Source: an optimization exercise on an open RTL-to-GDS flow (aim: small area). Production flows keep margins and buffers that such runs may drop.
At most, simulation tests tie the RTL to the original design; equivalence was not proved.
The series may have gaps, and a smaller design here may also do less where the tests do not look.
For runs 8 and 10 to 13, only the layout was checked, not whether the RTL still works.

===== config.mk =====
export PLATFORM = sky130hd
export DESIGN_NAME = fir16_top
export DESIGN_NICKNAME = fir16_top
export VERILOG_FILES = /design/flow/design.v
export SDC_FILE = /design/flow/constraint.sdc
export NUM_CORES = 4
export LEC_CHECK = 0
export CAP_MARGIN = 20
export CORE_MARGIN = 2
export CORE_UTILIZATION = 40
export CTS_BUF_LIST = sky130_fd_sc_hd__clkbuf_4
export SLEW_MARGIN = 20
export SYNTH_HIERARCHICAL = 1
export SYNTH_MINIMUM_KEEP_SIZE = 0

===== constraint.sdc =====
create_clock -name core_clock -period 8.0 [get_ports {clk}]
set_input_delay 1.6000 -clock core_clock [delete_from_list [all_inputs] [get_ports {clk}]]
set_output_delay 1.6000 -clock core_clock [all_outputs]
set_load 0.01 [all_outputs]

===== design.v =====
module fir16_top (clk, reset, sample_in, y_out);
    input clk;
    input reset;
    input  signed [15:0] sample_in;
    output signed [35:0] y_out;
    reg [15:0] tap0;
    reg [15:0] tap1;
    reg [15:0] tap2;
    reg [15:0] tap3;
    reg [15:0] tap4;
    reg [15:0] tap5;
    reg [15:0] tap6;
    reg [15:0] tap7;
    reg [15:0] tap8;
    reg [15:0] tap9;
    reg [15:0] tap10;
    reg [15:0] tap11;
    reg [15:0] tap12;
    reg [15:0] tap13;
    reg [15:0] tap14;
    reg [15:0] tap15;
    reg [15:0] tap16;
    always @(posedge clk) begin
        if (reset) begin
            tap0 <= 16'h0000;
            tap1 <= 16'h0000;
            tap2 <= 16'h0000;
            tap3 <= 16'h0000;
            tap4 <= 16'h0000;
            tap5 <= 16'h0000;
            tap6 <= 16'h0000;
            tap7 <= 16'h0000;
            tap8 <= 16'h0000;
            tap9 <= 16'h0000;
            tap10 <= 16'h0000;
            tap11 <= 16'h0000;
            tap12 <= 16'h0000;
            tap13 <= 16'h0000;
            tap14 <= 16'h0000;
            tap15 <= 16'h0000;
            tap16 <= 16'h0000;
        end else begin
            tap0 <= sample_in;
            tap1 <= tap0;
            tap2 <= tap1;
            tap3 <= tap2;
            tap4 <= tap3;
            tap5 <= tap4;
            tap6 <= tap5;
            tap7 <= tap6;
            tap8 <= tap7;
            tap9 <= tap8;
            tap10 <= tap9;
            tap11 <= tap10;
            tap12 <= tap11;
            tap13 <= tap12;
            tap14 <= tap13;
            tap15 <= tap14;
            tap16 <= tap15;
        end
    end
    wire n1, n2, n3, n4, n5, n6, n7, n8, n9, n10, n11, n12, n13, n14, n15, n16;
    wire n17, n18, n19, n20, n21, n22, n23, n24, n25, n26, n27, n28, n29, n30, n31, n32;
    wire n33, n34, n35, n36, n37, n38, n39, n40, n41, n42, n43, n44, n45, n46, n47, n48;
    wire n49, n50, n51, n52, n53, n54, n55, n56, n57, n58, n59, n60, n61, n62, n63, n64;
    wire n65, n66, n67, n68, n69, n70, n71, n72, n73, n74, n75, n76, n77, n78, n79, n80;
    wire n81, n82, n83, n84, n85, n86, n87, n88, n89, n90, n91, n92, n93, n94, n95, n96;
    wire n97, n98, n99, n100, n101, n102, n103, n104, n105, n106, n107, n108, n109, n110, n111, n112;
    wire n113, n114, n115, n116, n117, n118, n119, n120, n121, n122, n123, n124, n125, n126, n127, n128;
    wire n129, n130, n131, n132, n133, n134, n135, n136, n137, n138, n139, n140, n141, n142, n143, n144;
    wire n145, n146, n147, n148, n149, n150, n151, n152, n153, n154, n155, n156, n157, n158, n159, n160;
    wire n161, n162, n163, n164, n165, n166, n167, n168, n169, n170, n171, n172, n173, n174, n175, n176;
    wire n177, n178, n179, n180, n181, n182, n183, n184, n185, n186, n187, n188, n189, n190, n191, n192;
    wire n193, n194, n195, n196, n197, n198, n199, n200, n201, n202, n203, n204, n205, n206, n207, n208;
    wire n209, n210, n211, n212, n213, n214, n215, n216, n217, n218, n219, n220, n221, n222, n223, n224;
    wire n225, n226, n227, n228, n229, n230, n231, n232, n233, n234, n235, n236, n237, n238, n239, n240;
    wire n241, n242, n243, n244, n245, n246, n247, n248, n249, n250, n251, n252, n253, n254, n255, n256;
    wire n257, n258, n259, n260, n261, n262, n263, n264, n265, n266, n267, n268, n269, n270, n271, n272;
    wire n273, n274, n275, n276, n277, n278, n279, n280, n281, n282, n283, n284, n285, n286, n287, n288;
    wire n289, n290, n291, n292, n293, n294, n295, n296, n297, n298, n299, n300, n301, n302, n303, n304;
    wire n305, n306, n307, n308, n309, n310, n311, n312, n313, n314, n315, n316, n317, n318, n319, n320;
    wire n321, n322, n323, n324, n325, n326, n327, n328, n329, n330, n331, n332, n333, n334, n335, n336;
    wire n337, n338, n339, n340, n341, n342, n343, n344, n345, n346, n347, n348, n349, n350, n351, n352;
    wire n353, n354, n355, n356, n357, n358, n359, n360, n361, n362, n363, n364, n365, n366, n367, n368;
    wire n369, n370, n371, n372, n373, n374, n375, n376, n377, n378, n379, n380, n381, n382, n383, n384;
    wire n385, n386, n387, n388, n389, n390, n391, n392, n393, n394, n395, n396, n397, n398, n399, n400;
    wire n401, n402, n403, n404, n405, n406, n407, n408, n409, n410, n411, n412, n413, n414, n415, n416;
    wire n417, n418, n419, n420, n421, n422, n423, n424, n425, n426, n427, n428, n429, n430, n431, n432;
    wire n433, n434, n435, n436, n437, n438, n439, n440, n441, n442, n443, n444, n445, n446, n447, n448;
    wire n449, n450, n451, n452, n453, n454, n455, n456, n457, n458, n459, n460, n461, n462, n463, n464;
    wire n465, n466, n467, n468, n469, n470, n471, n472, n473, n474, n475, n476, n477, n478, n479, n480;
    wire n481, n482, n483, n484, n485, n486, n487, n488, n489, n490, n491, n492, n493, n494, n495, n496;
    wire n497, n498, n499, n500, n501, n502, n503, n504, n505, n506, n507, n508, n509, n510, n511, n512;
    wire n513, n514, n515, n516, n517, n518, n519, n520, n521, n522, n523, n524, n525, n526, n527, n528;
    wire n529, n530, n531, n532, n533, n534, n535, n536, n537, n538, n539, n540, n541, n542, n543, n544;
    wire n545, n546, n547, n548, n549, n550, n551, n552, n553, n554, n555, n556, n557, n558, n559, n560;
    wire n561, n562, n563, n564, n565, n566, n567, n568, n569, n570, n571, n572, n573, n574, n575, n576;
    wire n577, n578, n579, n580, n581, n582, n583, n584, n585, n586, n587, n588, n589, n590, n591, n592;
    wire n593, n594, n595, n596, n597, n598, n599, n600, n601, n602, n603, n604, n605, n606, n607, n608;
    wire n609, n610, n611, n612, n613, n614, n615, n616, n617, n618, n619, n620, n621, n622, n623, n624;
    wire n625, n626, n627, n628, n629, n630, n631, n632, n633, n634, n635, n636, n637, n638, n639, n640;
    wire n641, n642, n643, n644, n645, n646, n647, n648, n649, n650, n651, n652, n653, n654, n655, n656;
    wire n657, n658, n659, n660, n661, n662, n663, n664, n665, n666, n667, n668, n669, n670, n671, n672;
    wire n673, n674, n675, n676, n677, n678, n679, n680, n681, n682, n683, n684, n685, n686, n687, n688;
    wire n689, n690, n691, n692, n693, n694, n695, n696, n697, n698, n699, n700, n701, n702, n703, n704;
    wire n705, n706, n707, n708, n709, n710, n711, n712, n713, n714, n715, n716, n717, n718, n719, n720;
    wire n721, n722, n723, n724, n725, n726, n727, n728, n729, n730, n731, n732, n733, n734, n735, n736;
    wire n737, n738, n739, n740, n741, n742, n743, n744, n745, n746, n747, n748, n749, n750, n751, n752;
    wire n753, n754, n755, n756, n757, n758, n759, n760, n761, n762, n763, n764, n765, n766, n767, n768;
    wire n769, n770, n771, n772, n773, n774, n775, n776, n777, n778, n779, n780, n781, n782, n783, n784;
    wire n785, n786, n787, n788, n789, n790, n791, n792, n793, n794, n795, n796, n797, n798, n799, n800;
    wire n801, n802, n803, n804, n805, n806, n807, n808, n809, n810, n811, n812, n813, n814, n815, n816;
    wire n817, n818, n819, n820, n821, n822, n823, n824, n825, n826, n827, n828, n829, n830, n831, n832;
    wire n833, n834, n835, n836, n837, n838, n839, n840, n841, n842, n843, n844, n845, n846, n847, n848;
    wire n849, n850, n851, n852, n853, n854, n855, n856, n857, n858, n859, n860, n861, n862, n863, n864;
    wire n865, n866, n867, n868, n869, n870, n871, n872, n873, n874, n875, n876, n877, n878, n879, n880;
    wire n881, n882, n883, n884, n885, n886, n887, n888, n889, n890, n891, n892, n893, n894, n895, n896;
    wire n897, n898, n899, n900, n901, n902, n903, n904, n905, n906, n907, n908, n909, n910, n911, n912;
    wire n913, n914, n915, n916, n917, n918, n919, n920, n921, n922, n923, n924, n925, n926, n927, n928;
    wire n929, n930, n931, n932, n933, n934, n935, n936, n937, n938, n939, n940, n941, n942, n943, n944;
    wire n945, n946, n947, n948, n949, n950, n951, n952, n953, n954, n955, n956, n957, n958, n959, n960;
    wire n961, n962, n963, n964, n965, n966, n967, n968, n969, n970, n971, n972, n973, n974, n975, n976;
    wire n977, n978, n979, n980, n981, n982, n983, n984, n985, n986, n987, n988, n989, n990, n991, n992;
    wire n993, n994, n995, n996, n997, n998, n999, n1000, n1001, n1002, n1003, n1004, n1005, n1006, n1007, n1008;
    wire n1009, n1010, n1011, n1012, n1013, n1014, n1015, n1016, n1017, n1018, n1019, n1020, n1021, n1022, n1023, n1024;
    wire n1025, n1026, n1027, n1028, n1029, n1030, n1031, n1032, n1033, n1034, n1035, n1036, n1037, n1038, n1039, n1040;
    wire n1041, n1042, n1043, n1044, n1045, n1046, n1047, n1048, n1049, n1050, n1051, n1052, n1053, n1054, n1055, n1056;
    wire n1057, n1058, n1059, n1060, n1061, n1062, n1063, n1064, n1065, n1066, n1067, n1068, n1069, n1070, n1071, n1072;
    wire n1073, n1074, n1075, n1076, n1077, n1078, n1079, n1080, n1081, n1082, n1083, n1084, n1085, n1086, n1087, n1088;
    wire n1089, n1090, n1091, n1092, n1093, n1094, n1095, n1096, n1097, n1098, n1099, n1100, n1101, n1102, n1103, n1104;
    wire n1105, n1106, n1107, n1108, n1109, n1110, n1111, n1112, n1113, n1114, n1115, n1116, n1117, n1118, n1119, n1120;
    wire n1121, n1122, n1123, n1124, n1125, n1126, n1127, n1128, n1129, n1130, n1131, n1132, n1133, n1134, n1135, n1136;
    wire n1137, n1138, n1139, n1140, n1141, n1142, n1143, n1144, n1145, n1146, n1147, n1148, n1149, n1150, n1151, n1152;
    wire n1153, n1154, n1155, n1156, n1157, n1158, n1159, n1160, n1161, n1162, n1163, n1164, n1165, n1166, n1167, n1168;
    wire n1169, n1170, n1171, n1172, n1173, n1174, n1175, n1176, n1177, n1178, n1179, n1180, n1181, n1182, n1183, n1184;
    wire n1185, n1186, n1187, n1188, n1189, n1190, n1191, n1192, n1193, n1194, n1195, n1196, n1197, n1198, n1199, n1200;
    wire n1201, n1202, n1203, n1204, n1205, n1206, n1207, n1208, n1209, n1210, n1211, n1212, n1213, n1214, n1215, n1216;
    wire n1217, n1218, n1219, n1220, n1221, n1222, n1223, n1224, n1225, n1226, n1227, n1228, n1229, n1230, n1231, n1232;
    wire n1233, n1234, n1235, n1236, n1237, n1238, n1239, n1240, n1241, n1242, n1243;
    reg r_n33;
    reg r_n259;
    reg r_n269;
    reg r_n281;
    reg r_n299;
    reg r_n321;
    reg r_n351;
    reg r_n389;
    reg r_n433;
    reg r_n481;
    reg r_n535;
    reg r_n591;
    reg r_n651;
    reg r_n652;
    reg r_n713;
    reg r_n771;
    reg r_n772;
    reg r_n833;
    reg r_n834;
    reg r_n891;
    reg r_n949;
    reg r_n950;
    reg r_n1003;
    reg r_n1004;
    reg r_n1049;
    reg r_n1093;
    reg r_n1094;
    reg r_n1127;
    reg r_n1128;
    reg r_n1155;
    reg r_n1156;
    reg r_n1177;
    reg r_n1193;
    reg r_n1194;
    reg r_n1205;
    reg r_n1206;
    reg r_n1209;
    reg r_n1208;
    reg r_n1210;
    reg r_n1211;
    fir16_ha un1 (.a(tap1[0]), .b(tap16[0]), .s(n1), .co(n2));
    fir16_fa un3 (.a(tap1[1]), .b(tap16[1]), .c(n2), .s(n3), .co(n4));
    fir16_fa un5 (.a(tap1[2]), .b(tap16[2]), .c(n4), .s(n5), .co(n6));
    fir16_fa un7 (.a(tap1[3]), .b(tap16[3]), .c(n6), .s(n7), .co(n8));
    fir16_fa un9 (.a(tap1[4]), .b(tap16[4]), .c(n8), .s(n9), .co(n10));
    fir16_fa un11 (.a(tap1[5]), .b(tap16[5]), .c(n10), .s(n11), .co(n12));
    fir16_ha un13 (.a(tap1[6]), .b(tap16[6]), .s(n13), .co(n14));
    fir16_fa un15 (.a(tap1[7]), .b(tap16[7]), .c(n14), .s(n15), .co(n16));
    fir16_fa un17 (.a(tap1[8]), .b(tap16[8]), .c(n16), .s(n17), .co(n18));
    fir16_fa un19 (.a(tap1[9]), .b(tap16[9]), .c(n18), .s(n19), .co(n20));
    fir16_fa un21 (.a(tap1[10]), .b(tap16[10]), .c(n20), .s(n21), .co(n22));
    fir16_ha un23 (.a(tap1[11]), .b(tap16[11]), .s(n23), .co(n24));
    fir16_fa un25 (.a(tap1[12]), .b(tap16[12]), .c(n24), .s(n25), .co(n26));
    fir16_fa un27 (.a(tap1[13]), .b(tap16[13]), .c(n26), .s(n27), .co(n28));
    fir16_fa un29 (.a(tap1[14]), .b(tap16[14]), .c(n28), .s(n29), .co(n30));
    fir16_fa un31 (.a(tap1[15]), .b(tap16[15]), .c(~n30), .s(n31), .co(n32));
    fir16_ha un33 (.a(tap2[0]), .b(tap15[0]), .s(n33), .co(n34));
    fir16_fa un35 (.a(tap2[1]), .b(tap15[1]), .c(n34), .s(n35), .co(n36));
    fir16_fa un37 (.a(tap2[2]), .b(tap15[2]), .c(n36), .s(n37), .co(n38));
    fir16_fa un39 (.a(tap2[3]), .b(tap15[3]), .c(n38), .s(n39), .co(n40));
    fir16_fa un41 (.a(tap2[4]), .b(tap15[4]), .c(n40), .s(n41), .co(n42));
    fir16_fa un43 (.a(tap2[5]), .b(tap15[5]), .c(n42), .s(n43), .co(n44));
    fir16_ha un45 (.a(tap2[6]), .b(tap15[6]), .s(n45), .co(n46));
    fir16_fa un47 (.a(tap2[7]), .b(tap15[7]), .c(n46), .s(n47), .co(n48));
    fir16_fa un49 (.a(tap2[8]), .b(tap15[8]), .c(n48), .s(n49), .co(n50));
    fir16_fa un51 (.a(tap2[9]), .b(tap15[9]), .c(n50), .s(n51), .co(n52));
    fir16_fa un53 (.a(tap2[10]), .b(tap15[10]), .c(n52), .s(n53), .co(n54));
    fir16_ha un55 (.a(tap2[11]), .b(tap15[11]), .s(n55), .co(n56));
    fir16_fa un57 (.a(tap2[12]), .b(tap15[12]), .c(n56), .s(n57), .co(n58));
    fir16_fa un59 (.a(tap2[13]), .b(tap15[13]), .c(n58), .s(n59), .co(n60));
    fir16_fa un61 (.a(tap2[14]), .b(tap15[14]), .c(n60), .s(n61), .co(n62));
    fir16_fa un63 (.a(tap2[15]), .b(tap15[15]), .c(~n62), .s(n63), .co(n64));
    fir16_ha un65 (.a(tap3[0]), .b(tap14[0]), .s(n65), .co(n66));
    fir16_fa un67 (.a(tap3[1]), .b(tap14[1]), .c(n66), .s(n67), .co(n68));
    fir16_fa un69 (.a(tap3[2]), .b(tap14[2]), .c(n68), .s(n69), .co(n70));
    fir16_fa un71 (.a(tap3[3]), .b(tap14[3]), .c(n70), .s(n71), .co(n72));
    fir16_fa un73 (.a(tap3[4]), .b(tap14[4]), .c(n72), .s(n73), .co(n74));
    fir16_fa un75 (.a(tap3[5]), .b(tap14[5]), .c(n74), .s(n75), .co(n76));
    fir16_ha un77 (.a(tap3[6]), .b(tap14[6]), .s(n77), .co(n78));
    fir16_fa un79 (.a(tap3[7]), .b(tap14[7]), .c(n78), .s(n79), .co(n80));
    fir16_fa un81 (.a(tap3[8]), .b(tap14[8]), .c(n80), .s(n81), .co(n82));
    fir16_fa un83 (.a(tap3[9]), .b(tap14[9]), .c(n82), .s(n83), .co(n84));
    fir16_fa un85 (.a(tap3[10]), .b(tap14[10]), .c(n84), .s(n85), .co(n86));
    fir16_ha un87 (.a(tap3[11]), .b(tap14[11]), .s(n87), .co(n88));
    fir16_fa un89 (.a(tap3[12]), .b(tap14[12]), .c(n88), .s(n89), .co(n90));
    fir16_fa un91 (.a(tap3[13]), .b(tap14[13]), .c(n90), .s(n91), .co(n92));
    fir16_fa un93 (.a(tap3[14]), .b(tap14[14]), .c(n92), .s(n93), .co(n94));
    fir16_fa un95 (.a(tap3[15]), .b(tap14[15]), .c(~n94), .s(n95), .co(n96));
    fir16_ha un97 (.a(tap4[0]), .b(tap13[0]), .s(n97), .co(n98));
    fir16_fa un99 (.a(tap4[1]), .b(tap13[1]), .c(n98), .s(n99), .co(n100));
    fir16_fa un101 (.a(tap4[2]), .b(tap13[2]), .c(n100), .s(n101), .co(n102));
    fir16_fa un103 (.a(tap4[3]), .b(tap13[3]), .c(n102), .s(n103), .co(n104));
    fir16_fa un105 (.a(tap4[4]), .b(tap13[4]), .c(n104), .s(n105), .co(n106));
    fir16_fa un107 (.a(tap4[5]), .b(tap13[5]), .c(n106), .s(n107), .co(n108));
    fir16_ha un109 (.a(tap4[6]), .b(tap13[6]), .s(n109), .co(n110));
    fir16_fa un111 (.a(tap4[7]), .b(tap13[7]), .c(n110), .s(n111), .co(n112));
    fir16_fa un113 (.a(tap4[8]), .b(tap13[8]), .c(n112), .s(n113), .co(n114));
    fir16_fa un115 (.a(tap4[9]), .b(tap13[9]), .c(n114), .s(n115), .co(n116));
    fir16_fa un117 (.a(tap4[10]), .b(tap13[10]), .c(n116), .s(n117), .co(n118));
    fir16_ha un119 (.a(tap4[11]), .b(tap13[11]), .s(n119), .co(n120));
    fir16_fa un121 (.a(tap4[12]), .b(tap13[12]), .c(n120), .s(n121), .co(n122));
    fir16_fa un123 (.a(tap4[13]), .b(tap13[13]), .c(n122), .s(n123), .co(n124));
    fir16_fa un125 (.a(tap4[14]), .b(tap13[14]), .c(n124), .s(n125), .co(n126));
    fir16_fa un127 (.a(tap4[15]), .b(tap13[15]), .c(~n126), .s(n127), .co(n128));
    fir16_ha un129 (.a(tap5[0]), .b(tap12[0]), .s(n129), .co(n130));
    fir16_fa un131 (.a(tap5[1]), .b(tap12[1]), .c(n130), .s(n131), .co(n132));
    fir16_fa un133 (.a(tap5[2]), .b(tap12[2]), .c(n132), .s(n133), .co(n134));
    fir16_fa un135 (.a(tap5[3]), .b(tap12[3]), .c(n134), .s(n135), .co(n136));
    fir16_fa un137 (.a(tap5[4]), .b(tap12[4]), .c(n136), .s(n137), .co(n138));
    fir16_fa un139 (.a(tap5[5]), .b(tap12[5]), .c(n138), .s(n139), .co(n140));
    fir16_ha un141 (.a(tap5[6]), .b(tap12[6]), .s(n141), .co(n142));
    fir16_fa un143 (.a(tap5[7]), .b(tap12[7]), .c(n142), .s(n143), .co(n144));
    fir16_fa un145 (.a(tap5[8]), .b(tap12[8]), .c(n144), .s(n145), .co(n146));
    fir16_fa un147 (.a(tap5[9]), .b(tap12[9]), .c(n146), .s(n147), .co(n148));
    fir16_fa un149 (.a(tap5[10]), .b(tap12[10]), .c(n148), .s(n149), .co(n150));
    fir16_ha un151 (.a(tap5[11]), .b(tap12[11]), .s(n151), .co(n152));
    fir16_fa un153 (.a(tap5[12]), .b(tap12[12]), .c(n152), .s(n153), .co(n154));
    fir16_fa un155 (.a(tap5[13]), .b(tap12[13]), .c(n154), .s(n155), .co(n156));
    fir16_fa un157 (.a(tap5[14]), .b(tap12[14]), .c(n156), .s(n157), .co(n158));
    fir16_fa un159 (.a(tap5[15]), .b(tap12[15]), .c(~n158), .s(n159), .co(n160));
    fir16_ha un161 (.a(tap6[0]), .b(tap11[0]), .s(n161), .co(n162));
    fir16_fa un163 (.a(tap6[1]), .b(tap11[1]), .c(n162), .s(n163), .co(n164));
    fir16_fa un165 (.a(tap6[2]), .b(tap11[2]), .c(n164), .s(n165), .co(n166));
    fir16_fa un167 (.a(tap6[3]), .b(tap11[3]), .c(n166), .s(n167), .co(n168));
    fir16_fa un169 (.a(tap6[4]), .b(tap11[4]), .c(n168), .s(n169), .co(n170));
    fir16_fa un171 (.a(tap6[5]), .b(tap11[5]), .c(n170), .s(n171), .co(n172));
    fir16_ha un173 (.a(tap6[6]), .b(tap11[6]), .s(n173), .co(n174));
    fir16_fa un175 (.a(tap6[7]), .b(tap11[7]), .c(n174), .s(n175), .co(n176));
    fir16_fa un177 (.a(tap6[8]), .b(tap11[8]), .c(n176), .s(n177), .co(n178));
    fir16_fa un179 (.a(tap6[9]), .b(tap11[9]), .c(n178), .s(n179), .co(n180));
    fir16_fa un181 (.a(tap6[10]), .b(tap11[10]), .c(n180), .s(n181), .co(n182));
    fir16_ha un183 (.a(tap6[11]), .b(tap11[11]), .s(n183), .co(n184));
    fir16_fa un185 (.a(tap6[12]), .b(tap11[12]), .c(n184), .s(n185), .co(n186));
    fir16_fa un187 (.a(tap6[13]), .b(tap11[13]), .c(n186), .s(n187), .co(n188));
    fir16_fa un189 (.a(tap6[14]), .b(tap11[14]), .c(n188), .s(n189), .co(n190));
    fir16_fa un191 (.a(tap6[15]), .b(tap11[15]), .c(~n190), .s(n191), .co(n192));
    fir16_ha un193 (.a(tap7[0]), .b(tap10[0]), .s(n193), .co(n194));
    fir16_fa un195 (.a(tap7[1]), .b(tap10[1]), .c(n194), .s(n195), .co(n196));
    fir16_fa un197 (.a(tap7[2]), .b(tap10[2]), .c(n196), .s(n197), .co(n198));
    fir16_fa un199 (.a(tap7[3]), .b(tap10[3]), .c(n198), .s(n199), .co(n200));
    fir16_fa un201 (.a(tap7[4]), .b(tap10[4]), .c(n200), .s(n201), .co(n202));
    fir16_fa un203 (.a(tap7[5]), .b(tap10[5]), .c(n202), .s(n203), .co(n204));
    fir16_ha un205 (.a(tap7[6]), .b(tap10[6]), .s(n205), .co(n206));
    fir16_fa un207 (.a(tap7[7]), .b(tap10[7]), .c(n206), .s(n207), .co(n208));
    fir16_fa un209 (.a(tap7[8]), .b(tap10[8]), .c(n208), .s(n209), .co(n210));
    fir16_fa un211 (.a(tap7[9]), .b(tap10[9]), .c(n210), .s(n211), .co(n212));
    fir16_fa un213 (.a(tap7[10]), .b(tap10[10]), .c(n212), .s(n213), .co(n214));
    fir16_ha un215 (.a(tap7[11]), .b(tap10[11]), .s(n215), .co(n216));
    fir16_fa un217 (.a(tap7[12]), .b(tap10[12]), .c(n216), .s(n217), .co(n218));
    fir16_fa un219 (.a(tap7[13]), .b(tap10[13]), .c(n218), .s(n219), .co(n220));
    fir16_fa un221 (.a(tap7[14]), .b(tap10[14]), .c(n220), .s(n221), .co(n222));
    fir16_fa un223 (.a(tap7[15]), .b(tap10[15]), .c(~n222), .s(n223), .co(n224));
    fir16_ha un225 (.a(tap8[0]), .b(tap9[0]), .s(n225), .co(n226));
    fir16_fa un227 (.a(tap8[1]), .b(tap9[1]), .c(n226), .s(n227), .co(n228));
    fir16_fa un229 (.a(tap8[2]), .b(tap9[2]), .c(n228), .s(n229), .co(n230));
    fir16_fa un231 (.a(tap8[3]), .b(tap9[3]), .c(n230), .s(n231), .co(n232));
    fir16_fa un233 (.a(tap8[4]), .b(tap9[4]), .c(n232), .s(n233), .co(n234));
    fir16_fa un235 (.a(tap8[5]), .b(tap9[5]), .c(n234), .s(n235), .co(n236));
    fir16_ha un237 (.a(tap8[6]), .b(tap9[6]), .s(n237), .co(n238));
    fir16_fa un239 (.a(tap8[7]), .b(tap9[7]), .c(n238), .s(n239), .co(n240));
    fir16_fa un241 (.a(tap8[8]), .b(tap9[8]), .c(n240), .s(n241), .co(n242));
    fir16_fa un243 (.a(tap8[9]), .b(tap9[9]), .c(n242), .s(n243), .co(n244));
    fir16_fa un245 (.a(tap8[10]), .b(tap9[10]), .c(n244), .s(n245), .co(n246));
    fir16_ha un247 (.a(tap8[11]), .b(tap9[11]), .s(n247), .co(n248));
    fir16_fa un249 (.a(tap8[12]), .b(tap9[12]), .c(n248), .s(n249), .co(n250));
    fir16_fa un251 (.a(tap8[13]), .b(tap9[13]), .c(n250), .s(n251), .co(n252));
    fir16_fa un253 (.a(tap8[14]), .b(tap9[14]), .c(n252), .s(n253), .co(n254));
    fir16_fa un255 (.a(tap8[15]), .b(tap9[15]), .c(~n254), .s(n255), .co(n256));
    assign n257 = ~(~n129 ^ n193);
    assign n258 = ~n129 | n193;
    fir16_fa un259 (.a(n33), .b(~n257), .c(n35), .s(n259), .co(n260));
    assign n261 = ~(~n1 ^ ~n33);
    assign n262 = ~n1 | ~n33;
    fir16_fa un263 (.a(n161), .b(n258), .c(n261), .s(n263), .co(n264));
    fir16_fa un265 (.a(n225), .b(n131), .c(~n195), .s(n265), .co(n266));
    fir16_fa un267 (.a(n37), .b(n260), .c(~n263), .s(n267), .co(n268));
    fir16_ha un269 (.a(~n265), .b(~n267), .s(n269), .co(n270));
    fir16_fa un271 (.a(n65), .b(n3), .c(n35), .s(n271), .co(n272));
    fir16_fa un273 (.a(n262), .b(n163), .c(~n227), .s(n273), .co(n274));
    fir16_fa un275 (.a(n264), .b(~n133), .c(n197), .s(n275), .co(n276));
    fir16_fa un277 (.a(n266), .b(n271), .c(~n273), .s(n277), .co(n278));
    fir16_fa un279 (.a(n39), .b(n268), .c(~n275), .s(n279), .co(n280));
    fir16_fa un281 (.a(n277), .b(~n270), .c(n279), .s(n281), .co(n282));
    assign n283 = ~(~n1 ^ n33);
    assign n284 = ~n1 | n33;
    fir16_fa un285 (.a(~n97), .b(n225), .c(n283), .s(n285), .co(n286));
    fir16_fa un287 (.a(n67), .b(n5), .c(n37), .s(n287), .co(n288));
    fir16_fa un289 (.a(n285), .b(n165), .c(n274), .s(n289), .co(n290));
    fir16_fa un291 (.a(n229), .b(n272), .c(n135), .s(n291), .co(n292));
    fir16_fa un293 (.a(n199), .b(n276), .c(n289), .s(n293), .co(n294));
    fir16_fa un295 (.a(n287), .b(n278), .c(n41), .s(n295), .co(n296));
    fir16_fa un297 (.a(n291), .b(n280), .c(~n293), .s(n297), .co(n298));
    fir16_fa un299 (.a(n295), .b(n282), .c(n297), .s(n299), .co(n300));
    fir16_fa un301 (.a(~n129), .b(n161), .c(n284), .s(n301), .co(n302));
    fir16_fa un303 (.a(n3), .b(~n35), .c(n99), .s(n303), .co(n304));
    fir16_fa un305 (.a(n227), .b(n286), .c(n301), .s(n305), .co(n306));
    fir16_fa un307 (.a(n69), .b(n303), .c(n7), .s(n307), .co(n308));
    fir16_fa un309 (.a(n39), .b(n231), .c(n288), .s(n309), .co(n310));
    fir16_fa un311 (.a(n167), .b(n290), .c(n305), .s(n311), .co(n312));
    fir16_fa un313 (.a(n137), .b(n292), .c(n307), .s(n313), .co(n314));
    fir16_fa un315 (.a(n201), .b(n294), .c(n311), .s(n315), .co(n316));
    fir16_fa un317 (.a(n309), .b(n43), .c(n296), .s(n317), .co(n318));
    fir16_fa un319 (.a(n313), .b(n298), .c(~n315), .s(n319), .co(n320));
    fir16_fa un321 (.a(n317), .b(n300), .c(n319), .s(n321), .co(n322));
    fir16_fa un323 (.a(n1), .b(n45), .c(n33), .s(n323), .co(n324));
    fir16_fa un325 (.a(n193), .b(n225), .c(n131), .s(n325), .co(n326));
    fir16_fa un327 (.a(n163), .b(n302), .c(n37), .s(n327), .co(n328));
    fir16_fa un329 (.a(n323), .b(n5), .c(n101), .s(n329), .co(n330));
    fir16_fa un331 (.a(~n229), .b(n304), .c(n325), .s(n331), .co(n332));
    fir16_fa un333 (.a(n71), .b(n329), .c(n331), .s(n333), .co(n334));
    fir16_fa un335 (.a(n306), .b(n327), .c(n169), .s(n335), .co(n336));
    fir16_fa un337 (.a(n9), .b(n41), .c(n233), .s(n337), .co(n338));
    fir16_fa un339 (.a(n308), .b(n310), .c(n44), .s(n339), .co(n340));
    fir16_fa un341 (.a(n312), .b(n203), .c(n335), .s(n341), .co(n342));
    fir16_fa un343 (.a(n139), .b(n333), .c(n314), .s(n343), .co(n344));
    fir16_fa un345 (.a(n337), .b(n339), .c(n318), .s(n345), .co(n346));
    fir16_fa un347 (.a(n316), .b(n341), .c(~n343), .s(n347), .co(n348));
    fir16_fa un349 (.a(n320), .b(n345), .c(n322), .s(n349), .co(n350));
    fir16_ha un351 (.a(n347), .b(~n349), .s(n351), .co(n352));
    assign n353 = ~(n65 ^ ~n141);
    assign n354 = n65 | ~n141;
    fir16_fa un355 (.a(n129), .b(n161), .c(~n205), .s(n355), .co(n356));
    fir16_fa un357 (.a(n3), .b(n47), .c(n35), .s(n357), .co(n358));
    fir16_fa un359 (.a(n195), .b(n227), .c(n324), .s(n359), .co(n360));
    fir16_fa un361 (.a(n355), .b(n133), .c(n326), .s(n361), .co(n362));
    fir16_fa un363 (.a(n353), .b(n165), .c(~n357), .s(n363), .co(n364));
    fir16_fa un365 (.a(n359), .b(n7), .c(n103), .s(n365), .co(n366));
    fir16_fa un367 (.a(n39), .b(n231), .c(n328), .s(n367), .co(n368));
    fir16_fa un369 (.a(n330), .b(n332), .c(n361), .s(n369), .co(n370));
    fir16_fa un371 (.a(n73), .b(n365), .c(n334), .s(n371), .co(n372));
    fir16_fa un373 (.a(n363), .b(n367), .c(n204), .s(n373), .co(n374));
    fir16_fa un375 (.a(n140), .b(n369), .c(n11), .s(n375), .co(n376));
    fir16_fa un377 (.a(n43), .b(n235), .c(n338), .s(n377), .co(n378));
    fir16_fa un379 (.a(n171), .b(n336), .c(n373), .s(n379), .co(n380));
    fir16_fa un381 (.a(n340), .b(n371), .c(n344), .s(n381), .co(n382));
    fir16_fa un383 (.a(~n342), .b(n375), .c(n377), .s(n383), .co(n384));
    fir16_fa un385 (.a(n346), .b(n381), .c(n383), .s(n385), .co(n386));
    fir16_fa un387 (.a(n379), .b(n348), .c(~n385), .s(n387), .co(n388));
    fir16_fa un389 (.a(~n350), .b(n352), .c(n387), .s(n389), .co(n390));
    fir16_fa un391 (.a(n13), .b(n45), .c(n237), .s(n391), .co(n392));
    fir16_fa un393 (.a(n97), .b(n173), .c(n354), .s(n393), .co(n394));
    fir16_fa un395 (.a(n143), .b(n131), .c(n163), .s(n395), .co(n396));
    fir16_fa un397 (.a(n67), .b(n207), .c(~n356), .s(n397), .co(n398));
    fir16_fa un399 (.a(n391), .b(n5), .c(n49), .s(n399), .co(n400));
    fir16_fa un401 (.a(n37), .b(n197), .c(n229), .s(n401), .co(n402));
    fir16_fa un403 (.a(n358), .b(n360), .c(n395), .s(n403), .co(n404));
    fir16_fa un405 (.a(n393), .b(n397), .c(n167), .s(n405), .co(n406));
    fir16_fa un407 (.a(n135), .b(n362), .c(n399), .s(n407), .co(n408));
    fir16_fa un409 (.a(n401), .b(n403), .c(n9), .s(n409), .co(n410));
    fir16_fa un411 (.a(n364), .b(n41), .c(n233), .s(n411), .co(n412));
    fir16_fa un413 (.a(n105), .b(n366), .c(n370), .s(n413), .co(n414));
    fir16_fa un415 (.a(n368), .b(n405), .c(n172), .s(n415), .co(n416));
    fir16_fa un417 (.a(n12), .b(n44), .c(n236), .s(n417), .co(n418));
    fir16_fa un419 (.a(n407), .b(n75), .c(n409), .s(n419), .co(n420));
    fir16_fa un421 (.a(n411), .b(n374), .c(n415), .s(n421), .co(n422));
    fir16_fa un423 (.a(n372), .b(n413), .c(n376), .s(n423), .co(n424));
    fir16_fa un425 (.a(n378), .b(n417), .c(n419), .s(n425), .co(n426));
    fir16_fa un427 (.a(n382), .b(n423), .c(n384), .s(n427), .co(n428));
    fir16_fa un429 (.a(n380), .b(n421), .c(~n425), .s(n429), .co(n430));
    fir16_fa un431 (.a(n427), .b(n386), .c(~n429), .s(n431), .co(n432));
    fir16_fa un433 (.a(n388), .b(~n431), .c(n390), .s(n433), .co(n434));
    fir16_fa un435 (.a(n129), .b(n161), .c(n193), .s(n435), .co(n436));
    fir16_fa un437 (.a(n77), .b(n15), .c(n47), .s(n437), .co(n438));
    fir16_fa un439 (.a(n225), .b(n99), .c(n175), .s(n439), .co(n440));
    fir16_fa un441 (.a(n239), .b(n392), .c(~n435), .s(n441), .co(n442));
    fir16_fa un443 (.a(n394), .b(n69), .c(n209), .s(n443), .co(n444));
    fir16_fa un445 (.a(n145), .b(n133), .c(n165), .s(n445), .co(n446));
    fir16_fa un447 (.a(n396), .b(n437), .c(n441), .s(n447), .co(n448));
    fir16_fa un449 (.a(n7), .b(n51), .c(n39), .s(n449), .co(n450));
    fir16_fa un451 (.a(n199), .b(n231), .c(n400), .s(n451), .co(n452));
    fir16_fa un453 (.a(n398), .b(n439), .c(n443), .s(n453), .co(n454));
    fir16_fa un455 (.a(n402), .b(n404), .c(n445), .s(n455), .co(n456));
    fir16_fa un457 (.a(~n137), .b(n169), .c(n406), .s(n457), .co(n458));
    fir16_fa un459 (.a(n447), .b(n408), .c(n449), .s(n459), .co(n460));
    fir16_fa un461 (.a(n451), .b(n76), .c(n11), .s(n461), .co(n462));
    fir16_fa un463 (.a(n453), .b(n43), .c(n235), .s(n463), .co(n464));
    fir16_fa un465 (.a(n107), .b(n410), .c(n455), .s(n465), .co(n466));
    fir16_fa un467 (.a(n412), .b(n457), .c(n416), .s(n467), .co(n468));
    fir16_fa un469 (.a(n414), .b(n418), .c(n459), .s(n469), .co(n470));
    fir16_fa un471 (.a(n461), .b(n420), .c(n465), .s(n471), .co(n472));
    fir16_fa un473 (.a(n463), .b(n422), .c(n467), .s(n473), .co(n474));
    fir16_fa un475 (.a(n424), .b(n469), .c(n426), .s(n475), .co(n476));
    fir16_fa un477 (.a(n471), .b(n428), .c(n475), .s(n477), .co(n478));
    fir16_fa un479 (.a(n473), .b(n430), .c(~n432), .s(n479), .co(n480));
    fir16_fa un481 (.a(~n477), .b(n479), .c(n434), .s(n481), .co(n482));
    assign n483 = ~(~n13 ^ n45);
    assign n484 = ~n13 | n45;
    fir16_fa un485 (.a(~n109), .b(n237), .c(n483), .s(n485), .co(n486));
    fir16_fa un487 (.a(n131), .b(n163), .c(n195), .s(n487), .co(n488));
    fir16_fa un489 (.a(~n79), .b(n227), .c(n436), .s(n489), .co(n490));
    fir16_fa un491 (.a(n485), .b(n101), .c(n177), .s(n491), .co(n492));
    fir16_fa un493 (.a(n17), .b(n49), .c(n241), .s(n493), .co(n494));
    fir16_fa un495 (.a(n440), .b(n487), .c(n489), .s(n495), .co(n496));
    fir16_fa un497 (.a(n438), .b(n442), .c(n147), .s(n497), .co(n498));
    fir16_fa un499 (.a(n71), .b(n211), .c(n444), .s(n499), .co(n500));
    fir16_fa un501 (.a(n135), .b(n167), .c(n446), .s(n501), .co(n502));
    fir16_fa un503 (.a(n493), .b(n448), .c(n9), .s(n503), .co(n504));
    fir16_fa un505 (.a(n53), .b(n41), .c(n201), .s(n505), .co(n506));
    fir16_fa un507 (.a(n233), .b(n450), .c(n452), .s(n507), .co(n508));
    fir16_fa un509 (.a(n491), .b(n495), .c(n454), .s(n509), .co(n510));
    fir16_fa un511 (.a(n497), .b(n501), .c(n456), .s(n511), .co(n512));
    fir16_fa un513 (.a(n499), .b(n44), .c(n236), .s(n513), .co(n514));
    fir16_fa un515 (.a(n12), .b(n108), .c(n139), .s(n515), .co(n516));
    fir16_fa un517 (.a(n503), .b(n505), .c(n507), .s(n517), .co(n518));
    fir16_fa un519 (.a(n171), .b(n458), .c(n509), .s(n519), .co(n520));
    fir16_fa un521 (.a(n460), .b(n462), .c(n511), .s(n521), .co(n522));
    fir16_fa un523 (.a(n464), .b(~n466), .c(n513), .s(n523), .co(n524));
    fir16_fa un525 (.a(n515), .b(n517), .c(n470), .s(n525), .co(n526));
    fir16_fa un527 (.a(n468), .b(n519), .c(n523), .s(n527), .co(n528));
    fir16_fa un529 (.a(n472), .b(n521), .c(n525), .s(n529), .co(n530));
    fir16_fa un531 (.a(n474), .b(~n476), .c(n527), .s(n531), .co(n532));
    fir16_fa un533 (.a(n529), .b(n478), .c(~n531), .s(n533), .co(n534));
    fir16_fa un535 (.a(n480), .b(~n533), .c(n482), .s(n535), .co(n536));
    fir16_fa un537 (.a(n55), .b(n141), .c(~n173), .s(n537), .co(n538));
    fir16_fa un539 (.a(n484), .b(n47), .c(n239), .s(n539), .co(n540));
    fir16_fa un541 (.a(n15), .b(n111), .c(n537), .s(n541), .co(n542));
    fir16_fa un543 (.a(n486), .b(n133), .c(n165), .s(n543), .co(n544));
    fir16_fa un545 (.a(n197), .b(n229), .c(n488), .s(n545), .co(n546));
    fir16_fa un547 (.a(~n81), .b(n490), .c(n539), .s(n547), .co(n548));
    fir16_fa un549 (.a(n541), .b(n19), .c(n51), .s(n549), .co(n550));
    fir16_fa un551 (.a(n103), .b(n179), .c(n492), .s(n551), .co(n552));
    fir16_fa un553 (.a(n543), .b(n545), .c(n496), .s(n553), .co(n554));
    fir16_fa un555 (.a(n243), .b(n494), .c(n54), .s(n555), .co(n556));
    fir16_fa un557 (.a(n547), .b(n73), .c(n213), .s(n557), .co(n558));
    fir16_fa un559 (.a(n149), .b(n137), .c(n169), .s(n559), .co(n560));
    fir16_fa un561 (.a(n498), .b(n502), .c(n549), .s(n561), .co(n562));
    fir16_fa un563 (.a(n500), .b(n551), .c(n172), .s(n563), .co(n564));
    fir16_fa un565 (.a(n140), .b(n11), .c(n43), .s(n565), .co(n566));
    fir16_fa un567 (.a(n203), .b(n235), .c(n504), .s(n567), .co(n568));
    fir16_fa un569 (.a(n555), .b(n506), .c(n508), .s(n569), .co(n570));
    fir16_fa un571 (.a(n553), .b(n510), .c(n557), .s(n571), .co(n572));
    fir16_fa un573 (.a(n559), .b(n512), .c(n561), .s(n573), .co(n574));
    fir16_fa un575 (.a(n514), .b(~n516), .c(n563), .s(n575), .co(n576));
    fir16_fa un577 (.a(n565), .b(n567), .c(n518), .s(n577), .co(n578));
    fir16_fa un579 (.a(n569), .b(n522), .c(n573), .s(n579), .co(n580));
    fir16_fa un581 (.a(n520), .b(n571), .c(n524), .s(n581), .co(n582));
    fir16_fa un583 (.a(~n575), .b(n577), .c(n526), .s(n583), .co(n584));
    fir16_fa un585 (.a(n581), .b(n528), .c(~n579), .s(n585), .co(n586));
    fir16_fa un587 (.a(n583), .b(n530), .c(~n532), .s(n587), .co(n588));
    fir16_fa un589 (.a(~n585), .b(n534), .c(n587), .s(n589), .co(n590));
    fir16_ha un591 (.a(~n589), .b(n536), .s(n591), .co(n592));
    assign n593 = ~(~n13 ^ ~n45);
    assign n594 = ~n13 | ~n45;
    fir16_fa un595 (.a(n151), .b(n205), .c(n237), .s(n595), .co(n596));
    fir16_fa un597 (.a(n215), .b(n593), .c(n175), .s(n597), .co(n598));
    fir16_fa un599 (.a(n57), .b(n143), .c(n538), .s(n599), .co(n600));
    fir16_fa un601 (.a(n595), .b(n17), .c(n113), .s(n601), .co(n602));
    fir16_fa un603 (.a(n49), .b(n241), .c(n540), .s(n603), .co(n604));
    fir16_fa un605 (.a(~n597), .b(n542), .c(n599), .s(n605), .co(n606));
    fir16_fa un607 (.a(n135), .b(n167), .c(n199), .s(n607), .co(n608));
    fir16_fa un609 (.a(n231), .b(n544), .c(n546), .s(n609), .co(n610));
    fir16_fa un611 (.a(n83), .b(n601), .c(n150), .s(n611), .co(n612));
    fir16_fa un613 (.a(n548), .b(n603), .c(n214), .s(n613), .co(n614));
    fir16_fa un615 (.a(n605), .b(n21), .c(n53), .s(n615), .co(n616));
    fir16_fa un617 (.a(n105), .b(n181), .c(n552), .s(n617), .co(n618));
    fir16_fa un619 (.a(n607), .b(n554), .c(n609), .s(n619), .co(n620));
    fir16_fa un621 (.a(n245), .b(n550), .c(n12), .s(n621), .co(n622));
    fir16_fa un623 (.a(n44), .b(n204), .c(n236), .s(n623), .co(n624));
    fir16_fa un625 (.a(n556), .b(n139), .c(n171), .s(n625), .co(n626));
    fir16_fa un627 (.a(n75), .b(n613), .c(n558), .s(n627), .co(n628));
    fir16_fa un629 (.a(n611), .b(n560), .c(n562), .s(n629), .co(n630));
    fir16_fa un631 (.a(~n615), .b(n617), .c(n564), .s(n631), .co(n632));
    fir16_fa un633 (.a(n621), .b(n566), .c(n568), .s(n633), .co(n634));
    fir16_fa un635 (.a(n623), .b(n570), .c(n625), .s(n635), .co(n636));
    fir16_fa un637 (.a(n619), .b(n627), .c(n572), .s(n637), .co(n638));
    fir16_fa un639 (.a(n629), .b(n574), .c(~n631), .s(n639), .co(n640));
    fir16_fa un641 (.a(n633), .b(n578), .c(n635), .s(n641), .co(n642));
    fir16_fa un643 (.a(n576), .b(n637), .c(n582), .s(n643), .co(n644));
    fir16_fa un645 (.a(n580), .b(n639), .c(n641), .s(n645), .co(n646));
    fir16_fa un647 (.a(~n584), .b(n643), .c(n586), .s(n647), .co(n648));
    fir16_fa un649 (.a(n645), .b(n588), .c(~n647), .s(n649), .co(n650));
    fir16_fa un651 (.a(n590), .b(n649), .c(~n592), .s(n651), .co(n652));
    assign n653 = ~(~n23 ^ ~n55);
    assign n654 = ~n23 | ~n55;
    fir16_fa un655 (.a(n141), .b(n173), .c(n247), .s(n655), .co(n656));
    fir16_fa un657 (.a(n77), .b(n183), .c(n594), .s(n657), .co(n658));
    fir16_fa un659 (.a(n15), .b(n47), .c(n153), .s(n659), .co(n660));
    fir16_fa un661 (.a(n207), .b(n239), .c(n596), .s(n661), .co(n662));
    fir16_fa un663 (.a(n653), .b(n217), .c(~n655), .s(n663), .co(n664));
    fir16_fa un665 (.a(n657), .b(n177), .c(n598), .s(n665), .co(n666));
    fir16_fa un667 (.a(n59), .b(n145), .c(n600), .s(n667), .co(n668));
    fir16_fa un669 (.a(n659), .b(n661), .c(n19), .s(n669), .co(n670));
    fir16_fa un671 (.a(n663), .b(n51), .c(n243), .s(n671), .co(n672));
    fir16_fa un673 (.a(n115), .b(n602), .c(n667), .s(n673), .co(n674));
    fir16_fa un675 (.a(n604), .b(n665), .c(n182), .s(n675), .co(n676));
    fir16_fa un677 (.a(n606), .b(n22), .c(n54), .s(n677), .co(n678));
    fir16_fa un679 (.a(n137), .b(n169), .c(n201), .s(n679), .co(n680));
    fir16_fa un681 (.a(n246), .b(n85), .c(n669), .s(n681), .co(n682));
    fir16_fa un683 (.a(n233), .b(n608), .c(n610), .s(n683), .co(n684));
    fir16_fa un685 (.a(n671), .b(n76), .c(n614), .s(n685), .co(n686));
    fir16_fa un687 (.a(n140), .b(n172), .c(n612), .s(n687), .co(n688));
    fir16_fa un689 (.a(n107), .b(n675), .c(n618), .s(n689), .co(n690));
    fir16_fa un691 (.a(n673), .b(n616), .c(n677), .s(n691), .co(n692));
    fir16_fa un693 (.a(n679), .b(n683), .c(n620), .s(n693), .co(n694));
    fir16_fa un695 (.a(n681), .b(n622), .c(n624), .s(n695), .co(n696));
    fir16_fa un697 (.a(n626), .b(n687), .c(n630), .s(n697), .co(n698));
    fir16_fa un699 (.a(n628), .b(n685), .c(n689), .s(n699), .co(n700));
    fir16_fa un701 (.a(n691), .b(n695), .c(n634), .s(n701), .co(n702));
    fir16_fa un703 (.a(n632), .b(n693), .c(n638), .s(n703), .co(n704));
    fir16_fa un705 (.a(n636), .b(n697), .c(n640), .s(n705), .co(n706));
    fir16_fa un707 (.a(~n699), .b(n701), .c(n642), .s(n707), .co(n708));
    fir16_fa un709 (.a(n703), .b(~n705), .c(n644), .s(n709), .co(n710));
    fir16_fa un711 (.a(n646), .b(n707), .c(~n709), .s(n711), .co(n712));
    fir16_fa un713 (.a(~n648), .b(n711), .c(n650), .s(n713), .co(n714));
    fir16_fa un715 (.a(~n87), .b(n109), .c(n654), .s(n715), .co(n716));
    fir16_fa un717 (.a(n25), .b(n57), .c(n143), .s(n717), .co(n718));
    fir16_fa un719 (.a(n175), .b(n249), .c(n656), .s(n719), .co(n720));
    fir16_fa un721 (.a(n79), .b(n185), .c(n658), .s(n721), .co(n722));
    fir16_fa un723 (.a(n17), .b(n49), .c(n155), .s(n723), .co(n724));
    fir16_fa un725 (.a(n209), .b(n241), .c(n660), .s(n725), .co(n726));
    fir16_fa un727 (.a(n715), .b(n219), .c(n664), .s(n727), .co(n728));
    fir16_fa un729 (.a(n662), .b(n717), .c(n719), .s(n729), .co(n730));
    fir16_fa un731 (.a(n721), .b(n179), .c(n666), .s(n731), .co(n732));
    fir16_fa un733 (.a(n61), .b(n147), .c(n668), .s(n733), .co(n734));
    fir16_fa un735 (.a(n723), .b(n725), .c(n86), .s(n735), .co(n736));
    fir16_fa un737 (.a(n727), .b(n53), .c(n245), .s(n737), .co(n738));
    fir16_fa un739 (.a(n21), .b(n117), .c(n670), .s(n739), .co(n740));
    fir16_fa un741 (.a(n729), .b(n674), .c(n733), .s(n741), .co(n742));
    fir16_fa un743 (.a(n672), .b(n731), .c(n108), .s(n743), .co(n744));
    fir16_fa un745 (.a(n676), .b(n139), .c(n171), .s(n745), .co(n746));
    fir16_fa un747 (.a(n203), .b(n235), .c(n680), .s(n747), .co(n748));
    fir16_fa un749 (.a(n678), .b(n735), .c(n682), .s(n749), .co(n750));
    fir16_fa un751 (.a(n684), .b(n737), .c(n686), .s(n751), .co(n752));
    fir16_fa un753 (.a(n739), .b(n688), .c(n741), .s(n753), .co(n754));
    fir16_fa un755 (.a(n743), .b(n690), .c(n745), .s(n755), .co(n756));
    fir16_fa un757 (.a(n692), .b(n749), .c(n696), .s(n757), .co(n758));
    fir16_fa un759 (.a(n747), .b(n694), .c(n751), .s(n759), .co(n760));
    fir16_fa un761 (.a(n753), .b(n698), .c(~n700), .s(n761), .co(n762));
    fir16_fa un763 (.a(n755), .b(n759), .c(n704), .s(n763), .co(n764));
    fir16_fa un765 (.a(n757), .b(n702), .c(n761), .s(n765), .co(n766));
    fir16_fa un767 (.a(n706), .b(n708), .c(n765), .s(n767), .co(n768));
    fir16_fa un769 (.a(n763), .b(n710), .c(~n767), .s(n769), .co(n770));
    fir16_fa un771 (.a(n712), .b(~n769), .c(n714), .s(n771), .co(n772));
    assign n773 = ~(~n23 ^ n55);
    assign n774 = ~n23 | n55;
    fir16_fa un775 (.a(n141), .b(n173), .c(n205), .s(n775), .co(n776));
    fir16_fa un777 (.a(~n119), .b(n247), .c(n237), .s(n777), .co(n778));
    fir16_fa un779 (.a(n773), .b(n111), .c(n775), .s(n779), .co(n780));
    fir16_fa un781 (.a(n89), .b(n27), .c(n59), .s(n781), .co(n782));
    fir16_fa un783 (.a(n777), .b(n716), .c(n81), .s(n783), .co(n784));
    fir16_fa un785 (.a(n145), .b(n177), .c(n251), .s(n785), .co(n786));
    fir16_fa un787 (.a(~n187), .b(n718), .c(n720), .s(n787), .co(n788));
    fir16_fa un789 (.a(n722), .b(n779), .c(n221), .s(n789), .co(n790));
    fir16_fa un791 (.a(n19), .b(n51), .c(n157), .s(n791), .co(n792));
    fir16_fa un793 (.a(n211), .b(n243), .c(n724), .s(n793), .co(n794));
    fir16_fa un795 (.a(n726), .b(n781), .c(n785), .s(n795), .co(n796));
    fir16_fa un797 (.a(n783), .b(n728), .c(n54), .s(n797), .co(n798));
    fir16_fa un799 (.a(n787), .b(n730), .c(n22), .s(n799), .co(n800));
    fir16_fa un801 (.a(n246), .b(n63), .c(n181), .s(n801), .co(n802));
    fir16_fa un803 (.a(n118), .b(n149), .c(n734), .s(n803), .co(n804));
    fir16_fa un805 (.a(n732), .b(n789), .c(n140), .s(n805), .co(n806));
    fir16_fa un807 (.a(n791), .b(n793), .c(n736), .s(n807), .co(n808));
    fir16_fa un809 (.a(n172), .b(n204), .c(n236), .s(n809), .co(n810));
    fir16_fa un811 (.a(n795), .b(n740), .c(n799), .s(n811), .co(n812));
    fir16_fa un813 (.a(n797), .b(n738), .c(n801), .s(n813), .co(n814));
    fir16_fa un815 (.a(n803), .b(n742), .c(n807), .s(n815), .co(n816));
    fir16_fa un817 (.a(n744), .b(n805), .c(n746), .s(n817), .co(n818));
    fir16_fa un819 (.a(n748), .b(n809), .c(~n750), .s(n819), .co(n820));
    fir16_fa un821 (.a(~n811), .b(n813), .c(n752), .s(n821), .co(n822));
    fir16_fa un823 (.a(n756), .b(n817), .c(n819), .s(n823), .co(n824));
    fir16_fa un825 (.a(n754), .b(n815), .c(n758), .s(n825), .co(n826));
    fir16_fa un827 (.a(n760), .b(n821), .c(n823), .s(n827), .co(n828));
    fir16_fa un829 (.a(n762), .b(n825), .c(n766), .s(n829), .co(n830));
    fir16_fa un831 (.a(n764), .b(n827), .c(~n768), .s(n831), .co(n832));
    fir16_fa un833 (.a(~n829), .b(n770), .c(n831), .s(n833), .co(n834));
    assign n835 = ~(~n151 ^ n183);
    assign n836 = ~n151 | n183;
    fir16_fa un837 (.a(n774), .b(n835), .c(n57), .s(n837), .co(n838));
    fir16_fa un839 (.a(n143), .b(n175), .c(n207), .s(n839), .co(n840));
    fir16_fa un841 (.a(n249), .b(n239), .c(n776), .s(n841), .co(n842));
    fir16_fa un843 (.a(n25), .b(n121), .c(~n778), .s(n843), .co(n844));
    fir16_fa un845 (.a(n113), .b(n837), .c(n780), .s(n845), .co(n846));
    fir16_fa un847 (.a(~n91), .b(n839), .c(n841), .s(n847), .co(n848));
    fir16_fa un849 (.a(n843), .b(n29), .c(n61), .s(n849), .co(n850));
    fir16_fa un851 (.a(n83), .b(n189), .c(n784), .s(n851), .co(n852));
    fir16_fa un853 (.a(n147), .b(n179), .c(n253), .s(n853), .co(n854));
    fir16_fa un855 (.a(n782), .b(n786), .c(n788), .s(n855), .co(n856));
    fir16_fa un857 (.a(n64), .b(n182), .c(n845), .s(n857), .co(n858));
    fir16_fa un859 (.a(n150), .b(n21), .c(n53), .s(n859), .co(n860));
    fir16_fa un861 (.a(n223), .b(n213), .c(n245), .s(n861), .co(n862));
    fir16_fa un863 (.a(n159), .b(n790), .c(n847), .s(n863), .co(n864));
    fir16_fa un865 (.a(n792), .b(n794), .c(n849), .s(n865), .co(n866));
    fir16_fa un867 (.a(n853), .b(n796), .c(n855), .s(n867), .co(n868));
    fir16_fa un869 (.a(n851), .b(n798), .c(n802), .s(n869), .co(n870));
    fir16_fa un871 (.a(n800), .b(n804), .c(n859), .s(n871), .co(n872));
    fir16_fa un873 (.a(n857), .b(n863), .c(n806), .s(n873), .co(n874));
    fir16_fa un875 (.a(n861), .b(n808), .c(n865), .s(n875), .co(n876));
    fir16_fa un877 (.a(n810), .b(n869), .c(n814), .s(n877), .co(n878));
    fir16_fa un879 (.a(n867), .b(n812), .c(n871), .s(n879), .co(n880));
    fir16_fa un881 (.a(n873), .b(n818), .c(n820), .s(n881), .co(n882));
    fir16_fa un883 (.a(n816), .b(n875), .c(n879), .s(n883), .co(n884));
    fir16_fa un885 (.a(n822), .b(n877), .c(n881), .s(n885), .co(n886));
    fir16_fa un887 (.a(~n824), .b(n826), .c(n883), .s(n887), .co(n888));
    fir16_fa un889 (.a(n885), .b(n828), .c(~n887), .s(n889), .co(n890));
    fir16_fa un891 (.a(~n830), .b(n889), .c(n832), .s(n891), .co(n892));
    assign n893 = ~(~n23 ^ ~n55);
    assign n894 = ~n23 | ~n55;
    fir16_fa un895 (.a(n215), .b(n247), .c(~n836), .s(n895), .co(n896));
    fir16_fa un897 (.a(n893), .b(~n153), .c(n185), .s(n897), .co(n898));
    fir16_fa un899 (.a(n895), .b(n27), .c(n123), .s(n899), .co(n900));
    fir16_fa un901 (.a(n59), .b(n145), .c(n177), .s(n901), .co(n902));
    fir16_fa un903 (.a(n209), .b(n251), .c(n241), .s(n903), .co(n904));
    fir16_fa un905 (.a(n838), .b(n840), .c(n842), .s(n905), .co(n906));
    fir16_fa un907 (.a(n844), .b(~n897), .c(n93), .s(n907), .co(n908));
    fir16_fa un909 (.a(n115), .b(n846), .c(n901), .s(n909), .co(n910));
    fir16_fa un911 (.a(n903), .b(n905), .c(n848), .s(n911), .co(n912));
    fir16_fa un913 (.a(n899), .b(n22), .c(n54), .s(n913), .co(n914));
    fir16_fa un915 (.a(n224), .b(n214), .c(n246), .s(n915), .co(n916));
    fir16_fa un917 (.a(n160), .b(n31), .c(n63), .s(n917), .co(n918));
    fir16_fa un919 (.a(n149), .b(n191), .c(n181), .s(n919), .co(n920));
    fir16_fa un921 (.a(n85), .b(n255), .c(n852), .s(n921), .co(n922));
    fir16_fa un923 (.a(n850), .b(n854), .c(n907), .s(n923), .co(n924));
    fir16_fa un925 (.a(n856), .b(n860), .c(n862), .s(n925), .co(n926));
    fir16_fa un927 (.a(n858), .b(n909), .c(n864), .s(n927), .co(n928));
    fir16_fa un929 (.a(n913), .b(n915), .c(n866), .s(n929), .co(n930));
    fir16_fa un931 (.a(n911), .b(n917), .c(n921), .s(n931), .co(n932));
    fir16_fa un933 (.a(n919), .b(n923), .c(n868), .s(n933), .co(n934));
    fir16_fa un935 (.a(n870), .b(n927), .c(n874), .s(n935), .co(n936));
    fir16_fa un937 (.a(n872), .b(n925), .c(n929), .s(n937), .co(n938));
    fir16_fa un939 (.a(n876), .b(~n931), .c(n933), .s(n939), .co(n940));
    fir16_fa un941 (.a(n878), .b(~n880), .c(n935), .s(n941), .co(n942));
    fir16_fa un943 (.a(n937), .b(~n882), .c(n939), .s(n943), .co(n944));
    fir16_fa un945 (.a(~n884), .b(n941), .c(n886), .s(n945), .co(n946));
    fir16_fa un947 (.a(n943), .b(n888), .c(~n945), .s(n947), .co(n948));
    fir16_fa un949 (.a(n890), .b(~n947), .c(n892), .s(n949), .co(n950));
    assign n951 = ~(n87 ^ ~n151);
    assign n952 = n87 | ~n151;
    fir16_fa un953 (.a(~n183), .b(n894), .c(n951), .s(n953), .co(n954));
    fir16_fa un955 (.a(n25), .b(n57), .c(n217), .s(n955), .co(n956));
    fir16_fa un957 (.a(n249), .b(n896), .c(n155), .s(n957), .co(n958));
    fir16_fa un959 (.a(n187), .b(n953), .c(n898), .s(n959), .co(n960));
    fir16_fa un961 (.a(n955), .b(n29), .c(n125), .s(n961), .co(n962));
    fir16_fa un963 (.a(n61), .b(n147), .c(n179), .s(n963), .co(n964));
    fir16_fa un965 (.a(n211), .b(n253), .c(n243), .s(n965), .co(n966));
    fir16_fa un967 (.a(n902), .b(n904), .c(n906), .s(n967), .co(n968));
    fir16_fa un969 (.a(n900), .b(n957), .c(n150), .s(n969), .co(n970));
    fir16_fa un971 (.a(n959), .b(n32), .c(n64), .s(n971), .co(n972));
    fir16_fa un973 (.a(n86), .b(n256), .c(n95), .s(n973), .co(n974));
    fir16_fa un975 (.a(n192), .b(n182), .c(n908), .s(n975), .co(n976));
    fir16_fa un977 (.a(n117), .b(n963), .c(n965), .s(n977), .co(n978));
    fir16_fa un979 (.a(n910), .b(n967), .c(n912), .s(n979), .co(n980));
    fir16_fa un981 (.a(n961), .b(n914), .c(n916), .s(n981), .co(n982));
    fir16_fa un983 (.a(n918), .b(n922), .c(n971), .s(n983), .co(n984));
    fir16_fa un985 (.a(n969), .b(n920), .c(n975), .s(n985), .co(n986));
    fir16_fa un987 (.a(n973), .b(n977), .c(n928), .s(n987), .co(n988));
    fir16_fa un989 (.a(n924), .b(n926), .c(n981), .s(n989), .co(n990));
    fir16_fa un991 (.a(n979), .b(n932), .c(n983), .s(n991), .co(n992));
    fir16_fa un993 (.a(n930), .b(n985), .c(n934), .s(n993), .co(n994));
    fir16_fa un995 (.a(n987), .b(n936), .c(n991), .s(n995), .co(n996));
    fir16_fa un997 (.a(n989), .b(n938), .c(n940), .s(n997), .co(n998));
    fir16_fa un999 (.a(n993), .b(n997), .c(n944), .s(n999), .co(n1000));
    fir16_fa un1001 (.a(n942), .b(n995), .c(n946), .s(n1001), .co(n1002));
    fir16_fa un1003 (.a(n999), .b(n948), .c(~n1001), .s(n1003), .co(n1004));
    assign n1005 = ~(n119 ^ n952);
    assign n1006 = n119 | n952;
    fir16_fa un1007 (.a(~n89), .b(n153), .c(n185), .s(n1007), .co(n1008));
    fir16_fa un1009 (.a(n27), .b(n59), .c(n219), .s(n1009), .co(n1010));
    fir16_fa un1011 (.a(n1005), .b(n954), .c(~n251), .s(n1011), .co(n1012));
    fir16_fa un1013 (.a(n956), .b(n1007), .c(n157), .s(n1013), .co(n1014));
    fir16_fa un1015 (.a(n189), .b(n960), .c(n1011), .s(n1015), .co(n1016));
    fir16_fa un1017 (.a(n958), .b(n1009), .c(n63), .s(n1017), .co(n1018));
    fir16_fa un1019 (.a(n96), .b(n118), .c(n31), .s(n1019), .co(n1020));
    fir16_fa un1021 (.a(n127), .b(n149), .c(n181), .s(n1021), .co(n1022));
    fir16_fa un1023 (.a(n213), .b(n245), .c(n964), .s(n1023), .co(n1024));
    fir16_fa un1025 (.a(n255), .b(n962), .c(n1013), .s(n1025), .co(n1026));
    fir16_fa un1027 (.a(n966), .b(n968), .c(n1015), .s(n1027), .co(n1028));
    fir16_fa un1029 (.a(n970), .b(n976), .c(n1017), .s(n1029), .co(n1030));
    fir16_fa un1031 (.a(n972), .b(n974), .c(n1019), .s(n1031), .co(n1032));
    fir16_fa un1033 (.a(n1021), .b(n1023), .c(n978), .s(n1033), .co(n1034));
    fir16_fa un1035 (.a(n1025), .b(n982), .c(n986), .s(n1035), .co(n1036));
    fir16_fa un1037 (.a(n980), .b(n1027), .c(n984), .s(n1037), .co(n1038));
    fir16_fa un1039 (.a(n1031), .b(n1033), .c(n988), .s(n1039), .co(n1040));
    fir16_fa un1041 (.a(n1029), .b(n990), .c(n1035), .s(n1041), .co(n1042));
    fir16_fa un1043 (.a(n1037), .b(n992), .c(~n994), .s(n1043), .co(n1044));
    fir16_fa un1045 (.a(n1039), .b(n996), .c(n1043), .s(n1045), .co(n1046));
    fir16_fa un1047 (.a(n1041), .b(n998), .c(n1000), .s(n1047), .co(n1048));
    fir16_fa un1049 (.a(n1045), .b(n1002), .c(~n1047), .s(n1049), .co(n1050));
    fir16_fa un1051 (.a(n151), .b(n183), .c(n215), .s(n1051), .co(n1052));
    fir16_fa un1053 (.a(n247), .b(n121), .c(n1006), .s(n1053), .co(n1054));
    fir16_fa un1055 (.a(n155), .b(n187), .c(n1008), .s(n1055), .co(n1056));
    fir16_fa un1057 (.a(n1051), .b(n91), .c(n1053), .s(n1057), .co(n1058));
    fir16_fa un1059 (.a(n29), .b(n61), .c(n221), .s(n1059), .co(n1060));
    fir16_fa un1061 (.a(n253), .b(n1010), .c(n1055), .s(n1061), .co(n1062));
    fir16_fa un1063 (.a(n1012), .b(n32), .c(n128), .s(n1063), .co(n1064));
    fir16_fa un1065 (.a(n150), .b(n182), .c(n214), .s(n1065), .co(n1066));
    fir16_fa un1067 (.a(n64), .b(n256), .c(n191), .s(n1067), .co(n1068));
    fir16_fa un1069 (.a(n246), .b(n1057), .c(n159), .s(n1069), .co(n1070));
    fir16_fa un1071 (.a(n1014), .b(n1059), .c(n1061), .s(n1071), .co(n1072));
    fir16_fa un1073 (.a(n1016), .b(n1020), .c(n1022), .s(n1073), .co(n1074));
    fir16_fa un1075 (.a(n1024), .b(n1063), .c(n1065), .s(n1075), .co(n1076));
    fir16_fa un1077 (.a(n1018), .b(n1067), .c(n1026), .s(n1077), .co(n1078));
    fir16_fa un1079 (.a(n1069), .b(n1028), .c(n1032), .s(n1079), .co(n1080));
    fir16_fa un1081 (.a(n1073), .b(n1034), .c(n1075), .s(n1081), .co(n1082));
    fir16_fa un1083 (.a(n1071), .b(n1030), .c(n1077), .s(n1083), .co(n1084));
    fir16_fa un1085 (.a(~n1036), .b(n1038), .c(n1079), .s(n1085), .co(n1086));
    fir16_fa un1087 (.a(~n1083), .b(n1040), .c(n1081), .s(n1087), .co(n1088));
    fir16_fa un1089 (.a(~n1042), .b(n1085), .c(n1044), .s(n1089), .co(n1090));
    fir16_fa un1091 (.a(n1087), .b(n1046), .c(n1089), .s(n1091), .co(n1092));
    fir16_fa un1093 (.a(~n1048), .b(n1091), .c(n1050), .s(n1093), .co(n1094));
    fir16_fa un1095 (.a(n153), .b(n185), .c(n217), .s(n1095), .co(n1096));
    fir16_fa un1097 (.a(n249), .b(n1052), .c(n123), .s(n1097), .co(n1098));
    fir16_fa un1099 (.a(n1054), .b(n1095), .c(n93), .s(n1099), .co(n1100));
    fir16_fa un1101 (.a(n157), .b(n189), .c(n1056), .s(n1101), .co(n1102));
    fir16_fa un1103 (.a(n1097), .b(n1058), .c(n160), .s(n1103), .co(n1104));
    fir16_fa un1105 (.a(n31), .b(n63), .c(n223), .s(n1105), .co(n1106));
    fir16_fa un1107 (.a(n192), .b(n1060), .c(n1062), .s(n1107), .co(n1108));
    fir16_fa un1109 (.a(n255), .b(n1099), .c(n1064), .s(n1109), .co(n1110));
    fir16_fa un1111 (.a(n1066), .b(n1070), .c(n1103), .s(n1111), .co(n1112));
    fir16_fa un1113 (.a(n1101), .b(n1068), .c(n1072), .s(n1113), .co(n1114));
    fir16_fa un1115 (.a(n1105), .b(n1074), .c(n1109), .s(n1115), .co(n1116));
    fir16_fa un1117 (.a(n1107), .b(~n1076), .c(n1078), .s(n1117), .co(n1118));
    fir16_fa un1119 (.a(n1111), .b(~n1113), .c(n1080), .s(n1119), .co(n1120));
    fir16_fa un1121 (.a(n1115), .b(~n1084), .c(n1082), .s(n1121), .co(n1122));
    fir16_fa un1123 (.a(~n1117), .b(n1086), .c(n1119), .s(n1123), .co(n1124));
    fir16_fa un1125 (.a(n1121), .b(n1088), .c(n1090), .s(n1125), .co(n1126));
    fir16_fa un1127 (.a(n1123), .b(n1125), .c(n1092), .s(n1127), .co(n1128));
    assign n1129 = ~(n155 ^ n187);
    assign n1130 = n155 | n187;
    fir16_fa un1131 (.a(n219), .b(n251), .c(n1096), .s(n1131), .co(n1132));
    fir16_fa un1133 (.a(n1129), .b(n125), .c(n1098), .s(n1133), .co(n1134));
    fir16_fa un1135 (.a(n1131), .b(n32), .c(n64), .s(n1135), .co(n1136));
    fir16_fa un1137 (.a(n224), .b(n256), .c(n159), .s(n1137), .co(n1138));
    fir16_fa un1139 (.a(~n95), .b(n191), .c(n1100), .s(n1139), .co(n1140));
    fir16_fa un1141 (.a(n1133), .b(n1104), .c(n1106), .s(n1141), .co(n1142));
    fir16_fa un1143 (.a(n1135), .b(n1137), .c(n1139), .s(n1143), .co(n1144));
    fir16_fa un1145 (.a(n1102), .b(n1108), .c(~n1110), .s(n1145), .co(n1146));
    fir16_fa un1147 (.a(n1112), .b(n1141), .c(n1143), .s(n1147), .co(n1148));
    fir16_fa un1149 (.a(n1114), .b(n1145), .c(n1118), .s(n1149), .co(n1150));
    fir16_fa un1151 (.a(n1116), .b(n1147), .c(n1120), .s(n1151), .co(n1152));
    fir16_fa un1153 (.a(n1122), .b(n1151), .c(n1124), .s(n1153), .co(n1154));
    fir16_fa un1155 (.a(~n1149), .b(n1126), .c(n1153), .s(n1155), .co(n1156));
    assign n1157 = ~(n1130 ^ n157);
    assign n1158 = n1130 | n157;
    fir16_fa un1159 (.a(n189), .b(n221), .c(n253), .s(n1159), .co(n1160));
    fir16_fa un1161 (.a(n1132), .b(n160), .c(n192), .s(n1161), .co(n1162));
    fir16_fa un1163 (.a(n96), .b(~n1157), .c(n127), .s(n1163), .co(n1164));
    fir16_fa un1165 (.a(n1134), .b(n1159), .c(n1136), .s(n1165), .co(n1166));
    fir16_fa un1167 (.a(n1138), .b(n1140), .c(n1161), .s(n1167), .co(n1168));
    fir16_fa un1169 (.a(n1142), .b(n1165), .c(n1144), .s(n1169), .co(n1170));
    fir16_fa un1171 (.a(n1163), .b(~n1167), .c(n1146), .s(n1171), .co(n1172));
    fir16_fa un1173 (.a(n1148), .b(n1169), .c(~n1171), .s(n1173), .co(n1174));
    fir16_fa un1175 (.a(~n1150), .b(n1152), .c(n1173), .s(n1175), .co(n1176));
    fir16_ha un1177 (.a(n1154), .b(n1175), .s(n1177), .co(n1178));
    assign n1179 = ~(~n128 ^ n1158);
    assign n1180 = ~n128 | n1158;
    fir16_fa un1181 (.a(n159), .b(n191), .c(n223), .s(n1181), .co(n1182));
    fir16_fa un1183 (.a(~n255), .b(n1160), .c(n1179), .s(n1183), .co(n1184));
    fir16_fa un1185 (.a(n1162), .b(n1183), .c(n1166), .s(n1185), .co(n1186));
    fir16_fa un1187 (.a(n1164), .b(n1181), .c(~n1168), .s(n1187), .co(n1188));
    fir16_fa un1189 (.a(n1185), .b(n1170), .c(~n1187), .s(n1189), .co(n1190));
    fir16_fa un1191 (.a(~n1172), .b(n1189), .c(n1174), .s(n1191), .co(n1192));
    fir16_fa un1193 (.a(n1176), .b(n1191), .c(n1178), .s(n1193), .co(n1194));
    assign n1195 = ~(~n160 ^ ~n192);
    assign n1196 = ~n160 | ~n192;
    fir16_fa un1197 (.a(n224), .b(n256), .c(~n1195), .s(n1197), .co(n1198));
    fir16_fa un1199 (.a(n1180), .b(~n1182), .c(n1184), .s(n1199), .co(n1200));
    fir16_fa un1201 (.a(~n1197), .b(n1199), .c(n1186), .s(n1201), .co(n1202));
    fir16_fa un1203 (.a(~n1188), .b(n1201), .c(n1190), .s(n1203), .co(n1204));
    fir16_ha un1205 (.a(n1203), .b(n1192), .s(n1205), .co(n1206));
    fir16_fa un1207 (.a(n1196), .b(~n1198), .c(n1200), .s(n1207), .co(n1208));
    fir16_fa un1209 (.a(n1207), .b(n1202), .c(n1204), .s(n1209), .co(n1210));
    assign n1211 = 1'b1;
    fir16_ha un1212 (.a(~r_n652), .b(~r_n713), .s(n1212), .co(n1213));
    fir16_ha un1214 (.a(~r_n771), .b(n1213), .s(n1214), .co(n1215));
    fir16_fa un1216 (.a(~r_n772), .b(r_n833), .c(n1215), .s(n1216), .co(n1217));
    fir16_fa un1218 (.a(r_n834), .b(r_n891), .c(n1217), .s(n1218), .co(n1219));
    fir16_ha un1220 (.a(r_n949), .b(n1219), .s(n1220), .co(n1221));
    fir16_fa un1222 (.a(r_n950), .b(~r_n1003), .c(n1221), .s(n1222), .co(n1223));
    fir16_fa un1224 (.a(~r_n1004), .b(r_n1049), .c(n1223), .s(n1224), .co(n1225));
    fir16_ha un1226 (.a(r_n1093), .b(n1225), .s(n1226), .co(n1227));
    fir16_fa un1228 (.a(r_n1094), .b(r_n1127), .c(n1227), .s(n1228), .co(n1229));
    fir16_fa un1230 (.a(r_n1128), .b(r_n1155), .c(n1229), .s(n1230), .co(n1231));
    fir16_fa un1232 (.a(r_n1156), .b(r_n1177), .c(n1231), .s(n1232), .co(n1233));
    fir16_ha un1234 (.a(r_n1193), .b(n1233), .s(n1234), .co(n1235));
    fir16_fa un1236 (.a(r_n1194), .b(r_n1205), .c(n1235), .s(n1236), .co(n1237));
    fir16_fa un1238 (.a(r_n1206), .b(r_n1209), .c(n1237), .s(n1238), .co(n1239));
    fir16_fa un1240 (.a(r_n1208), .b(r_n1210), .c(n1239), .s(n1240), .co(n1241));
    fir16_ha un1242 (.a(r_n1211), .b(n1241), .s(n1242), .co(n1243));
    wire [28:0] y = {n1242, n1240, n1238, n1236, n1234, n1232, n1230, n1228, n1226, n1224, n1222, n1220, n1218, n1216, n1214, n1212, ~r_n651, r_n591, r_n535, r_n481, r_n433, r_n389, r_n351, ~r_n321, ~r_n299, ~r_n281, r_n269, ~r_n259, r_n33};
    always @(posedge clk) begin
        if (reset) begin
            r_n33 <= 1'b0;
            r_n259 <= 1'b1;
            r_n269 <= 1'b0;
            r_n281 <= 1'b1;
            r_n299 <= 1'b1;
            r_n321 <= 1'b1;
            r_n351 <= 1'b0;
            r_n389 <= 1'b0;
            r_n433 <= 1'b0;
            r_n481 <= 1'b0;
            r_n535 <= 1'b0;
            r_n591 <= 1'b0;
            r_n651 <= 1'b1;
            r_n652 <= 1'b1;
            r_n713 <= 1'b1;
            r_n771 <= 1'b1;
            r_n772 <= 1'b1;
            r_n833 <= 1'b0;
            r_n834 <= 1'b0;
            r_n891 <= 1'b0;
            r_n949 <= 1'b0;
            r_n950 <= 1'b0;
            r_n1003 <= 1'b1;
            r_n1004 <= 1'b1;
            r_n1049 <= 1'b0;
            r_n1093 <= 1'b0;
            r_n1094 <= 1'b0;
            r_n1127 <= 1'b0;
            r_n1128 <= 1'b0;
            r_n1155 <= 1'b0;
            r_n1156 <= 1'b0;
            r_n1177 <= 1'b0;
            r_n1193 <= 1'b0;
            r_n1194 <= 1'b0;
            r_n1205 <= 1'b0;
            r_n1206 <= 1'b0;
            r_n1209 <= 1'b0;
            r_n1208 <= 1'b0;
            r_n1210 <= 1'b0;
            r_n1211 <= 1'b0;
        end else begin
            r_n33 <= n33;
            r_n259 <= n259;
            r_n269 <= n269;
            r_n281 <= n281;
            r_n299 <= n299;
            r_n321 <= n321;
            r_n351 <= n351;
            r_n389 <= n389;
            r_n433 <= n433;
            r_n481 <= n481;
            r_n535 <= n535;
            r_n591 <= n591;
            r_n651 <= n651;
            r_n652 <= n652;
            r_n713 <= n713;
            r_n771 <= n771;
            r_n772 <= n772;
            r_n833 <= n833;
            r_n834 <= n834;
            r_n891 <= n891;
            r_n949 <= n949;
            r_n950 <= n950;
            r_n1003 <= n1003;
            r_n1004 <= n1004;
            r_n1049 <= n1049;
            r_n1093 <= n1093;
            r_n1094 <= n1094;
            r_n1127 <= n1127;
            r_n1128 <= n1128;
            r_n1155 <= n1155;
            r_n1156 <= n1156;
            r_n1177 <= n1177;
            r_n1193 <= n1193;
            r_n1194 <= n1194;
            r_n1205 <= n1205;
            r_n1206 <= n1206;
            r_n1209 <= n1209;
            r_n1208 <= n1208;
            r_n1210 <= n1210;
            r_n1211 <= n1211;
        end
    end
    assign y_out = {{7{y[28]}}, y};
endmodule
module fir16_fa (a, b, c, s, co);
    input a, b, c;
    output s, co;
    assign s = a ^ b ^ c;
    assign co = (a & b) | (a & c) | (b & c);
endmodule
module fir16_ha (a, b, s, co);
    input a, b;
    output s, co;
    assign s = a ^ b;
    assign co = a & b;
endmodule

===== run.sh =====
#!/bin/bash
# synth_recipe.tcl (not shown) runs the flow's synth.tcl, then flattens the netlist and writes it again
# the make line also repeats each setting of config.mk as NAME=value (left out here)
make -C /OpenROAD-flow-scripts/flow DESIGN_CONFIG=/design/flow/config.mk WORK_HOME=/design/flow/orfs CLKGATE_MAP_FILE= SYNTH_SCRIPT=/design/flow/synth_recipe.tcl finish

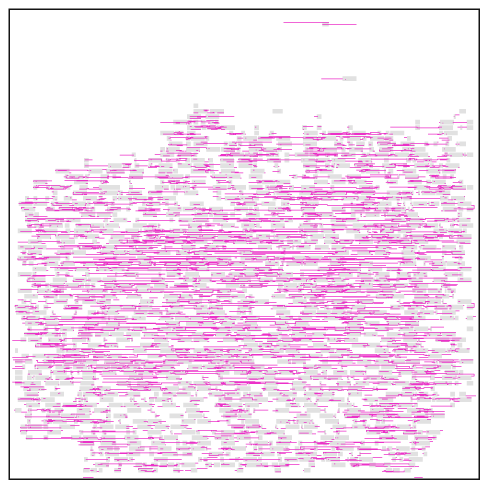
(run_1/layer_met1.png)
(2 px per µm) Cells faint in the background.
The layer carries 17200 µm of wire. 2034 nets have wire on it. The wires run mostly horizontal. The layer holds 37% of the routed length.
final wirelength: 46.0 mm
met1 global-route usage: 0.213

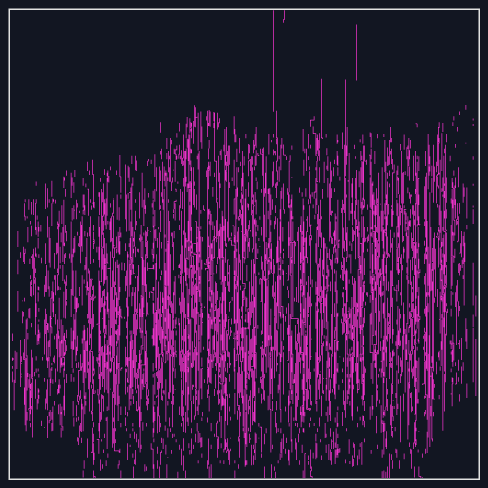
(run_1/layer_met2.png)
(2 px per µm)
The wires run mostly vertical. 1962 nets have wire on it. The layer holds 54% of the routed length. The layer carries 25.1 mm of wire. The longest straight run is 127 µm.

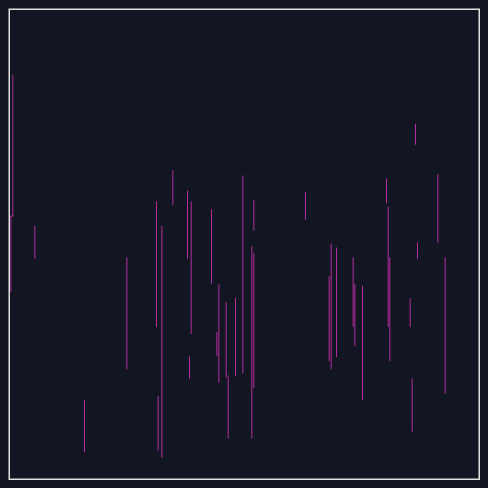
(run_1/layer_met4.png)
(2 px per µm)
The layer holds 3.5% of the routed length. The longest straight run is 116 µm. 30 nets have wire on it. The layer carries 1600 µm of wire.
vias post-DR: 10300

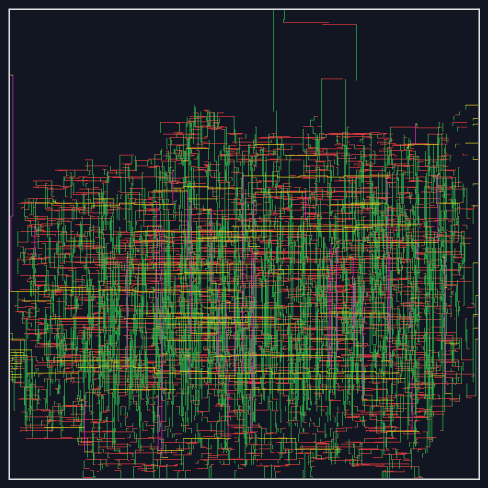
(run_1/wires.png)
(2 px per µm)
metal 1: shown in red, wire length 17200 µm. metal 2: shown in green, wire length 25.1 mm. metal 4: shown in magenta, wire length 1600 µm. metal 3: shown in yellow, wire length 2220 µm.

[run 1: cell usage in the layout, fill, tap and decap left out]
master           synthesis  layout
buf_2                   30       2
buf_4                   31       3
buf_8                    0       1
bufinv_16                0       1
clkbuf_4                 0     120
clkdlybuf4s15_2          0       6
clkdlybuf4s50_1          0      43
clkinv_1                 0      12
clkinv_2                 0       3
clkinv_4                 0       1
clkinvlp_4               0       1
dfxtp_1                312     312
diode_2                  0       3
dlygate4sd2_1            0       1
fa_1                   570     560
fa_2                     0      10
ha_1                    50      46
ha_2                     0       3
ha_4                     0       1
inv_1                  153     153
inv_2                    0       4
nor2b_1                300     300
or2_2                   11      11
[run 1: cell usage after synthesis]
| cell type | number |
|---|---|
| inv_1 | 153 |
| ha_1 | 50 |
| or2_2 | 11 |
| clkbuf_1 | 4 |
| dfxtp_1 | 312 |
| fa_1 | 570 |
| buf_4 | 31 |
| buf_2 | 30 |
| nor2b_1 | 300 |
==> results.txt, run 1 <==
fin crit share 0.964; #MultiIn Comb 931; critical path data required time 6400 ps; number of non-clock buffers in the layout 56; invs w/o clock 153; Yosys reg bits 312; multi-input combinational cell area 0.0140 mm²; Clock Skews 46.8 ps; compound-cell area share of the yosys netlist 0; H-tree depth 3; GR Overflow Total 0; most used routing layer met2; CP Max Fanout 8; multiplexer area fraction after synthesis 0; Starting Density 0.404; Achievable Freq 130 MHz; final setup TNS 0 ps; fill count 4728; critical path launch point type flop; status no timing/DRC/antenna violations; Synth Area in XOR/XNOR 0; Hold Vio Cnt, Final 0; Placement Cell Area 0.0222 mm²; GR Util met3 0.0451; Final Critical Period 7710 ps; Worst Hold Path EP tap1[13]$_SDFF_PP0_; final worst-path setup slack 290 ps; WP depth 18; slowest cell delay on critical path 380 ps; clock buffers 120; Hold-fix buffers, CTS 0; Reg2Reg Setup Slack 580 ps; Routed met1 length 17.2 mm; routing usage on met2 0.327; Synth top area share 0.538; Top class by area multi-input combinational cells; wire length on met3 2.22 mm; cell mode on critical path fa_2; placed instance count 2140; non-filler cells, final 2285; max-slew violations 0; Area growth, synth to finish 9.87%; Final Cell Area 0.0233 mm²; synthesized area 0.0212 mm²; clock-cell share of area 0.0439; Yosys top cell by area fa_1; Tap Count 688; post-synthesis simple-gate area fraction 0.0918; Synth Area in Adders 0.568; DR iter-0 viols 397; DR DRC count 0
==> inputs of run 2 (changes only) <==
--- a/config.mk
+++ b/config.mk
@@ -8,7 +8,7 @@
 export CAP_MARGIN = 20
 export CORE_MARGIN = 2
 export CORE_UTILIZATION = 40
-export CTS_BUF_LIST = sky130_fd_sc_hd__clkbuf_4
+export CTS_BUF_LIST = sky130_fd_sc_hd__clkbuf_8
 export SLEW_MARGIN = 20
 export SYNTH_HIERARCHICAL = 1
 export SYNTH_MINIMUM_KEEP_SIZE = 0
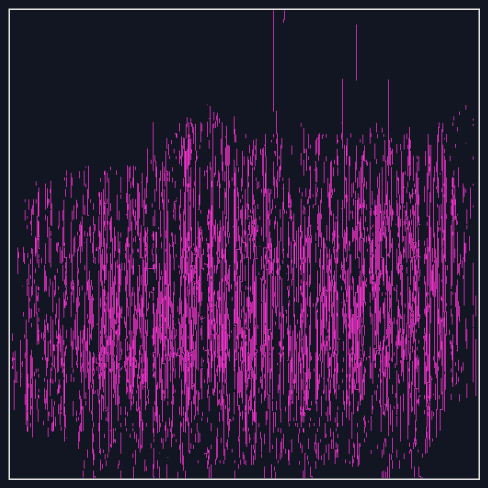
(run_2/layer_met2.png)
(2 px per µm)
The wires run mostly vertical. The layer carries 25.0 mm of wire. 1921 nets have wire on it. The layer holds 55% of the routed length.

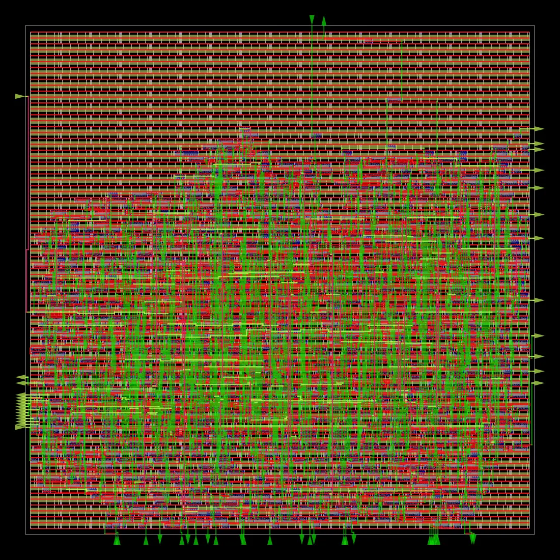
(run_2/routing.png)
final wirelength: 45.9 mm
wire length on met3: 1.82 mm
Routed met1 length: 17.5 mm
Avg WL per Cell: 20.5 µm
highest metal used: met4

==> run 2 against run 1 <==
Register-to-register slack is essentially flat. Synthesized cell count is the same. Non-clock buffer count is the same. Still clean. Area after synthesis is the same. Final area grew 0.79%. Routed wire length shrank 0.25%. Worst setup slack lost 2.1 ps. Largest cell class unchanged. Via count shrank 1.7%. Clock skew shrank 23 ps.
==> results.txt, run 2 <==
status no timing/DRC/antenna violations (unchanged); Hold-fix buffers, CTS 0 (unchanged); Final Critical Period 7710 ps (about the same); number of flops mapped to enable cells by yosys 0 (unchanged); multi-input combinational cell area 0.0140 mm² (about the same); max-slew violations 0 (unchanged); critical path data required time 6400 ps (about the same); non-filler cells, final 2238 (was 2285); Synth Area in XOR/XNOR 0 (unchanged); Reg2Reg Setup Slack 570 ps (was 580 ps); commonest cells after routing, fill and taps aside 564 x fa_1, 312 x dfxtp_1, 300 x nor2b_1 (was 560 x fa_1, 312 x dfxtp_1, 300 x nor2b_1); cell mode on critical path fa_2 (unchanged); final setup TNS 0 ps (unchanged); CP Max Fanout 8 (unchanged); vias post-DR 10100 (was 10300); top-count cell post-synth fa_1 (unchanged); Achievable Freq 130 MHz (about the same); compound-cell area share of the yosys netlist 0 (unchanged); Worst Hold Path EP tap1[9]$_SDFF_PP0_ (was tap1[13]$_SDFF_PP0_); Hold Vio Cnt, Final 0 (unchanged); Clock Skews 24.1 ps (was 46.8 ps); Yosys reg bits 312 (unchanged); Synth Flop Type dfxtp_1 (unchanged); critical path launch point type flop (unchanged); multiplexer area fraction after synthesis 0 (unchanged); H-tree depth 2 (was 3); Final Cell Area 0.0235 mm² (was 0.0233 mm²); Synth Area in Adders 0.568 (unchanged); fin crit share 0.964 (about the same); post-synthesis simple-gate area fraction 0.0918 (unchanged); placed instance count 2140 (unchanged); most common cell after layout, fill and taps aside fa_1 (unchanged); DR iter-0 viols 368 (was 397); Post-synth ARST share 0 (unchanged); top cells by count, synth 570 x fa_1, 312 x dfxtp_1, 300 x nor2b_1 (unchanged); DR DRC count 0 (unchanged); Starting Density 0.404 (unchanged); Yosys top cell by area fa_1 (unchanged); GR Overflow Total 0 (unchanged); slowest cell delay on critical path 390 ps (was 380 ps); Placement Cell Area 0.0222 mm² (unchanged)
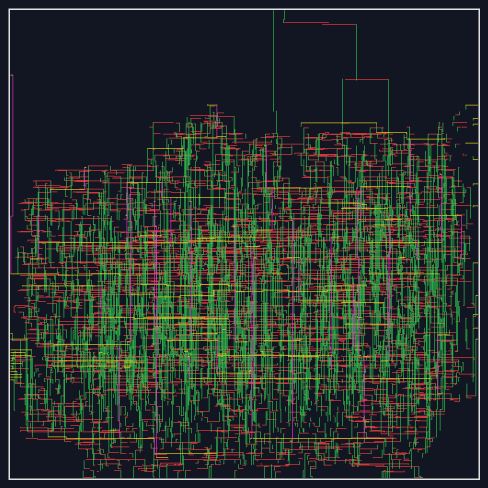
(run_2/wires.png)
(2 px per µm)
metal 1: shown in red, wire length 17500 µm. metal 4: shown in magenta, wire length 1520 µm. metal 3: shown in yellow, wire length 1820 µm. metal 2: shown in green, wire length 25.0 mm.

## run 2: Yosys stat by module (local to each module, per instance)
module     cells inside  cell area (µm²)  flops+latches  times used
fir16_fa              1             20.0              0         570
fir16_ha              1             12.5              0          35
fir16_top           856             9350            312           1
## run 2: worst max path at each step
stage                      startpoint         to  slack (ps)  cells after the start
floorplan           r_n652$_SDFF_PP1_  y_out[28]         910                     18
global placement    r_n652$_SDFF_PP1_  y_out[35]         180                     18
detailed placement  r_n652$_SDFF_PP1_  y_out[35]         110                     18
CTS                 r_n652$_SDFF_PP1_  y_out[35]          50                     18
global route        r_n652$_SDFF_PP1_  y_out[32]          20                     18
finish              r_n652$_SDFF_PP1_  y_out[35]         290                     18
## run 2: layout make-up
class / count / area share
Inverter: 153 / 0.0245
Clock buffer: 69 / 0.0405
Clock inverter: 28 / 0.0111
Sequential cell: 312 / 0.266
Antenna cell: 1 / 0.000107
Timing Repair Buffer: 56 / 0.0241
Tap cell: 688 / 0.0367
Multi-Input combinational cell: 931 / 0.597
## run 2: layer usage
metal  GRT usage  up-vias  part of all wire
met5           0        -                 0
met4      0.0686        0             0.033
met3      0.0323       83             0.040
met2       0.328      211              0.55
met1       0.215     5456              0.38
li1            -     4366                 -
==> inputs of run 3 (changes only) <==
--- a/config.mk
+++ b/config.mk
@@ -9,6 +9,8 @@
 export CORE_MARGIN = 2
 export CORE_UTILIZATION = 40
 export CTS_BUF_LIST = sky130_fd_sc_hd__clkbuf_8
+export CTS_CLUSTER_DIAMETER = 50
+export CTS_CLUSTER_SIZE = 20
 export SLEW_MARGIN = 20
 export SYNTH_HIERARCHICAL = 1
 export SYNTH_MINIMUM_KEEP_SIZE = 0
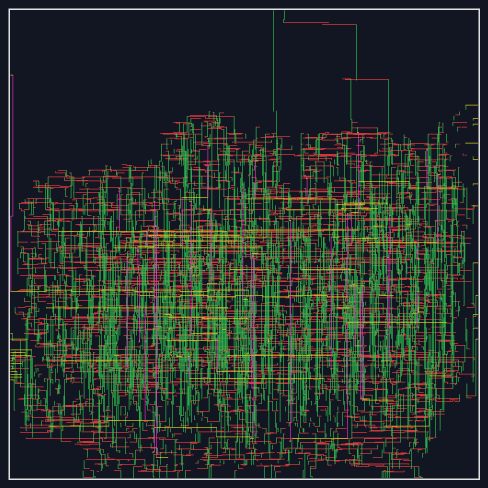
(run_3/wires.png)
(2 px per µm)
metal 2: shown in green, wire length 24.7 mm. metal 3: shown in yellow, wire length 1700 µm. metal 4: shown in magenta, wire length 1570 µm. metal 1: shown in red, wire length 17300 µm.
Avg WL per Cell: 20.5 µm
GRT Util Overall: 0.179
final wirelength: 45.3 mm
vias post-DR: 9982

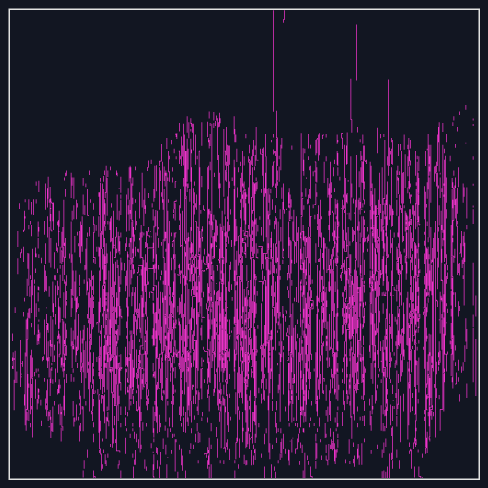
(run_3/layer_met2.png)
(2 px per µm)
The longest straight run is 128 µm. The layer carries 24.7 mm of wire.
routing usage on met2: 0.325

==> run 3 against run 2 <==
Utilization fell by 0.59 points. Clock skew grew 19 ps. Routed wire length fell by 1.3%. Flip-flop and latch count stayed put. Register-to-register slack barely moved.
==> results.txt, run 3 <==
Synth top area share 0.538 (unchanged); number of non-clock buffers in the layout 56 (unchanged); WP depth 18 (unchanged); Hold-fix buffers, CTS 0 (unchanged); commonest cells after routing, fill and taps aside 564 x fa_1, 312 x dfxtp_1, 300 x nor2b_1 (unchanged); Hold Vio Cnt, Final 0 (unchanged); placed instance count 2140 (unchanged); Top class by area multi-input combinational cells (unchanged); Starting Density 0.404 (unchanged); CP Max Fanout 8 (unchanged); Clock Skews 43.2 ps (was 24.1 ps); met1 global-route usage 0.214 (was 0.215); Synth Area in Adders 0.568 (unchanged); clock-cell share of area 0.0389 (was 0.0516); number of flops mapped to enable cells by yosys 0 (unchanged); highest metal used met4 (unchanged); DR WL met2 24.7 mm (was 25.0 mm); synthesized area 0.0212 mm² (unchanged); top-count cell post-synth fa_1 (unchanged); status no timing/DRC/antenna violations (unchanged); final setup TNS 0 ps (unchanged); Seq area share 0.270 (was 0.266); Routed met1 length 17.3 mm (was 17.5 mm); max-slew violations 0 (unchanged); Yosys top cell by area fa_1 (unchanged); final worst-path setup slack 285 ps (was 288 ps); Synth Flop Type dfxtp_1 (unchanged); wire length on met3 1.70 mm (was 1.82 mm); GR Util met3 0.0298 (was 0.0323); DR DRC count 0 (unchanged); most common cell after layout, fill and taps aside fa_1 (unchanged); seq_cells 312 (unchanged); fraction of area in non-clock buffers 0.0245 (was 0.0241); Area growth, synth to finish 9.27% (was 10.7%); slowest cell delay on critical path 390 ps (about the same); Final Critical Period 7720 ps (was 7710 ps); antenna cells 1 (unchanged); non-filler cells, final 2206 (was 2238)
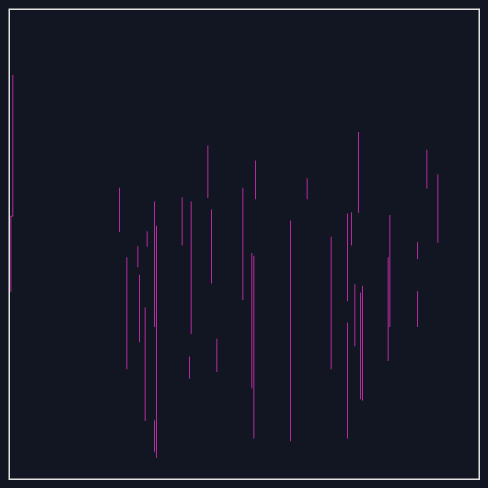
(run_3/layer_met4.png)
(2 px per µm)
The layer carries 1570 µm of wire. The longest straight run is 116 µm. 24 nets have wire on it. The layer holds 3.5% of the routed length.

==> run 3: cell counts after synthesis <==
No cell type changed its count.
==> run 3: worst paths after layout <==
kind	start	to	slack [ps]
setup / recovery	r_n652$_SDFF_PP1_	y_out[35]	280
hold / removal	tap0[7]$_SDFF_PP0_	tap1[7]$_SDFF_PP0_	430
setup reg to reg	tap1[0]$_SDFF_PP0_	r_n651$_SDFF_PP1_	580
hold reg to reg	tap0[7]$_SDFF_PP0_	tap1[7]$_SDFF_PP0_	430
==> run 3: per-module statistics from Yosys, one instance, submodules excluded <==
| module | copies in the design | cell area, µm² | flip-flops and latches |
|---|---|---|---|
| fir16_fa | 570 | 20.0 | 0 |
| fir16_ha | 35 | 12.5 | 0 |
| fir16_top | 1 | 9350 | 312 |
==> run 3: stage by stage <==
stage	hold WS, ps	instance area, µm²
6_report	433	23200
3_3_place_gp	426	22200
3_5_place_dp	427	22200
4_1_cts	450	23200
5_1_grt	457	23200
2_1_floorplan	414	21200
==> inputs of run 4 (changes only) <==
--- a/config.mk
+++ b/config.mk
@@ -9,8 +9,8 @@
 export CORE_MARGIN = 2
 export CORE_UTILIZATION = 40
 export CTS_BUF_LIST = sky130_fd_sc_hd__clkbuf_8
-export CTS_CLUSTER_DIAMETER = 50
-export CTS_CLUSTER_SIZE = 20
+export CTS_CLUSTER_DIAMETER = 80
+export CTS_CLUSTER_SIZE = 16
 export SLEW_MARGIN = 20
 export SYNTH_HIERARCHICAL = 1
 export SYNTH_MINIMUM_KEEP_SIZE = 0
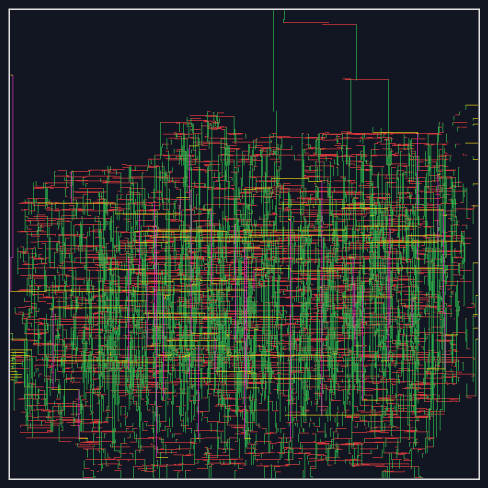
(run_4/wires.png)
(2 px per µm)
metal 2: shown in green, wire length 24.7 mm. metal 4: shown in magenta, wire length 1610 µm. metal 1: shown in red, wire length 17200 µm. metal 3: shown in yellow, wire length 1710 µm.
final wirelength: 45.3 mm
Avg WL per Cell: 20.8 µm
vias post-DR: 9937

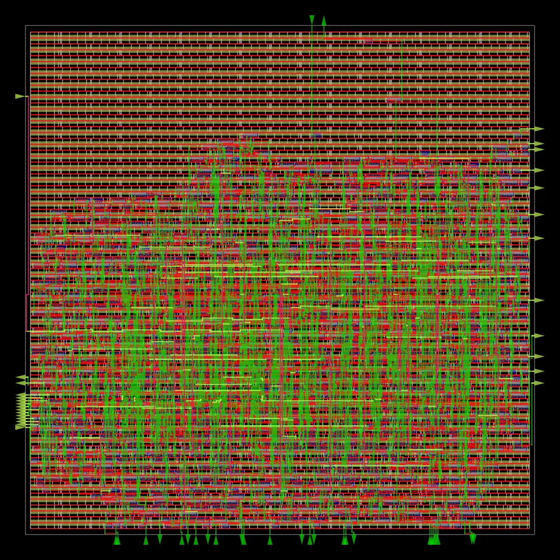
(run_4/routing.png)
Routed met1 length: 17.2 mm
GRT Util Overall: 0.178

==> run 4 against run 3 <==
Largest cell class unchanged. Via count shrank 0.45%. Highest routed layer unchanged. Still clean on timing, DRC and antenna. Critical path type unchanged. Clock-buffer cell count is 8 lower.
==> results.txt, run 4 <==
CP startpoint r_n652$_SDFF_PP1_ (unchanged); fin crit share 0.960 (was 0.964); final worst-path setup slack 317 ps (was 285 ps); hold_sp tap0[7]$_SDFF_PP0_ (unchanged); hold slack 435 ps (was 433 ps); critical path data required time 6400 ps (about the same); Synth Area in XOR/XNOR 0 (unchanged); H-tree depth 1 (was 2); Yosys top cell by area fa_1 (unchanged); Area growth, synth to finish 7.23% (was 9.27%); Post-synth ARST share 0 (unchanged); compound-cell area share of the yosys netlist 0 (unchanged); top-count cell post-synth fa_1 (unchanged); antenna violations before repair 1 (unchanged); placed instance count 2140 (unchanged); Reg2Reg Setup Slack 560 ps (was 580 ps); commonest cells after routing, fill and taps aside 563 x fa_1, 312 x dfxtp_1, 300 x nor2b_1 (was 564 x fa_1, 312 x dfxtp_1, 300 x nor2b_1); Clock Skews 18.0 ps (was 43.2 ps); WS Path Type reg -> out (unchanged); DR iter-0 viols 428 (was 431); Final Cell Area 0.0227 mm² (was 0.0232 mm²); Hold Vio Cnt, Final 0 (unchanged); Final Critical Period 7680 ps (was 7720 ps); multiplexer area fraction after synthesis 0 (unchanged); Hold-fix buffers, CTS 0 (unchanged); most common cell after layout, fill and taps aside fa_1 (unchanged); top cells by count, synth 570 x fa_1, 312 x dfxtp_1, 300 x nor2b_1 (unchanged); critical path launch point type flop (unchanged); post-synthesis simple-gate area fraction 0.0918 (unchanged); first-pass GRT wire length 70.3 mm (was 70.5 mm); Achievable Freq 130 MHz (about the same); CP Max Fanout 8 (unchanged); Synth Area in Adders 0.568 (unchanged); status no timing/DRC/antenna violations (unchanged); Yosys reg bits 312 (unchanged); number of flops mapped to enable cells by yosys 0 (unchanged); Synth top area share 0.538 (unchanged); Starting Density 0.404 (unchanged); crit path capture y_out[35] (unchanged); max-slew violations 0 (unchanged); synthesized area 0.0212 mm² (unchanged); Placement Cell Area 0.0222 mm² (unchanged); Synth Flop Type dfxtp_1 (unchanged); WP depth 18 (unchanged); GR Overflow Total 0 (unchanged); RR Endpoint r_n651$_SDFF_PP1_ (unchanged); cell mode on critical path fa_2 (unchanged); Worst Hold Path EP tap1[7]$_SDFF_PP0_ (unchanged); DR DRC count 0 (unchanged)
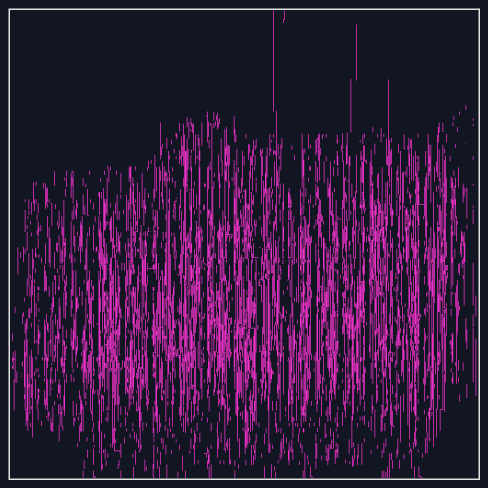
(run_4/layer_met2.png)
(2 px per µm)
The layer carries 24.7 mm of wire. The wires run mostly vertical. The layer holds 55% of the routed length.

run 4: cell types whose count changed in the layout (fill, tap and decap cells not counted), sizes merged:
cell,change
inv,-14
clkbuf,-8
bufinv,-2
clkinv,-4
clkinvlp,-1
run 4: logic make-up after synthesis:
logic type | after synthesis
buf+inv | 218
flops | 312
simple gates | 311
fa+ha+maj | 620
run 4: routing by layer:
| layer | global-route usage | vias up | routed length [µm] |
|---|---|---|---|
| met5 | 0 | - | 0 |
| met1 | 0.215 | 5400 | 17200 |
| met3 | 0.0265 | 74 | 1710 |
| li1 | - | 4283 | - |
| met2 | 0.325 | 180 | 24700 |
| met4 | 0.0568 | 0 | 1610 |
run 4: cell type report:
type,count,area (µm²)
clock buffers,29,399
multi-input cells,931,14000
well taps,688,861
diodes,1,2.50
repair buffers,56,567
inverters,153,574
fillers,4735,29700
flip-flops and latches,312,6250
clock inverters,7,68.8
run 4: repair_timing:
action	CTS	global route
setup buffers	0	0
pin swaps	0	1
resized for setup	31	4
endpoints found under the setup margin	9	10
==> inputs of run 5 (changes only) <==
--- a/config.mk
+++ b/config.mk
@@ -8,9 +8,6 @@
 export CAP_MARGIN = 20
 export CORE_MARGIN = 2
 export CORE_UTILIZATION = 40
-export CTS_BUF_LIST = sky130_fd_sc_hd__clkbuf_8
-export CTS_CLUSTER_DIAMETER = 80
-export CTS_CLUSTER_SIZE = 16
 export SLEW_MARGIN = 20
 export SYNTH_HIERARCHICAL = 1
 export SYNTH_MINIMUM_KEEP_SIZE = 0
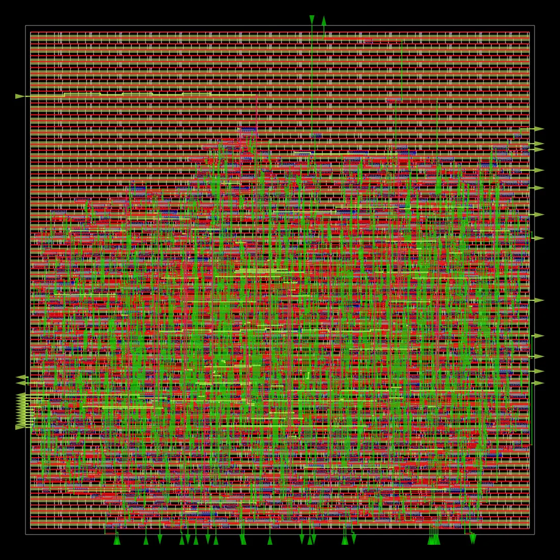
(run_5/routing.png)
final wirelength: 45.8 mm
GRT Util Overall: 0.182
wire length on met3: 1.57 mm

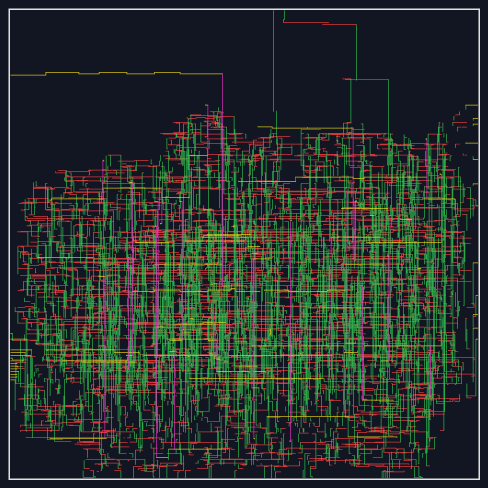
(run_5/wires.png)
(2 px per µm)
metal 2: shown in green, wire length 24.7 mm. metal 4: shown in magenta, wire length 1790 µm. metal 3: shown in yellow, wire length 1570 µm. metal 1: shown in red, wire length 17700 µm.
Avg WL per Cell: 20.8 µm
vias post-DR: 10000

==> run 5 against run 4 <==
Clock skew hardly changed. Routed wire length is 1.1% higher. Die area stayed put. First-iteration DRC count is 4.7% lower. Register-to-register slack hardly changed. Via count is 0.78% higher. Flip-flop and latch count stayed put. Critical path depth is 1 lower. Area after synthesis stayed put. Highest routed layer unchanged. Synthesized cell count stayed put.
==> results.txt, run 5 <==
Final Cell Area 0.0234 mm² (was 0.0227 mm²); setup bufs post-CTS 0 (unchanged); #MultiIn Comb 931 (unchanged); DR DRC count 0 (unchanged); Synth top area share 0.538 (unchanged); RR Endpoint r_n651$_SDFF_PP1_ (unchanged); multi-input gate share of total cell area 0.599 (was 0.616); hold slack 437 ps (was 435 ps); slowest cell delay on critical path 550 ps (was 380 ps); clock buffers 48 (was 29); H-tree depth 2 (was 1); Seq. cell area 0.00625 mm² (unchanged); seq_cells 312 (unchanged); final setup TNS 0 ps (unchanged); final worst-path setup slack 279 ps (was 317 ps); antenna violations before repair 0 (was 1); Clock Skews 17.8 ps (was 18.0 ps); GR Overflow Total 0 (unchanged); invs w/o clock 153 (unchanged); hold_sp tap0[12]$_SDFF_PP0_ (was tap0[7]$_SDFF_PP0_); multi-input combinational cell area 0.0140 mm² (about the same); WP depth 17 (was 18); DR WL met2 24.7 mm (about the same); synthesized area 0.0212 mm² (unchanged); Yosys reg bits 312 (unchanged); max-slew violations 0 (unchanged); status no timing/DRC/antenna violations (unchanged); top cells by count, synth 570 x fa_1, 312 x dfxtp_1, 300 x nor2b_1 (unchanged); top-count cell post-synth fa_1 (unchanged); clock-cell share of area 0.0505 (was 0.0206); Final Critical Period 7720 ps (was 7680 ps); highest metal used met4 (unchanged); non-filler cells, final 2201 (was 2177); Starting Density 0.404 (unchanged); Top class by area multi-input combinational cells (unchanged); Hold Vio Cnt, Final 0 (unchanged); Yosys top cell by area fa_1 (unchanged); placed instance count 2140 (unchanged); Achievable Freq 130 MHz (about the same); worst r2r src tap1[0]$_SDFF_PP0_ (unchanged); most common cell after layout, fill and taps aside fa_1 (unchanged); Routed met1 length 17.7 mm (was 17.2 mm); commonest cells after routing, fill and taps aside 567 x fa_1, 312 x dfxtp_1, 300 x nor2b_1 (was 563 x fa_1, 312 x dfxtp_1, 300 x nor2b_1); Area growth, synth to finish 10.3% (was 7.23%); number of flops mapped to enable cells by yosys 0 (unchanged); critical path launch point type flop (unchanged); DR iter-0 viols 408 (was 428)
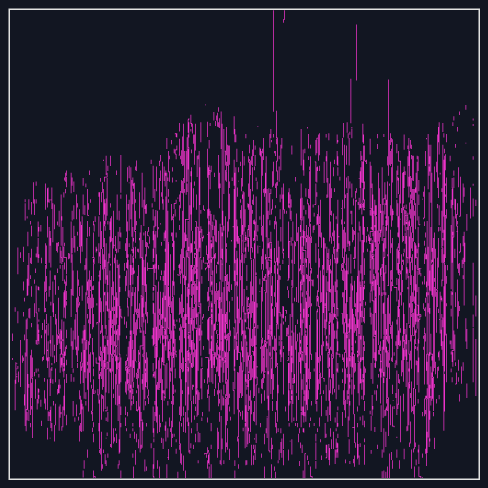
(run_5/layer_met2.png)
(2 px per µm)
1906 nets have wire on it. The layer holds 54% of the routed length. The wires run mostly vertical.

run 5: cell counts after synthesis:
Identical to the previous run, type by type.
run 5: worst reg2reg max path, stage by stage (launching register included):
cell and delay, ps:
dfxtp_1 310, ha_1 200, fa_1 410, fa_1 450
fa_1 690, fa_1 490, fa_1 400, fa_1 390
fa_1 460, fa_1 510, inv_1 50, fa_1 450
fa_1 390, fa_1 400, fa_1 390, fa_1 400
ha_1 200, inv_1 60, fa_1 400, or2_2 270
run 5: timing repair:
action                     in CTS  in global routing
setup endpoints to repair       9                  9
gates cloned                    0                  0
resized for setup              15                 16
run 5: logic make-up (layout without fill, tap and decap cells):
logic type    count (synthesis)  after routing  synth area share
fa+ha+maj                   620            620             0.568
simple gates                311            311            0.0918
buf+inv                     218            270            0.0459
flops                       312            312             0.295
run 5: layer usage:
metal | vias up | GRT usage
li1 | 4335 | -
met1 | 5418 | 0.217
met2 | 179 | 0.326
met3 | 83 | 0.0299
met4 | 0 | 0.0732
met5 | - | 0
run 5: per-module statistics from Yosys, one instance, submodules excluded:
module / flip-flops and latches / times used
fir16_top: 312 / 1
fir16_fa: 0 / 570
fir16_ha: 0 / 35
==> inputs of run 6 (changes only) <==
--- a/config.mk
+++ b/config.mk
@@ -8,6 +8,9 @@
 export CAP_MARGIN = 20
 export CORE_MARGIN = 2
 export CORE_UTILIZATION = 40
+export CTS_BUF_LIST = sky130_fd_sc_hd__clkbuf_4 sky130_fd_sc_hd__clkbuf_8
+export CTS_CLUSTER_DIAMETER = 60
+export CTS_CLUSTER_SIZE = 12
 export SLEW_MARGIN = 20
 export SYNTH_HIERARCHICAL = 1
 export SYNTH_MINIMUM_KEEP_SIZE = 0
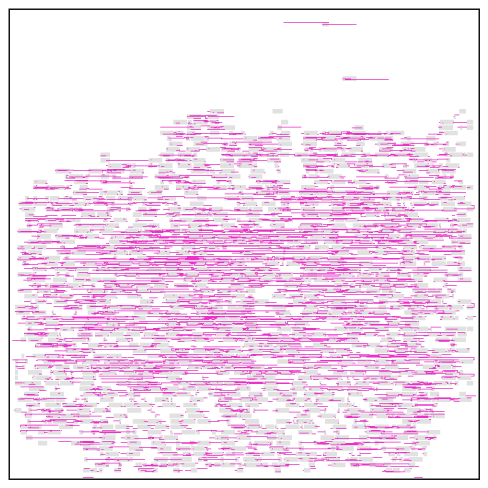
(run_6/layer_met1.png)
(2 px per µm) Cells faint in the background.
1985 nets have wire on it. The layer carries 17400 µm of wire.
final wirelength: 45.4 mm
vias post-DR: 9982

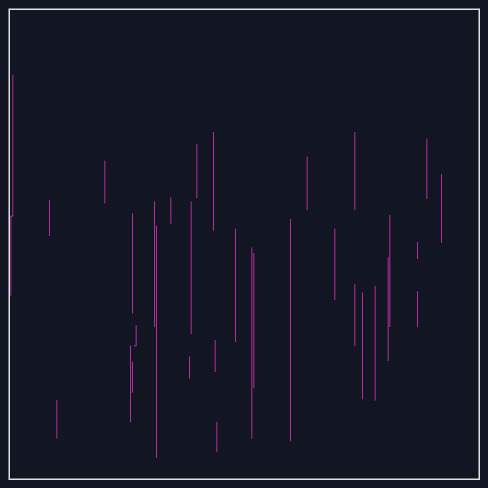
(run_6/layer_met4.png)
(2 px per µm)
The layer carries 1430 µm of wire. The longest straight run is 116 µm.

==> run 6 against run 5 <==
Utilization is 0.82 points lower. Fmax about the same. Critical path type unchanged. Worst setup slack improved by 6.9 ps.
==> results.txt, run 6 <==
WS Path Type reg -> out (unchanged); status no timing/DRC/antenna violations (unchanged); multiplexer area fraction after synthesis 0 (unchanged); Post-synth ARST share 0 (unchanged); DR DRC count 0 (unchanged); Hold Vio Cnt, Final 0 (unchanged); Final Cell Area 0.0230 mm² (was 0.0234 mm²); Avg WL per Cell 20.7 µm (was 20.8 µm); Yosys top cell by area fa_1 (unchanged); hold slack 424 ps (was 437 ps); final setup TNS 0 ps (unchanged); post-synthesis simple-gate area fraction 0.0918 (unchanged); Synth Area in Adders 0.568 (unchanged); fill count 4728 (was 4685); synthesized area 0.0212 mm² (unchanged); syn_area_per_cell 14.5 µm² (unchanged); fin crit share 0.964 (was 0.965); largest family of logic cells by synthesized area adder cells (unchanged); Worst Hold Path EP tap1[15]$_SDFF_PP0_ (was tap1[12]$_SDFF_PP0_); top cells by count, synth 570 x fa_1, 312 x dfxtp_1, 300 x nor2b_1 (unchanged); slowest cell delay on critical path 390 ps (was 550 ps); first-pass GRT wire length 70.6 mm (was 71.3 mm); crit path capture y_out[30] (was y_out[27]); cell chain of the critical path inv_1 -> ha_1 -> ha_1 -> fa_2 -> fa_1 -> ha_2 -> fa_2 -> fa_1 -> ha_1 -> fa_2 -> fa_1 -> fa_1 -> ha_1 -> fa_1 -> fa_2 -> fa_2 -> ha_4 -> clkdlybuf4s15_2 (was inv_1 -> ha_1 -> ha_1 -> fa_1 -> fa_1 -> ha_1 -> fa_2 -> fa_1 -> ha_2 -> fa_2 -> fa_1 -> fa_1 -> ha_1 -> fa_1 -> fa_1 -> fa_2 -> dlygate4sd2_1); number of flops mapped to enable cells by yosys 0 (unchanged); critical path launch point type flop (unchanged); final worst-path setup slack 286 ps (was 279 ps); Final Critical Period 7710 ps (was 7720 ps); Synth top area share 0.538 (unchanged); Setup violations, final 0 (unchanged); WP depth 18 (was 17); hold_sp tap0[15]$_SDFF_PP0_ (was tap0[12]$_SDFF_PP0_); Achievable Freq 130 MHz (about the same); critical path data required time 6400 ps (about the same); CTS resizes 16 (was 15); RR Endpoint r_n651$_SDFF_PP1_ (unchanged); GR Overflow Total 0 (unchanged); Yosys reg bits 312 (unchanged); top-count cell post-synth fa_1 (unchanged); Area growth, synth to finish 8.27% (was 10.3%); Starting Density 0.404 (unchanged); max-slew violations 0 (unchanged); most common cell after layout, fill and taps aside fa_1 (unchanged); Synth Area in XOR/XNOR 0 (unchanged); worst r2r src tap1[0]$_SDFF_PP0_ (unchanged); Clock Skews 32.5 ps (was 17.8 ps); Hold-fix buffers, CTS 0 (unchanged); H-tree depth 2 (unchanged); compound-cell area share of the yosys netlist 0 (unchanged); Placement Cell Area 0.0222 mm² (unchanged); commonest cells after routing, fill and taps aside 565 x fa_1, 312 x dfxtp_1, 300 x nor2b_1 (was 567 x fa_1, 312 x dfxtp_1, 300 x nor2b_1); clk sinks 312 (unchanged); Synth Flop Type dfxtp_1 (unchanged)
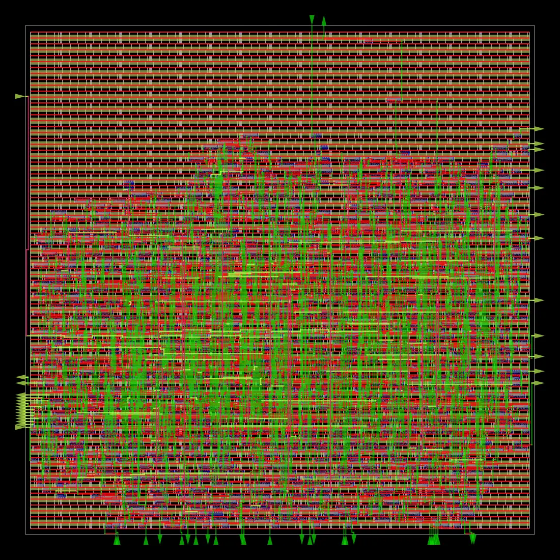
(run_6/routing.png)
DR WL met2: 24.9 mm
GRT Util Overall: 0.179
wire length on met3: 1.65 mm
Routed met1 length: 17.4 mm

==> run 6: cell counts after synthesis <==
Identical to the previous run, type by type.
==> run 6: logic make-up (layout without fill, tap and decap cells) <==
group         Yosys count  after routing
fa+ha+maj             620            620
buf+inv               218            265
flops                 312            312
other cells             0              1
simple gates          311            311
==> run 6: final cells by class <==
class / count / area [µm²] / area share
multi-input combinational: 931 / 14000 / 0.610
sequential: 312 / 6250 / 0.272
tap: 688 / 861 / 0.0375
clock buffer: 45 / 601 / 0.0262
inverter: 153 / 574 / 0.0250
timing repair buffer: 56 / 523 / 0.0228
clock inverter: 11 / 138 / 0.00600
antenna: 1 / 2.50 / 0.000109
==> run 6: routing by layer <==
metal | GRT usage | vias up | part of all wire | wire, µm
met4 | 0.0585 | 0 | 0.031 | 1430
met2 | 0.327 | 173 | 0.55 | 24900
met1 | 0.215 | 5421 | 0.38 | 17400
li1 | - | 4316 | - | -
met5 | 0 | - | 0 | 0
met3 | 0.0294 | 72 | 0.036 | 1650
==> inputs of run 7 (changes only) <==
--- a/config.mk
+++ b/config.mk
@@ -8,9 +8,9 @@
 export CAP_MARGIN = 20
 export CORE_MARGIN = 2
 export CORE_UTILIZATION = 40
-export CTS_BUF_LIST = sky130_fd_sc_hd__clkbuf_4 sky130_fd_sc_hd__clkbuf_8
+export CTS_BUF_LIST = sky130_fd_sc_hd__clkbuf_8 sky130_fd_sc_hd__clkbuf_16
 export CTS_CLUSTER_DIAMETER = 60
-export CTS_CLUSTER_SIZE = 12
+export CTS_CLUSTER_SIZE = 18
 export SLEW_MARGIN = 20
 export SYNTH_HIERARCHICAL = 1
 export SYNTH_MINIMUM_KEEP_SIZE = 0
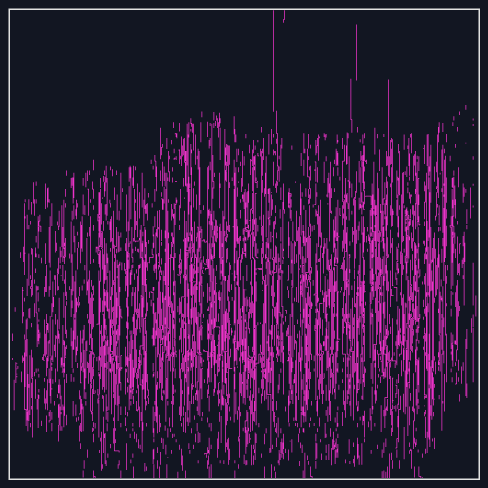
(run_7/layer_met2.png)
(2 px per µm)
The longest straight run is 127 µm. The layer holds 54% of the routed length. 1902 nets have wire on it.

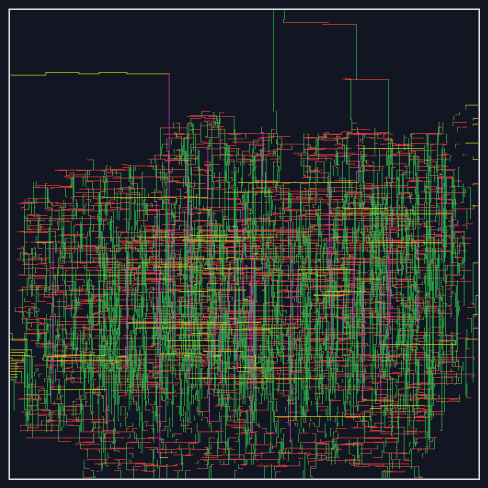
(run_7/wires.png)
(2 px per µm)
metal 4: shown in magenta, wire length 1790 µm. metal 1: shown in red, wire length 17400 µm. metal 3: shown in yellow, wire length 1600 µm. metal 2: shown in green, wire length 24.6 mm.

==> run 7 against run 6 <==
Still clean. Area after synthesis unchanged. Final area increased by 1.3%. Clock skew decreased by 6.4 ps. Worst setup slack got worse by 11 ps. First-iteration DRC count increased by 10%. Register-to-register slack about the same. Critical endpoint unchanged.
==> results.txt, run 7 <==
DR iter-0 viols 459 (was 416); Area growth, synth to finish 9.67% (was 8.27%); WS Path Type reg -> out (unchanged); Yosys top cell by area fa_1 (unchanged); cell mode on critical path fa_2; Post-synth ARST share 0 (unchanged); setup bufs post-CTS 0 (unchanged); Hold Vio Cnt, Final 0 (unchanged); H-tree depth 1 (was 2); fin crit share 0.966 (was 0.964); Setup violations, final 0 (unchanged); most common cell after layout, fill and taps aside fa_1 (unchanged); Starting Density 0.404 (unchanged); highest metal used met4 (unchanged); placed instance count 2140 (unchanged); top-count cell post-synth fa_1 (unchanged); vias post-DR 10000 (was 9982); wire length on met3 1.60 mm (was 1.65 mm); non-filler cells, final 2191 (was 2197); Synth top area share 0.538 (unchanged); CP startpoint r_n652$_SDFF_PP1_ (unchanged); crit path capture y_out[30] (unchanged); Achievable Freq 129 MHz (was 130 MHz); status no timing/DRC/antenna violations (unchanged); antenna violations before repair 0 (was 1); number of flops mapped to enable cells by yosys 0 (unchanged); Hold-fix buffers, CTS 0 (unchanged); CP Max Fanout 8 (unchanged); CTS resizes 17 (was 16); Final Cell Area 0.0232 mm² (was 0.0230 mm²); slowest cell delay on critical path 390 ps (about the same); GR Overflow Total 0 (unchanged); syn_area_per_cell 14.5 µm² (unchanged); WP depth 18 (unchanged); Final Critical Period 7730 ps (was 7710 ps); commonest cells after routing, fill and taps aside 564 x fa_1, 312 x dfxtp_1, 300 x nor2b_1 (was 565 x fa_1, 312 x dfxtp_1, 300 x nor2b_1); critical path launch point type flop (unchanged); critical path data required time 6400 ps (about the same); Clock Skews 26.2 ps (was 32.5 ps); first-pass GRT wire length 70.6 mm (about the same); fill count 4671 (was 4728); antenna cells 0 (was 1); cell chain of the critical path inv_1 -> ha_1 -> ha_1 -> fa_2 -> fa_1 -> ha_1 -> fa_2 -> fa_1 -> ha_1 -> fa_2 -> fa_2 -> fa_1 -> ha_1 -> fa_1 -> fa_2 -> fa_2 -> ha_4 -> clkdlybuf4s15_2 (was inv_1 -> ha_1 -> ha_1 -> fa_2 -> fa_1 -> ha_2 -> fa_2 -> fa_1 -> ha_1 -> fa_2 -> fa_1 -> fa_1 -> ha_1 -> fa_1 -> fa_2 -> fa_2 -> ha_4 -> clkdlybuf4s15_2); Placement Cell Area 0.0222 mm² (unchanged); Worst Hold Path EP tap1[7]$_SDFF_PP0_ (was tap1[15]$_SDFF_PP0_); final worst-path setup slack 275 ps (was 286 ps); Reg2Reg Setup Slack 570 ps (was 580 ps); DR WL met2 24.6 mm (was 24.9 mm)
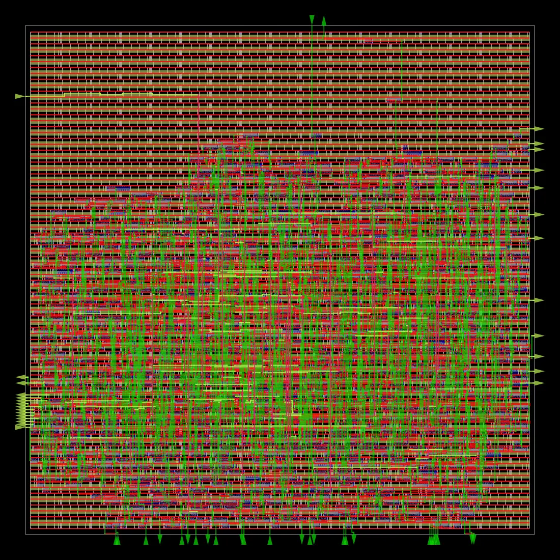
(run_7/routing.png)
final wirelength: 45.4 mm
Routed met1 length: 17.4 mm

run 7: changes by cell type in the layout (fill, tap and decap cells not counted), sizes merged:
cell      change
bufinv        +1
clkbuf       -15
clkinv        +1
clkinvlp      +3
diode         -1
inv           +5
run 7: per-layer routing:
metal  up-vias  global-route usage
li1       4310                   -
met5         -                   0
met1      5451               0.215
met4         0              0.0633
met3        88              0.0277
met2       182               0.323
run 7: final cells by class:
type	instances	area (µm²)	area share
multi-input combinational	931	14000	0.603
sequential	312	6250	0.269
tap	688	861	0.0370
clock buffer	30	739	0.0318
inverter	153	574	0.0247
timing repair buffer	56	523	0.0225
clock inverter	21	297	0.0128
run 7: logic make-up (layout without fill, tap and decap cells):
group / Yosys count / after routing / share of synthesized area
fa+ha+maj: 620 / 620 / 0.568
flops: 312 / 312 / 0.295
simple gates: 311 / 311 / 0.0918
buf+inv: 218 / 260 / 0.0459
==> run 8: a larger rewrite; changed files in full <==
==> design.v <==
module fir16_top (clk, reset, sample_in, y_out);
    input clk;
    input reset;
    input  signed [15:0] sample_in;
    output signed [35:0] y_out;
    reg [15:0] tap0;
    reg [15:0] tap1;
    reg [15:0] tap2;
    reg [15:0] tap3;
    reg [15:0] tap4;
    reg [15:0] tap5;
    reg [15:0] tap6;
    reg [15:0] tap7;
    reg [15:0] tap8;
    reg [15:0] tap9;
    reg [15:0] tap10;
    reg [15:0] tap11;
    reg [15:0] tap12;
    reg [15:0] tap13;
    reg [15:0] tap14;
    reg [15:0] tap15;
    reg [15:0] tap16;
    always @(posedge clk) begin
        if (reset) begin
            tap0 <= 16'h0000;
            tap1 <= 16'h0000;
            tap2 <= 16'h0000;
            tap3 <= 16'h0000;
            tap4 <= 16'h0000;
            tap5 <= 16'h0000;
            tap6 <= 16'h0000;
            tap7 <= 16'h0000;
            tap8 <= 16'h0000;
            tap9 <= 16'h0000;
            tap10 <= 16'h0000;
            tap11 <= 16'h0000;
            tap12 <= 16'h0000;
            tap13 <= 16'h0000;
            tap14 <= 16'h0000;
            tap15 <= 16'h0000;
            tap16 <= 16'h0000;
        end else begin
            tap0 <= sample_in;
            tap1 <= tap0;
            tap2 <= tap1;
            tap3 <= tap2;
            tap4 <= tap3;
            tap5 <= tap4;
            tap6 <= tap5;
            tap7 <= tap6;
            tap8 <= tap7;
            tap9 <= tap8;
            tap10 <= tap9;
            tap11 <= tap10;
            tap12 <= tap11;
            tap13 <= tap12;
            tap14 <= tap13;
            tap15 <= tap14;
            tap16 <= tap15;
        end
    end
    wire n1, n2, n3, n4, n5, n6, n7, n8, n9, n10, n11, n12, n13, n14, n15, n16;
    wire n17, n18, n19, n20, n21, n22, n23, n24, n25, n26, n27, n28, n29, n30, n31, n32;
    wire n33, n34, n35, n36, n37, n38, n39, n40, n41, n42, n43, n44, n45, n46, n47, n48;
    wire n49, n50, n51, n52, n53, n54, n55, n56, n57, n58, n59, n60, n61, n62, n63, n64;
    wire n65, n66, n67, n68, n69, n70, n71, n72, n73, n74, n75, n76, n77, n78, n79, n80;
    wire n81, n82, n83, n84, n85, n86, n87, n88, n89, n90, n91, n92, n93, n94, n95, n96;
    wire n97, n98, n99, n100, n101, n102, n103, n104, n105, n106, n107, n108, n109, n110, n111, n112;
    wire n113, n114, n115, n116, n117, n118, n119, n120, n121, n122, n123, n124, n125, n126, n127, n128;
    wire n129, n130, n131, n132, n133, n134, n135, n136, n137, n138, n139, n140, n141, n142, n143, n144;
    wire n145, n146, n147, n148, n149, n150, n151, n152, n153, n154, n155, n156, n157, n158, n159, n160;
    wire n161, n162, n163, n164, n165, n166, n167, n168, n169, n170, n171, n172, n173, n174, n175, n176;
    wire n177, n178, n179, n180, n181, n182, n183, n184, n185, n186, n187, n188, n189, n190, n191, n192;
    wire n193, n194, n195, n196, n197, n198, n199, n200, n201, n202, n203, n204, n205, n206, n207, n208;
    wire n209, n210, n211, n212, n213, n214, n215, n216, n217, n218, n219, n220, n221, n222, n223, n224;
    wire n225, n226, n227, n228, n229, n230, n231, n232, n233, n234, n235, n236, n237, n238, n239, n240;
    wire n241, n242, n243, n244, n245, n246, n247, n248, n249, n250, n251, n252, n253, n254, n255, n256;
    wire n257, n258, n259, n260, n261, n262, n263, n264, n265, n266, n267, n268, n269, n270, n271, n272;
    wire n273, n274, n275, n276, n277, n278, n279, n280, n281, n282, n283, n284, n285, n286, n287, n288;
    wire n289, n290, n291, n292, n293, n294, n295, n296, n297, n298, n299, n300, n301, n302, n303, n304;
    wire n305, n306, n307, n308, n309, n310, n311, n312, n313, n314, n315, n316, n317, n318, n319, n320;
    wire n321, n322, n323, n324, n325, n326, n327, n328, n329, n330, n331, n332, n333, n334, n335, n336;
    wire n337, n338, n339, n340, n341, n342, n343, n344, n345, n346, n347, n348, n349, n350, n351, n352;
    wire n353, n354, n355, n356, n357, n358, n359, n360, n361, n362, n363, n364, n365, n366, n367, n368;
    wire n369, n370, n371, n372, n373, n374, n375, n376, n377, n378, n379, n380, n381, n382, n383, n384;
    wire n385, n386, n387, n388, n389, n390, n391, n392, n393, n394, n395, n396, n397, n398, n399, n400;
    wire n401, n402, n403, n404, n405, n406, n407, n408, n409, n410, n411, n412, n413, n414, n415, n416;
    wire n417, n418, n419, n420, n421, n422, n423, n424, n425, n426, n427, n428, n429, n430, n431, n432;
    wire n433, n434, n435, n436, n437, n438, n439, n440, n441, n442, n443, n444, n445, n446, n447, n448;
    wire n449, n450, n451, n452, n453, n454, n455, n456, n457, n458, n459, n460, n461, n462, n463, n464;
    wire n465, n466, n467, n468, n469, n470, n471, n472, n473, n474, n475, n476, n477, n478, n479, n480;
    wire n481, n482, n483, n484, n485, n486, n487, n488, n489, n490, n491, n492, n493, n494, n495, n496;
    wire n497, n498, n499, n500, n501, n502, n503, n504, n505, n506, n507, n508, n509, n510, n511, n512;
    wire n513, n514, n515, n516, n517, n518, n519, n520, n521, n522, n523, n524, n525, n526, n527, n528;
    wire n529, n530, n531, n532, n533, n534, n535, n536, n537, n538, n539, n540, n541, n542, n543, n544;
    wire n545, n546, n547, n548, n549, n550, n551, n552, n553, n554, n555, n556, n557, n558, n559, n560;
    wire n561, n562, n563, n564, n565, n566, n567, n568, n569, n570, n571, n572, n573, n574, n575, n576;
    wire n577, n578, n579, n580, n581, n582, n583, n584, n585, n586, n587, n588, n589, n590, n591, n592;
    wire n593, n594, n595, n596, n597, n598, n599, n600, n601, n602, n603, n604, n605, n606, n607, n608;
    wire n609, n610, n611, n612, n613, n614, n615, n616, n617, n618, n619, n620, n621, n622, n623, n624;
    wire n625, n626, n627, n628, n629, n630, n631, n632, n633, n634, n635, n636, n637, n638, n639, n640;
    wire n641, n642, n643, n644, n645, n646, n647, n648, n649, n650, n651, n652, n653, n654, n655, n656;
    wire n657, n658, n659, n660, n661, n662, n663, n664, n665, n666, n667, n668, n669, n670, n671, n672;
    wire n673, n674, n675, n676, n677, n678, n679, n680, n681, n682, n683, n684, n685, n686, n687, n688;
    wire n689, n690, n691, n692, n693, n694, n695, n696, n697, n698, n699, n700, n701, n702, n703, n704;
    wire n705, n706, n707, n708, n709, n710, n711, n712, n713, n714, n715, n716, n717, n718, n719, n720;
    wire n721, n722, n723, n724, n725, n726, n727, n728, n729, n730, n731, n732, n733, n734, n735, n736;
    wire n737, n738, n739, n740, n741, n742, n743, n744, n745, n746, n747, n748, n749, n750, n751, n752;
    wire n753, n754, n755, n756, n757, n758, n759, n760, n761, n762, n763, n764, n765, n766, n767, n768;
    wire n769, n770, n771, n772, n773, n774, n775, n776, n777, n778, n779, n780, n781, n782, n783, n784;
    wire n785, n786, n787, n788, n789, n790, n791, n792, n793, n794, n795, n796, n797, n798, n799, n800;
    wire n801, n802, n803, n804, n805, n806, n807, n808, n809, n810, n811, n812, n813, n814, n815, n816;
    wire n817, n818, n819, n820, n821, n822, n823, n824, n825, n826, n827, n828, n829, n830, n831, n832;
    wire n833, n834, n835, n836, n837, n838, n839, n840, n841, n842, n843, n844, n845, n846, n847, n848;
    wire n849, n850, n851, n852, n853, n854, n855, n856, n857, n858, n859, n860, n861, n862, n863, n864;
    wire n865, n866, n867, n868, n869, n870, n871, n872, n873, n874, n875, n876, n877, n878, n879, n880;
    wire n881, n882, n883, n884, n885, n886, n887, n888, n889, n890, n891, n892, n893, n894, n895, n896;
    wire n897, n898, n899, n900, n901, n902, n903, n904, n905, n906, n907, n908, n909, n910, n911, n912;
    wire n913, n914, n915, n916, n917, n918, n919, n920, n921, n922, n923, n924, n925, n926, n927, n928;
    wire n929, n930, n931, n932, n933, n934, n935, n936, n937, n938, n939, n940, n941, n942, n943, n944;
    wire n945, n946, n947, n948, n949, n950, n951, n952, n953, n954, n955, n956, n957, n958, n959, n960;
    wire n961, n962, n963, n964, n965, n966, n967, n968, n969, n970, n971, n972, n973, n974, n975, n976;
    wire n977, n978, n979, n980, n981, n982, n983, n984, n985, n986, n987, n988, n989, n990, n991, n992;
    wire n993, n994, n995, n996, n997, n998, n999, n1000, n1001, n1002, n1003, n1004, n1005, n1006, n1007, n1008;
    wire n1009, n1010, n1011, n1012, n1013, n1014, n1015, n1016, n1017, n1018, n1019, n1020, n1021, n1022, n1023, n1024;
    wire n1025, n1026, n1027, n1028, n1029, n1030, n1031, n1032, n1033, n1034, n1035, n1036, n1037, n1038, n1039, n1040;
    wire n1041, n1042, n1043, n1044, n1045, n1046, n1047, n1048, n1049, n1050, n1051, n1052, n1053, n1054, n1055, n1056;
    wire n1057, n1058, n1059, n1060, n1061, n1062, n1063, n1064, n1065, n1066, n1067, n1068, n1069, n1070, n1071, n1072;
    wire n1073, n1074, n1075, n1076, n1077, n1078, n1079, n1080, n1081, n1082, n1083, n1084, n1085, n1086, n1087;
    reg r_n33;
    reg r_n397;
    reg r_n405;
    reg r_n415;
    reg r_n429;
    reg r_n447;
    reg r_n471;
    reg r_n499;
    reg r_n529;
    reg r_n565;
    reg r_n605;
    reg r_n645;
    reg r_n689;
    reg r_n690;
    reg r_n729;
    reg r_n730;
    reg r_n769;
    reg r_n770;
    reg r_n811;
    reg r_n812;
    reg r_n851;
    reg r_n889;
    reg r_n891;
    reg r_n892;
    reg r_n927;
    reg r_n957;
    reg r_n958;
    reg r_n983;
    reg r_n984;
    reg r_n1003;
    reg r_n1019;
    reg r_n1020;
    reg r_n1031;
    reg r_n1032;
    reg r_n1041;
    reg r_n1049;
    reg r_n1050;
    reg r_n1053;
    reg r_n1052;
    reg r_n1054;
    reg r_n1055;
    fir16_ha un1 (.a(tap1[0]), .b(tap16[0]), .s(n1), .co(n2));
    fir16_fa un3 (.a(tap1[1]), .b(tap16[1]), .c(n2), .s(n3), .co(n4));
    fir16_fa un5 (.a(tap1[2]), .b(tap16[2]), .c(n4), .s(n5), .co(n6));
    fir16_fa un7 (.a(tap1[3]), .b(tap16[3]), .c(n6), .s(n7), .co(n8));
    fir16_fa un9 (.a(tap1[4]), .b(tap16[4]), .c(n8), .s(n9), .co(n10));
    fir16_fa un11 (.a(tap1[5]), .b(tap16[5]), .c(n10), .s(n11), .co(n12));
    fir16_fa un13 (.a(tap1[6]), .b(tap16[6]), .c(n12), .s(n13), .co(n14));
    fir16_fa un15 (.a(tap1[7]), .b(tap16[7]), .c(n14), .s(n15), .co(n16));
    fir16_ha un17 (.a(tap1[8]), .b(tap16[8]), .s(n17), .co(n18));
    fir16_fa un19 (.a(tap1[9]), .b(tap16[9]), .c(n18), .s(n19), .co(n20));
    fir16_fa un21 (.a(tap1[10]), .b(tap16[10]), .c(n20), .s(n21), .co(n22));
    fir16_fa un23 (.a(tap1[11]), .b(tap16[11]), .c(n22), .s(n23), .co(n24));
    fir16_fa un25 (.a(tap1[12]), .b(tap16[12]), .c(n24), .s(n25), .co(n26));
    fir16_fa un27 (.a(tap1[13]), .b(tap16[13]), .c(n26), .s(n27), .co(n28));
    fir16_fa un29 (.a(tap1[14]), .b(tap16[14]), .c(n28), .s(n29), .co(n30));
    fir16_fa un31 (.a(tap1[15]), .b(tap16[15]), .c(~n30), .s(n31), .co(n32));
    fir16_ha un33 (.a(tap2[0]), .b(tap15[0]), .s(n33), .co(n34));
    fir16_fa un35 (.a(tap2[1]), .b(tap15[1]), .c(n34), .s(n35), .co(n36));
    fir16_fa un37 (.a(tap2[2]), .b(tap15[2]), .c(n36), .s(n37), .co(n38));
    fir16_fa un39 (.a(tap2[3]), .b(tap15[3]), .c(n38), .s(n39), .co(n40));
    fir16_fa un41 (.a(tap2[4]), .b(tap15[4]), .c(n40), .s(n41), .co(n42));
    fir16_fa un43 (.a(tap2[5]), .b(tap15[5]), .c(n42), .s(n43), .co(n44));
    fir16_fa un45 (.a(tap2[6]), .b(tap15[6]), .c(n44), .s(n45), .co(n46));
    fir16_fa un47 (.a(tap2[7]), .b(tap15[7]), .c(n46), .s(n47), .co(n48));
    fir16_ha un49 (.a(tap2[8]), .b(tap15[8]), .s(n49), .co(n50));
    fir16_fa un51 (.a(tap2[9]), .b(tap15[9]), .c(n50), .s(n51), .co(n52));
    fir16_fa un53 (.a(tap2[10]), .b(tap15[10]), .c(n52), .s(n53), .co(n54));
    fir16_fa un55 (.a(tap2[11]), .b(tap15[11]), .c(n54), .s(n55), .co(n56));
    fir16_fa un57 (.a(tap2[12]), .b(tap15[12]), .c(n56), .s(n57), .co(n58));
    fir16_fa un59 (.a(tap2[13]), .b(tap15[13]), .c(n58), .s(n59), .co(n60));
    fir16_fa un61 (.a(tap2[14]), .b(tap15[14]), .c(n60), .s(n61), .co(n62));
    fir16_fa un63 (.a(tap2[15]), .b(tap15[15]), .c(~n62), .s(n63), .co(n64));
    fir16_ha un65 (.a(tap3[0]), .b(tap14[0]), .s(n65), .co(n66));
    fir16_fa un67 (.a(tap3[1]), .b(tap14[1]), .c(n66), .s(n67), .co(n68));
    fir16_fa un69 (.a(tap3[2]), .b(tap14[2]), .c(n68), .s(n69), .co(n70));
    fir16_fa un71 (.a(tap3[3]), .b(tap14[3]), .c(n70), .s(n71), .co(n72));
    fir16_fa un73 (.a(tap3[4]), .b(tap14[4]), .c(n72), .s(n73), .co(n74));
    fir16_fa un75 (.a(tap3[5]), .b(tap14[5]), .c(n74), .s(n75), .co(n76));
    fir16_fa un77 (.a(tap3[6]), .b(tap14[6]), .c(n76), .s(n77), .co(n78));
    fir16_fa un79 (.a(tap3[7]), .b(tap14[7]), .c(n78), .s(n79), .co(n80));
    fir16_ha un81 (.a(tap3[8]), .b(tap14[8]), .s(n81), .co(n82));
    fir16_fa un83 (.a(tap3[9]), .b(tap14[9]), .c(n82), .s(n83), .co(n84));
    fir16_fa un85 (.a(tap3[10]), .b(tap14[10]), .c(n84), .s(n85), .co(n86));
    fir16_fa un87 (.a(tap3[11]), .b(tap14[11]), .c(n86), .s(n87), .co(n88));
    fir16_fa un89 (.a(tap3[12]), .b(tap14[12]), .c(n88), .s(n89), .co(n90));
    fir16_fa un91 (.a(tap3[13]), .b(tap14[13]), .c(n90), .s(n91), .co(n92));
    fir16_fa un93 (.a(tap3[14]), .b(tap14[14]), .c(n92), .s(n93), .co(n94));
    fir16_fa un95 (.a(tap3[15]), .b(tap14[15]), .c(~n94), .s(n95), .co(n96));
    fir16_ha un97 (.a(tap4[0]), .b(tap13[0]), .s(n97), .co(n98));
    fir16_fa un99 (.a(tap4[1]), .b(tap13[1]), .c(n98), .s(n99), .co(n100));
    fir16_fa un101 (.a(tap4[2]), .b(tap13[2]), .c(n100), .s(n101), .co(n102));
    fir16_fa un103 (.a(tap4[3]), .b(tap13[3]), .c(n102), .s(n103), .co(n104));
    fir16_fa un105 (.a(tap4[4]), .b(tap13[4]), .c(n104), .s(n105), .co(n106));
    fir16_fa un107 (.a(tap4[5]), .b(tap13[5]), .c(n106), .s(n107), .co(n108));
    fir16_fa un109 (.a(tap4[6]), .b(tap13[6]), .c(n108), .s(n109), .co(n110));
    fir16_fa un111 (.a(tap4[7]), .b(tap13[7]), .c(n110), .s(n111), .co(n112));
    fir16_ha un113 (.a(tap4[8]), .b(tap13[8]), .s(n113), .co(n114));
    fir16_fa un115 (.a(tap4[9]), .b(tap13[9]), .c(n114), .s(n115), .co(n116));
    fir16_fa un117 (.a(tap4[10]), .b(tap13[10]), .c(n116), .s(n117), .co(n118));
    fir16_fa un119 (.a(tap4[11]), .b(tap13[11]), .c(n118), .s(n119), .co(n120));
    fir16_fa un121 (.a(tap4[12]), .b(tap13[12]), .c(n120), .s(n121), .co(n122));
    fir16_fa un123 (.a(tap4[13]), .b(tap13[13]), .c(n122), .s(n123), .co(n124));
    fir16_fa un125 (.a(tap4[14]), .b(tap13[14]), .c(n124), .s(n125), .co(n126));
    fir16_fa un127 (.a(tap4[15]), .b(tap13[15]), .c(~n126), .s(n127), .co(n128));
    fir16_ha un129 (.a(tap5[0]), .b(tap12[0]), .s(n129), .co(n130));
    fir16_fa un131 (.a(tap5[1]), .b(tap12[1]), .c(n130), .s(n131), .co(n132));
    fir16_fa un133 (.a(tap5[2]), .b(tap12[2]), .c(n132), .s(n133), .co(n134));
    fir16_fa un135 (.a(tap5[3]), .b(tap12[3]), .c(n134), .s(n135), .co(n136));
    fir16_fa un137 (.a(tap5[4]), .b(tap12[4]), .c(n136), .s(n137), .co(n138));
    fir16_fa un139 (.a(tap5[5]), .b(tap12[5]), .c(n138), .s(n139), .co(n140));
    fir16_fa un141 (.a(tap5[6]), .b(tap12[6]), .c(n140), .s(n141), .co(n142));
    fir16_fa un143 (.a(tap5[7]), .b(tap12[7]), .c(n142), .s(n143), .co(n144));
    fir16_ha un145 (.a(tap5[8]), .b(tap12[8]), .s(n145), .co(n146));
    fir16_fa un147 (.a(tap5[9]), .b(tap12[9]), .c(n146), .s(n147), .co(n148));
    fir16_fa un149 (.a(tap5[10]), .b(tap12[10]), .c(n148), .s(n149), .co(n150));
    fir16_fa un151 (.a(tap5[11]), .b(tap12[11]), .c(n150), .s(n151), .co(n152));
    fir16_fa un153 (.a(tap5[12]), .b(tap12[12]), .c(n152), .s(n153), .co(n154));
    fir16_fa un155 (.a(tap5[13]), .b(tap12[13]), .c(n154), .s(n155), .co(n156));
    fir16_fa un157 (.a(tap5[14]), .b(tap12[14]), .c(n156), .s(n157), .co(n158));
    fir16_fa un159 (.a(tap5[15]), .b(tap12[15]), .c(~n158), .s(n159), .co(n160));
    fir16_ha un161 (.a(tap6[0]), .b(tap11[0]), .s(n161), .co(n162));
    fir16_fa un163 (.a(tap6[1]), .b(tap11[1]), .c(n162), .s(n163), .co(n164));
    fir16_fa un165 (.a(tap6[2]), .b(tap11[2]), .c(n164), .s(n165), .co(n166));
    fir16_fa un167 (.a(tap6[3]), .b(tap11[3]), .c(n166), .s(n167), .co(n168));
    fir16_fa un169 (.a(tap6[4]), .b(tap11[4]), .c(n168), .s(n169), .co(n170));
    fir16_fa un171 (.a(tap6[5]), .b(tap11[5]), .c(n170), .s(n171), .co(n172));
    fir16_fa un173 (.a(tap6[6]), .b(tap11[6]), .c(n172), .s(n173), .co(n174));
    fir16_fa un175 (.a(tap6[7]), .b(tap11[7]), .c(n174), .s(n175), .co(n176));
    fir16_ha un177 (.a(tap6[8]), .b(tap11[8]), .s(n177), .co(n178));
    fir16_fa un179 (.a(tap6[9]), .b(tap11[9]), .c(n178), .s(n179), .co(n180));
    fir16_fa un181 (.a(tap6[10]), .b(tap11[10]), .c(n180), .s(n181), .co(n182));
    fir16_fa un183 (.a(tap6[11]), .b(tap11[11]), .c(n182), .s(n183), .co(n184));
    fir16_fa un185 (.a(tap6[12]), .b(tap11[12]), .c(n184), .s(n185), .co(n186));
    fir16_fa un187 (.a(tap6[13]), .b(tap11[13]), .c(n186), .s(n187), .co(n188));
    fir16_fa un189 (.a(tap6[14]), .b(tap11[14]), .c(n188), .s(n189), .co(n190));
    fir16_fa un191 (.a(tap6[15]), .b(tap11[15]), .c(~n190), .s(n191), .co(n192));
    fir16_ha un193 (.a(tap7[0]), .b(tap10[0]), .s(n193), .co(n194));
    fir16_fa un195 (.a(tap7[1]), .b(tap10[1]), .c(n194), .s(n195), .co(n196));
    fir16_fa un197 (.a(tap7[2]), .b(tap10[2]), .c(n196), .s(n197), .co(n198));
    fir16_fa un199 (.a(tap7[3]), .b(tap10[3]), .c(n198), .s(n199), .co(n200));
    fir16_fa un201 (.a(tap7[4]), .b(tap10[4]), .c(n200), .s(n201), .co(n202));
    fir16_fa un203 (.a(tap7[5]), .b(tap10[5]), .c(n202), .s(n203), .co(n204));
    fir16_fa un205 (.a(tap7[6]), .b(tap10[6]), .c(n204), .s(n205), .co(n206));
    fir16_fa un207 (.a(tap7[7]), .b(tap10[7]), .c(n206), .s(n207), .co(n208));
    fir16_ha un209 (.a(tap7[8]), .b(tap10[8]), .s(n209), .co(n210));
    fir16_fa un211 (.a(tap7[9]), .b(tap10[9]), .c(n210), .s(n211), .co(n212));
    fir16_fa un213 (.a(tap7[10]), .b(tap10[10]), .c(n212), .s(n213), .co(n214));
    fir16_fa un215 (.a(tap7[11]), .b(tap10[11]), .c(n214), .s(n215), .co(n216));
    fir16_fa un217 (.a(tap7[12]), .b(tap10[12]), .c(n216), .s(n217), .co(n218));
    fir16_fa un219 (.a(tap7[13]), .b(tap10[13]), .c(n218), .s(n219), .co(n220));
    fir16_fa un221 (.a(tap7[14]), .b(tap10[14]), .c(n220), .s(n221), .co(n222));
    fir16_fa un223 (.a(tap7[15]), .b(tap10[15]), .c(~n222), .s(n223), .co(n224));
    fir16_ha un225 (.a(tap8[0]), .b(tap9[0]), .s(n225), .co(n226));
    fir16_fa un227 (.a(tap8[1]), .b(tap9[1]), .c(n226), .s(n227), .co(n228));
    fir16_fa un229 (.a(tap8[2]), .b(tap9[2]), .c(n228), .s(n229), .co(n230));
    fir16_fa un231 (.a(tap8[3]), .b(tap9[3]), .c(n230), .s(n231), .co(n232));
    fir16_fa un233 (.a(tap8[4]), .b(tap9[4]), .c(n232), .s(n233), .co(n234));
    fir16_fa un235 (.a(tap8[5]), .b(tap9[5]), .c(n234), .s(n235), .co(n236));
    fir16_fa un237 (.a(tap8[6]), .b(tap9[6]), .c(n236), .s(n237), .co(n238));
    fir16_fa un239 (.a(tap8[7]), .b(tap9[7]), .c(n238), .s(n239), .co(n240));
    fir16_ha un241 (.a(tap8[8]), .b(tap9[8]), .s(n241), .co(n242));
    fir16_fa un243 (.a(tap8[9]), .b(tap9[9]), .c(n242), .s(n243), .co(n244));
    fir16_fa un245 (.a(tap8[10]), .b(tap9[10]), .c(n244), .s(n245), .co(n246));
    fir16_fa un247 (.a(tap8[11]), .b(tap9[11]), .c(n246), .s(n247), .co(n248));
    fir16_fa un249 (.a(tap8[12]), .b(tap9[12]), .c(n248), .s(n249), .co(n250));
    fir16_fa un251 (.a(tap8[13]), .b(tap9[13]), .c(n250), .s(n251), .co(n252));
    fir16_fa un253 (.a(tap8[14]), .b(tap9[14]), .c(n252), .s(n253), .co(n254));
    fir16_fa un255 (.a(tap8[15]), .b(tap9[15]), .c(~n254), .s(n255), .co(n256));
    fir16_ha un257 (.a(n1), .b(n33), .s(n257), .co(n258));
    fir16_fa un259 (.a(n258), .b(n3), .c(n35), .s(n259), .co(n260));
    fir16_fa un261 (.a(n5), .b(n37), .c(n260), .s(n261), .co(n262));
    fir16_fa un263 (.a(n7), .b(n39), .c(n262), .s(n263), .co(n264));
    fir16_fa un265 (.a(n9), .b(n41), .c(n264), .s(n265), .co(n266));
    fir16_fa un267 (.a(n11), .b(n43), .c(n266), .s(n267), .co(n268));
    fir16_fa un269 (.a(n13), .b(n45), .c(n268), .s(n269), .co(n270));
    fir16_fa un271 (.a(n15), .b(n47), .c(n270), .s(n271), .co(n272));
    fir16_fa un273 (.a(n17), .b(n49), .c(n272), .s(n273), .co(n274));
    fir16_ha un275 (.a(n19), .b(n51), .s(n275), .co(n276));
    fir16_fa un277 (.a(n276), .b(n21), .c(n53), .s(n277), .co(n278));
    fir16_fa un279 (.a(n23), .b(n55), .c(n278), .s(n279), .co(n280));
    fir16_fa un281 (.a(n25), .b(n57), .c(n280), .s(n281), .co(n282));
    fir16_fa un283 (.a(n27), .b(n59), .c(n282), .s(n283), .co(n284));
    fir16_fa un285 (.a(n29), .b(n61), .c(n284), .s(n285), .co(n286));
    fir16_fa un287 (.a(n31), .b(n63), .c(~n286), .s(n287), .co(n288));
    fir16_fa un289 (.a(n32), .b(n64), .c(n288), .s(n289), .co(n290));
    fir16_ha un291 (.a(n97), .b(n67), .s(n291), .co(n292));
    fir16_fa un293 (.a(n99), .b(n292), .c(n69), .s(n293), .co(n294));
    fir16_fa un295 (.a(n101), .b(n71), .c(n294), .s(n295), .co(n296));
    fir16_fa un297 (.a(n103), .b(n73), .c(n296), .s(n297), .co(n298));
    fir16_fa un299 (.a(n105), .b(n75), .c(n298), .s(n299), .co(n300));
    fir16_fa un301 (.a(n107), .b(n77), .c(n300), .s(n301), .co(n302));
    fir16_fa un303 (.a(n109), .b(n79), .c(n302), .s(n303), .co(n304));
    fir16_fa un305 (.a(n81), .b(n111), .c(n304), .s(n305), .co(n306));
    fir16_ha un307 (.a(n113), .b(n83), .s(n307), .co(n308));
    fir16_fa un309 (.a(n115), .b(n308), .c(n85), .s(n309), .co(n310));
    fir16_fa un311 (.a(n117), .b(n87), .c(n310), .s(n311), .co(n312));
    fir16_fa un313 (.a(n119), .b(n89), .c(n312), .s(n313), .co(n314));
    fir16_fa un315 (.a(n121), .b(n91), .c(n314), .s(n315), .co(n316));
    fir16_fa un317 (.a(n123), .b(n93), .c(n316), .s(n317), .co(n318));
    fir16_fa un319 (.a(n125), .b(~n95), .c(n318), .s(n319), .co(n320));
    assign n321 = ~(~n96 ^ ~n127);
    assign n322 = ~n96 | ~n127;
    fir16_ha un323 (.a(n321), .b(n320), .s(n323), .co(n324));
    fir16_fa un325 (.a(~n128), .b(n322), .c(n324), .s(n325), .co(n326));
    fir16_ha un327 (.a(n129), .b(n161), .s(n327), .co(n328));
    fir16_fa un329 (.a(n328), .b(n131), .c(n163), .s(n329), .co(n330));
    fir16_fa un331 (.a(n133), .b(n165), .c(n330), .s(n331), .co(n332));
    fir16_fa un333 (.a(n135), .b(n167), .c(n332), .s(n333), .co(n334));
    fir16_fa un335 (.a(n137), .b(n169), .c(n334), .s(n335), .co(n336));
    fir16_fa un337 (.a(n139), .b(n171), .c(n336), .s(n337), .co(n338));
    fir16_fa un339 (.a(n141), .b(n173), .c(n338), .s(n339), .co(n340));
    fir16_fa un341 (.a(n143), .b(n175), .c(n340), .s(n341), .co(n342));
    fir16_fa un343 (.a(n145), .b(n177), .c(n342), .s(n343), .co(n344));
    fir16_ha un345 (.a(n147), .b(n179), .s(n345), .co(n346));
    fir16_fa un347 (.a(n346), .b(n149), .c(n181), .s(n347), .co(n348));
    fir16_fa un349 (.a(n151), .b(n183), .c(n348), .s(n349), .co(n350));
    fir16_fa un351 (.a(n153), .b(n185), .c(n350), .s(n351), .co(n352));
    fir16_fa un353 (.a(n155), .b(n187), .c(n352), .s(n353), .co(n354));
    fir16_fa un355 (.a(n157), .b(n189), .c(n354), .s(n355), .co(n356));
    fir16_fa un357 (.a(n159), .b(n191), .c(~n356), .s(n357), .co(n358));
    fir16_fa un359 (.a(n160), .b(n192), .c(n358), .s(n359), .co(n360));
    fir16_ha un361 (.a(n193), .b(n225), .s(n361), .co(n362));
    fir16_fa un363 (.a(n362), .b(n195), .c(n227), .s(n363), .co(n364));
    fir16_fa un365 (.a(n197), .b(n229), .c(n364), .s(n365), .co(n366));
    fir16_fa un367 (.a(n199), .b(n231), .c(n366), .s(n367), .co(n368));
    fir16_fa un369 (.a(n201), .b(n233), .c(n368), .s(n369), .co(n370));
    fir16_fa un371 (.a(n203), .b(n235), .c(n370), .s(n371), .co(n372));
    fir16_fa un373 (.a(n205), .b(n237), .c(n372), .s(n373), .co(n374));
    fir16_fa un375 (.a(n207), .b(n239), .c(n374), .s(n375), .co(n376));
    fir16_fa un377 (.a(n209), .b(n241), .c(n376), .s(n377), .co(n378));
    fir16_ha un379 (.a(n211), .b(n243), .s(n379), .co(n380));
    fir16_fa un381 (.a(n380), .b(n213), .c(n245), .s(n381), .co(n382));
    fir16_fa un383 (.a(n215), .b(n247), .c(n382), .s(n383), .co(n384));
    fir16_fa un385 (.a(n217), .b(n249), .c(n384), .s(n385), .co(n386));
    fir16_fa un387 (.a(n219), .b(n251), .c(n386), .s(n387), .co(n388));
    fir16_fa un389 (.a(n221), .b(n253), .c(n388), .s(n389), .co(n390));
    fir16_fa un391 (.a(n223), .b(n255), .c(~n390), .s(n391), .co(n392));
    fir16_fa un393 (.a(n224), .b(n256), .c(n392), .s(n393), .co(n394));
    assign n395 = ~(~n129 ^ n193);
    assign n396 = ~n129 | n193;
    fir16_fa un397 (.a(n33), .b(~n395), .c(n35), .s(n397), .co(n398));
    fir16_fa un399 (.a(n161), .b(~n225), .c(n396), .s(n399), .co(n400));
    fir16_fa un401 (.a(n257), .b(n131), .c(~n195), .s(n401), .co(n402));
    fir16_fa un403 (.a(~n399), .b(n37), .c(n398), .s(n403), .co(n404));
    assign n405 = n401 ^ n403;
    assign n406 = ~(n401 | n403);
    fir16_fa un407 (.a(n65), .b(~n163), .c(n227), .s(n407), .co(n408));
    fir16_fa un409 (.a(n400), .b(~n133), .c(n197), .s(n409), .co(n410));
    fir16_fa un411 (.a(n402), .b(n259), .c(n407), .s(n411), .co(n412));
    fir16_fa un413 (.a(n39), .b(n404), .c(~n409), .s(n413), .co(n414));
    fir16_fa un415 (.a(n411), .b(~n406), .c(n413), .s(n415), .co(n416));
    fir16_fa un417 (.a(~n1), .b(n33), .c(n225), .s(n417), .co(n418));
    fir16_fa un419 (.a(n291), .b(n229), .c(n408), .s(n419), .co(n420));
    fir16_fa un421 (.a(n417), .b(n165), .c(n199), .s(n421), .co(n422));
    fir16_fa un423 (.a(n135), .b(n261), .c(n419), .s(n423), .co(n424));
    fir16_fa un425 (.a(~n410), .b(n412), .c(n41), .s(n425), .co(n426));
    fir16_fa un427 (.a(n414), .b(n423), .c(n425), .s(n427), .co(n428));
    fir16_fa un429 (.a(~n421), .b(n416), .c(n427), .s(n429), .co(n430));
    fir16_fa un431 (.a(n161), .b(n35), .c(n227), .s(n431), .co(n432));
    fir16_fa un433 (.a(n129), .b(n3), .c(~n418), .s(n433), .co(n434));
    fir16_fa un435 (.a(n433), .b(n231), .c(n420), .s(n435), .co(n436));
    fir16_fa un437 (.a(n431), .b(n167), .c(~n293), .s(n437), .co(n438));
    fir16_fa un439 (.a(~n137), .b(n201), .c(n422), .s(n439), .co(n440));
    fir16_fa un441 (.a(n263), .b(n435), .c(n424), .s(n441), .co(n442));
    fir16_fa un443 (.a(~n437), .b(n43), .c(n426), .s(n443), .co(n444));
    fir16_fa un445 (.a(n441), .b(n428), .c(n443), .s(n445), .co(n446));
    fir16_fa un447 (.a(~n439), .b(n430), .c(n445), .s(n447), .co(n448));
    assign n449 = ~(~n257 ^ ~n361);
    assign n450 = ~n257 | ~n361;
    fir16_fa un451 (.a(~n131), .b(n163), .c(n449), .s(n451), .co(n452));
    fir16_fa un453 (.a(n37), .b(n229), .c(n432), .s(n453), .co(n454));
    fir16_fa un455 (.a(n5), .b(n434), .c(~n451), .s(n455), .co(n456));
    fir16_fa un457 (.a(n233), .b(n455), .c(n436), .s(n457), .co(n458));
    fir16_fa un459 (.a(n453), .b(n169), .c(n438), .s(n459), .co(n460));
    fir16_fa un461 (.a(n295), .b(n139), .c(~n203), .s(n461), .co(n462));
    fir16_fa un463 (.a(n265), .b(n457), .c(n442), .s(n463), .co(n464));
    fir16_fa un465 (.a(n440), .b(n459), .c(~n45), .s(n465), .co(n466));
    fir16_fa un467 (.a(n444), .b(n461), .c(n463), .s(n467), .co(n468));
    fir16_fa un469 (.a(~n465), .b(n446), .c(n467), .s(n469), .co(n470));
    assign n471 = n448 ^ n469;
    assign n472 = ~(n448 | n469);
    fir16_fa un473 (.a(n65), .b(~n327), .c(n450), .s(n473), .co(n474));
    fir16_fa un475 (.a(n133), .b(n259), .c(n363), .s(n475), .co(n476));
    fir16_fa un477 (.a(n165), .b(n452), .c(n473), .s(n477), .co(n478));
    fir16_fa un479 (.a(n39), .b(n231), .c(n454), .s(n479), .co(n480));
    fir16_fa un481 (.a(n7), .b(n456), .c(n475), .s(n481), .co(n482));
    fir16_fa un483 (.a(n477), .b(n479), .c(n171), .s(n483), .co(n484));
    fir16_fa un485 (.a(n235), .b(n458), .c(n481), .s(n485), .co(n486));
    fir16_fa un487 (.a(n297), .b(n141), .c(n462), .s(n487), .co(n488));
    fir16_fa un489 (.a(n460), .b(n205), .c(n483), .s(n489), .co(n490));
    fir16_fa un491 (.a(n267), .b(n485), .c(n464), .s(n491), .co(n492));
    fir16_fa un493 (.a(n47), .b(~n466), .c(n487), .s(n493), .co(n494));
    fir16_fa un495 (.a(~n489), .b(n468), .c(n491), .s(n495), .co(n496));
    fir16_fa un497 (.a(n493), .b(n470), .c(n495), .s(n497), .co(n498));
    fir16_ha un499 (.a(n472), .b(~n497), .s(n499), .co(n500));
    fir16_fa un501 (.a(n49), .b(~n291), .c(n329), .s(n501), .co(n502));
    fir16_fa un503 (.a(n474), .b(~n135), .c(n167), .s(n503), .co(n504));
    fir16_fa un505 (.a(n261), .b(n365), .c(n476), .s(n505), .co(n506));
    fir16_fa un507 (.a(n478), .b(n41), .c(n233), .s(n507), .co(n508));
    fir16_fa un509 (.a(n501), .b(n9), .c(~n480), .s(n509), .co(n510));
    fir16_fa un511 (.a(~n503), .b(n482), .c(n505), .s(n511), .co(n512));
    fir16_fa un513 (.a(n507), .b(n173), .c(n484), .s(n513), .co(n514));
    fir16_fa un515 (.a(n509), .b(n237), .c(n486), .s(n515), .co(n516));
    fir16_fa un517 (.a(n299), .b(n511), .c(n48), .s(n517), .co(n518));
    fir16_fa un519 (.a(n143), .b(n488), .c(n269), .s(n519), .co(n520));
    fir16_fa un521 (.a(n207), .b(n490), .c(n513), .s(n521), .co(n522));
    fir16_fa un523 (.a(n515), .b(n492), .c(n517), .s(n523), .co(n524));
    fir16_fa un525 (.a(n494), .b(n519), .c(~n521), .s(n525), .co(n526));
    fir16_fa un527 (.a(n496), .b(n523), .c(n525), .s(n527), .co(n528));
    fir16_fa un529 (.a(n498), .b(n527), .c(~n500), .s(n529), .co(n530));
    assign n531 = ~(~n145 ^ n209);
    assign n532 = ~n145 | n209;
    fir16_fa un533 (.a(n531), .b(n327), .c(n361), .s(n533), .co(n534));
    fir16_fa un535 (.a(n51), .b(n331), .c(n502), .s(n535), .co(n536));
    fir16_fa un537 (.a(n533), .b(n293), .c(n169), .s(n537), .co(n538));
    fir16_fa un539 (.a(n137), .b(n263), .c(n367), .s(n539), .co(n540));
    fir16_fa un541 (.a(n504), .b(n43), .c(n235), .s(n541), .co(n542));
    fir16_fa un543 (.a(n506), .b(n11), .c(n535), .s(n543), .co(n544));
    fir16_fa un545 (.a(n508), .b(~n510), .c(n537), .s(n545), .co(n546));
    fir16_fa un547 (.a(n539), .b(n512), .c(n543), .s(n547), .co(n548));
    fir16_fa un549 (.a(n541), .b(n545), .c(n208), .s(n549), .co(n550));
    fir16_fa un551 (.a(n144), .b(~n175), .c(n239), .s(n551), .co(n552));
    fir16_fa un553 (.a(n516), .b(n301), .c(n518), .s(n553), .co(n554));
    fir16_fa un555 (.a(n547), .b(n271), .c(n551), .s(n555), .co(n556));
    fir16_fa un557 (.a(n514), .b(n549), .c(n522), .s(n557), .co(n558));
    fir16_fa un559 (.a(n520), .b(n553), .c(n524), .s(n559), .co(n560));
    fir16_fa un561 (.a(~n557), .b(n526), .c(n555), .s(n561), .co(n562));
    fir16_fa un563 (.a(n559), .b(n528), .c(n561), .s(n563), .co(n564));
    assign n565 = n530 ^ n563;
    assign n566 = ~(n530 | n563);
    fir16_fa un567 (.a(n177), .b(~n241), .c(n532), .s(n567), .co(n568));
    fir16_fa un569 (.a(n211), .b(n534), .c(n567), .s(n569), .co(n570));
    fir16_fa un571 (.a(n147), .b(n53), .c(~n329), .s(n571), .co(n572));
    fir16_fa un573 (.a(n363), .b(n569), .c(~n571), .s(n573), .co(n574));
    fir16_fa un575 (.a(n333), .b(n536), .c(n139), .s(n575), .co(n576));
    fir16_fa un577 (.a(n295), .b(n171), .c(n538), .s(n577), .co(n578));
    fir16_fa un579 (.a(n265), .b(n369), .c(n540), .s(n579), .co(n580));
    fir16_fa un581 (.a(n573), .b(n45), .c(n237), .s(n581), .co(n582));
    fir16_fa un583 (.a(n13), .b(n544), .c(n575), .s(n583), .co(n584));
    fir16_fa un585 (.a(n542), .b(n546), .c(n577), .s(n585), .co(n586));
    fir16_fa un587 (.a(n16), .b(n48), .c(n240), .s(n587), .co(n588));
    fir16_fa un589 (.a(n579), .b(n548), .c(n583), .s(n589), .co(n590));
    fir16_fa un591 (.a(n176), .b(n581), .c(n585), .s(n591), .co(n592));
    fir16_fa un593 (.a(n552), .b(n587), .c(n303), .s(n593), .co(n594));
    fir16_fa un595 (.a(~n550), .b(n554), .c(n589), .s(n595), .co(n596));
    fir16_fa un597 (.a(n273), .b(n556), .c(n593), .s(n597), .co(n598));
    fir16_fa un599 (.a(n591), .b(n558), .c(~n560), .s(n599), .co(n600));
    fir16_fa un601 (.a(n595), .b(n562), .c(n597), .s(n601), .co(n602));
    fir16_fa un603 (.a(~n599), .b(n564), .c(n601), .s(n603), .co(n604));
    fir16_ha un605 (.a(n566), .b(~n603), .s(n605), .co(n606));
    fir16_fa un607 (.a(n179), .b(n568), .c(n213), .s(n607), .co(n608));
    fir16_fa un609 (.a(n243), .b(n275), .c(n149), .s(n609), .co(n610));
    fir16_fa un611 (.a(n570), .b(n607), .c(n331), .s(n611), .co(n612));
    fir16_fa un613 (.a(n55), .b(n609), .c(n572), .s(n613), .co(n614));
    fir16_fa un615 (.a(n365), .b(n574), .c(n611), .s(n615), .co(n616));
    fir16_fa un617 (.a(n613), .b(~n297), .c(n335), .s(n617), .co(n618));
    fir16_fa un619 (.a(n173), .b(n578), .c(n615), .s(n619), .co(n620));
    fir16_fa un621 (.a(n141), .b(n576), .c(n267), .s(n621), .co(n622));
    fir16_fa un623 (.a(n371), .b(n580), .c(n80), .s(n623), .co(n624));
    fir16_fa un625 (.a(n47), .b(n239), .c(n582), .s(n625), .co(n626));
    fir16_fa un627 (.a(n15), .b(n617), .c(n584), .s(n627), .co(n628));
    fir16_fa un629 (.a(n621), .b(n588), .c(n623), .s(n629), .co(n630));
    fir16_fa un631 (.a(n586), .b(n619), .c(n625), .s(n631), .co(n632));
    fir16_fa un633 (.a(n627), .b(n590), .c(n274), .s(n633), .co(n634));
    fir16_fa un635 (.a(n305), .b(n629), .c(n594), .s(n635), .co(n636));
    fir16_fa un637 (.a(n592), .b(n631), .c(~n596), .s(n637), .co(n638));
    fir16_fa un639 (.a(n633), .b(n598), .c(n635), .s(n639), .co(n640));
    fir16_fa un641 (.a(n600), .b(n637), .c(~n602), .s(n641), .co(n642));
    fir16_fa un643 (.a(n639), .b(~n641), .c(n604), .s(n643), .co(n644));
    fir16_ha un645 (.a(n606), .b(~n643), .s(n645), .co(n646));
    assign n647 = ~(~n17 ^ n49);
    assign n648 = ~n17 | n49;
    fir16_fa un649 (.a(n241), .b(n647), .c(n181), .s(n649), .co(n650));
    fir16_fa un651 (.a(n307), .b(n245), .c(n151), .s(n651), .co(n652));
    fir16_fa un653 (.a(n215), .b(n608), .c(n649), .s(n653), .co(n654));
    fir16_fa un655 (.a(n610), .b(n277), .c(n57), .s(n655), .co(n656));
    fir16_fa un657 (.a(n333), .b(n367), .c(n612), .s(n657), .co(n658));
    fir16_fa un659 (.a(n651), .b(n614), .c(~n653), .s(n659), .co(n660));
    fir16_fa un661 (.a(~n655), .b(n616), .c(n657), .s(n661), .co(n662));
    fir16_fa un663 (.a(n659), .b(n337), .c(n618), .s(n663), .co(n664));
    fir16_fa un665 (.a(n299), .b(n48), .c(n240), .s(n665), .co(n666));
    fir16_fa un667 (.a(n112), .b(n16), .c(n143), .s(n667), .co(n668));
    fir16_fa un669 (.a(n175), .b(n620), .c(n661), .s(n669), .co(n670));
    fir16_fa un671 (.a(n269), .b(n373), .c(n622), .s(n671), .co(n672));
    fir16_fa un673 (.a(n624), .b(n663), .c(n667), .s(n673), .co(n674));
    fir16_fa un675 (.a(n626), .b(n665), .c(~n628), .s(n675), .co(n676));
    fir16_fa un677 (.a(n671), .b(n306), .c(n630), .s(n677), .co(n678));
    fir16_fa un679 (.a(n669), .b(n632), .c(n675), .s(n679), .co(n680));
    fir16_fa un681 (.a(n673), .b(n634), .c(n636), .s(n681), .co(n682));
    fir16_fa un683 (.a(~n677), .b(n679), .c(n638), .s(n683), .co(n684));
    fir16_fa un685 (.a(n681), .b(n640), .c(~n683), .s(n685), .co(n686));
    fir16_fa un687 (.a(~n642), .b(n685), .c(n644), .s(n687), .co(n688));
    fir16_ha un689 (.a(n646), .b(~n687), .s(n689), .co(n690));
    fir16_fa un691 (.a(~n145), .b(n177), .c(n648), .s(n691), .co(n692));
    fir16_fa un693 (.a(~n19), .b(n51), .c(n243), .s(n693), .co(n694));
    fir16_fa un695 (.a(n691), .b(n693), .c(n183), .s(n695), .co(n696));
    fir16_fa un697 (.a(n247), .b(~n650), .c(n309), .s(n697), .co(n698));
    fir16_fa un699 (.a(n217), .b(n654), .c(n695), .s(n699), .co(n700));
    fir16_fa un701 (.a(n153), .b(n652), .c(n279), .s(n701), .co(n702));
    fir16_fa un703 (.a(n697), .b(n59), .c(n656), .s(n703), .co(n704));
    fir16_fa un705 (.a(n335), .b(n369), .c(n658), .s(n705), .co(n706));
    fir16_fa un707 (.a(n660), .b(~n699), .c(n701), .s(n707), .co(n708));
    fir16_fa un709 (.a(n703), .b(n144), .c(~n176), .s(n709), .co(n710));
    fir16_fa un711 (.a(n705), .b(n662), .c(n301), .s(n711), .co(n712));
    fir16_fa un713 (.a(n707), .b(n339), .c(n664), .s(n713), .co(n714));
    fir16_fa un715 (.a(n668), .b(n709), .c(n271), .s(n715), .co(n716));
    fir16_fa un717 (.a(n666), .b(n670), .c(n711), .s(n717), .co(n718));
    fir16_fa un719 (.a(n375), .b(n672), .c(n713), .s(n719), .co(n720));
    fir16_fa un721 (.a(n674), .b(~n676), .c(n715), .s(n721), .co(n722));
    fir16_fa un723 (.a(~n717), .b(n719), .c(n678), .s(n723), .co(n724));
    fir16_fa un725 (.a(n721), .b(n682), .c(n723), .s(n725), .co(n726));
    fir16_fa un727 (.a(n680), .b(n684), .c(~n725), .s(n727), .co(n728));
    fir16_fa un729 (.a(n686), .b(~n727), .c(n688), .s(n729), .co(n730));
    fir16_fa un731 (.a(n179), .b(n692), .c(n53), .s(n731), .co(n732));
    fir16_fa un733 (.a(n147), .b(n21), .c(~n245), .s(n733), .co(n734));
    fir16_fa un735 (.a(n694), .b(n731), .c(~n733), .s(n735), .co(n736));
    fir16_fa un737 (.a(n185), .b(~n249), .c(n696), .s(n737), .co(n738));
    fir16_fa un739 (.a(n698), .b(n311), .c(n155), .s(n739), .co(n740));
    fir16_fa un741 (.a(n735), .b(n219), .c(n700), .s(n741), .co(n742));
    fir16_fa un743 (.a(n281), .b(n702), .c(~n737), .s(n743), .co(n744));
    fir16_fa un745 (.a(n61), .b(n704), .c(n739), .s(n745), .co(n746));
    fir16_fa un747 (.a(n337), .b(n371), .c(n706), .s(n747), .co(n748));
    fir16_fa un749 (.a(n16), .b(n48), .c(n208), .s(n749), .co(n750));
    fir16_fa un751 (.a(n240), .b(n708), .c(n743), .s(n751), .co(n752));
    fir16_fa un753 (.a(n745), .b(n710), .c(n749), .s(n753), .co(n754));
    fir16_fa un755 (.a(n741), .b(n747), .c(n303), .s(n755), .co(n756));
    fir16_fa un757 (.a(n751), .b(n341), .c(n714), .s(n757), .co(n758));
    fir16_fa un759 (.a(n273), .b(n377), .c(n716), .s(n759), .co(n760));
    fir16_fa un761 (.a(n712), .b(n755), .c(n718), .s(n761), .co(n762));
    fir16_fa un763 (.a(n753), .b(n757), .c(n720), .s(n763), .co(n764));
    fir16_fa un765 (.a(n722), .b(n759), .c(n724), .s(n765), .co(n766));
    fir16_fa un767 (.a(n763), .b(n765), .c(n726), .s(n767), .co(n768));
    fir16_fa un769 (.a(n761), .b(n728), .c(~n767), .s(n769), .co(n770));
    assign n771 = ~(~n275 ^ ~n379);
    assign n772 = ~n275 | ~n379;
    fir16_fa un773 (.a(n181), .b(n771), .c(n55), .s(n773), .co(n774));
    fir16_fa un775 (.a(n149), .b(n23), .c(n734), .s(n775), .co(n776));
    fir16_fa un777 (.a(n247), .b(n732), .c(n773), .s(n777), .co(n778));
    fir16_fa un779 (.a(n736), .b(n187), .c(n738), .s(n779), .co(n780));
    fir16_fa un781 (.a(n775), .b(n251), .c(n313), .s(n781), .co(n782));
    fir16_fa un783 (.a(n777), .b(~n157), .c(n221), .s(n783), .co(n784));
    fir16_fa un785 (.a(n740), .b(n283), .c(n744), .s(n785), .co(n786));
    fir16_fa un787 (.a(n742), .b(n779), .c(n80), .s(n787), .co(n788));
    fir16_fa un789 (.a(n144), .b(n176), .c(n781), .s(n789), .co(n790));
    fir16_fa un791 (.a(n63), .b(n339), .c(n373), .s(n791), .co(n792));
    fir16_fa un793 (.a(n746), .b(n750), .c(n785), .s(n793), .co(n794));
    fir16_fa un795 (.a(n783), .b(n748), .c(n787), .s(n795), .co(n796));
    fir16_fa un797 (.a(n752), .b(n789), .c(n274), .s(n797), .co(n798));
    fir16_fa un799 (.a(n378), .b(n754), .c(n793), .s(n799), .co(n800));
    fir16_fa un801 (.a(n791), .b(n795), .c(n305), .s(n801), .co(n802));
    fir16_fa un803 (.a(n343), .b(~n756), .c(n758), .s(n803), .co(n804));
    fir16_fa un805 (.a(n797), .b(n760), .c(n799), .s(n805), .co(n806));
    fir16_fa un807 (.a(n801), .b(n762), .c(~n803), .s(n807), .co(n808));
    fir16_fa un809 (.a(n764), .b(n805), .c(n766), .s(n809), .co(n810));
    fir16_fa un811 (.a(~n807), .b(n809), .c(n768), .s(n811), .co(n812));
    fir16_fa un813 (.a(n307), .b(n772), .c(n183), .s(n813), .co(n814));
    fir16_fa un815 (.a(n345), .b(n151), .c(n277), .s(n815), .co(n816));
    fir16_fa un817 (.a(n57), .b(n249), .c(n774), .s(n817), .co(n818));
    fir16_fa un819 (.a(n381), .b(n25), .c(n776), .s(n819), .co(n820));
    fir16_fa un821 (.a(n813), .b(n778), .c(n817), .s(n821), .co(n822));
    fir16_fa un823 (.a(n815), .b(n819), .c(n253), .s(n823), .co(n824));
    fir16_fa un825 (.a(n189), .b(n780), .c(n112), .s(n825), .co(n826));
    fir16_fa un827 (.a(n315), .b(n782), .c(n223), .s(n827), .co(n828));
    fir16_fa un829 (.a(n64), .b(n821), .c(n159), .s(n829), .co(n830));
    fir16_fa un831 (.a(n823), .b(n285), .c(n786), .s(n831), .co(n832));
    fir16_fa un833 (.a(n784), .b(n788), .c(n825), .s(n833), .co(n834));
    fir16_fa un835 (.a(n829), .b(n341), .c(n375), .s(n835), .co(n836));
    fir16_fa un837 (.a(n790), .b(n827), .c(n831), .s(n837), .co(n838));
    fir16_fa un839 (.a(n792), .b(n796), .c(n306), .s(n839), .co(n840));
    fir16_fa un841 (.a(n794), .b(n344), .c(~n833), .s(n841), .co(n842));
    fir16_fa un843 (.a(n798), .b(n837), .c(n800), .s(n843), .co(n844));
    fir16_fa un845 (.a(n835), .b(n802), .c(n839), .s(n845), .co(n846));
    fir16_fa un847 (.a(n841), .b(n804), .c(n843), .s(n847), .co(n848));
    fir16_fa un849 (.a(~n806), .b(n845), .c(n808), .s(n849), .co(n850));
    fir16_fa un851 (.a(n847), .b(~n849), .c(n810), .s(n851), .co(n852));
    assign n853 = ~(n309 ^ ~n347);
    assign n854 = n309 | ~n347;
    fir16_fa un855 (.a(n185), .b(n814), .c(n853), .s(n855), .co(n856));
    fir16_fa un857 (.a(n153), .b(n279), .c(n383), .s(n857), .co(n858));
    fir16_fa un859 (.a(n816), .b(n27), .c(n820), .s(n859), .co(n860));
    fir16_fa un861 (.a(n59), .b(n251), .c(n818), .s(n861), .co(n862));
    fir16_fa un863 (.a(n855), .b(n822), .c(n861), .s(n863), .co(n864));
    fir16_fa un865 (.a(n857), .b(n859), .c(n224), .s(n865), .co(n866));
    fir16_fa un867 (.a(n144), .b(n176), .c(n208), .s(n867), .co(n868));
    fir16_fa un869 (.a(n240), .b(n160), .c(n255), .s(n869), .co(n870));
    fir16_fa un871 (.a(n191), .b(n824), .c(n317), .s(n871), .co(n872));
    fir16_fa un873 (.a(n826), .b(n830), .c(n863), .s(n873), .co(n874));
    fir16_fa un875 (.a(n867), .b(n869), .c(n287), .s(n875), .co(n876));
    fir16_fa un877 (.a(n828), .b(n865), .c(n832), .s(n877), .co(n878));
    fir16_fa un879 (.a(n834), .b(n343), .c(n377), .s(n879), .co(n880));
    fir16_fa un881 (.a(n873), .b(n836), .c(n875), .s(n881), .co(n882));
    fir16_fa un883 (.a(n871), .b(n877), .c(n838), .s(n883), .co(n884));
    fir16_fa un885 (.a(n840), .b(n879), .c(n881), .s(n885), .co(n886));
    fir16_fa un887 (.a(n842), .b(n844), .c(n883), .s(n887), .co(n888));
    fir16_fa un889 (.a(n846), .b(n885), .c(n850), .s(n889), .co(n890));
    fir16_fa un891 (.a(n848), .b(n887), .c(n852), .s(n891), .co(n892));
    assign n893 = ~(n345 ^ n379);
    assign n894 = n345 | n379;
    fir16_fa un895 (.a(n893), .b(n854), .c(n311), .s(n895), .co(n896));
    fir16_fa un897 (.a(n349), .b(n155), .c(~n187), .s(n897), .co(n898));
    fir16_fa un899 (.a(n281), .b(n385), .c(n858), .s(n899), .co(n900));
    fir16_fa un901 (.a(n856), .b(n895), .c(n61), .s(n901), .co(n902));
    fir16_fa un903 (.a(n29), .b(n860), .c(n897), .s(n903), .co(n904));
    fir16_fa un905 (.a(n253), .b(n862), .c(n256), .s(n905), .co(n906));
    fir16_fa un907 (.a(n192), .b(n899), .c(~n901), .s(n907), .co(n908));
    fir16_fa un909 (.a(n864), .b(n868), .c(n870), .s(n909), .co(n910));
    fir16_fa un911 (.a(n866), .b(n903), .c(~n905), .s(n911), .co(n912));
    fir16_fa un913 (.a(n319), .b(n872), .c(n907), .s(n913), .co(n914));
    fir16_fa un915 (.a(n874), .b(n344), .c(n378), .s(n915), .co(n916));
    fir16_fa un917 (.a(n909), .b(n289), .c(n876), .s(n917), .co(n918));
    fir16_fa un919 (.a(n911), .b(n878), .c(n913), .s(n919), .co(n920));
    fir16_fa un921 (.a(n880), .b(n915), .c(n882), .s(n921), .co(n922));
    fir16_fa un923 (.a(~n917), .b(n884), .c(n919), .s(n923), .co(n924));
    fir16_fa un925 (.a(n886), .b(n921), .c(~n888), .s(n925), .co(n926));
    fir16_fa un927 (.a(~n923), .b(n925), .c(n890), .s(n927), .co(n928));
    fir16_fa un929 (.a(n894), .b(n347), .c(n381), .s(n929), .co(n930));
    fir16_fa un931 (.a(n929), .b(n313), .c(n896), .s(n931), .co(n932));
    fir16_fa un933 (.a(n351), .b(n157), .c(n898), .s(n933), .co(n934));
    fir16_fa un935 (.a(n283), .b(n387), .c(n900), .s(n935), .co(n936));
    fir16_fa un937 (.a(n189), .b(n31), .c(n902), .s(n937), .co(n938));
    fir16_fa un939 (.a(n63), .b(n255), .c(~n931), .s(n939), .co(n940));
    fir16_fa un941 (.a(n904), .b(n933), .c(n935), .s(n941), .co(n942));
    fir16_fa un943 (.a(n906), .b(~n908), .c(n937), .s(n943), .co(n944));
    fir16_fa un945 (.a(n939), .b(n912), .c(n323), .s(n945), .co(n946));
    fir16_fa un947 (.a(n910), .b(n290), .c(~n941), .s(n947), .co(n948));
    fir16_fa un949 (.a(n943), .b(n916), .c(n918), .s(n949), .co(n950));
    fir16_fa un951 (.a(n914), .b(n945), .c(n920), .s(n951), .co(n952));
    fir16_fa un953 (.a(n947), .b(n922), .c(n949), .s(n953), .co(n954));
    fir16_fa un955 (.a(n951), .b(n924), .c(~n953), .s(n955), .co(n956));
    fir16_fa un957 (.a(n926), .b(~n955), .c(n928), .s(n957), .co(n958));
    assign n959 = ~(n349 ^ n383);
    assign n960 = n349 | n383;
    fir16_fa un961 (.a(n930), .b(n959), .c(n315), .s(n961), .co(n962));
    fir16_fa un963 (.a(n353), .b(n64), .c(n256), .s(n963), .co(n964));
    fir16_fa un965 (.a(n932), .b(n32), .c(n159), .s(n965), .co(n966));
    fir16_fa un967 (.a(n191), .b(n934), .c(n285), .s(n967), .co(n968));
    fir16_fa un969 (.a(n389), .b(n936), .c(n940), .s(n969), .co(n970));
    fir16_fa un971 (.a(n961), .b(n938), .c(n965), .s(n971), .co(n972));
    fir16_fa un973 (.a(n963), .b(n967), .c(n942), .s(n973), .co(n974));
    fir16_fa un975 (.a(~n969), .b(n944), .c(n971), .s(n975), .co(n976));
    fir16_fa un977 (.a(n946), .b(n325), .c(n973), .s(n977), .co(n978));
    fir16_fa un979 (.a(n948), .b(n975), .c(n950), .s(n979), .co(n980));
    fir16_fa un981 (.a(n977), .b(n952), .c(~n979), .s(n981), .co(n982));
    fir16_fa un983 (.a(~n954), .b(n981), .c(n956), .s(n983), .co(n984));
    fir16_fa un985 (.a(n960), .b(n351), .c(n385), .s(n985), .co(n986));
    fir16_fa un987 (.a(n160), .b(~n192), .c(n985), .s(n987), .co(n988));
    fir16_fa un989 (.a(n317), .b(~n355), .c(n962), .s(n989), .co(n990));
    fir16_fa un991 (.a(n966), .b(n987), .c(n287), .s(n991), .co(n992));
    fir16_fa un993 (.a(n964), .b(~n391), .c(n968), .s(n993), .co(n994));
    fir16_fa un995 (.a(n989), .b(~n970), .c(n972), .s(n995), .co(n996));
    fir16_fa un997 (.a(n326), .b(n993), .c(n974), .s(n997), .co(n998));
    fir16_fa un999 (.a(n991), .b(n976), .c(n995), .s(n999), .co(n1000));
    fir16_fa un1001 (.a(n978), .b(n997), .c(~n999), .s(n1001), .co(n1002));
    fir16_fa un1003 (.a(~n980), .b(n1001), .c(n982), .s(n1003), .co(n1004));
    assign n1005 = ~(n353 ^ n387);
    assign n1006 = n353 | n387;
    fir16_fa un1007 (.a(n986), .b(n1005), .c(n988), .s(n1007), .co(n1008));
    fir16_fa un1009 (.a(n319), .b(n357), .c(n990), .s(n1009), .co(n1010));
    fir16_fa un1011 (.a(n1007), .b(n289), .c(n393), .s(n1011), .co(n1012));
    fir16_fa un1013 (.a(n992), .b(n1009), .c(n996), .s(n1013), .co(n1014));
    fir16_fa un1015 (.a(n994), .b(~n1011), .c(n998), .s(n1015), .co(n1016));
    fir16_fa un1017 (.a(n1013), .b(n1000), .c(~n1015), .s(n1017), .co(n1018));
    fir16_fa un1019 (.a(n1002), .b(~n1017), .c(n1004), .s(n1019), .co(n1020));
    fir16_fa un1021 (.a(n1006), .b(n355), .c(n389), .s(n1021), .co(n1022));
    fir16_fa un1023 (.a(n1021), .b(n1008), .c(n323), .s(n1023), .co(n1024));
    fir16_fa un1025 (.a(n290), .b(n394), .c(n359), .s(n1025), .co(n1026));
    fir16_fa un1027 (.a(n1010), .b(n1023), .c(n1012), .s(n1027), .co(n1028));
    fir16_fa un1029 (.a(n1025), .b(n1014), .c(n1027), .s(n1029), .co(n1030));
    fir16_fa un1031 (.a(~n1016), .b(n1029), .c(n1018), .s(n1031), .co(n1032));
    assign n1033 = ~(~n357 ^ ~n391);
    assign n1034 = ~n357 | ~n391;
    fir16_fa un1035 (.a(n1022), .b(n360), .c(n1033), .s(n1035), .co(n1036));
    fir16_fa un1037 (.a(n1024), .b(n325), .c(n1026), .s(n1037), .co(n1038));
    fir16_fa un1039 (.a(n1035), .b(n1028), .c(n1037), .s(n1039), .co(n1040));
    fir16_ha un1041 (.a(n1030), .b(n1039), .s(n1041), .co(n1042));
    assign n1043 = ~(n1034 ^ ~n359);
    assign n1044 = n1034 | ~n359;
    fir16_fa un1045 (.a(n326), .b(n1043), .c(n1036), .s(n1045), .co(n1046));
    fir16_fa un1047 (.a(~n393), .b(n1038), .c(n1045), .s(n1047), .co(n1048));
    fir16_fa un1049 (.a(n1040), .b(n1047), .c(n1042), .s(n1049), .co(n1050));
    fir16_fa un1051 (.a(n360), .b(n394), .c(~n1044), .s(n1051), .co(n1052));
    fir16_fa un1053 (.a(n1046), .b(~n1051), .c(n1048), .s(n1053), .co(n1054));
    assign n1055 = 1'b1;
    fir16_ha un1056 (.a(~r_n690), .b(r_n729), .s(n1056), .co(n1057));
    fir16_fa un1058 (.a(r_n730), .b(~r_n769), .c(n1057), .s(n1058), .co(n1059));
    fir16_fa un1060 (.a(~r_n770), .b(r_n811), .c(n1059), .s(n1060), .co(n1061));
    fir16_fa un1062 (.a(r_n812), .b(r_n851), .c(n1061), .s(n1062), .co(n1063));
    fir16_fa un1064 (.a(~r_n889), .b(r_n891), .c(n1063), .s(n1064), .co(n1065));
    fir16_fa un1066 (.a(r_n892), .b(~r_n927), .c(n1065), .s(n1066), .co(n1067));
    fir16_ha un1068 (.a(~r_n957), .b(n1067), .s(n1068), .co(n1069));
    fir16_fa un1070 (.a(~r_n958), .b(r_n983), .c(n1069), .s(n1070), .co(n1071));
    fir16_fa un1072 (.a(r_n984), .b(r_n1003), .c(n1071), .s(n1072), .co(n1073));
    fir16_ha un1074 (.a(r_n1019), .b(n1073), .s(n1074), .co(n1075));
    fir16_fa un1076 (.a(r_n1020), .b(~r_n1031), .c(n1075), .s(n1076), .co(n1077));
    fir16_fa un1078 (.a(r_n1032), .b(r_n1041), .c(~n1077), .s(n1078), .co(n1079));
    assign n1080 = r_n1049 ^ n1079;
    assign n1081 = ~(r_n1049 | n1079);
    fir16_fa un1082 (.a(r_n1050), .b(r_n1053), .c(~n1081), .s(n1082), .co(n1083));
    fir16_fa un1084 (.a(~r_n1052), .b(r_n1054), .c(n1083), .s(n1084), .co(n1085));
    assign n1086 = r_n1055 ^ n1085;
    assign n1087 = ~(r_n1055 | n1085);
    wire [28:0] y = {n1086, ~n1084, ~n1082, n1080, ~n1078, n1076, n1074, n1072, n1070, n1068, n1066, n1064, n1062, n1060, n1058, n1056, ~r_n689, ~r_n645, ~r_n605, ~r_n565, r_n529, ~r_n499, ~r_n471, r_n447, r_n429, r_n415, ~r_n405, r_n397, ~r_n33};
    always @(posedge clk) begin
        if (reset) begin
            r_n33 <= 1'b1;
            r_n397 <= 1'b0;
            r_n405 <= 1'b1;
            r_n415 <= 1'b0;
            r_n429 <= 1'b0;
            r_n447 <= 1'b0;
            r_n471 <= 1'b1;
            r_n499 <= 1'b1;
            r_n529 <= 1'b0;
            r_n565 <= 1'b1;
            r_n605 <= 1'b1;
            r_n645 <= 1'b1;
            r_n689 <= 1'b1;
            r_n690 <= 1'b1;
            r_n729 <= 1'b0;
            r_n730 <= 1'b0;
            r_n769 <= 1'b1;
            r_n770 <= 1'b1;
            r_n811 <= 1'b0;
            r_n812 <= 1'b0;
            r_n851 <= 1'b0;
            r_n889 <= 1'b1;
            r_n891 <= 1'b0;
            r_n892 <= 1'b0;
            r_n927 <= 1'b1;
            r_n957 <= 1'b1;
            r_n958 <= 1'b1;
            r_n983 <= 1'b0;
            r_n984 <= 1'b0;
            r_n1003 <= 1'b0;
            r_n1019 <= 1'b0;
            r_n1020 <= 1'b0;
            r_n1031 <= 1'b1;
            r_n1032 <= 1'b1;
            r_n1041 <= 1'b1;
            r_n1049 <= 1'b1;
            r_n1050 <= 1'b1;
            r_n1053 <= 1'b1;
            r_n1052 <= 1'b0;
            r_n1054 <= 1'b1;
            r_n1055 <= 1'b1;
        end else begin
            r_n33 <= ~n33;
            r_n397 <= ~n397;
            r_n405 <= ~n405;
            r_n415 <= ~n415;
            r_n429 <= ~n429;
            r_n447 <= ~n447;
            r_n471 <= ~n471;
            r_n499 <= ~n499;
            r_n529 <= ~n529;
            r_n565 <= ~n565;
            r_n605 <= ~n605;
            r_n645 <= ~n645;
            r_n689 <= ~n689;
            r_n690 <= ~n690;
            r_n729 <= ~n729;
            r_n730 <= ~n730;
            r_n769 <= ~n769;
            r_n770 <= ~n770;
            r_n811 <= ~n811;
            r_n812 <= ~n812;
            r_n851 <= ~n851;
            r_n889 <= ~n889;
            r_n891 <= ~n891;
            r_n892 <= ~n892;
            r_n927 <= ~n927;
            r_n957 <= ~n957;
            r_n958 <= ~n958;
            r_n983 <= ~n983;
            r_n984 <= ~n984;
            r_n1003 <= ~n1003;
            r_n1019 <= ~n1019;
            r_n1020 <= ~n1020;
            r_n1031 <= ~n1031;
            r_n1032 <= ~n1032;
            r_n1041 <= ~n1041;
            r_n1049 <= ~n1049;
            r_n1050 <= ~n1050;
            r_n1053 <= ~n1053;
            r_n1052 <= ~n1052;
            r_n1054 <= ~n1054;
            r_n1055 <= ~n1055;
        end
    end
    assign y_out = {{7{y[28]}}, y};
endmodule
module fir16_fa (a, b, c, s, co);
    input a, b, c;
    output s, co;
    assign s = a ^ b ^ c;
    assign co = (a & b) | (a & c) | (b & c);
endmodule
module fir16_ha (a, b, s, co);
    input a, b;
    output s, co;
    assign s = a ^ b;
    assign co = a & b;
endmodule
==> config.mk <==
export PLATFORM = sky130hd
export DESIGN_NAME = fir16_top
export DESIGN_NICKNAME = fir16_top
export VERILOG_FILES = /design/flow/design.v
export SDC_FILE = /design/flow/constraint.sdc
export NUM_CORES = 4
export LEC_CHECK = 0
export ABC_AREA = 1
export CAP_MARGIN = 20
export CORE_MARGIN = 2
export CORE_UTILIZATION = 40
export CTS_BUF_LIST = sky130_fd_sc_hd__clkbuf_4 sky130_fd_sc_hd__clkbuf_8
export CTS_CLUSTER_DIAMETER = 60
export CTS_CLUSTER_SIZE = 12
export SLEW_MARGIN = 20
export SYNTH_HIERARCHICAL = 1
export SYNTH_MINIMUM_KEEP_SIZE = 0
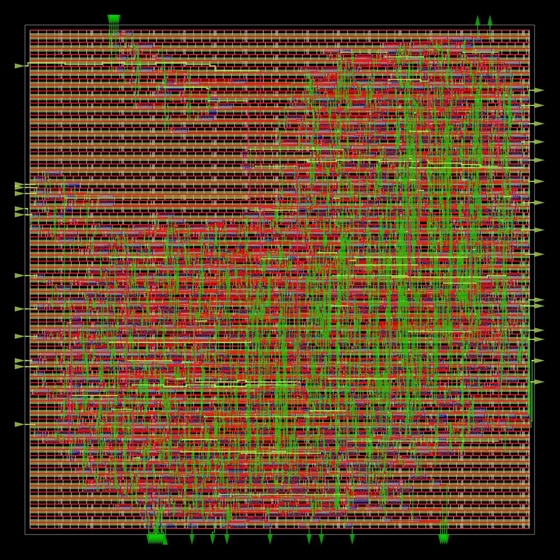
(run_8/routing.png)
Routed met1 length: 18.4 mm
wire length on met3: 1.48 mm
DR WL met2: 18.9 mm
Avg WL per Cell: 16.5 µm

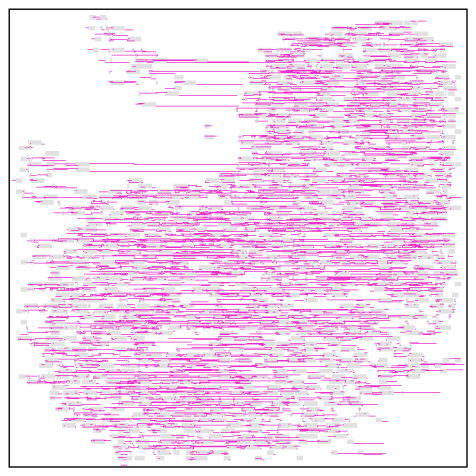
(run_8/layer_met1.png)
(2 px per µm) Cells faint in the background.
The longest straight run is 73.1 µm. The wires run mostly horizontal. The layer carries 18400 µm of wire.

==> run 8 against run 7 <==
Flip-flop and latch count up 1. Non-clock buffer count down 2. Register-to-register slack worse by 30 ps. Sequential share of layout area up 1.9 points. Routed wire length down 13%. Area after synthesis down 5.2%. Global-route usage down 1.6 points. Final area down 6.5%. Still clean.
==> results.txt, run 8 <==
synthesized area 0.0201 mm² (was 0.0212 mm²); post-synthesis simple-gate area fraction 0.0589 (was 0.0918); Hold Vio Cnt, Final 0 (unchanged); clk sinks 313 (was 312); Setup violations, final 0 (unchanged); Worst Hold Path EP tap6[8]$_SDFF_PP0_ (was tap1[7]$_SDFF_PP0_); cell chain of the critical path inv_1 -> ha_1 -> fa_1 -> fa_2 -> fa_2 -> fa_1 -> fa_1 -> ha_1 -> fa_2 -> fa_1 -> ha_1 -> fa_1 -> inv_1 -> fa_1 -> inv_1 -> ha_1 -> inv_1 -> fa_1 -> inv_1 -> clkdlybuf4s50_1 (was inv_1 -> ha_1 -> ha_1 -> fa_2 -> fa_1 -> ha_1 -> fa_2 -> fa_1 -> ha_1 -> fa_2 -> fa_2 -> fa_1 -> ha_1 -> fa_1 -> fa_2 -> fa_2 -> ha_4 -> clkdlybuf4s15_2); Placement Cell Area 0.0210 mm² (was 0.0222 mm²); DR iter-0 viols 461 (was 459); Yosys top cell by area fa_1 (unchanged); hold slack 395 ps (was 425 ps); final setup TNS 0 ps (unchanged); Synth Area in Adders 0.522 (was 0.568); DR DRC count 0 (unchanged); top-count cell post-synth fa_1 (unchanged); slowest cell delay on critical path 520 ps (was 390 ps); top cells by count, synth 493 x fa_1, 447 x inv_1, 313 x dfxtp_1 (was 570 x fa_1, 312 x dfxtp_1, 300 x nor2b_1); Starting Density 0.403 (was 0.404); worst r2r src tap2[0]$_SDFF_PP0_ (was tap1[0]$_SDFF_PP0_); Synth top area share 0.491 (was 0.538); routing usage on met2 0.264 (was 0.323); antenna cells 0 (unchanged); Hold-fix buffers, CTS 0 (unchanged); compound-cell area share of the yosys netlist 0 (unchanged); Area growth, synth to finish 8.25% (was 9.67%); syn_area_per_cell 12.0 µm² (was 14.5 µm²); final wirelength 39.7 mm (was 45.4 mm); most used routing layer met2 (unchanged); commonest cells after routing, fill and taps aside 490 x fa_1, 447 x inv_1, 313 x dfxtp_1 (was 564 x fa_1, 312 x dfxtp_1, 300 x nor2b_1); fill count 4735 (was 4671); Synth Area in XOR/XNOR 0 (unchanged); GR Overflow Total 0 (unchanged); met1 global-route usage 0.225 (was 0.215); cell mode on critical path fa_1 (was fa_2); antenna violations before repair 0 (unchanged); vias post-DR 10100 (was 10000); H-tree depth 2 (was 1); Achievable Freq 131 MHz (was 129 MHz); WS Path Type reg -> out (unchanged); Synth Flop Type dfxtp_1 (unchanged); status no timing/DRC/antenna violations (unchanged); largest family of logic cells by synthesized area adder cells (unchanged); GR Util met3 0.0299 (was 0.0277)
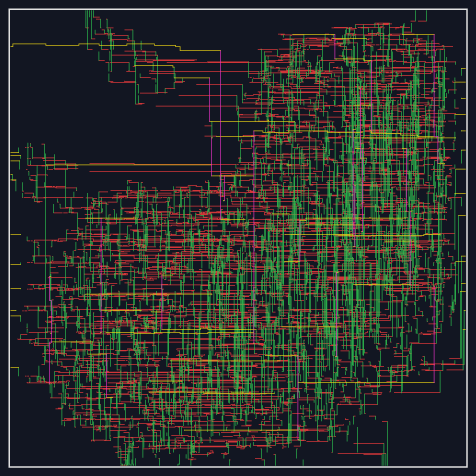
(run_8/wires.png)
(2 px per µm)
metal 1: shown in red, wire length 18400 µm. metal 2: shown in green, wire length 18900 µm. metal 3: shown in yellow, wire length 1480 µm. metal 4: shown in magenta, wire length 899 µm.

[run 8: worst max-delay path by stage]
stage	start	end	slack (ps)	cells past startpoint
2_1_floorplan	tap2[0]$_SDFF_PP0_	r_n729$_SDFF_PP0_	960	17
3_3_place_gp	tap2[0]$_SDFF_PP0_	r_n729$_SDFF_PP0_	540	17
3_5_place_dp	tap1[0]$_SDFF_PP0_	r_n729$_SDFF_PP0_	490	17
4_1_cts	r_n690$_SDFF_PP1_	y_out[27]	50	21
5_1_grt	r_n690$_SDFF_PP1_	y_out[26]	40	20
6_report	r_n690$_SDFF_PP1_	y_out[26]	380	20
[run 8: modules after synthesis (local to each module, per instance)]
module	area, µm²	flops+latches	times used	cells inside
fir16_top	9810	313	1	1151
fir16_ha	12.5	0	33	1
fir16_fa	20.0	0	493	1
[run 8: final cells by class]
type	count	area (µm²)	share of cell area
inverter	448	1680	0.0773
tap	672	841	0.0387
timing repair buffer	54	548	0.0252
clock inverter	14	201	0.00926
multi-input combinational	857	11700	0.537
sequential	313	6270	0.288
clock buffer	40	538	0.0247
==> inputs of run 9 (changes only) <==
--- a/design.v
+++ b/design.v
@@ -21,41 +21,35 @@
     reg [15:0] tap15;
     reg [15:0] tap16;
     always @(posedge clk) begin
+        tap1 <= tap0;
+        tap3 <= tap2;
+        tap5 <= tap4;
+        tap7 <= tap6;
+        tap9 <= tap8;
+        tap11 <= tap10;
+        tap13 <= tap12;
+        tap15 <= tap14;
+    end
+    always @(posedge clk) begin
         if (reset) begin
             tap0 <= 16'h0000;
-            tap1 <= 16'h0000;
             tap2 <= 16'h0000;
-            tap3 <= 16'h0000;
             tap4 <= 16'h0000;
-            tap5 <= 16'h0000;
             tap6 <= 16'h0000;
-            tap7 <= 16'h0000;
             tap8 <= 16'h0000;
-            tap9 <= 16'h0000;
             tap10 <= 16'h0000;
-            tap11 <= 16'h0000;
             tap12 <= 16'h0000;
-            tap13 <= 16'h0000;
             tap14 <= 16'h0000;
-            tap15 <= 16'h0000;
             tap16 <= 16'h0000;
         end else begin
             tap0 <= sample_in;
-            tap1 <= tap0;
             tap2 <= tap1;
-            tap3 <= tap2;
             tap4 <= tap3;
-            tap5 <= tap4;
             tap6 <= tap5;
-            tap7 <= tap6;
             tap8 <= tap7;
-            tap9 <= tap8;
             tap10 <= tap9;
-            tap11 <= tap10;
             tap12 <= tap11;
-            tap13 <= tap12;
             tap14 <= tap13;
-            tap15 <= tap14;
             tap16 <= tap15;
         end
     end
==> config.mk (replaced) <==
export PLATFORM = sky130hd
export DESIGN_NAME = fir16_top
export DESIGN_NICKNAME = fir16_top
export VERILOG_FILES = /design/flow/design.v
export SDC_FILE = /design/flow/constraint.sdc
export NUM_CORES = 4
export LEC_CHECK = 0
export CAP_MARGIN = 20
export CORE_MARGIN = 2
export CORE_UTILIZATION = 40
export CTS_BUF_LIST = sky130_fd_sc_hd__clkbuf_8
export CTS_CLUSTER_DIAMETER = 80
export CTS_CLUSTER_SIZE = 16
export SLEW_MARGIN = 20
export SYNTH_HIERARCHICAL = 1
export SYNTH_MINIMUM_KEEP_SIZE = 0
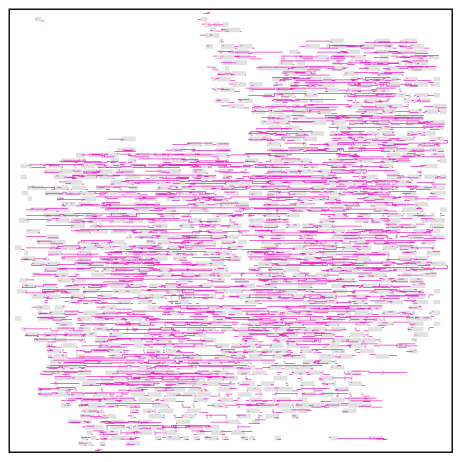
(run_9/layer_met1.png)
(2 px per µm) Cells faint in the background.
The wires run mostly horizontal. 1732 nets have wire on it.
final wirelength: 35.2 mm
met1 global-route usage: 0.208
vias post-DR: 8459

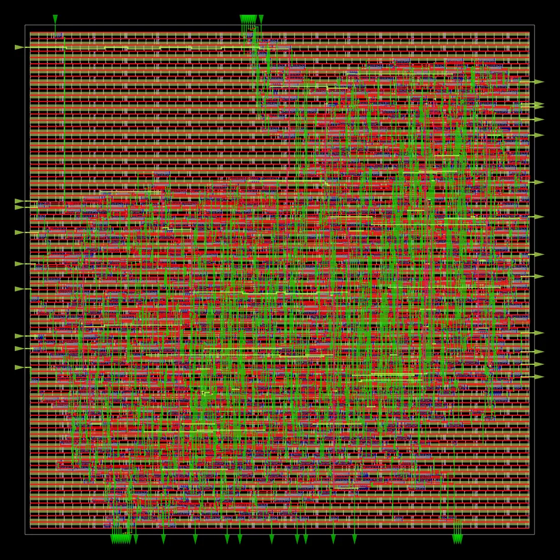
(run_9/routing.png)
Avg WL per Cell: 18.5 µm
DR WL met2: 18.1 mm

==> run 9 against run 8 <==
Global-route usage shrank 0.94 points. Synthesized cell count shrank 25%. Non-clock buffer count grew 1. First-iteration DRC count shrank 35%. Worst hold slack lost 90 ps. Final cell count shrank 20%. Utilization is essentially flat. Critical endpoint is now y_out[27].
==> results.txt, run 9 <==
status no timing/DRC/antenna violations (unchanged); Final Cell Area 0.0203 mm² (was 0.0217 mm²); multi-input gate share of total cell area 0.574 (was 0.537); final worst-path setup slack 316 ps (was 377 ps); clock buffers 27 (was 40); commonest cells after routing, fill and taps aside 492 x fa_1, 313 x dfxtp_1, 175 x inv_1 (was 490 x fa_1, 447 x inv_1, 313 x dfxtp_1); WS Path Type reg -> out (unchanged); Yosys reg bits 313 (unchanged); Setup violations, final 0 (unchanged); synthesized area 0.0188 mm² (was 0.0201 mm²); Reg2Reg Setup Slack 500 ps (was 540 ps); Top class by area multi-input combinational cells (unchanged); Hold Vio Cnt, Final 0 (unchanged); GRT Util Overall 0.153 (was 0.162); Seq. cell area 0.00627 mm² (unchanged); clk sinks 313 (unchanged); setup bufs post-CTS 0 (unchanged); Synth Flop Type dfxtp_1 (unchanged); syn_area_per_cell 14.9 µm² (was 12.0 µm²); antenna cells 0 (unchanged); Starting Density 0.405 (was 0.403); Area growth, synth to finish 7.75% (was 8.25%); seq_cells 313 (unchanged); routing usage on met2 0.258 (was 0.264); cell mode on critical path fa_1 (unchanged); CP Max Fanout 1 (unchanged); Hold-fix buffers, CTS 0 (unchanged); Achievable Freq 130 MHz (was 131 MHz); invs w/o clock 173 (was 448); most used routing layer met2 (unchanged)
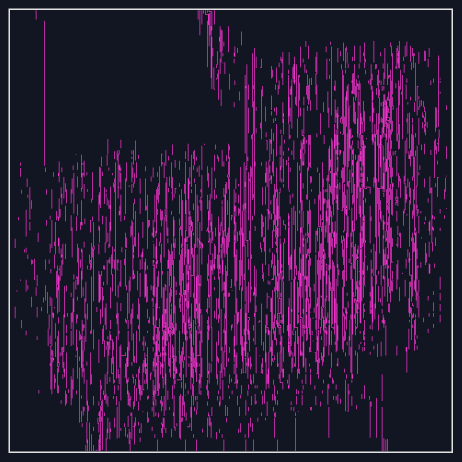
(run_9/layer_met2.png)
(2 px per µm)
The wires run mostly vertical. 1690 nets have wire on it. The layer carries 18100 µm of wire. The longest straight run is 83.6 µm.

-- run 9: cell count changes after synthesis, sizes merged, moves of 16 or more --
cell and change:
nand2b +22, nand2 -25, nor2 -272, inv -275
nor2b +142, buf -16
-- run 9: path summary, 6_finish.rpt --
| check | from | to | cells after the start |
|---|---|---|---|
| hold / removal | tap4[8]$_SDFF_PP0_ | tap5[8]$_DFF_P_ | 0 |
| setup / recovery | r_n690$_SDFF_PP1_ | y_out[27] | 21 |
| hold reg to reg | tap4[8]$_SDFF_PP0_ | tap5[8]$_DFF_P_ | 0 |
| setup reg to reg | tap11[0]$_DFF_P_ | r_n729$_SDFF_PP0_ | 18 |
-- run 9: kinds of logic (layout without fill, tap and decap cells) --
kind of cell	count (synthesis)	count (layout)	share of synthesized area
adders and majority gates	542	542	0.557
DFF	313	313	0.333
buffers and inverters	218	262	0.0498
and+or+nand+nor	184	184	0.0590
xor gates and xnor gates	1	1	0.000466
-- run 9: critical path: cells and delay by family, from the launching register on --
kind | cells | cell delay [ps]
buf+inv | 6 | 540
fa+ha+maj | 15 | 4610
flops | 1 | 320
## Run 10: large edit since run 9, in outline
design.v: 827 -> 807 lines; modules unchanged: 2
  fir16_top: edited, 815 -> 795 lines
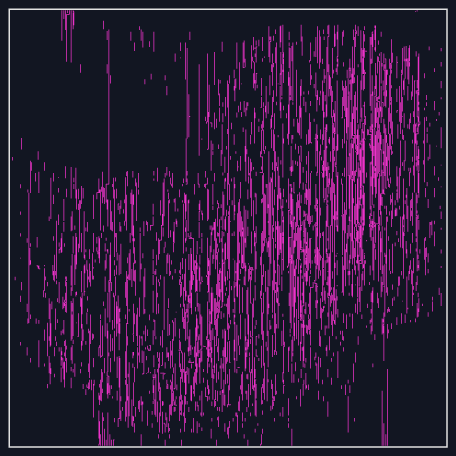
(run_10/layer_met2.png)
(2 px per µm)
The layer holds 48% of the routed length. The layer carries 17100 µm of wire. The longest straight run is 77.1 µm.

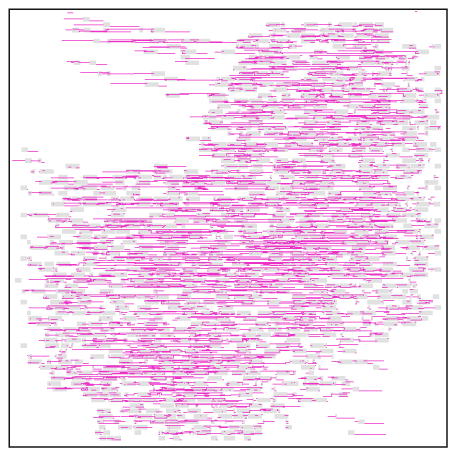
(run_10/layer_met1.png)
(2 px per µm) Cells faint in the background.
The longest straight run is 69.5 µm. The wires run mostly horizontal. The layer carries 16500 µm of wire.
final wirelength: 35.9 mm
vias post-DR: 8389
met1 global-route usage: 0.230

==> run 10 against run 9 <==
Worst hold slack better by 30 ps. Clock-buffer cell count up 3. Synthesized cell count down 1.7%. Register-to-register slack worse by 270 ps. Final cell count down 0.58%. Utilization up 0.54 points. Flip-flop and latch count down 2. Sequential share of layout area up 0.21 points. Critical path depth down 2. Highest routed layer unchanged.
==> results.txt, run 10 <==
Synth top area share 0.511 (was 0.525); R2R depth 19 (was 18); Final Critical Period 7770 ps (was 7680 ps); Hold Vio Cnt, Final 0 (unchanged); DR WL met2 17.1 mm (was 18.1 mm); synthesized area 0.0183 mm² (was 0.0188 mm²); final worst-path setup slack 230 ps (was 316 ps); crit path capture r_n921$_SDFF_PP1_ (was y_out[27]); Area growth, synth to finish 9.01% (was 7.75%); GR Util met3 0.0335 (was 0.0226); WS Path Type reg -> reg (was reg -> out); routing usage on met2 0.258 (about the same); Yosys top cell by area fa_1 (unchanged); non-filler cells, final 1898 (was 1909); Routed met1 length 16.5 mm (was 15.2 mm); WP depth 19 (was 21); Hold-fix buffers, CTS 0 (unchanged); Achievable Freq 129 MHz (was 130 MHz); Starting Density 0.405 (about the same); multi-input combinational cell area 0.0112 mm² (was 0.0116 mm²); Avg WL per Cell 18.9 µm (was 18.5 µm); status no timing/DRC/antenna violations (unchanged); fin crit share 0.971 (was 0.960); top-count cell post-synth fa_1 (unchanged); Synth Flop Type dfxtp_1 (unchanged); cell chain of the critical path ha_1 -> fa_1 -> fa_1 -> fa_1 -> fa_1 -> fa_1 -> fa_1 -> fa_1 -> fa_1 -> fa_1 -> fa_1 -> fa_1 -> fa_1 -> fa_1 -> inv_1 -> fa_1 -> inv_1 -> fa_1 -> nand2b_1 (was inv_1 -> ha_1 -> fa_1 -> fa_1 -> fa_1 -> fa_1 -> fa_1 -> ha_1 -> fa_1 -> fa_1 -> ha_1 -> fa_1 -> inv_1 -> fa_1 -> inv_1 -> ha_1 -> inv_1 -> fa_1 -> fa_2 -> inv_1 -> dlygate4sd2_1); Yosys reg bits 311 (was 313); GR Overflow Total 0 (unchanged); DR DRC count 0 (unchanged); final setup TNS 0 ps (unchanged); antenna violations before repair 0 (unchanged); top cells by count, synth 468 x fa_1, 311 x dfxtp_1, 176 x inv_1 (was 493 x fa_1, 313 x dfxtp_1, 173 x inv_1); WHS Path Cells 0 (unchanged)
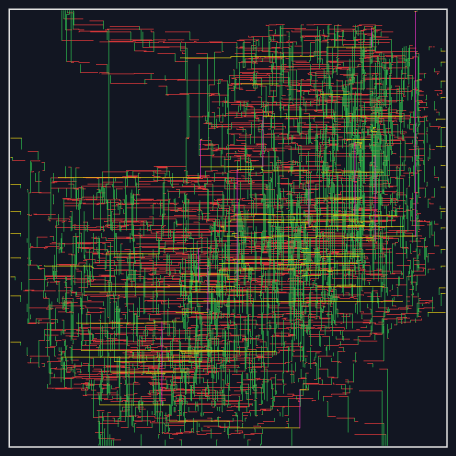
(run_10/wires.png)
(2 px per µm)
metal 2: shown in green, wire length 17100 µm. metal 1: shown in red, wire length 16500 µm. metal 3: shown in yellow, wire length 1950 µm. metal 4: shown in magenta, wire length 421 µm.

## run 10: per-stage QoR
stage / hold WS, ps / cell area [µm²]
floorplan: 310 / 18300
CTS: 335 / 20000
detailed placement: 312 / 19400
global route: 341 / 20000
finish: 335 / 20000
global placement: 312 / 19400
## run 10: final cells by class
| class | instances | share of cell area |
|---|---|---|
| Inverter | 176 | 0.0330 |
| Timing Repair Buffer | 63 | 0.0304 |
| Antenna cell | 1 | 0.000125 |
| Tap cell | 600 | 0.0375 |
| Multi-Input combinational cell | 708 | 0.561 |
| Clock inverter | 9 | 0.00544 |
| Sequential cell | 311 | 0.311 |
| Clock buffer | 30 | 0.0207 |
## run 10: logic make-up after synthesis
kind of cell	synth area share
flops	0.339
simple gates	0.0603
xor+xnor	0.000478
buf+inv	0.0500
fa+ha+maj	0.550
## run 10: per-module statistics from Yosys (local to each module, per instance)
module     flops+latches  cells inside
fir16_fa               0             1
fir16_ha               0             1
fir16_top            311           732
## run 10: what timing repair did
action,in CTS,in global routing
endpoints found under the setup margin,0,2
gates resized for setup,0,11
hold endpoints to repair,0,0
buffers inserted,0,1
==> inputs of run 11 (changes only) <==
--- a/config.mk
+++ b/config.mk
@@ -7,7 +7,7 @@
 export LEC_CHECK = 0
 export CAP_MARGIN = 20
 export CORE_MARGIN = 2
-export CORE_UTILIZATION = 40
+export CORE_UTILIZATION = 55
 export CTS_BUF_LIST = sky130_fd_sc_hd__clkbuf_8
 export CTS_CLUSTER_DIAMETER = 80
 export CTS_CLUSTER_SIZE = 16
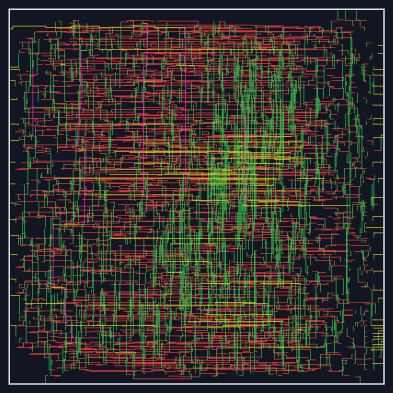
(run_11/wires.png)
(2 px per µm)
metal 4: shown in magenta, wire length 396 µm. metal 1: shown in red, wire length 19000 µm. metal 2: shown in green, wire length 13900 µm. metal 3: shown in yellow, wire length 2130 µm.

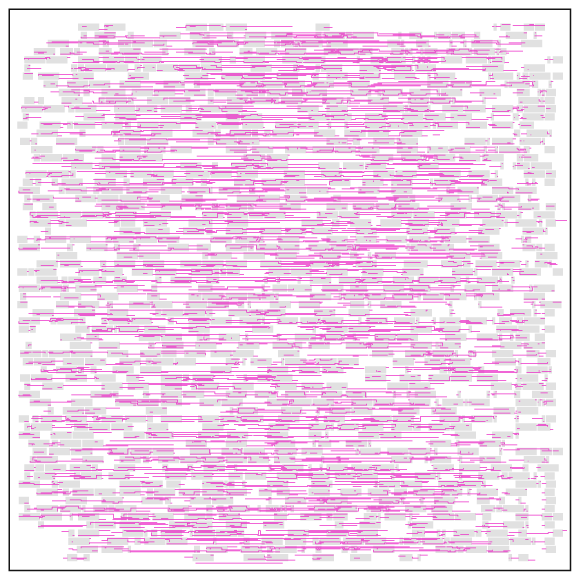
(run_11/layer_met1.png)
(3 px per µm) Cells faint in the background.
The layer carries 19000 µm of wire. The wires run mostly horizontal. 1714 nets have wire on it. The layer holds 54% of the routed length. The longest straight run is 95.7 µm.
vias post-DR: 8269
final wirelength: 35.4 mm
met1 global-route usage: 0.365

==> run 11 against run 10 <==
Fmax is 0.54% lower. Non-clock buffer count is 1 higher. Via count is 1.4% lower. Final cell count is 8.8% lower. Sequential share of layout area is 0.52 points higher. Worst hold slack worse by 5.0 ps. Clock skew is 14 ps lower. Flip-flop and latch count stayed put. Final area is 1.6% lower. Critical path type unchanged. Critical endpoint unchanged.
==> results.txt, run 11 <==
first-pass GRT wire length 55.7 mm (was 57.1 mm); Starting Density 0.561 (was 0.405); Top class by area multi-input combinational cells (unchanged); crit path capture r_n921$_SDFF_PP1_ (unchanged); Yosys reg bits 311 (unchanged); Area growth, synth to finish 7.22% (was 9.01%); status no timing/DRC/antenna violations (unchanged); fraction of area in non-clock buffers 0.0312 (was 0.0304); Yosys top cell by area fa_1 (unchanged); Seq. cell area 0.00623 mm² (unchanged); Reg2Reg Setup Slack 190 ps (was 230 ps); seq_cells 311 (unchanged); number of non-clock buffers in the layout 64 (was 63); hold_sp tap0[13]$_SDFF_PP0_ (was tap0[10]$_SDFF_PP0_); CP startpoint tap2[0]$_SDFF_PP0_ (was tap6[8]$_SDFF_PP0_); Clock Skews 15.3 ps (was 29.6 ps); top-count cell post-synth fa_1 (unchanged); Hold Vio Cnt, Final 0 (unchanged); largest family of logic cells by synthesized area adder cells (unchanged); Worst Hold Path EP tap1[13]$_DFF_P_ (was tap1[10]$_DFF_P_); final setup TNS 0 ps (unchanged); most common cell after layout, fill and taps aside fa_1 (unchanged); DR WL met2 13.9 mm (was 17.1 mm); Post-synth ARST share 0 (unchanged); critical path data required time 8540 ps (was 8560 ps); Achievable Freq 128 MHz (was 129 MHz); clock-cell share of area 0.0199 (was 0.0261); post-synthesis simple-gate area fraction 0.0603 (unchanged); Hold-fix buffers, CTS 0 (unchanged); Synth Area in Adders 0.550 (unchanged); multi-input gate share of total cell area 0.571 (was 0.561)
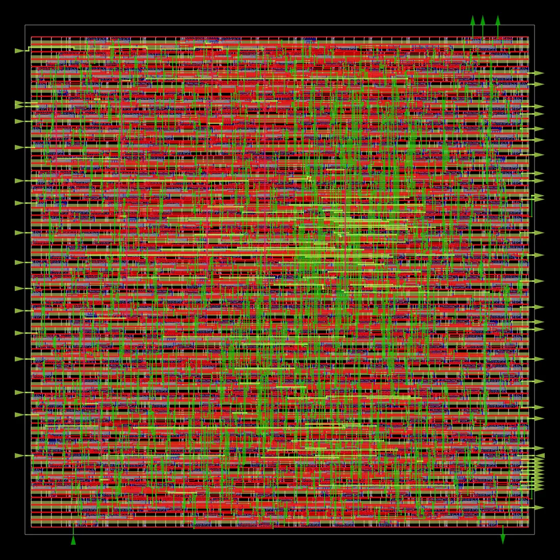
(run_11/routing.png)
Avg WL per Cell: 20.4 µm
GRT Util Overall: 0.215

## run 11: changes by cell type in the layout (fill, tap and decap cells not counted), sizes merged
| cell | change |
|---|---|
| clkbuf | -5 |
| clkinv | +2 |
| diode | -1 |
| inv | -6 |
| buf | +1 |
## run 11: timing repair
action,4_1_cts,5_1_grt
endpoints found under the setup margin,0,2
gates resized for setup,0,9
setup buffers,0,2
## run 11: per-stage QoR
stage,instance area (µm²),util,setup slack (ps)
floorplan,18300,-,510
finish,19700,0.601,188
CTS,19600,0.600,42.7
global route,19700,0.601,7.68
global placement,19200,0.588,79.3
detailed placement,19200,0.588,106
## run 11: worst max-delay path: stages (launching register included)
cell and delay, ps:
dfxtp_1 320, ha_1 200, fa_1 400, fa_2 400, fa_1 420, fa_1 400, fa_1 400, fa_1 520
fa_1 450, fa_1 400, fa_1 450, fa_2 460, fa_1 400, fa_1 440, fa_1 400, fa_1 390
fa_1 400, fa_1 370, inv_1 70, fa_1 400, nand2b_1 80
## run 11: logic make-up after synthesis
logic type    after synthesis
simple gates              182
flops                     311
xor+xnor                    1
buf+inv                   217
fa+ha+maj                 525
==> inputs of run 12 (changes only) <==
--- a/config.mk
+++ b/config.mk
@@ -7,7 +7,7 @@
 export LEC_CHECK = 0
 export CAP_MARGIN = 20
 export CORE_MARGIN = 2
-export CORE_UTILIZATION = 55
+export CORE_UTILIZATION = 70
 export CTS_BUF_LIST = sky130_fd_sc_hd__clkbuf_8
 export CTS_CLUSTER_DIAMETER = 80
 export CTS_CLUSTER_SIZE = 16
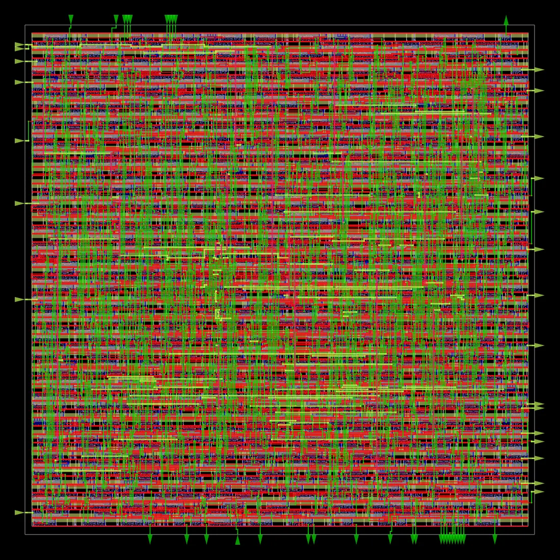
(run_12/routing.png)
Routed met1 length: 14.0 mm
wire length on met3: 1.51 mm
DR WL met2: 17.9 mm

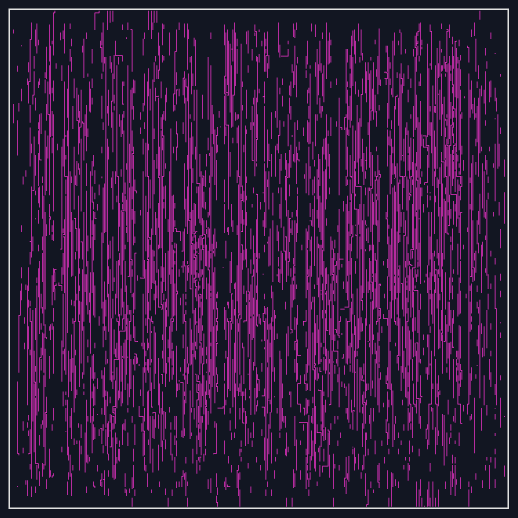
(run_12/layer_met2.png)
(3 px per µm)
The longest straight run is 110 µm. The layer carries 17900 µm of wire.
final wirelength: 34.0 mm
vias post-DR: 8440

==> run 12 against run 11 <==
Still clean. Via count up 2.1%. Worst setup slack improved by 20 ps. Final cell count shrank 6.3%. Area after synthesis unchanged. Critical path depth unchanged. Critical endpoint unchanged. Largest cell class unchanged.
==> results.txt, run 12 <==
status no timing/DRC/antenna violations (unchanged); most used routing layer met2 (was met1); placed instance count 1588 (was 1699); Area growth, synth to finish 6.30% (was 7.22%); GRT Util Overall 0.268 (was 0.215); WS Path Type reg -> reg (unchanged); critical path's slowest cell fa_1 (unchanged); clk sinks 311 (unchanged); Final Critical Period 7790 ps (was 7810 ps); highest metal used met4 (unchanged); Worst Hold Path EP tap1[8]$_DFF_P_ (was tap1[13]$_DFF_P_); Yosys top cell by area fa_1 (unchanged); dpl ws 110 ps (was 106 ps); GR Overflow Total 0 (unchanged); final setup TNS 0 ps (unchanged); cell mode on critical path fa_1 (unchanged); Synth Flop Type dfxtp_1 (unchanged); slowest cell delay on critical path 580 ps (was 520 ps); CTS resizes 0 (unchanged); setup bufs post-CTS 0 (unchanged); Starting Density 0.708 (was 0.561); DR DRC count 0 (unchanged); multi-input combinational cell area 0.0112 mm² (about the same); cell chain of the critical path ha_1 -> fa_1 -> fa_1 -> fa_1 -> fa_1 -> fa_1 -> fa_1 -> fa_1 -> fa_1 -> fa_1 -> inv_1 -> fa_1 -> fa_1 -> fa_1 -> fa_1 -> fa_1 -> fa_1 -> inv_1 -> fa_1 -> nand2b_1 (was ha_1 -> fa_1 -> fa_2 -> fa_1 -> fa_1 -> fa_1 -> fa_1 -> fa_1 -> fa_1 -> fa_1 -> fa_2 -> fa_1 -> fa_1 -> fa_1 -> fa_1 -> fa_1 -> fa_1 -> inv_1 -> fa_1 -> nand2b_1); final worst-path setup slack 208 ps (was 188 ps); antenna violations before repair 0 (unchanged); antenna cells 0 (unchanged); GR Util met3 0.0353 (was 0.0431); Buf+Inv Stages, Crit Path 2 (was 1); top cells by count, synth 468 x fa_1, 311 x dfxtp_1, 176 x inv_1 (unchanged); met1 global-route usage 0.375 (was 0.365); routing usage on met2 0.464 (was 0.292); syn_area_per_cell 14.8 µm² (unchanged); Top Family by Delay on Critical Path adder cells (unchanged); most common cell after layout, fill and taps aside fa_1 (unchanged)
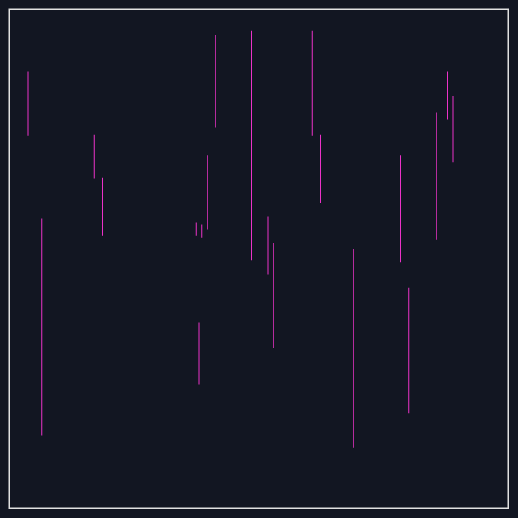
(run_12/layer_met4.png)
(3 px per µm)
The wires run mostly vertical. The longest straight run is 76.2 µm. The layer holds 1.8% of the routed length.

run 12: cell counts after synthesis:
No cell type changed its count.
run 12: cell families (layout without fill, tap and decap cells):
group | Yosys count | after routing | synth area share
DFF | 311 | 311 | 0.339
and+or+nand+nor | 182 | 182 | 0.0603
buffers and inverters | 217 | 268 | 0.0500
adders and majority gates | 525 | 525 | 0.550
xor gates and xnor gates | 1 | 1 | 0.000478
run 12: how the worst max path moves through the flow:
stage                                    from           endpoint  slack (ps)  cells past startpoint
after floorplan            tap2[0]$_SDFF_PP0_  r_n921$_SDFF_PP1_         510                     20
after global placement        tap5[0]$_DFF_P_  r_n921$_SDFF_PP1_         220                     20
after detailed placement   tap2[0]$_SDFF_PP0_  r_n921$_SDFF_PP1_         110                     20
after CTS                  tap2[0]$_SDFF_PP0_  r_n921$_SDFF_PP1_          60                     20
after global routing      tap10[0]$_SDFF_PP0_  r_n709$_SDFF_PP1_          20                     23
final                         tap5[0]$_DFF_P_  r_n921$_SDFF_PP1_         210                     20
run 12: area by class of cell:
class                   instances  area share
clock buffers                  25      0.0176
clock inverters                 9     0.00334
inverters                     176      0.0339
multi-input cells             708       0.575
flip-flops and latches        311       0.319
well taps                     335      0.0215
repair buffers                 58      0.0292
==> inputs of run 13 (changes only) <==
==> flow/run.sh (new file) <==
#!/bin/bash
# Standard layout; only the port buffers are the smallest buffer cell.
set -euo pipefail
bash standard.sh 'BUFFER_PORTS_ARGS=-buffer_cell sky130_fd_sc_hd__buf_1' finish > standard_flow.log 2>&1
==> standard.sh (new file) <==
#!/bin/bash
# synth_recipe.tcl (not shown) runs the flow's synth.tcl, then flattens the netlist and writes it again
# the make line also repeats each setting of config.mk as NAME=value (left out here)
make -C /OpenROAD-flow-scripts/flow DESIGN_CONFIG=/design/flow/config.mk WORK_HOME=/design/flow/orfs CLKGATE_MAP_FILE= SYNTH_SCRIPT=/design/flow/synth_recipe.tcl "${@:-finish}"
--- a/config.mk
+++ b/config.mk
@@ -7,7 +7,7 @@
 export LEC_CHECK = 0
 export CAP_MARGIN = 20
 export CORE_MARGIN = 2
-export CORE_UTILIZATION = 70
+export CORE_UTILIZATION = 40
 export CTS_BUF_LIST = sky130_fd_sc_hd__clkbuf_8
 export CTS_CLUSTER_DIAMETER = 80
 export CTS_CLUSTER_SIZE = 16
removed: run.sh
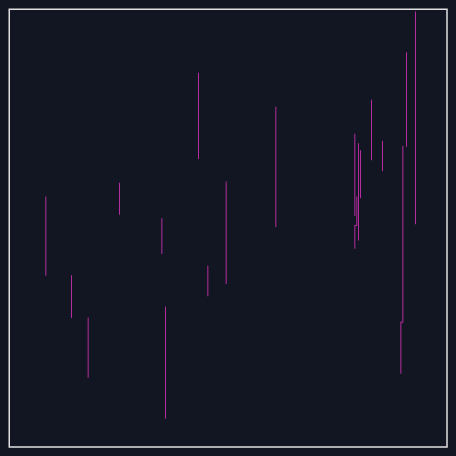
(run_13/layer_met4.png)
(2 px per µm)
The layer carries 800 µm of wire. 11 nets have wire on it.

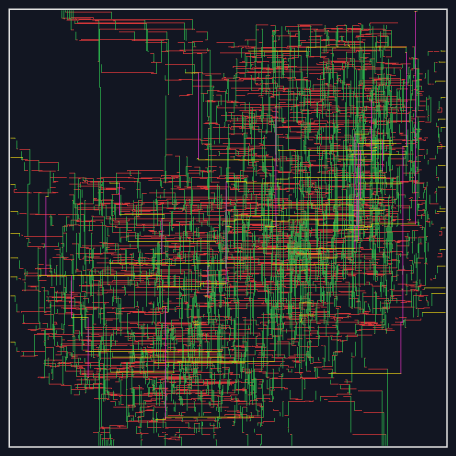
(run_13/wires.png)
(2 px per µm)
metal 2: shown in green, wire length 16500 µm. metal 1: shown in red, wire length 16600 µm. metal 3: shown in yellow, wire length 1450 µm. metal 4: shown in magenta, wire length 800 µm.

==> run 13 against run 12 <==
Clock-buffer cell count is 3 higher. First-iteration DRC count is 2.8% higher. Synthesized cell count stayed put. Largest cell class unchanged. Global-route usage is 11 points lower. Die area is 73% higher. Worst setup slack better by 32 ps. Via count is 1.5% lower. Final cell count is 17% higher.
==> results.txt, run 13 <==
status no timing/DRC/antenna violations (unchanged); CP startpoint tap8[8]$_SDFF_PP0_ (was tap5[0]$_DFF_P_); number of flops mapped to enable cells by yosys 0 (unchanged); cell mode on critical path fa_1 (unchanged); critical path data required time 8570 ps (was 8520 ps); fin crit share 0.970 (was 0.974); fin util 0.434 (was 0.752); hold_sp tap0[9]$_SDFF_PP0_ (was tap0[8]$_SDFF_PP0_); Achievable Freq 129 MHz (was 128 MHz); Setup violations, final 0 (unchanged); Starting Density 0.405 (was 0.708); Synth Flop Type dfxtp_1 (unchanged); synthesized area 0.0183 mm² (unchanged); Clock Skews 45.2 ps (was 25.2 ps); Yosys top cell by area fa_1 (unchanged); syn_area_per_cell 14.8 µm² (unchanged); fill count 4125 (was 1649); DR iter-0 viols 439 (was 427); hold slack 333 ps (was 329 ps); max-slew violations 0 (unchanged); placed instance count 1857 (was 1588); final setup TNS 0 ps (unchanged); H-tree depth 1 (unchanged); slowest cell delay on critical path 730 ps (was 580 ps); non-filler cells, final 1899 (was 1622); DR DRC count 0 (unchanged); GR Overflow Total 0 (unchanged); setup bufs post-CTS 0 (unchanged); Avg WL per Cell 18.6 µm (was 21.0 µm); Placement Cell Area 0.0191 mm² (about the same); Final Cell Area 0.0196 mm² (was 0.0195 mm²); worst r2r src tap8[8]$_SDFF_PP0_ (was tap5[0]$_DFF_P_); WS Path Type reg -> reg (unchanged); Top Family by Delay on Critical Path adder cells (unchanged); Final Critical Period 7760 ps (was 7790 ps); Hold-fix buffers, CTS 0 (unchanged); CP Max Fanout 3 (unchanged); cell chain of the critical path ha_1 -> fa_1 -> fa_1 -> fa_1 -> fa_1 -> fa_1 -> fa_1 -> fa_1 -> fa_1 -> fa_1 -> fa_1 -> fa_1 -> fa_1 -> fa_1 -> inv_1 -> fa_1 -> inv_1 -> fa_1 -> nand2b_1 (was ha_1 -> fa_1 -> fa_1 -> fa_1 -> fa_1 -> fa_1 -> fa_1 -> fa_1 -> fa_1 -> fa_1 -> inv_1 -> fa_1 -> fa_1 -> fa_1 -> fa_1 -> fa_1 -> fa_1 -> inv_1 -> fa_1 -> nand2b_1)
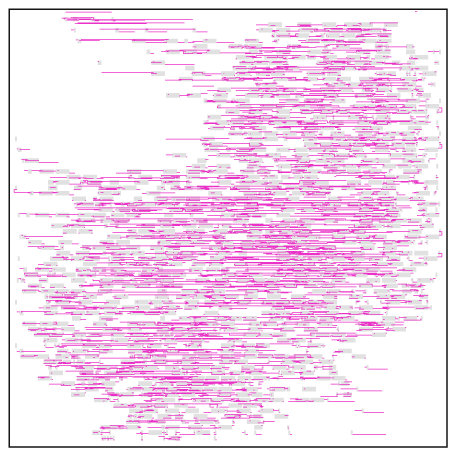
(run_13/layer_met1.png)
(2 px per µm) Cells faint in the background.
The layer carries 16600 µm of wire. The layer holds 47% of the routed length. The wires run mostly horizontal.

## run 13: cell counts after synthesis
No cell type changed its count.
## run 13: logic make-up (layout without fill, tap and decap cells)
logic type	after synthesis	count (layout)	synth area share
buf+inv	217	279	0.0500
other cells	0	1	0
xor+xnor	1	1	0.000478
flops	311	311	0.339
fa+ha+maj	525	525	0.550
simple gates	182	182	0.0603
## run 13: cell type report
class / count / area [µm²] / area share
multi-input cells: 708 / 11200 / 0.571
flip-flops and latches: 311 / 6230 / 0.317
well taps: 600 / 751 / 0.0382
inverters: 176 / 661 / 0.0336
clock buffers: 28 / 385 / 0.0196
repair buffers: 62 / 274 / 0.0139
clock inverters: 13 / 128 / 0.00650
diodes: 1 / 2.50 / 0.000127
## run 13: per-layer routing
metal	vias up	global-route usage	share of wire
met5	-	0	0
met4	0	0.0401	0.023
met3	44	0.0266	0.041
met2	130	0.251	0.47
met1	4453	0.227	0.47
li1	3683	-	-
## run 13: final timing paths
path	endpoint	slack, ps	cells past startpoint
max reg2reg	r_n921$_SDFF_PP1_	240	19
min	tap1[9]$_DFF_P_	330	0
max	r_n921$_SDFF_PP1_	240	19
min reg2reg	tap1[9]$_DFF_P_	330	0
--- run 14: outline of the changes from run 13 ---
design.v: 807 -> 805 lines; modules unchanged: 2
  fir16_top: edited, 795 -> 793 lines
--- a/config.mk
+++ b/config.mk
@@ -8,5 +8,5 @@
 export CAP_MARGIN = 20
 export CORE_MARGIN = 2
-export CORE_UTILIZATION = 40
+export CORE_UTILIZATION = 70
 export CTS_BUF_LIST = sky130_fd_sc_hd__clkbuf_8
 export CTS_CLUSTER_DIAMETER = 80
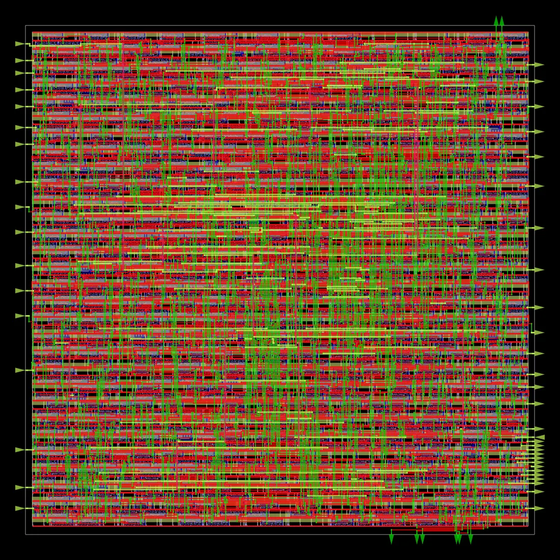
(run_14/routing.png)
GRT Util Overall: 0.276
DR WL met2: 14.5 mm
Avg WL per Cell: 21.7 µm

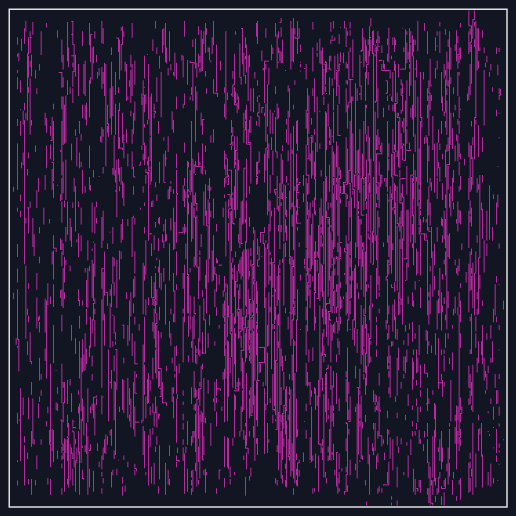
(run_14/layer_met2.png)
(3 px per µm)
The wires run mostly vertical. The layer holds 42% of the routed length. 1598 nets have wire on it.
vias post-DR: 8398
routing usage on met2: 0.381

==> run 14 against run 13 <==
Non-clock buffer count is 9 higher. Worst hold slack got worse by 1.3 ps. Critical endpoint is now r_n921$_SDFF_PP0_. Utilization rose by 31 points. Global-route usage is 12 points higher. Highest routed layer unchanged. Routed wire length is 1.6% lower. Flip-flop and latch count unchanged. Final cell count down 16%. Still clean.
==> results.txt, run 14 <==
status no timing/DRC/antenna violations (unchanged); final wirelength 34.8 mm (was 35.4 mm); hold_sp tap0[7]$_SDFF_PP0_ (was tap0[9]$_SDFF_PP0_); Final Cell Area 0.0191 mm² (was 0.0196 mm²); H-tree depth 1 (unchanged); Seq area share 0.326 (was 0.317); Tap Count 335 (was 600); syn_area_per_cell 15.1 µm² (was 14.8 µm²); max-slew violations 0 (unchanged); DR iter-0 viols 411 (was 439); dpl ws 46.2 ps (was 122 ps); first-pass GRT wire length 53.9 mm (was 56.0 mm); WHS Path Cells 0 (unchanged); Post-synth ARST share 0 (unchanged); clock buffers 23 (was 28); WS Path Type reg -> reg (unchanged); Starting Density 0.706 (was 0.405); Reg2Reg Setup Slack 180 ps (was 240 ps); number of flops mapped to enable cells by yosys 0 (unchanged); Area growth, synth to finish 4.84% (was 7.12%); Yosys reg bits 311 (unchanged); RR Endpoint r_n921$_SDFF_PP0_ (was r_n921$_SDFF_PP1_); Seq. cell area 0.00623 mm² (unchanged); Synth top area share 0.514 (was 0.511); Synth Flop Type dfxtp_1 (unchanged); slowest cell delay on critical path 590 ps (was 730 ps); commonest cells after routing, fill and taps aside 454 x fa_1, 311 x dfxtp_1, 154 x inv_1 (was 459 x fa_1, 311 x dfxtp_1, 177 x inv_1); Hold-fix buffers, CTS 0 (unchanged); GR Overflow Total 0 (unchanged); number of non-clock buffers in the layout 71 (was 62); multi-input combinational cell area 0.0112 mm² (about the same); Achievable Freq 128 MHz (was 129 MHz); R2R depth 19 (unchanged); Setup violations, final 0 (unchanged); Top class by area multi-input combinational cells (unchanged); fill count 1711 (was 4125); most common cell after layout, fill and taps aside fa_1 (unchanged); cell chain of the critical path ha_1 -> fa_1 -> fa_1 -> fa_1 -> fa_1 -> fa_1 -> fa_1 -> fa_1 -> fa_1 -> fa_1 -> fa_1 -> inv_1 -> fa_1 -> fa_1 -> fa_1 -> fa_1 -> fa_1 -> fa_1 -> nor2_1 (was ha_1 -> fa_1 -> fa_1 -> fa_1 -> fa_1 -> fa_1 -> fa_1 -> fa_1 -> fa_1 -> fa_1 -> fa_1 -> fa_1 -> fa_1 -> fa_1 -> inv_1 -> fa_1 -> inv_1 -> fa_1 -> nand2b_1); #MultiIn Comb 708 (unchanged); Yosys top cell by area fa_1 (unchanged); clk sinks 311 (unchanged); CP Max Fanout 2 (was 3); multi-input gate share of total cell area 0.587 (was 0.571); top cells by count, synth 468 x fa_1, 311 x dfxtp_1, 152 x inv_1 (was 468 x fa_1, 311 x dfxtp_1, 176 x inv_1); Worst Hold Path EP tap1[7]$_DFF_P_ (was tap1[9]$_DFF_P_); Final Critical Period 7820 ps (was 7760 ps); fraction of area in non-clock buffers 0.0177 (was 0.0139); Placement Cell Area 0.0187 mm² (was 0.0191 mm²); final worst-path setup slack 181 ps (was 240 ps); critical path data required time 8430 ps (was 8570 ps); invs w/o clock 152 (was 176)
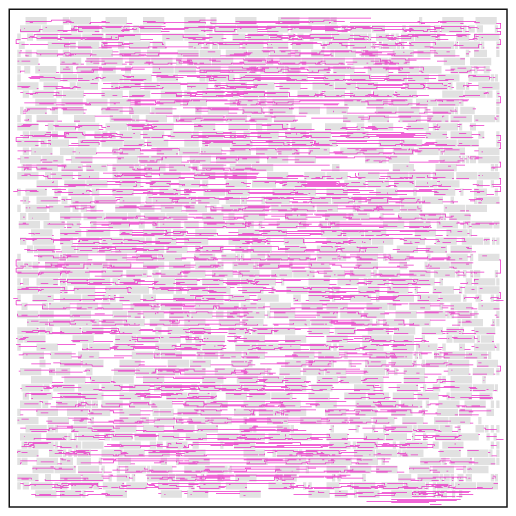
(run_14/layer_met1.png)
(3 px per µm) Cells faint in the background.
The wires run mostly horizontal. 1704 nets have wire on it. The longest straight run is 81.9 µm. The layer carries 17000 µm of wire.

## run 14: per-layer routing
metal / wire, µm / track usage / vias up / share of wire
met5: 0 / 0 / - / 0
met4: 429 / 0.0423 / 0 / 0.012
li1: - / - / 3626 / -
met3: 2950 / 0.0817 / 32 / 0.085
met1: 17000 / 0.452 / 4494 / 0.49
met2: 14500 / 0.381 / 246 / 0.42
## run 14: metrics by stage
step	TNS (ps)	hold slack [ps]	instances
after floorplan	0	310	1211
after global placement	0	310	1575
after detailed placement	0	312	1575
after CTS	0	330	1602
after global routing	-37.9	338	1604
final	0	331	1604
## run 14: kinds of logic after synthesis
family | share of synthesized area
buf+inv | 0.0449
fa+ha+maj | 0.553
flops | 0.341
simple gates | 0.0605
xor+xnor | 0.000480
## run 14: critical path, delay by kind of cell, from the launching register on
family                     cells  cell delay [ps]
buffers and inverters          1               90
DFF                            1              320
and+or+nand+nor                1               40
adders and majority gates     17             7270
## run 14: what timing repair did
action | CTS | global route
resized for setup | 0 | 14
endpoints found under the setup margin | 0 | 3
buffers inserted | 0 | 2
hold endpoints to repair | 0 | 0
==> inputs of run 15 (changes only) <==
--- a/design.v
+++ b/design.v
@@ -30,7 +30,7 @@
         tap13 <= tap12;
         tap15 <= tap14;
     end
-    always @(posedge clk) begin
+    always @(posedge clk or posedge reset) begin
         if (reset) begin
             tap0 <= 16'h0000;
             tap2 <= 16'h0000;
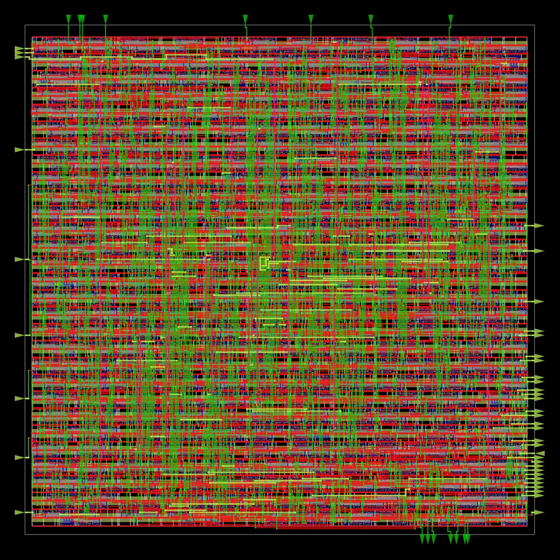
(run_15/routing.png)
wire length on met3: 1.32 mm
Avg WL per Cell: 23.4 µm
Routed met1 length: 13.8 mm
GRT Util Overall: 0.283

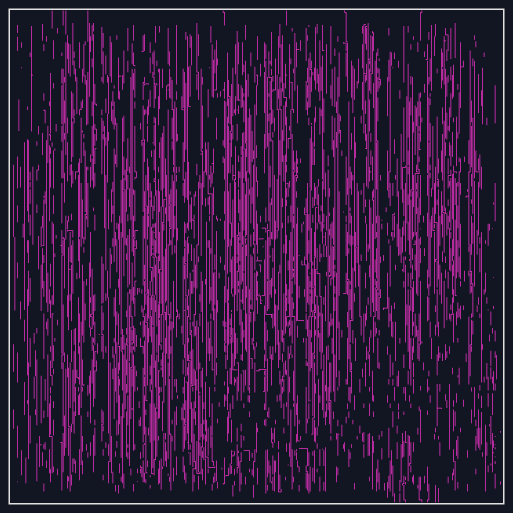
(run_15/layer_met2.png)
(3 px per µm)
1509 nets have wire on it. The layer holds 53% of the routed length. The longest straight run is 83.6 µm.
routing usage on met2: 0.486
vias post-DR: 7791
final wirelength: 34.5 mm

==> run 15 against run 14 <==
Worst setup slack better by 28 ps. Via count is 7.2% lower. Sequential share of layout area is 3.8 points higher. Global-route usage is 0.68 points higher. Die area is 1.3% lower. Critical endpoint unchanged.
==> results.txt, run 15 <==
final worst-path setup slack 209 ps (was 181 ps); Post-synth ARST share 0.463 (was 0); crit path capture r_n921$_SDFF_PP0_ (unchanged); most used routing layer met2 (was met1); highest metal used met4 (unchanged); Final Critical Period 7790 ps (was 7820 ps); placed instance count 1424 (was 1575); worst r2r src tap14[0]$_DFF_PP0_ (was tap3[0]$_DFF_P_); antenna violations before repair 0 (unchanged); Setup violations, final 0 (unchanged); Final Cell Area 0.0191 mm² (about the same); non-filler cells, final 1474 (was 1604); antenna cells 0 (unchanged); WHS Path Cells 0 (unchanged); fin crit share 0.974 (was 0.977); Synth Flop Type dfxtp_1 (unchanged); clk sinks 311 (unchanged); Hold-fix buffers, CTS 0 (unchanged); Area growth, synth to finish 6.15% (was 4.84%); commonest cells after routing, fill and taps aside 432 x fa_1, 167 x dfxtp_1, 166 x inv_1 (was 454 x fa_1, 311 x dfxtp_1, 154 x inv_1); critical path launch point type flop (unchanged); most common cell after layout, fill and taps aside fa_1 (unchanged); fin util 0.759 (was 0.740); max-slew violations 0 (unchanged); CP Max Fanout 2 (unchanged); hold_sp tap0[3]$_DFF_PP0_ (was tap0[7]$_SDFF_PP0_); GR Util met3 0.0346 (was 0.0817); met1 global-route usage 0.391 (was 0.452); RR Endpoint r_n921$_SDFF_PP0_ (unchanged); first-pass GRT wire length 53.7 mm (was 53.9 mm); Placement Cell Area 0.0185 mm² (was 0.0187 mm²); R2R depth 19 (unchanged); top cells by count, synth 468 x fa_1, 167 x dfxtp_1, 153 x inv_1 (was 468 x fa_1, 311 x dfxtp_1, 152 x inv_1); Seq. cell area 0.00695 mm² (was 0.00623 mm²); status no timing/DRC/antenna violations (unchanged); Reg2Reg Setup Slack 210 ps (was 180 ps); dpl ws -26.0 ps (was 46.2 ps); WS Path Type reg -> reg (unchanged); DR DRC count 0 (unchanged); fill count 1507 (was 1711); number of flops mapped to enable cells by yosys 0 (unchanged); top-count cell post-synth fa_1 (unchanged); Worst Hold Path EP tap1[3]$_DFF_P_ (was tap1[7]$_DFF_P_); DR WL met2 18.2 mm (was 14.5 mm); CP startpoint tap14[0]$_DFF_PP0_ (was tap3[0]$_DFF_P_); syn_area_per_cell 17.1 µm² (was 15.1 µm²); final setup TNS 0 ps (unchanged); Yosys reg bits 311 (unchanged); CTS resizes 4 (was 0); Yosys top cell by area fa_1 (unchanged); H-tree depth 1 (unchanged); drt pass-1 iters 4 (unchanged); Hold Vio Cnt, Final 0 (unchanged)
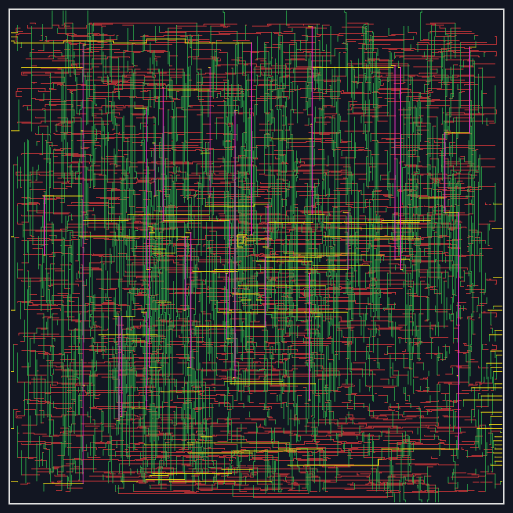
(run_15/wires.png)
(3 px per µm)
metal 4: shown in magenta, wire length 1170 µm. metal 2: shown in green, wire length 18200 µm. metal 3: shown in yellow, wire length 1320 µm. metal 1: shown in red, wire length 13800 µm.

[run 15: cells by family after synthesis]
group / synth area share
xor gates and xnor gates: 0.000487
adders and majority gates: 0.560
buffers and inverters: 0.0421
and+or+nand+nor: 0.0113
DFF: 0.386
[run 15: area by class of cell]
cell class | instances | share of cell area
flip-flops and latches | 311 | 0.364
well taps | 330 | 0.0216
clock buffers | 25 | 0.0180
repair buffers | 73 | 0.0183
inverters | 153 | 0.0303
multi-input cells | 564 | 0.544
clock inverters | 18 | 0.00465
[run 15: worst max-delay path, cell delays in order, from the launching register on]
cell	delay, ps
dfrtp_1	390
ha_1	190
fa_1	390
fa_1	500
fa_1	440
fa_1	410
fa_1	390
fa_1	380
fa_1	380
fa_1	400
fa_1	420
fa_2	640
fa_1	450
fa_1	490
inv_1	60
fa_2	360
fa_1	440
fa_1	390
fa_1	490
nor2_1	40
==> inputs of run 16 (changes only) <==
--- a/config.mk
+++ b/config.mk
@@ -9,8 +9,8 @@
 export CORE_MARGIN = 2
 export CORE_UTILIZATION = 70
 export CTS_BUF_LIST = sky130_fd_sc_hd__clkbuf_8
-export CTS_CLUSTER_DIAMETER = 80
-export CTS_CLUSTER_SIZE = 16
+export CTS_CLUSTER_DIAMETER = 70
+export CTS_CLUSTER_SIZE = 18
 export SLEW_MARGIN = 20
 export SYNTH_HIERARCHICAL = 1
 export SYNTH_MINIMUM_KEEP_SIZE = 0
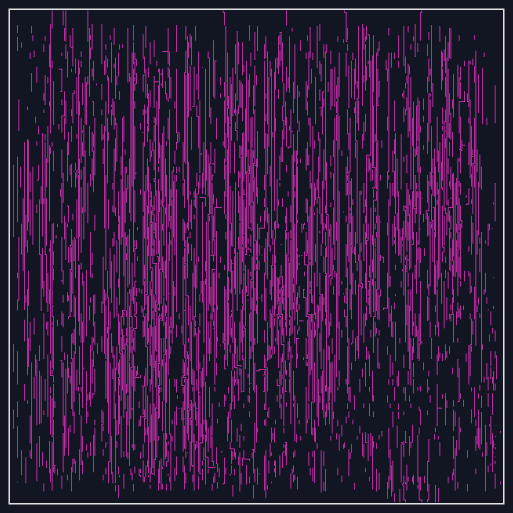
(run_16/layer_met2.png)
(3 px per µm)
The layer carries 18000 µm of wire. The layer holds 53% of the routed length. 1499 nets have wire on it. The longest straight run is 98.3 µm. The wires run mostly vertical.

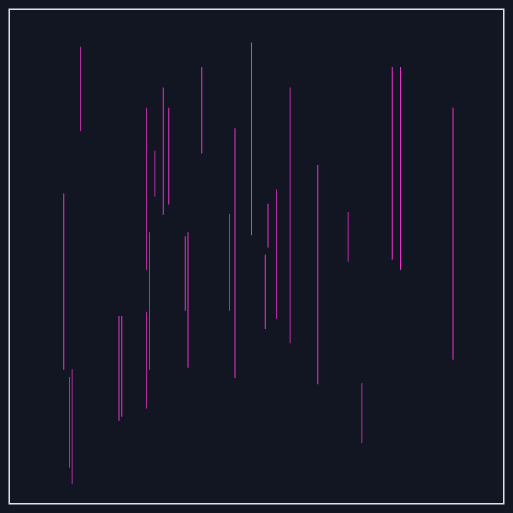
(run_16/layer_met4.png)
(3 px per µm)
The layer carries 1210 µm of wire. The wires run mostly vertical. The layer holds 3.5% of the routed length. 22 nets have wire on it.

==> run 16 against run 15 <==
Still clean. Sequential share of layout area about the same. Fmax down 0.28%. Clock skew down 5.4 ps. Register-to-register slack worse by 20 ps. Final area about the same. Via count about the same. Worst setup slack worse by 22 ps.
==> results.txt, run 16 <==
Routed met1 length 13.7 mm (was 13.8 mm); Hold Vio Cnt, Final 0 (unchanged); Clock Skews 30.4 ps (was 35.9 ps); fin crit share 0.977 (was 0.974); routing usage on met2 0.479 (was 0.486); Starting Density 0.715 (unchanged); wire length on met3 1.32 mm (about the same); H-tree depth 1 (unchanged); GR Util met3 0.0323 (was 0.0346); DR iter-0 viols 448 (was 429); cell mode on critical path fa_1 (unchanged); status no timing/DRC/antenna violations (unchanged); drt pass-1 iters 4 (unchanged); GR Overflow Total 0 (unchanged); Final Critical Period 7810 ps (was 7790 ps); top cells by count, synth 468 x fa_1, 167 x dfxtp_1, 153 x inv_1 (unchanged); slowest cell delay on critical path 630 ps (was 640 ps); Achievable Freq 128 MHz (about the same); top-count cell post-synth fa_1 (unchanged); fin util 0.758 (was 0.759); highest metal used met4 (unchanged); met1 global-route usage 0.390 (was 0.391); DR DRC count 0 (unchanged); non-filler cells, final 1472 (was 1474); Area growth, synth to finish 6.06% (was 6.15%); Buf+Inv Stages, Crit Path 1 (unchanged); cell chain of the critical path ha_1 -> fa_1 -> fa_1 -> fa_1 -> fa_1 -> fa_1 -> fa_1 -> fa_1 -> fa_1 -> fa_1 -> fa_2 -> fa_1 -> fa_1 -> inv_1 -> fa_2 -> fa_1 -> fa_1 -> fa_1 -> nor2_1 (unchanged); WS Path Type reg -> reg (unchanged); antenna violations before repair 0 (unchanged); antenna cells 0 (unchanged); setup bufs post-CTS 0 (unchanged)
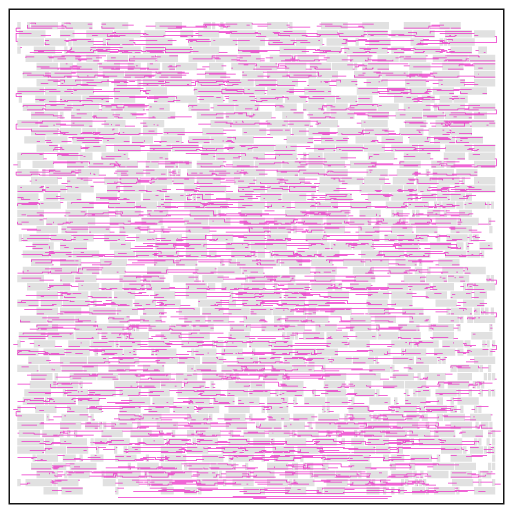
(run_16/layer_met1.png)
(3 px per µm) Cells faint in the background.
1569 nets have wire on it. The longest straight run is 64.4 µm. The layer holds 40% of the routed length. The wires run mostly horizontal. The layer carries 13700 µm of wire.

==> run 16: Yosys stat by module, one instance, submodules excluded <==
module,copies in the design,cells,flops+latches
fir16_fa,468,1,0
fir16_ha,38,1,0
fir16_top,1,546,311
==> run 16: worst paths after layout <==
check	startpoint	end	slack, ps	depth (start not counted)
max	tap14[0]$_DFF_PP0_	r_n921$_SDFF_PP0_	190	19
max in group asynchronous	reset	tap2[15]$_DFF_PP0_	5190	4
min	tap0[3]$_DFF_PP0_	tap1[3]$_DFF_P_	340	0
max reg2reg	tap14[0]$_DFF_PP0_	r_n921$_SDFF_PP0_	190	19
min reg2reg	tap0[3]$_DFF_PP0_	tap1[3]$_DFF_P_	340	0
min in group asynchronous	reset	tap14[1]$_DFF_PP0_	1370	3
==> run 16: logic make-up after synthesis <==
logic type	Yosys count	synth area share
DFF	311	0.386
and+or+nand+nor	38	0.0113
buffers and inverters	177	0.0421
xor gates and xnor gates	1	0.000487
adders and majority gates	525	0.560
==> run 16: area by class of cell <==
class,instances,area [µm²],share of cell area
clock buffer,23,317,0.0166
clock inverter,18,103,0.00537
inverter,153,579,0.0303
multi-input combinational,564,10400,0.544
sequential,311,6950,0.364
tap,330,413,0.0216
timing repair buffer,73,349,0.0183
==> run 17: too many edits to list; what changed since run 16 <==
design.v: 805 -> 798 lines; modules unchanged: 2
  fir16_top: edited, 793 -> 786 lines
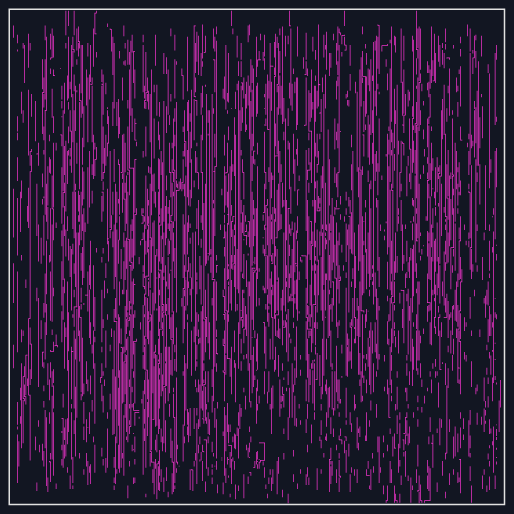
(run_17/layer_met2.png)
(3 px per µm)
The layer carries 17600 µm of wire. 1482 nets have wire on it. The wires run mostly vertical. The longest straight run is 87.4 µm.

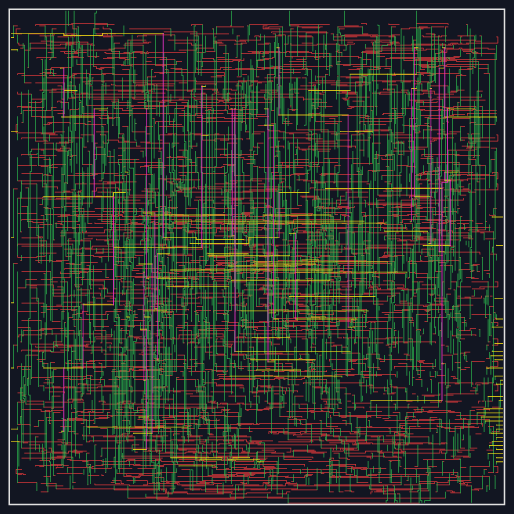
(run_17/wires.png)
(3 px per µm)
metal 1: shown in red, wire length 13700 µm. metal 3: shown in yellow, wire length 1350 µm. metal 4: shown in magenta, wire length 1260 µm. metal 2: shown in green, wire length 17600 µm.

==> run 17 against run 16 <==
Clock-buffer cell count fell by 2. Flip-flop and latch count is 2 lower. Still clean. Routed wire length shrank 0.93%. Register-to-register slack about the same. Worst setup slack improved by 0.82 ps. Critical path depth grew 1. Final area up 0.41%. Die area grew 0.24%. Worst hold slack gained 12 ps. Critical path type unchanged.
==> results.txt, run 17 <==
Final Critical Period 7810 ps (about the same); Seq. cell area 0.00691 mm² (was 0.00695 mm²); largest family of logic cells by synthesized area adder cells (unchanged); hold_sp tap0[1]$_DFF_PP0_ (was tap0[3]$_DFF_PP0_); critical path launch point type flop (unchanged); met1 global-route usage 0.391 (was 0.390); placed instance count 1422 (was 1424); Synth Area in XOR/XNOR 0.000485 (was 0.000487); syn_area_per_cell 17.3 µm² (was 17.1 µm²); Final Cell Area 0.0192 mm² (was 0.0191 mm²); synthesized area 0.0180 mm² (about the same); routing usage on met2 0.475 (was 0.479); seq_cells 309 (was 311); Top class by area multi-input combinational cells (unchanged); critical path's slowest cell fa_1 (was fa_2); most common cell after layout, fill and taps aside fa_1 (unchanged); non-filler cells, final 1466 (was 1472); top cells by count, synth 468 x fa_1, 165 x dfxtp_1, 147 x inv_1 (was 468 x fa_1, 167 x dfxtp_1, 153 x inv_1); fraction of area in non-clock buffers 0.0217 (was 0.0183); Top Family by Delay on Critical Path adder cells (unchanged); number of flops mapped to enable cells by yosys 0 (unchanged); Post-synth ARST share 0.466 (was 0.463); CP Max Fanout 2 (unchanged); Synth Area in Adders 0.559 (was 0.560); post-synthesis simple-gate area fraction 0.0157 (was 0.0113); GR Overflow Total 0 (unchanged); invs w/o clock 147 (was 153); dpl ws -129 ps (was -26.0 ps); final worst-path setup slack 188 ps (was 187 ps); Yosys top cell by area fa_1 (unchanged); slowest cell delay on critical path 530 ps (was 630 ps); Placement Cell Area 0.0186 mm² (was 0.0185 mm²); R2R depth 20 (was 19); GR Util met3 0.0387 (was 0.0323); commonest cells after routing, fill and taps aside 423 x fa_1, 165 x dfxtp_1, 158 x inv_1 (was 433 x fa_1, 167 x dfxtp_1, 165 x inv_1); Synth Flop Type dfxtp_1 (unchanged); DR iter-0 viols 396 (was 448); WP depth 20 (was 19); worst r2r src tap14[0]$_DFF_PP0_ (unchanged); Synth top area share 0.519 (was 0.521); Clock Skews 21.3 ps (was 30.4 ps); clock-cell share of area 0.0203 (was 0.0220); compound-cell area share of the yosys netlist 0 (unchanged); DR DRC count 0 (unchanged); drt pass-1 iters 4 (unchanged); status no timing/DRC/antenna violations (unchanged); max-slew violations 0 (unchanged); clk sinks 309 (was 311); Seq area share 0.360 (was 0.364); critical path data required time 8420 ps (about the same)
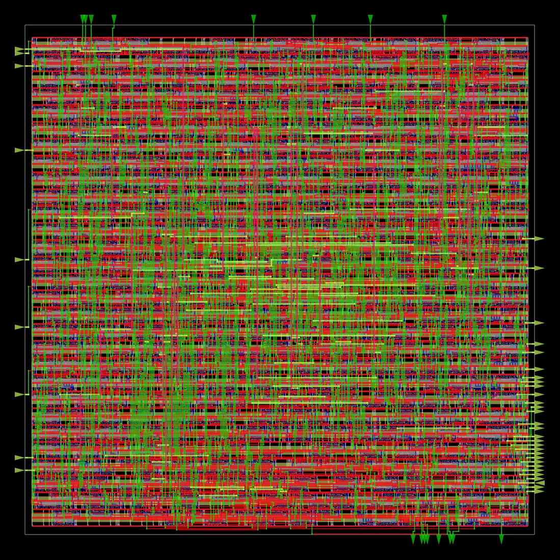
(run_17/routing.png)
DR WL met2: 17.6 mm
wire length on met3: 1.35 mm
vias post-DR: 7695

run 17: repair_timing:
item / CTS / global route
endpoints found under the setup margin: 4 / 5
gates resized for setup: 17 / 29
pin swaps: 4 / 7
setup buffers: 1 / 5
run 17: worst register-to-register path, delay by kind of cell, from the launching register on:
| family | cells | cell delay, ps |
|---|---|---|
| adders and majority gates | 17 | 7140 |
| buffers and inverters | 2 | 110 |
| DFF | 1 | 390 |
| and+or+nand+nor | 1 | 40 |
run 17: worst max-delay path by stage:
stage                             end  slack, ps               start
finish              r_n785$_SDFF_PP0_        190  tap14[0]$_DFF_PP0_
detailed placement  r_n919$_SDFF_PP0_       -130   tap8[0]$_DFF_PP0_
global route        r_n919$_SDFF_PP0_        -30  tap14[0]$_DFF_PP0_
global placement    r_n785$_SDFF_PP0_        -70   tap2[0]$_DFF_PP0_
CTS                 r_n919$_SDFF_PP0_          6   tap8[0]$_DFF_PP0_
floorplan           r_n919$_SDFF_PP0_        410   tap6[0]$_DFF_PP0_
run 17: Yosys stat by module, one instance, submodules excluded:
module,flops+latches,area [µm²],times used
fir16_fa,0,20.0,468
fir16_ha,0,12.5,39
fir16_top,309,8190,1

==> gallery <==
Signal wires by layer.
(a)
(2 px per µm)
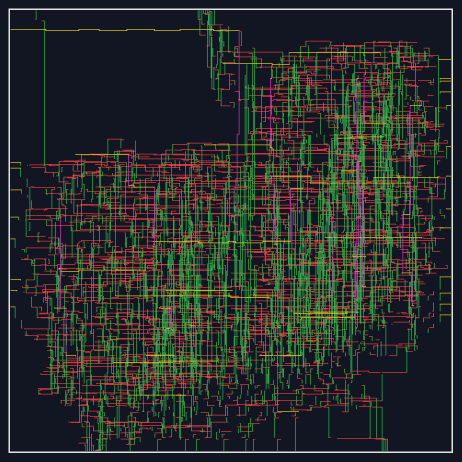
(b)
(2 px per µm)
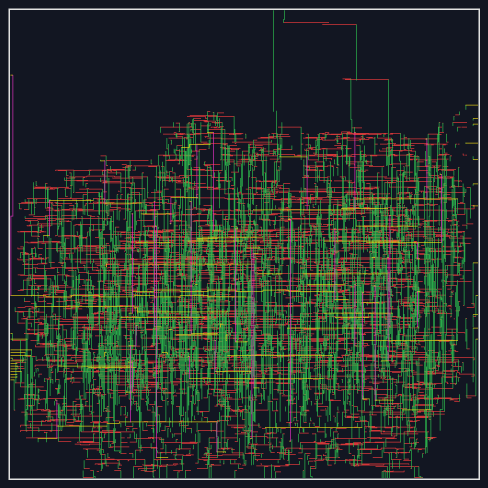
(c)
(3 px per µm)
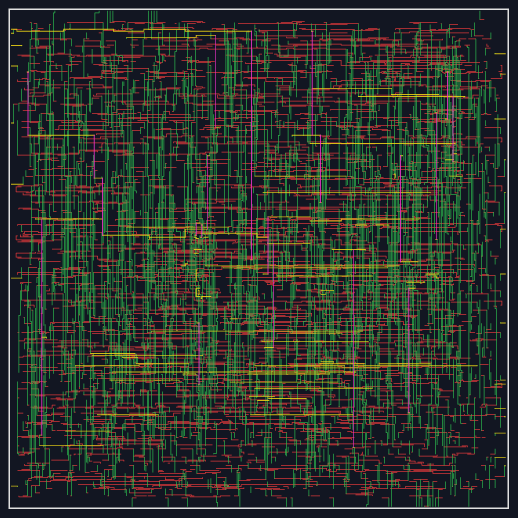
(d)
(3 px per µm)
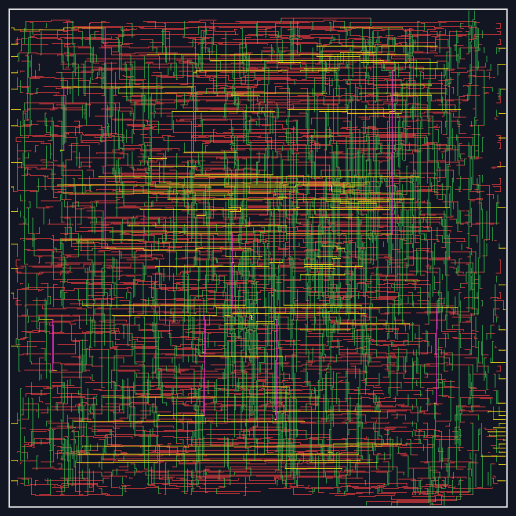
(e)
(3 px per µm)
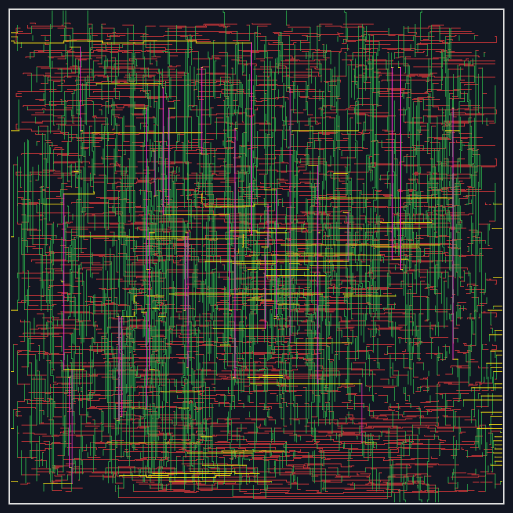
(a) is run 9.
(b) is run 6.
(e) is run 16.
(d) is run 14.
(c) is run 12.


==> gallery <==
Wires after detailed routing.
image #1
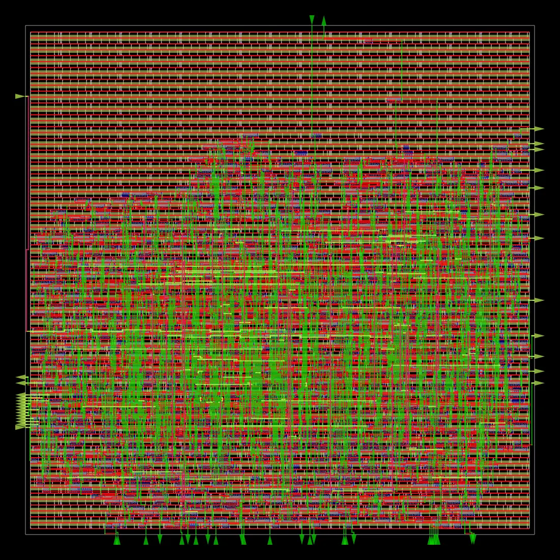
image #2
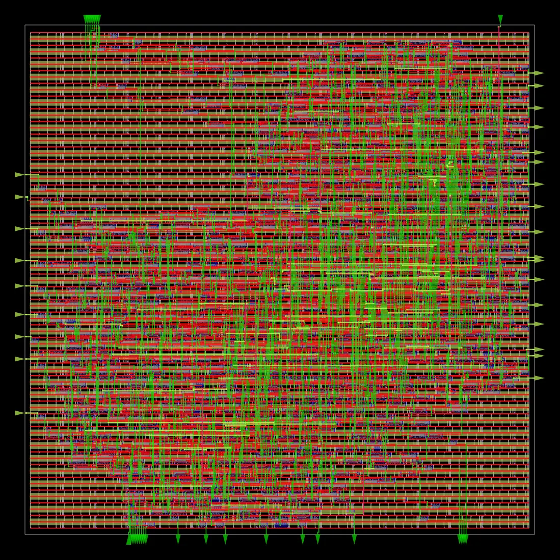
image #3
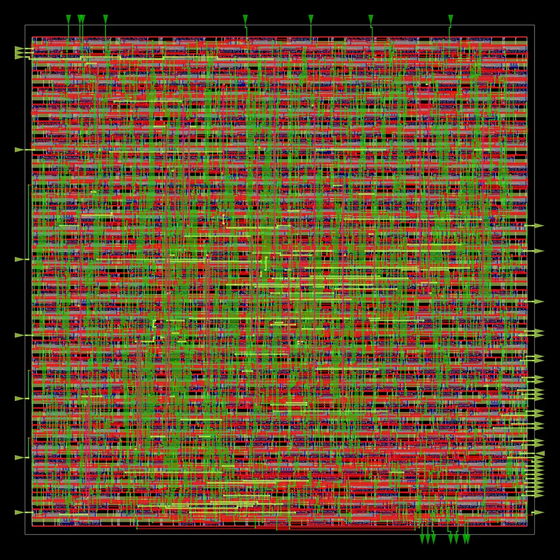
- image #3 = run 16
- image #1 = run 3
- image #2 = run 10
- highest track usage: image #3

-- port drivers added, routing unchanged --
How much do the figures lean on ideal ports? The routed layouts below were timed once more, with nothing changed but the port constraints. Step 1 assumes that a clkbuf_16 drives the clock port and a buf_2 every other input. Step 2 times the ports against the registers' clock, not the clock port: input delays grow and output delays shrink by t, the midpoint of the rising clock arrivals with the driver on. a / b / c = ideal ports / drivers / drivers and shift; a / b = the first two.
run	shift t [ns]	setup WS [ns]	slew at the worst register clock pin (ns)	worst data-port slew with drivers (ns)	cell pins on the clock port's net
run 1	0.836	0.290 / 0.239 / 0.584	0.07 / 0.07	0.07	1
run 2	0.682	0.288 / 0.236 / 0.569	0.07 / 0.07	0.07	1
run 3	0.633	0.285 / 0.232 / 0.584	0.12 / 0.12	0.07	1
run 4	0.667	0.317 / 0.264 / 0.564	0.11 / 0.11	0.07	1
run 5	0.601	0.279 / 0.223 / 0.563	0.07 / 0.07	0.07	1
run 6	0.615	0.286 / 0.235 / 0.579	0.08 / 0.08	0.07	1
run 7	0.645	0.275 / 0.218 / 0.571	0.08 / 0.08	0.07	1
run 8	0.627	0.377 / 0.329 / 0.544	0.08 / 0.08	0.05	1
run 9	0.650	0.316 / 0.265 / 0.504	0.11 / 0.11	0.04	1
run 10	0.671	0.230 / 0.230 / 0.230	0.10 / 0.10	0.04	1
run 11	0.635	0.188 / 0.188 / 0.188	0.10 / 0.10	0.05	1
run 12	0.615	0.208 / 0.208 / 0.208	0.11 / 0.11	0.04	1
run 13	0.668	0.240 / 0.240 / 0.240	0.10 / 0.10	0.04	1
run 14	0.601	0.181 / 0.181 / 0.181	0.11 / 0.11	0.03	1
run 15	0.607	0.209 / 0.209 / 0.209	0.11 / 0.11	0.03	1
run 16	0.595	0.187 / 0.187 / 0.187	0.12 / 0.12	0.04	1
run 17	0.598	0.188 / 0.188 / 0.188	0.12 / 0.12	0.04	1
After both steps setup and hold are still met in every run listed.
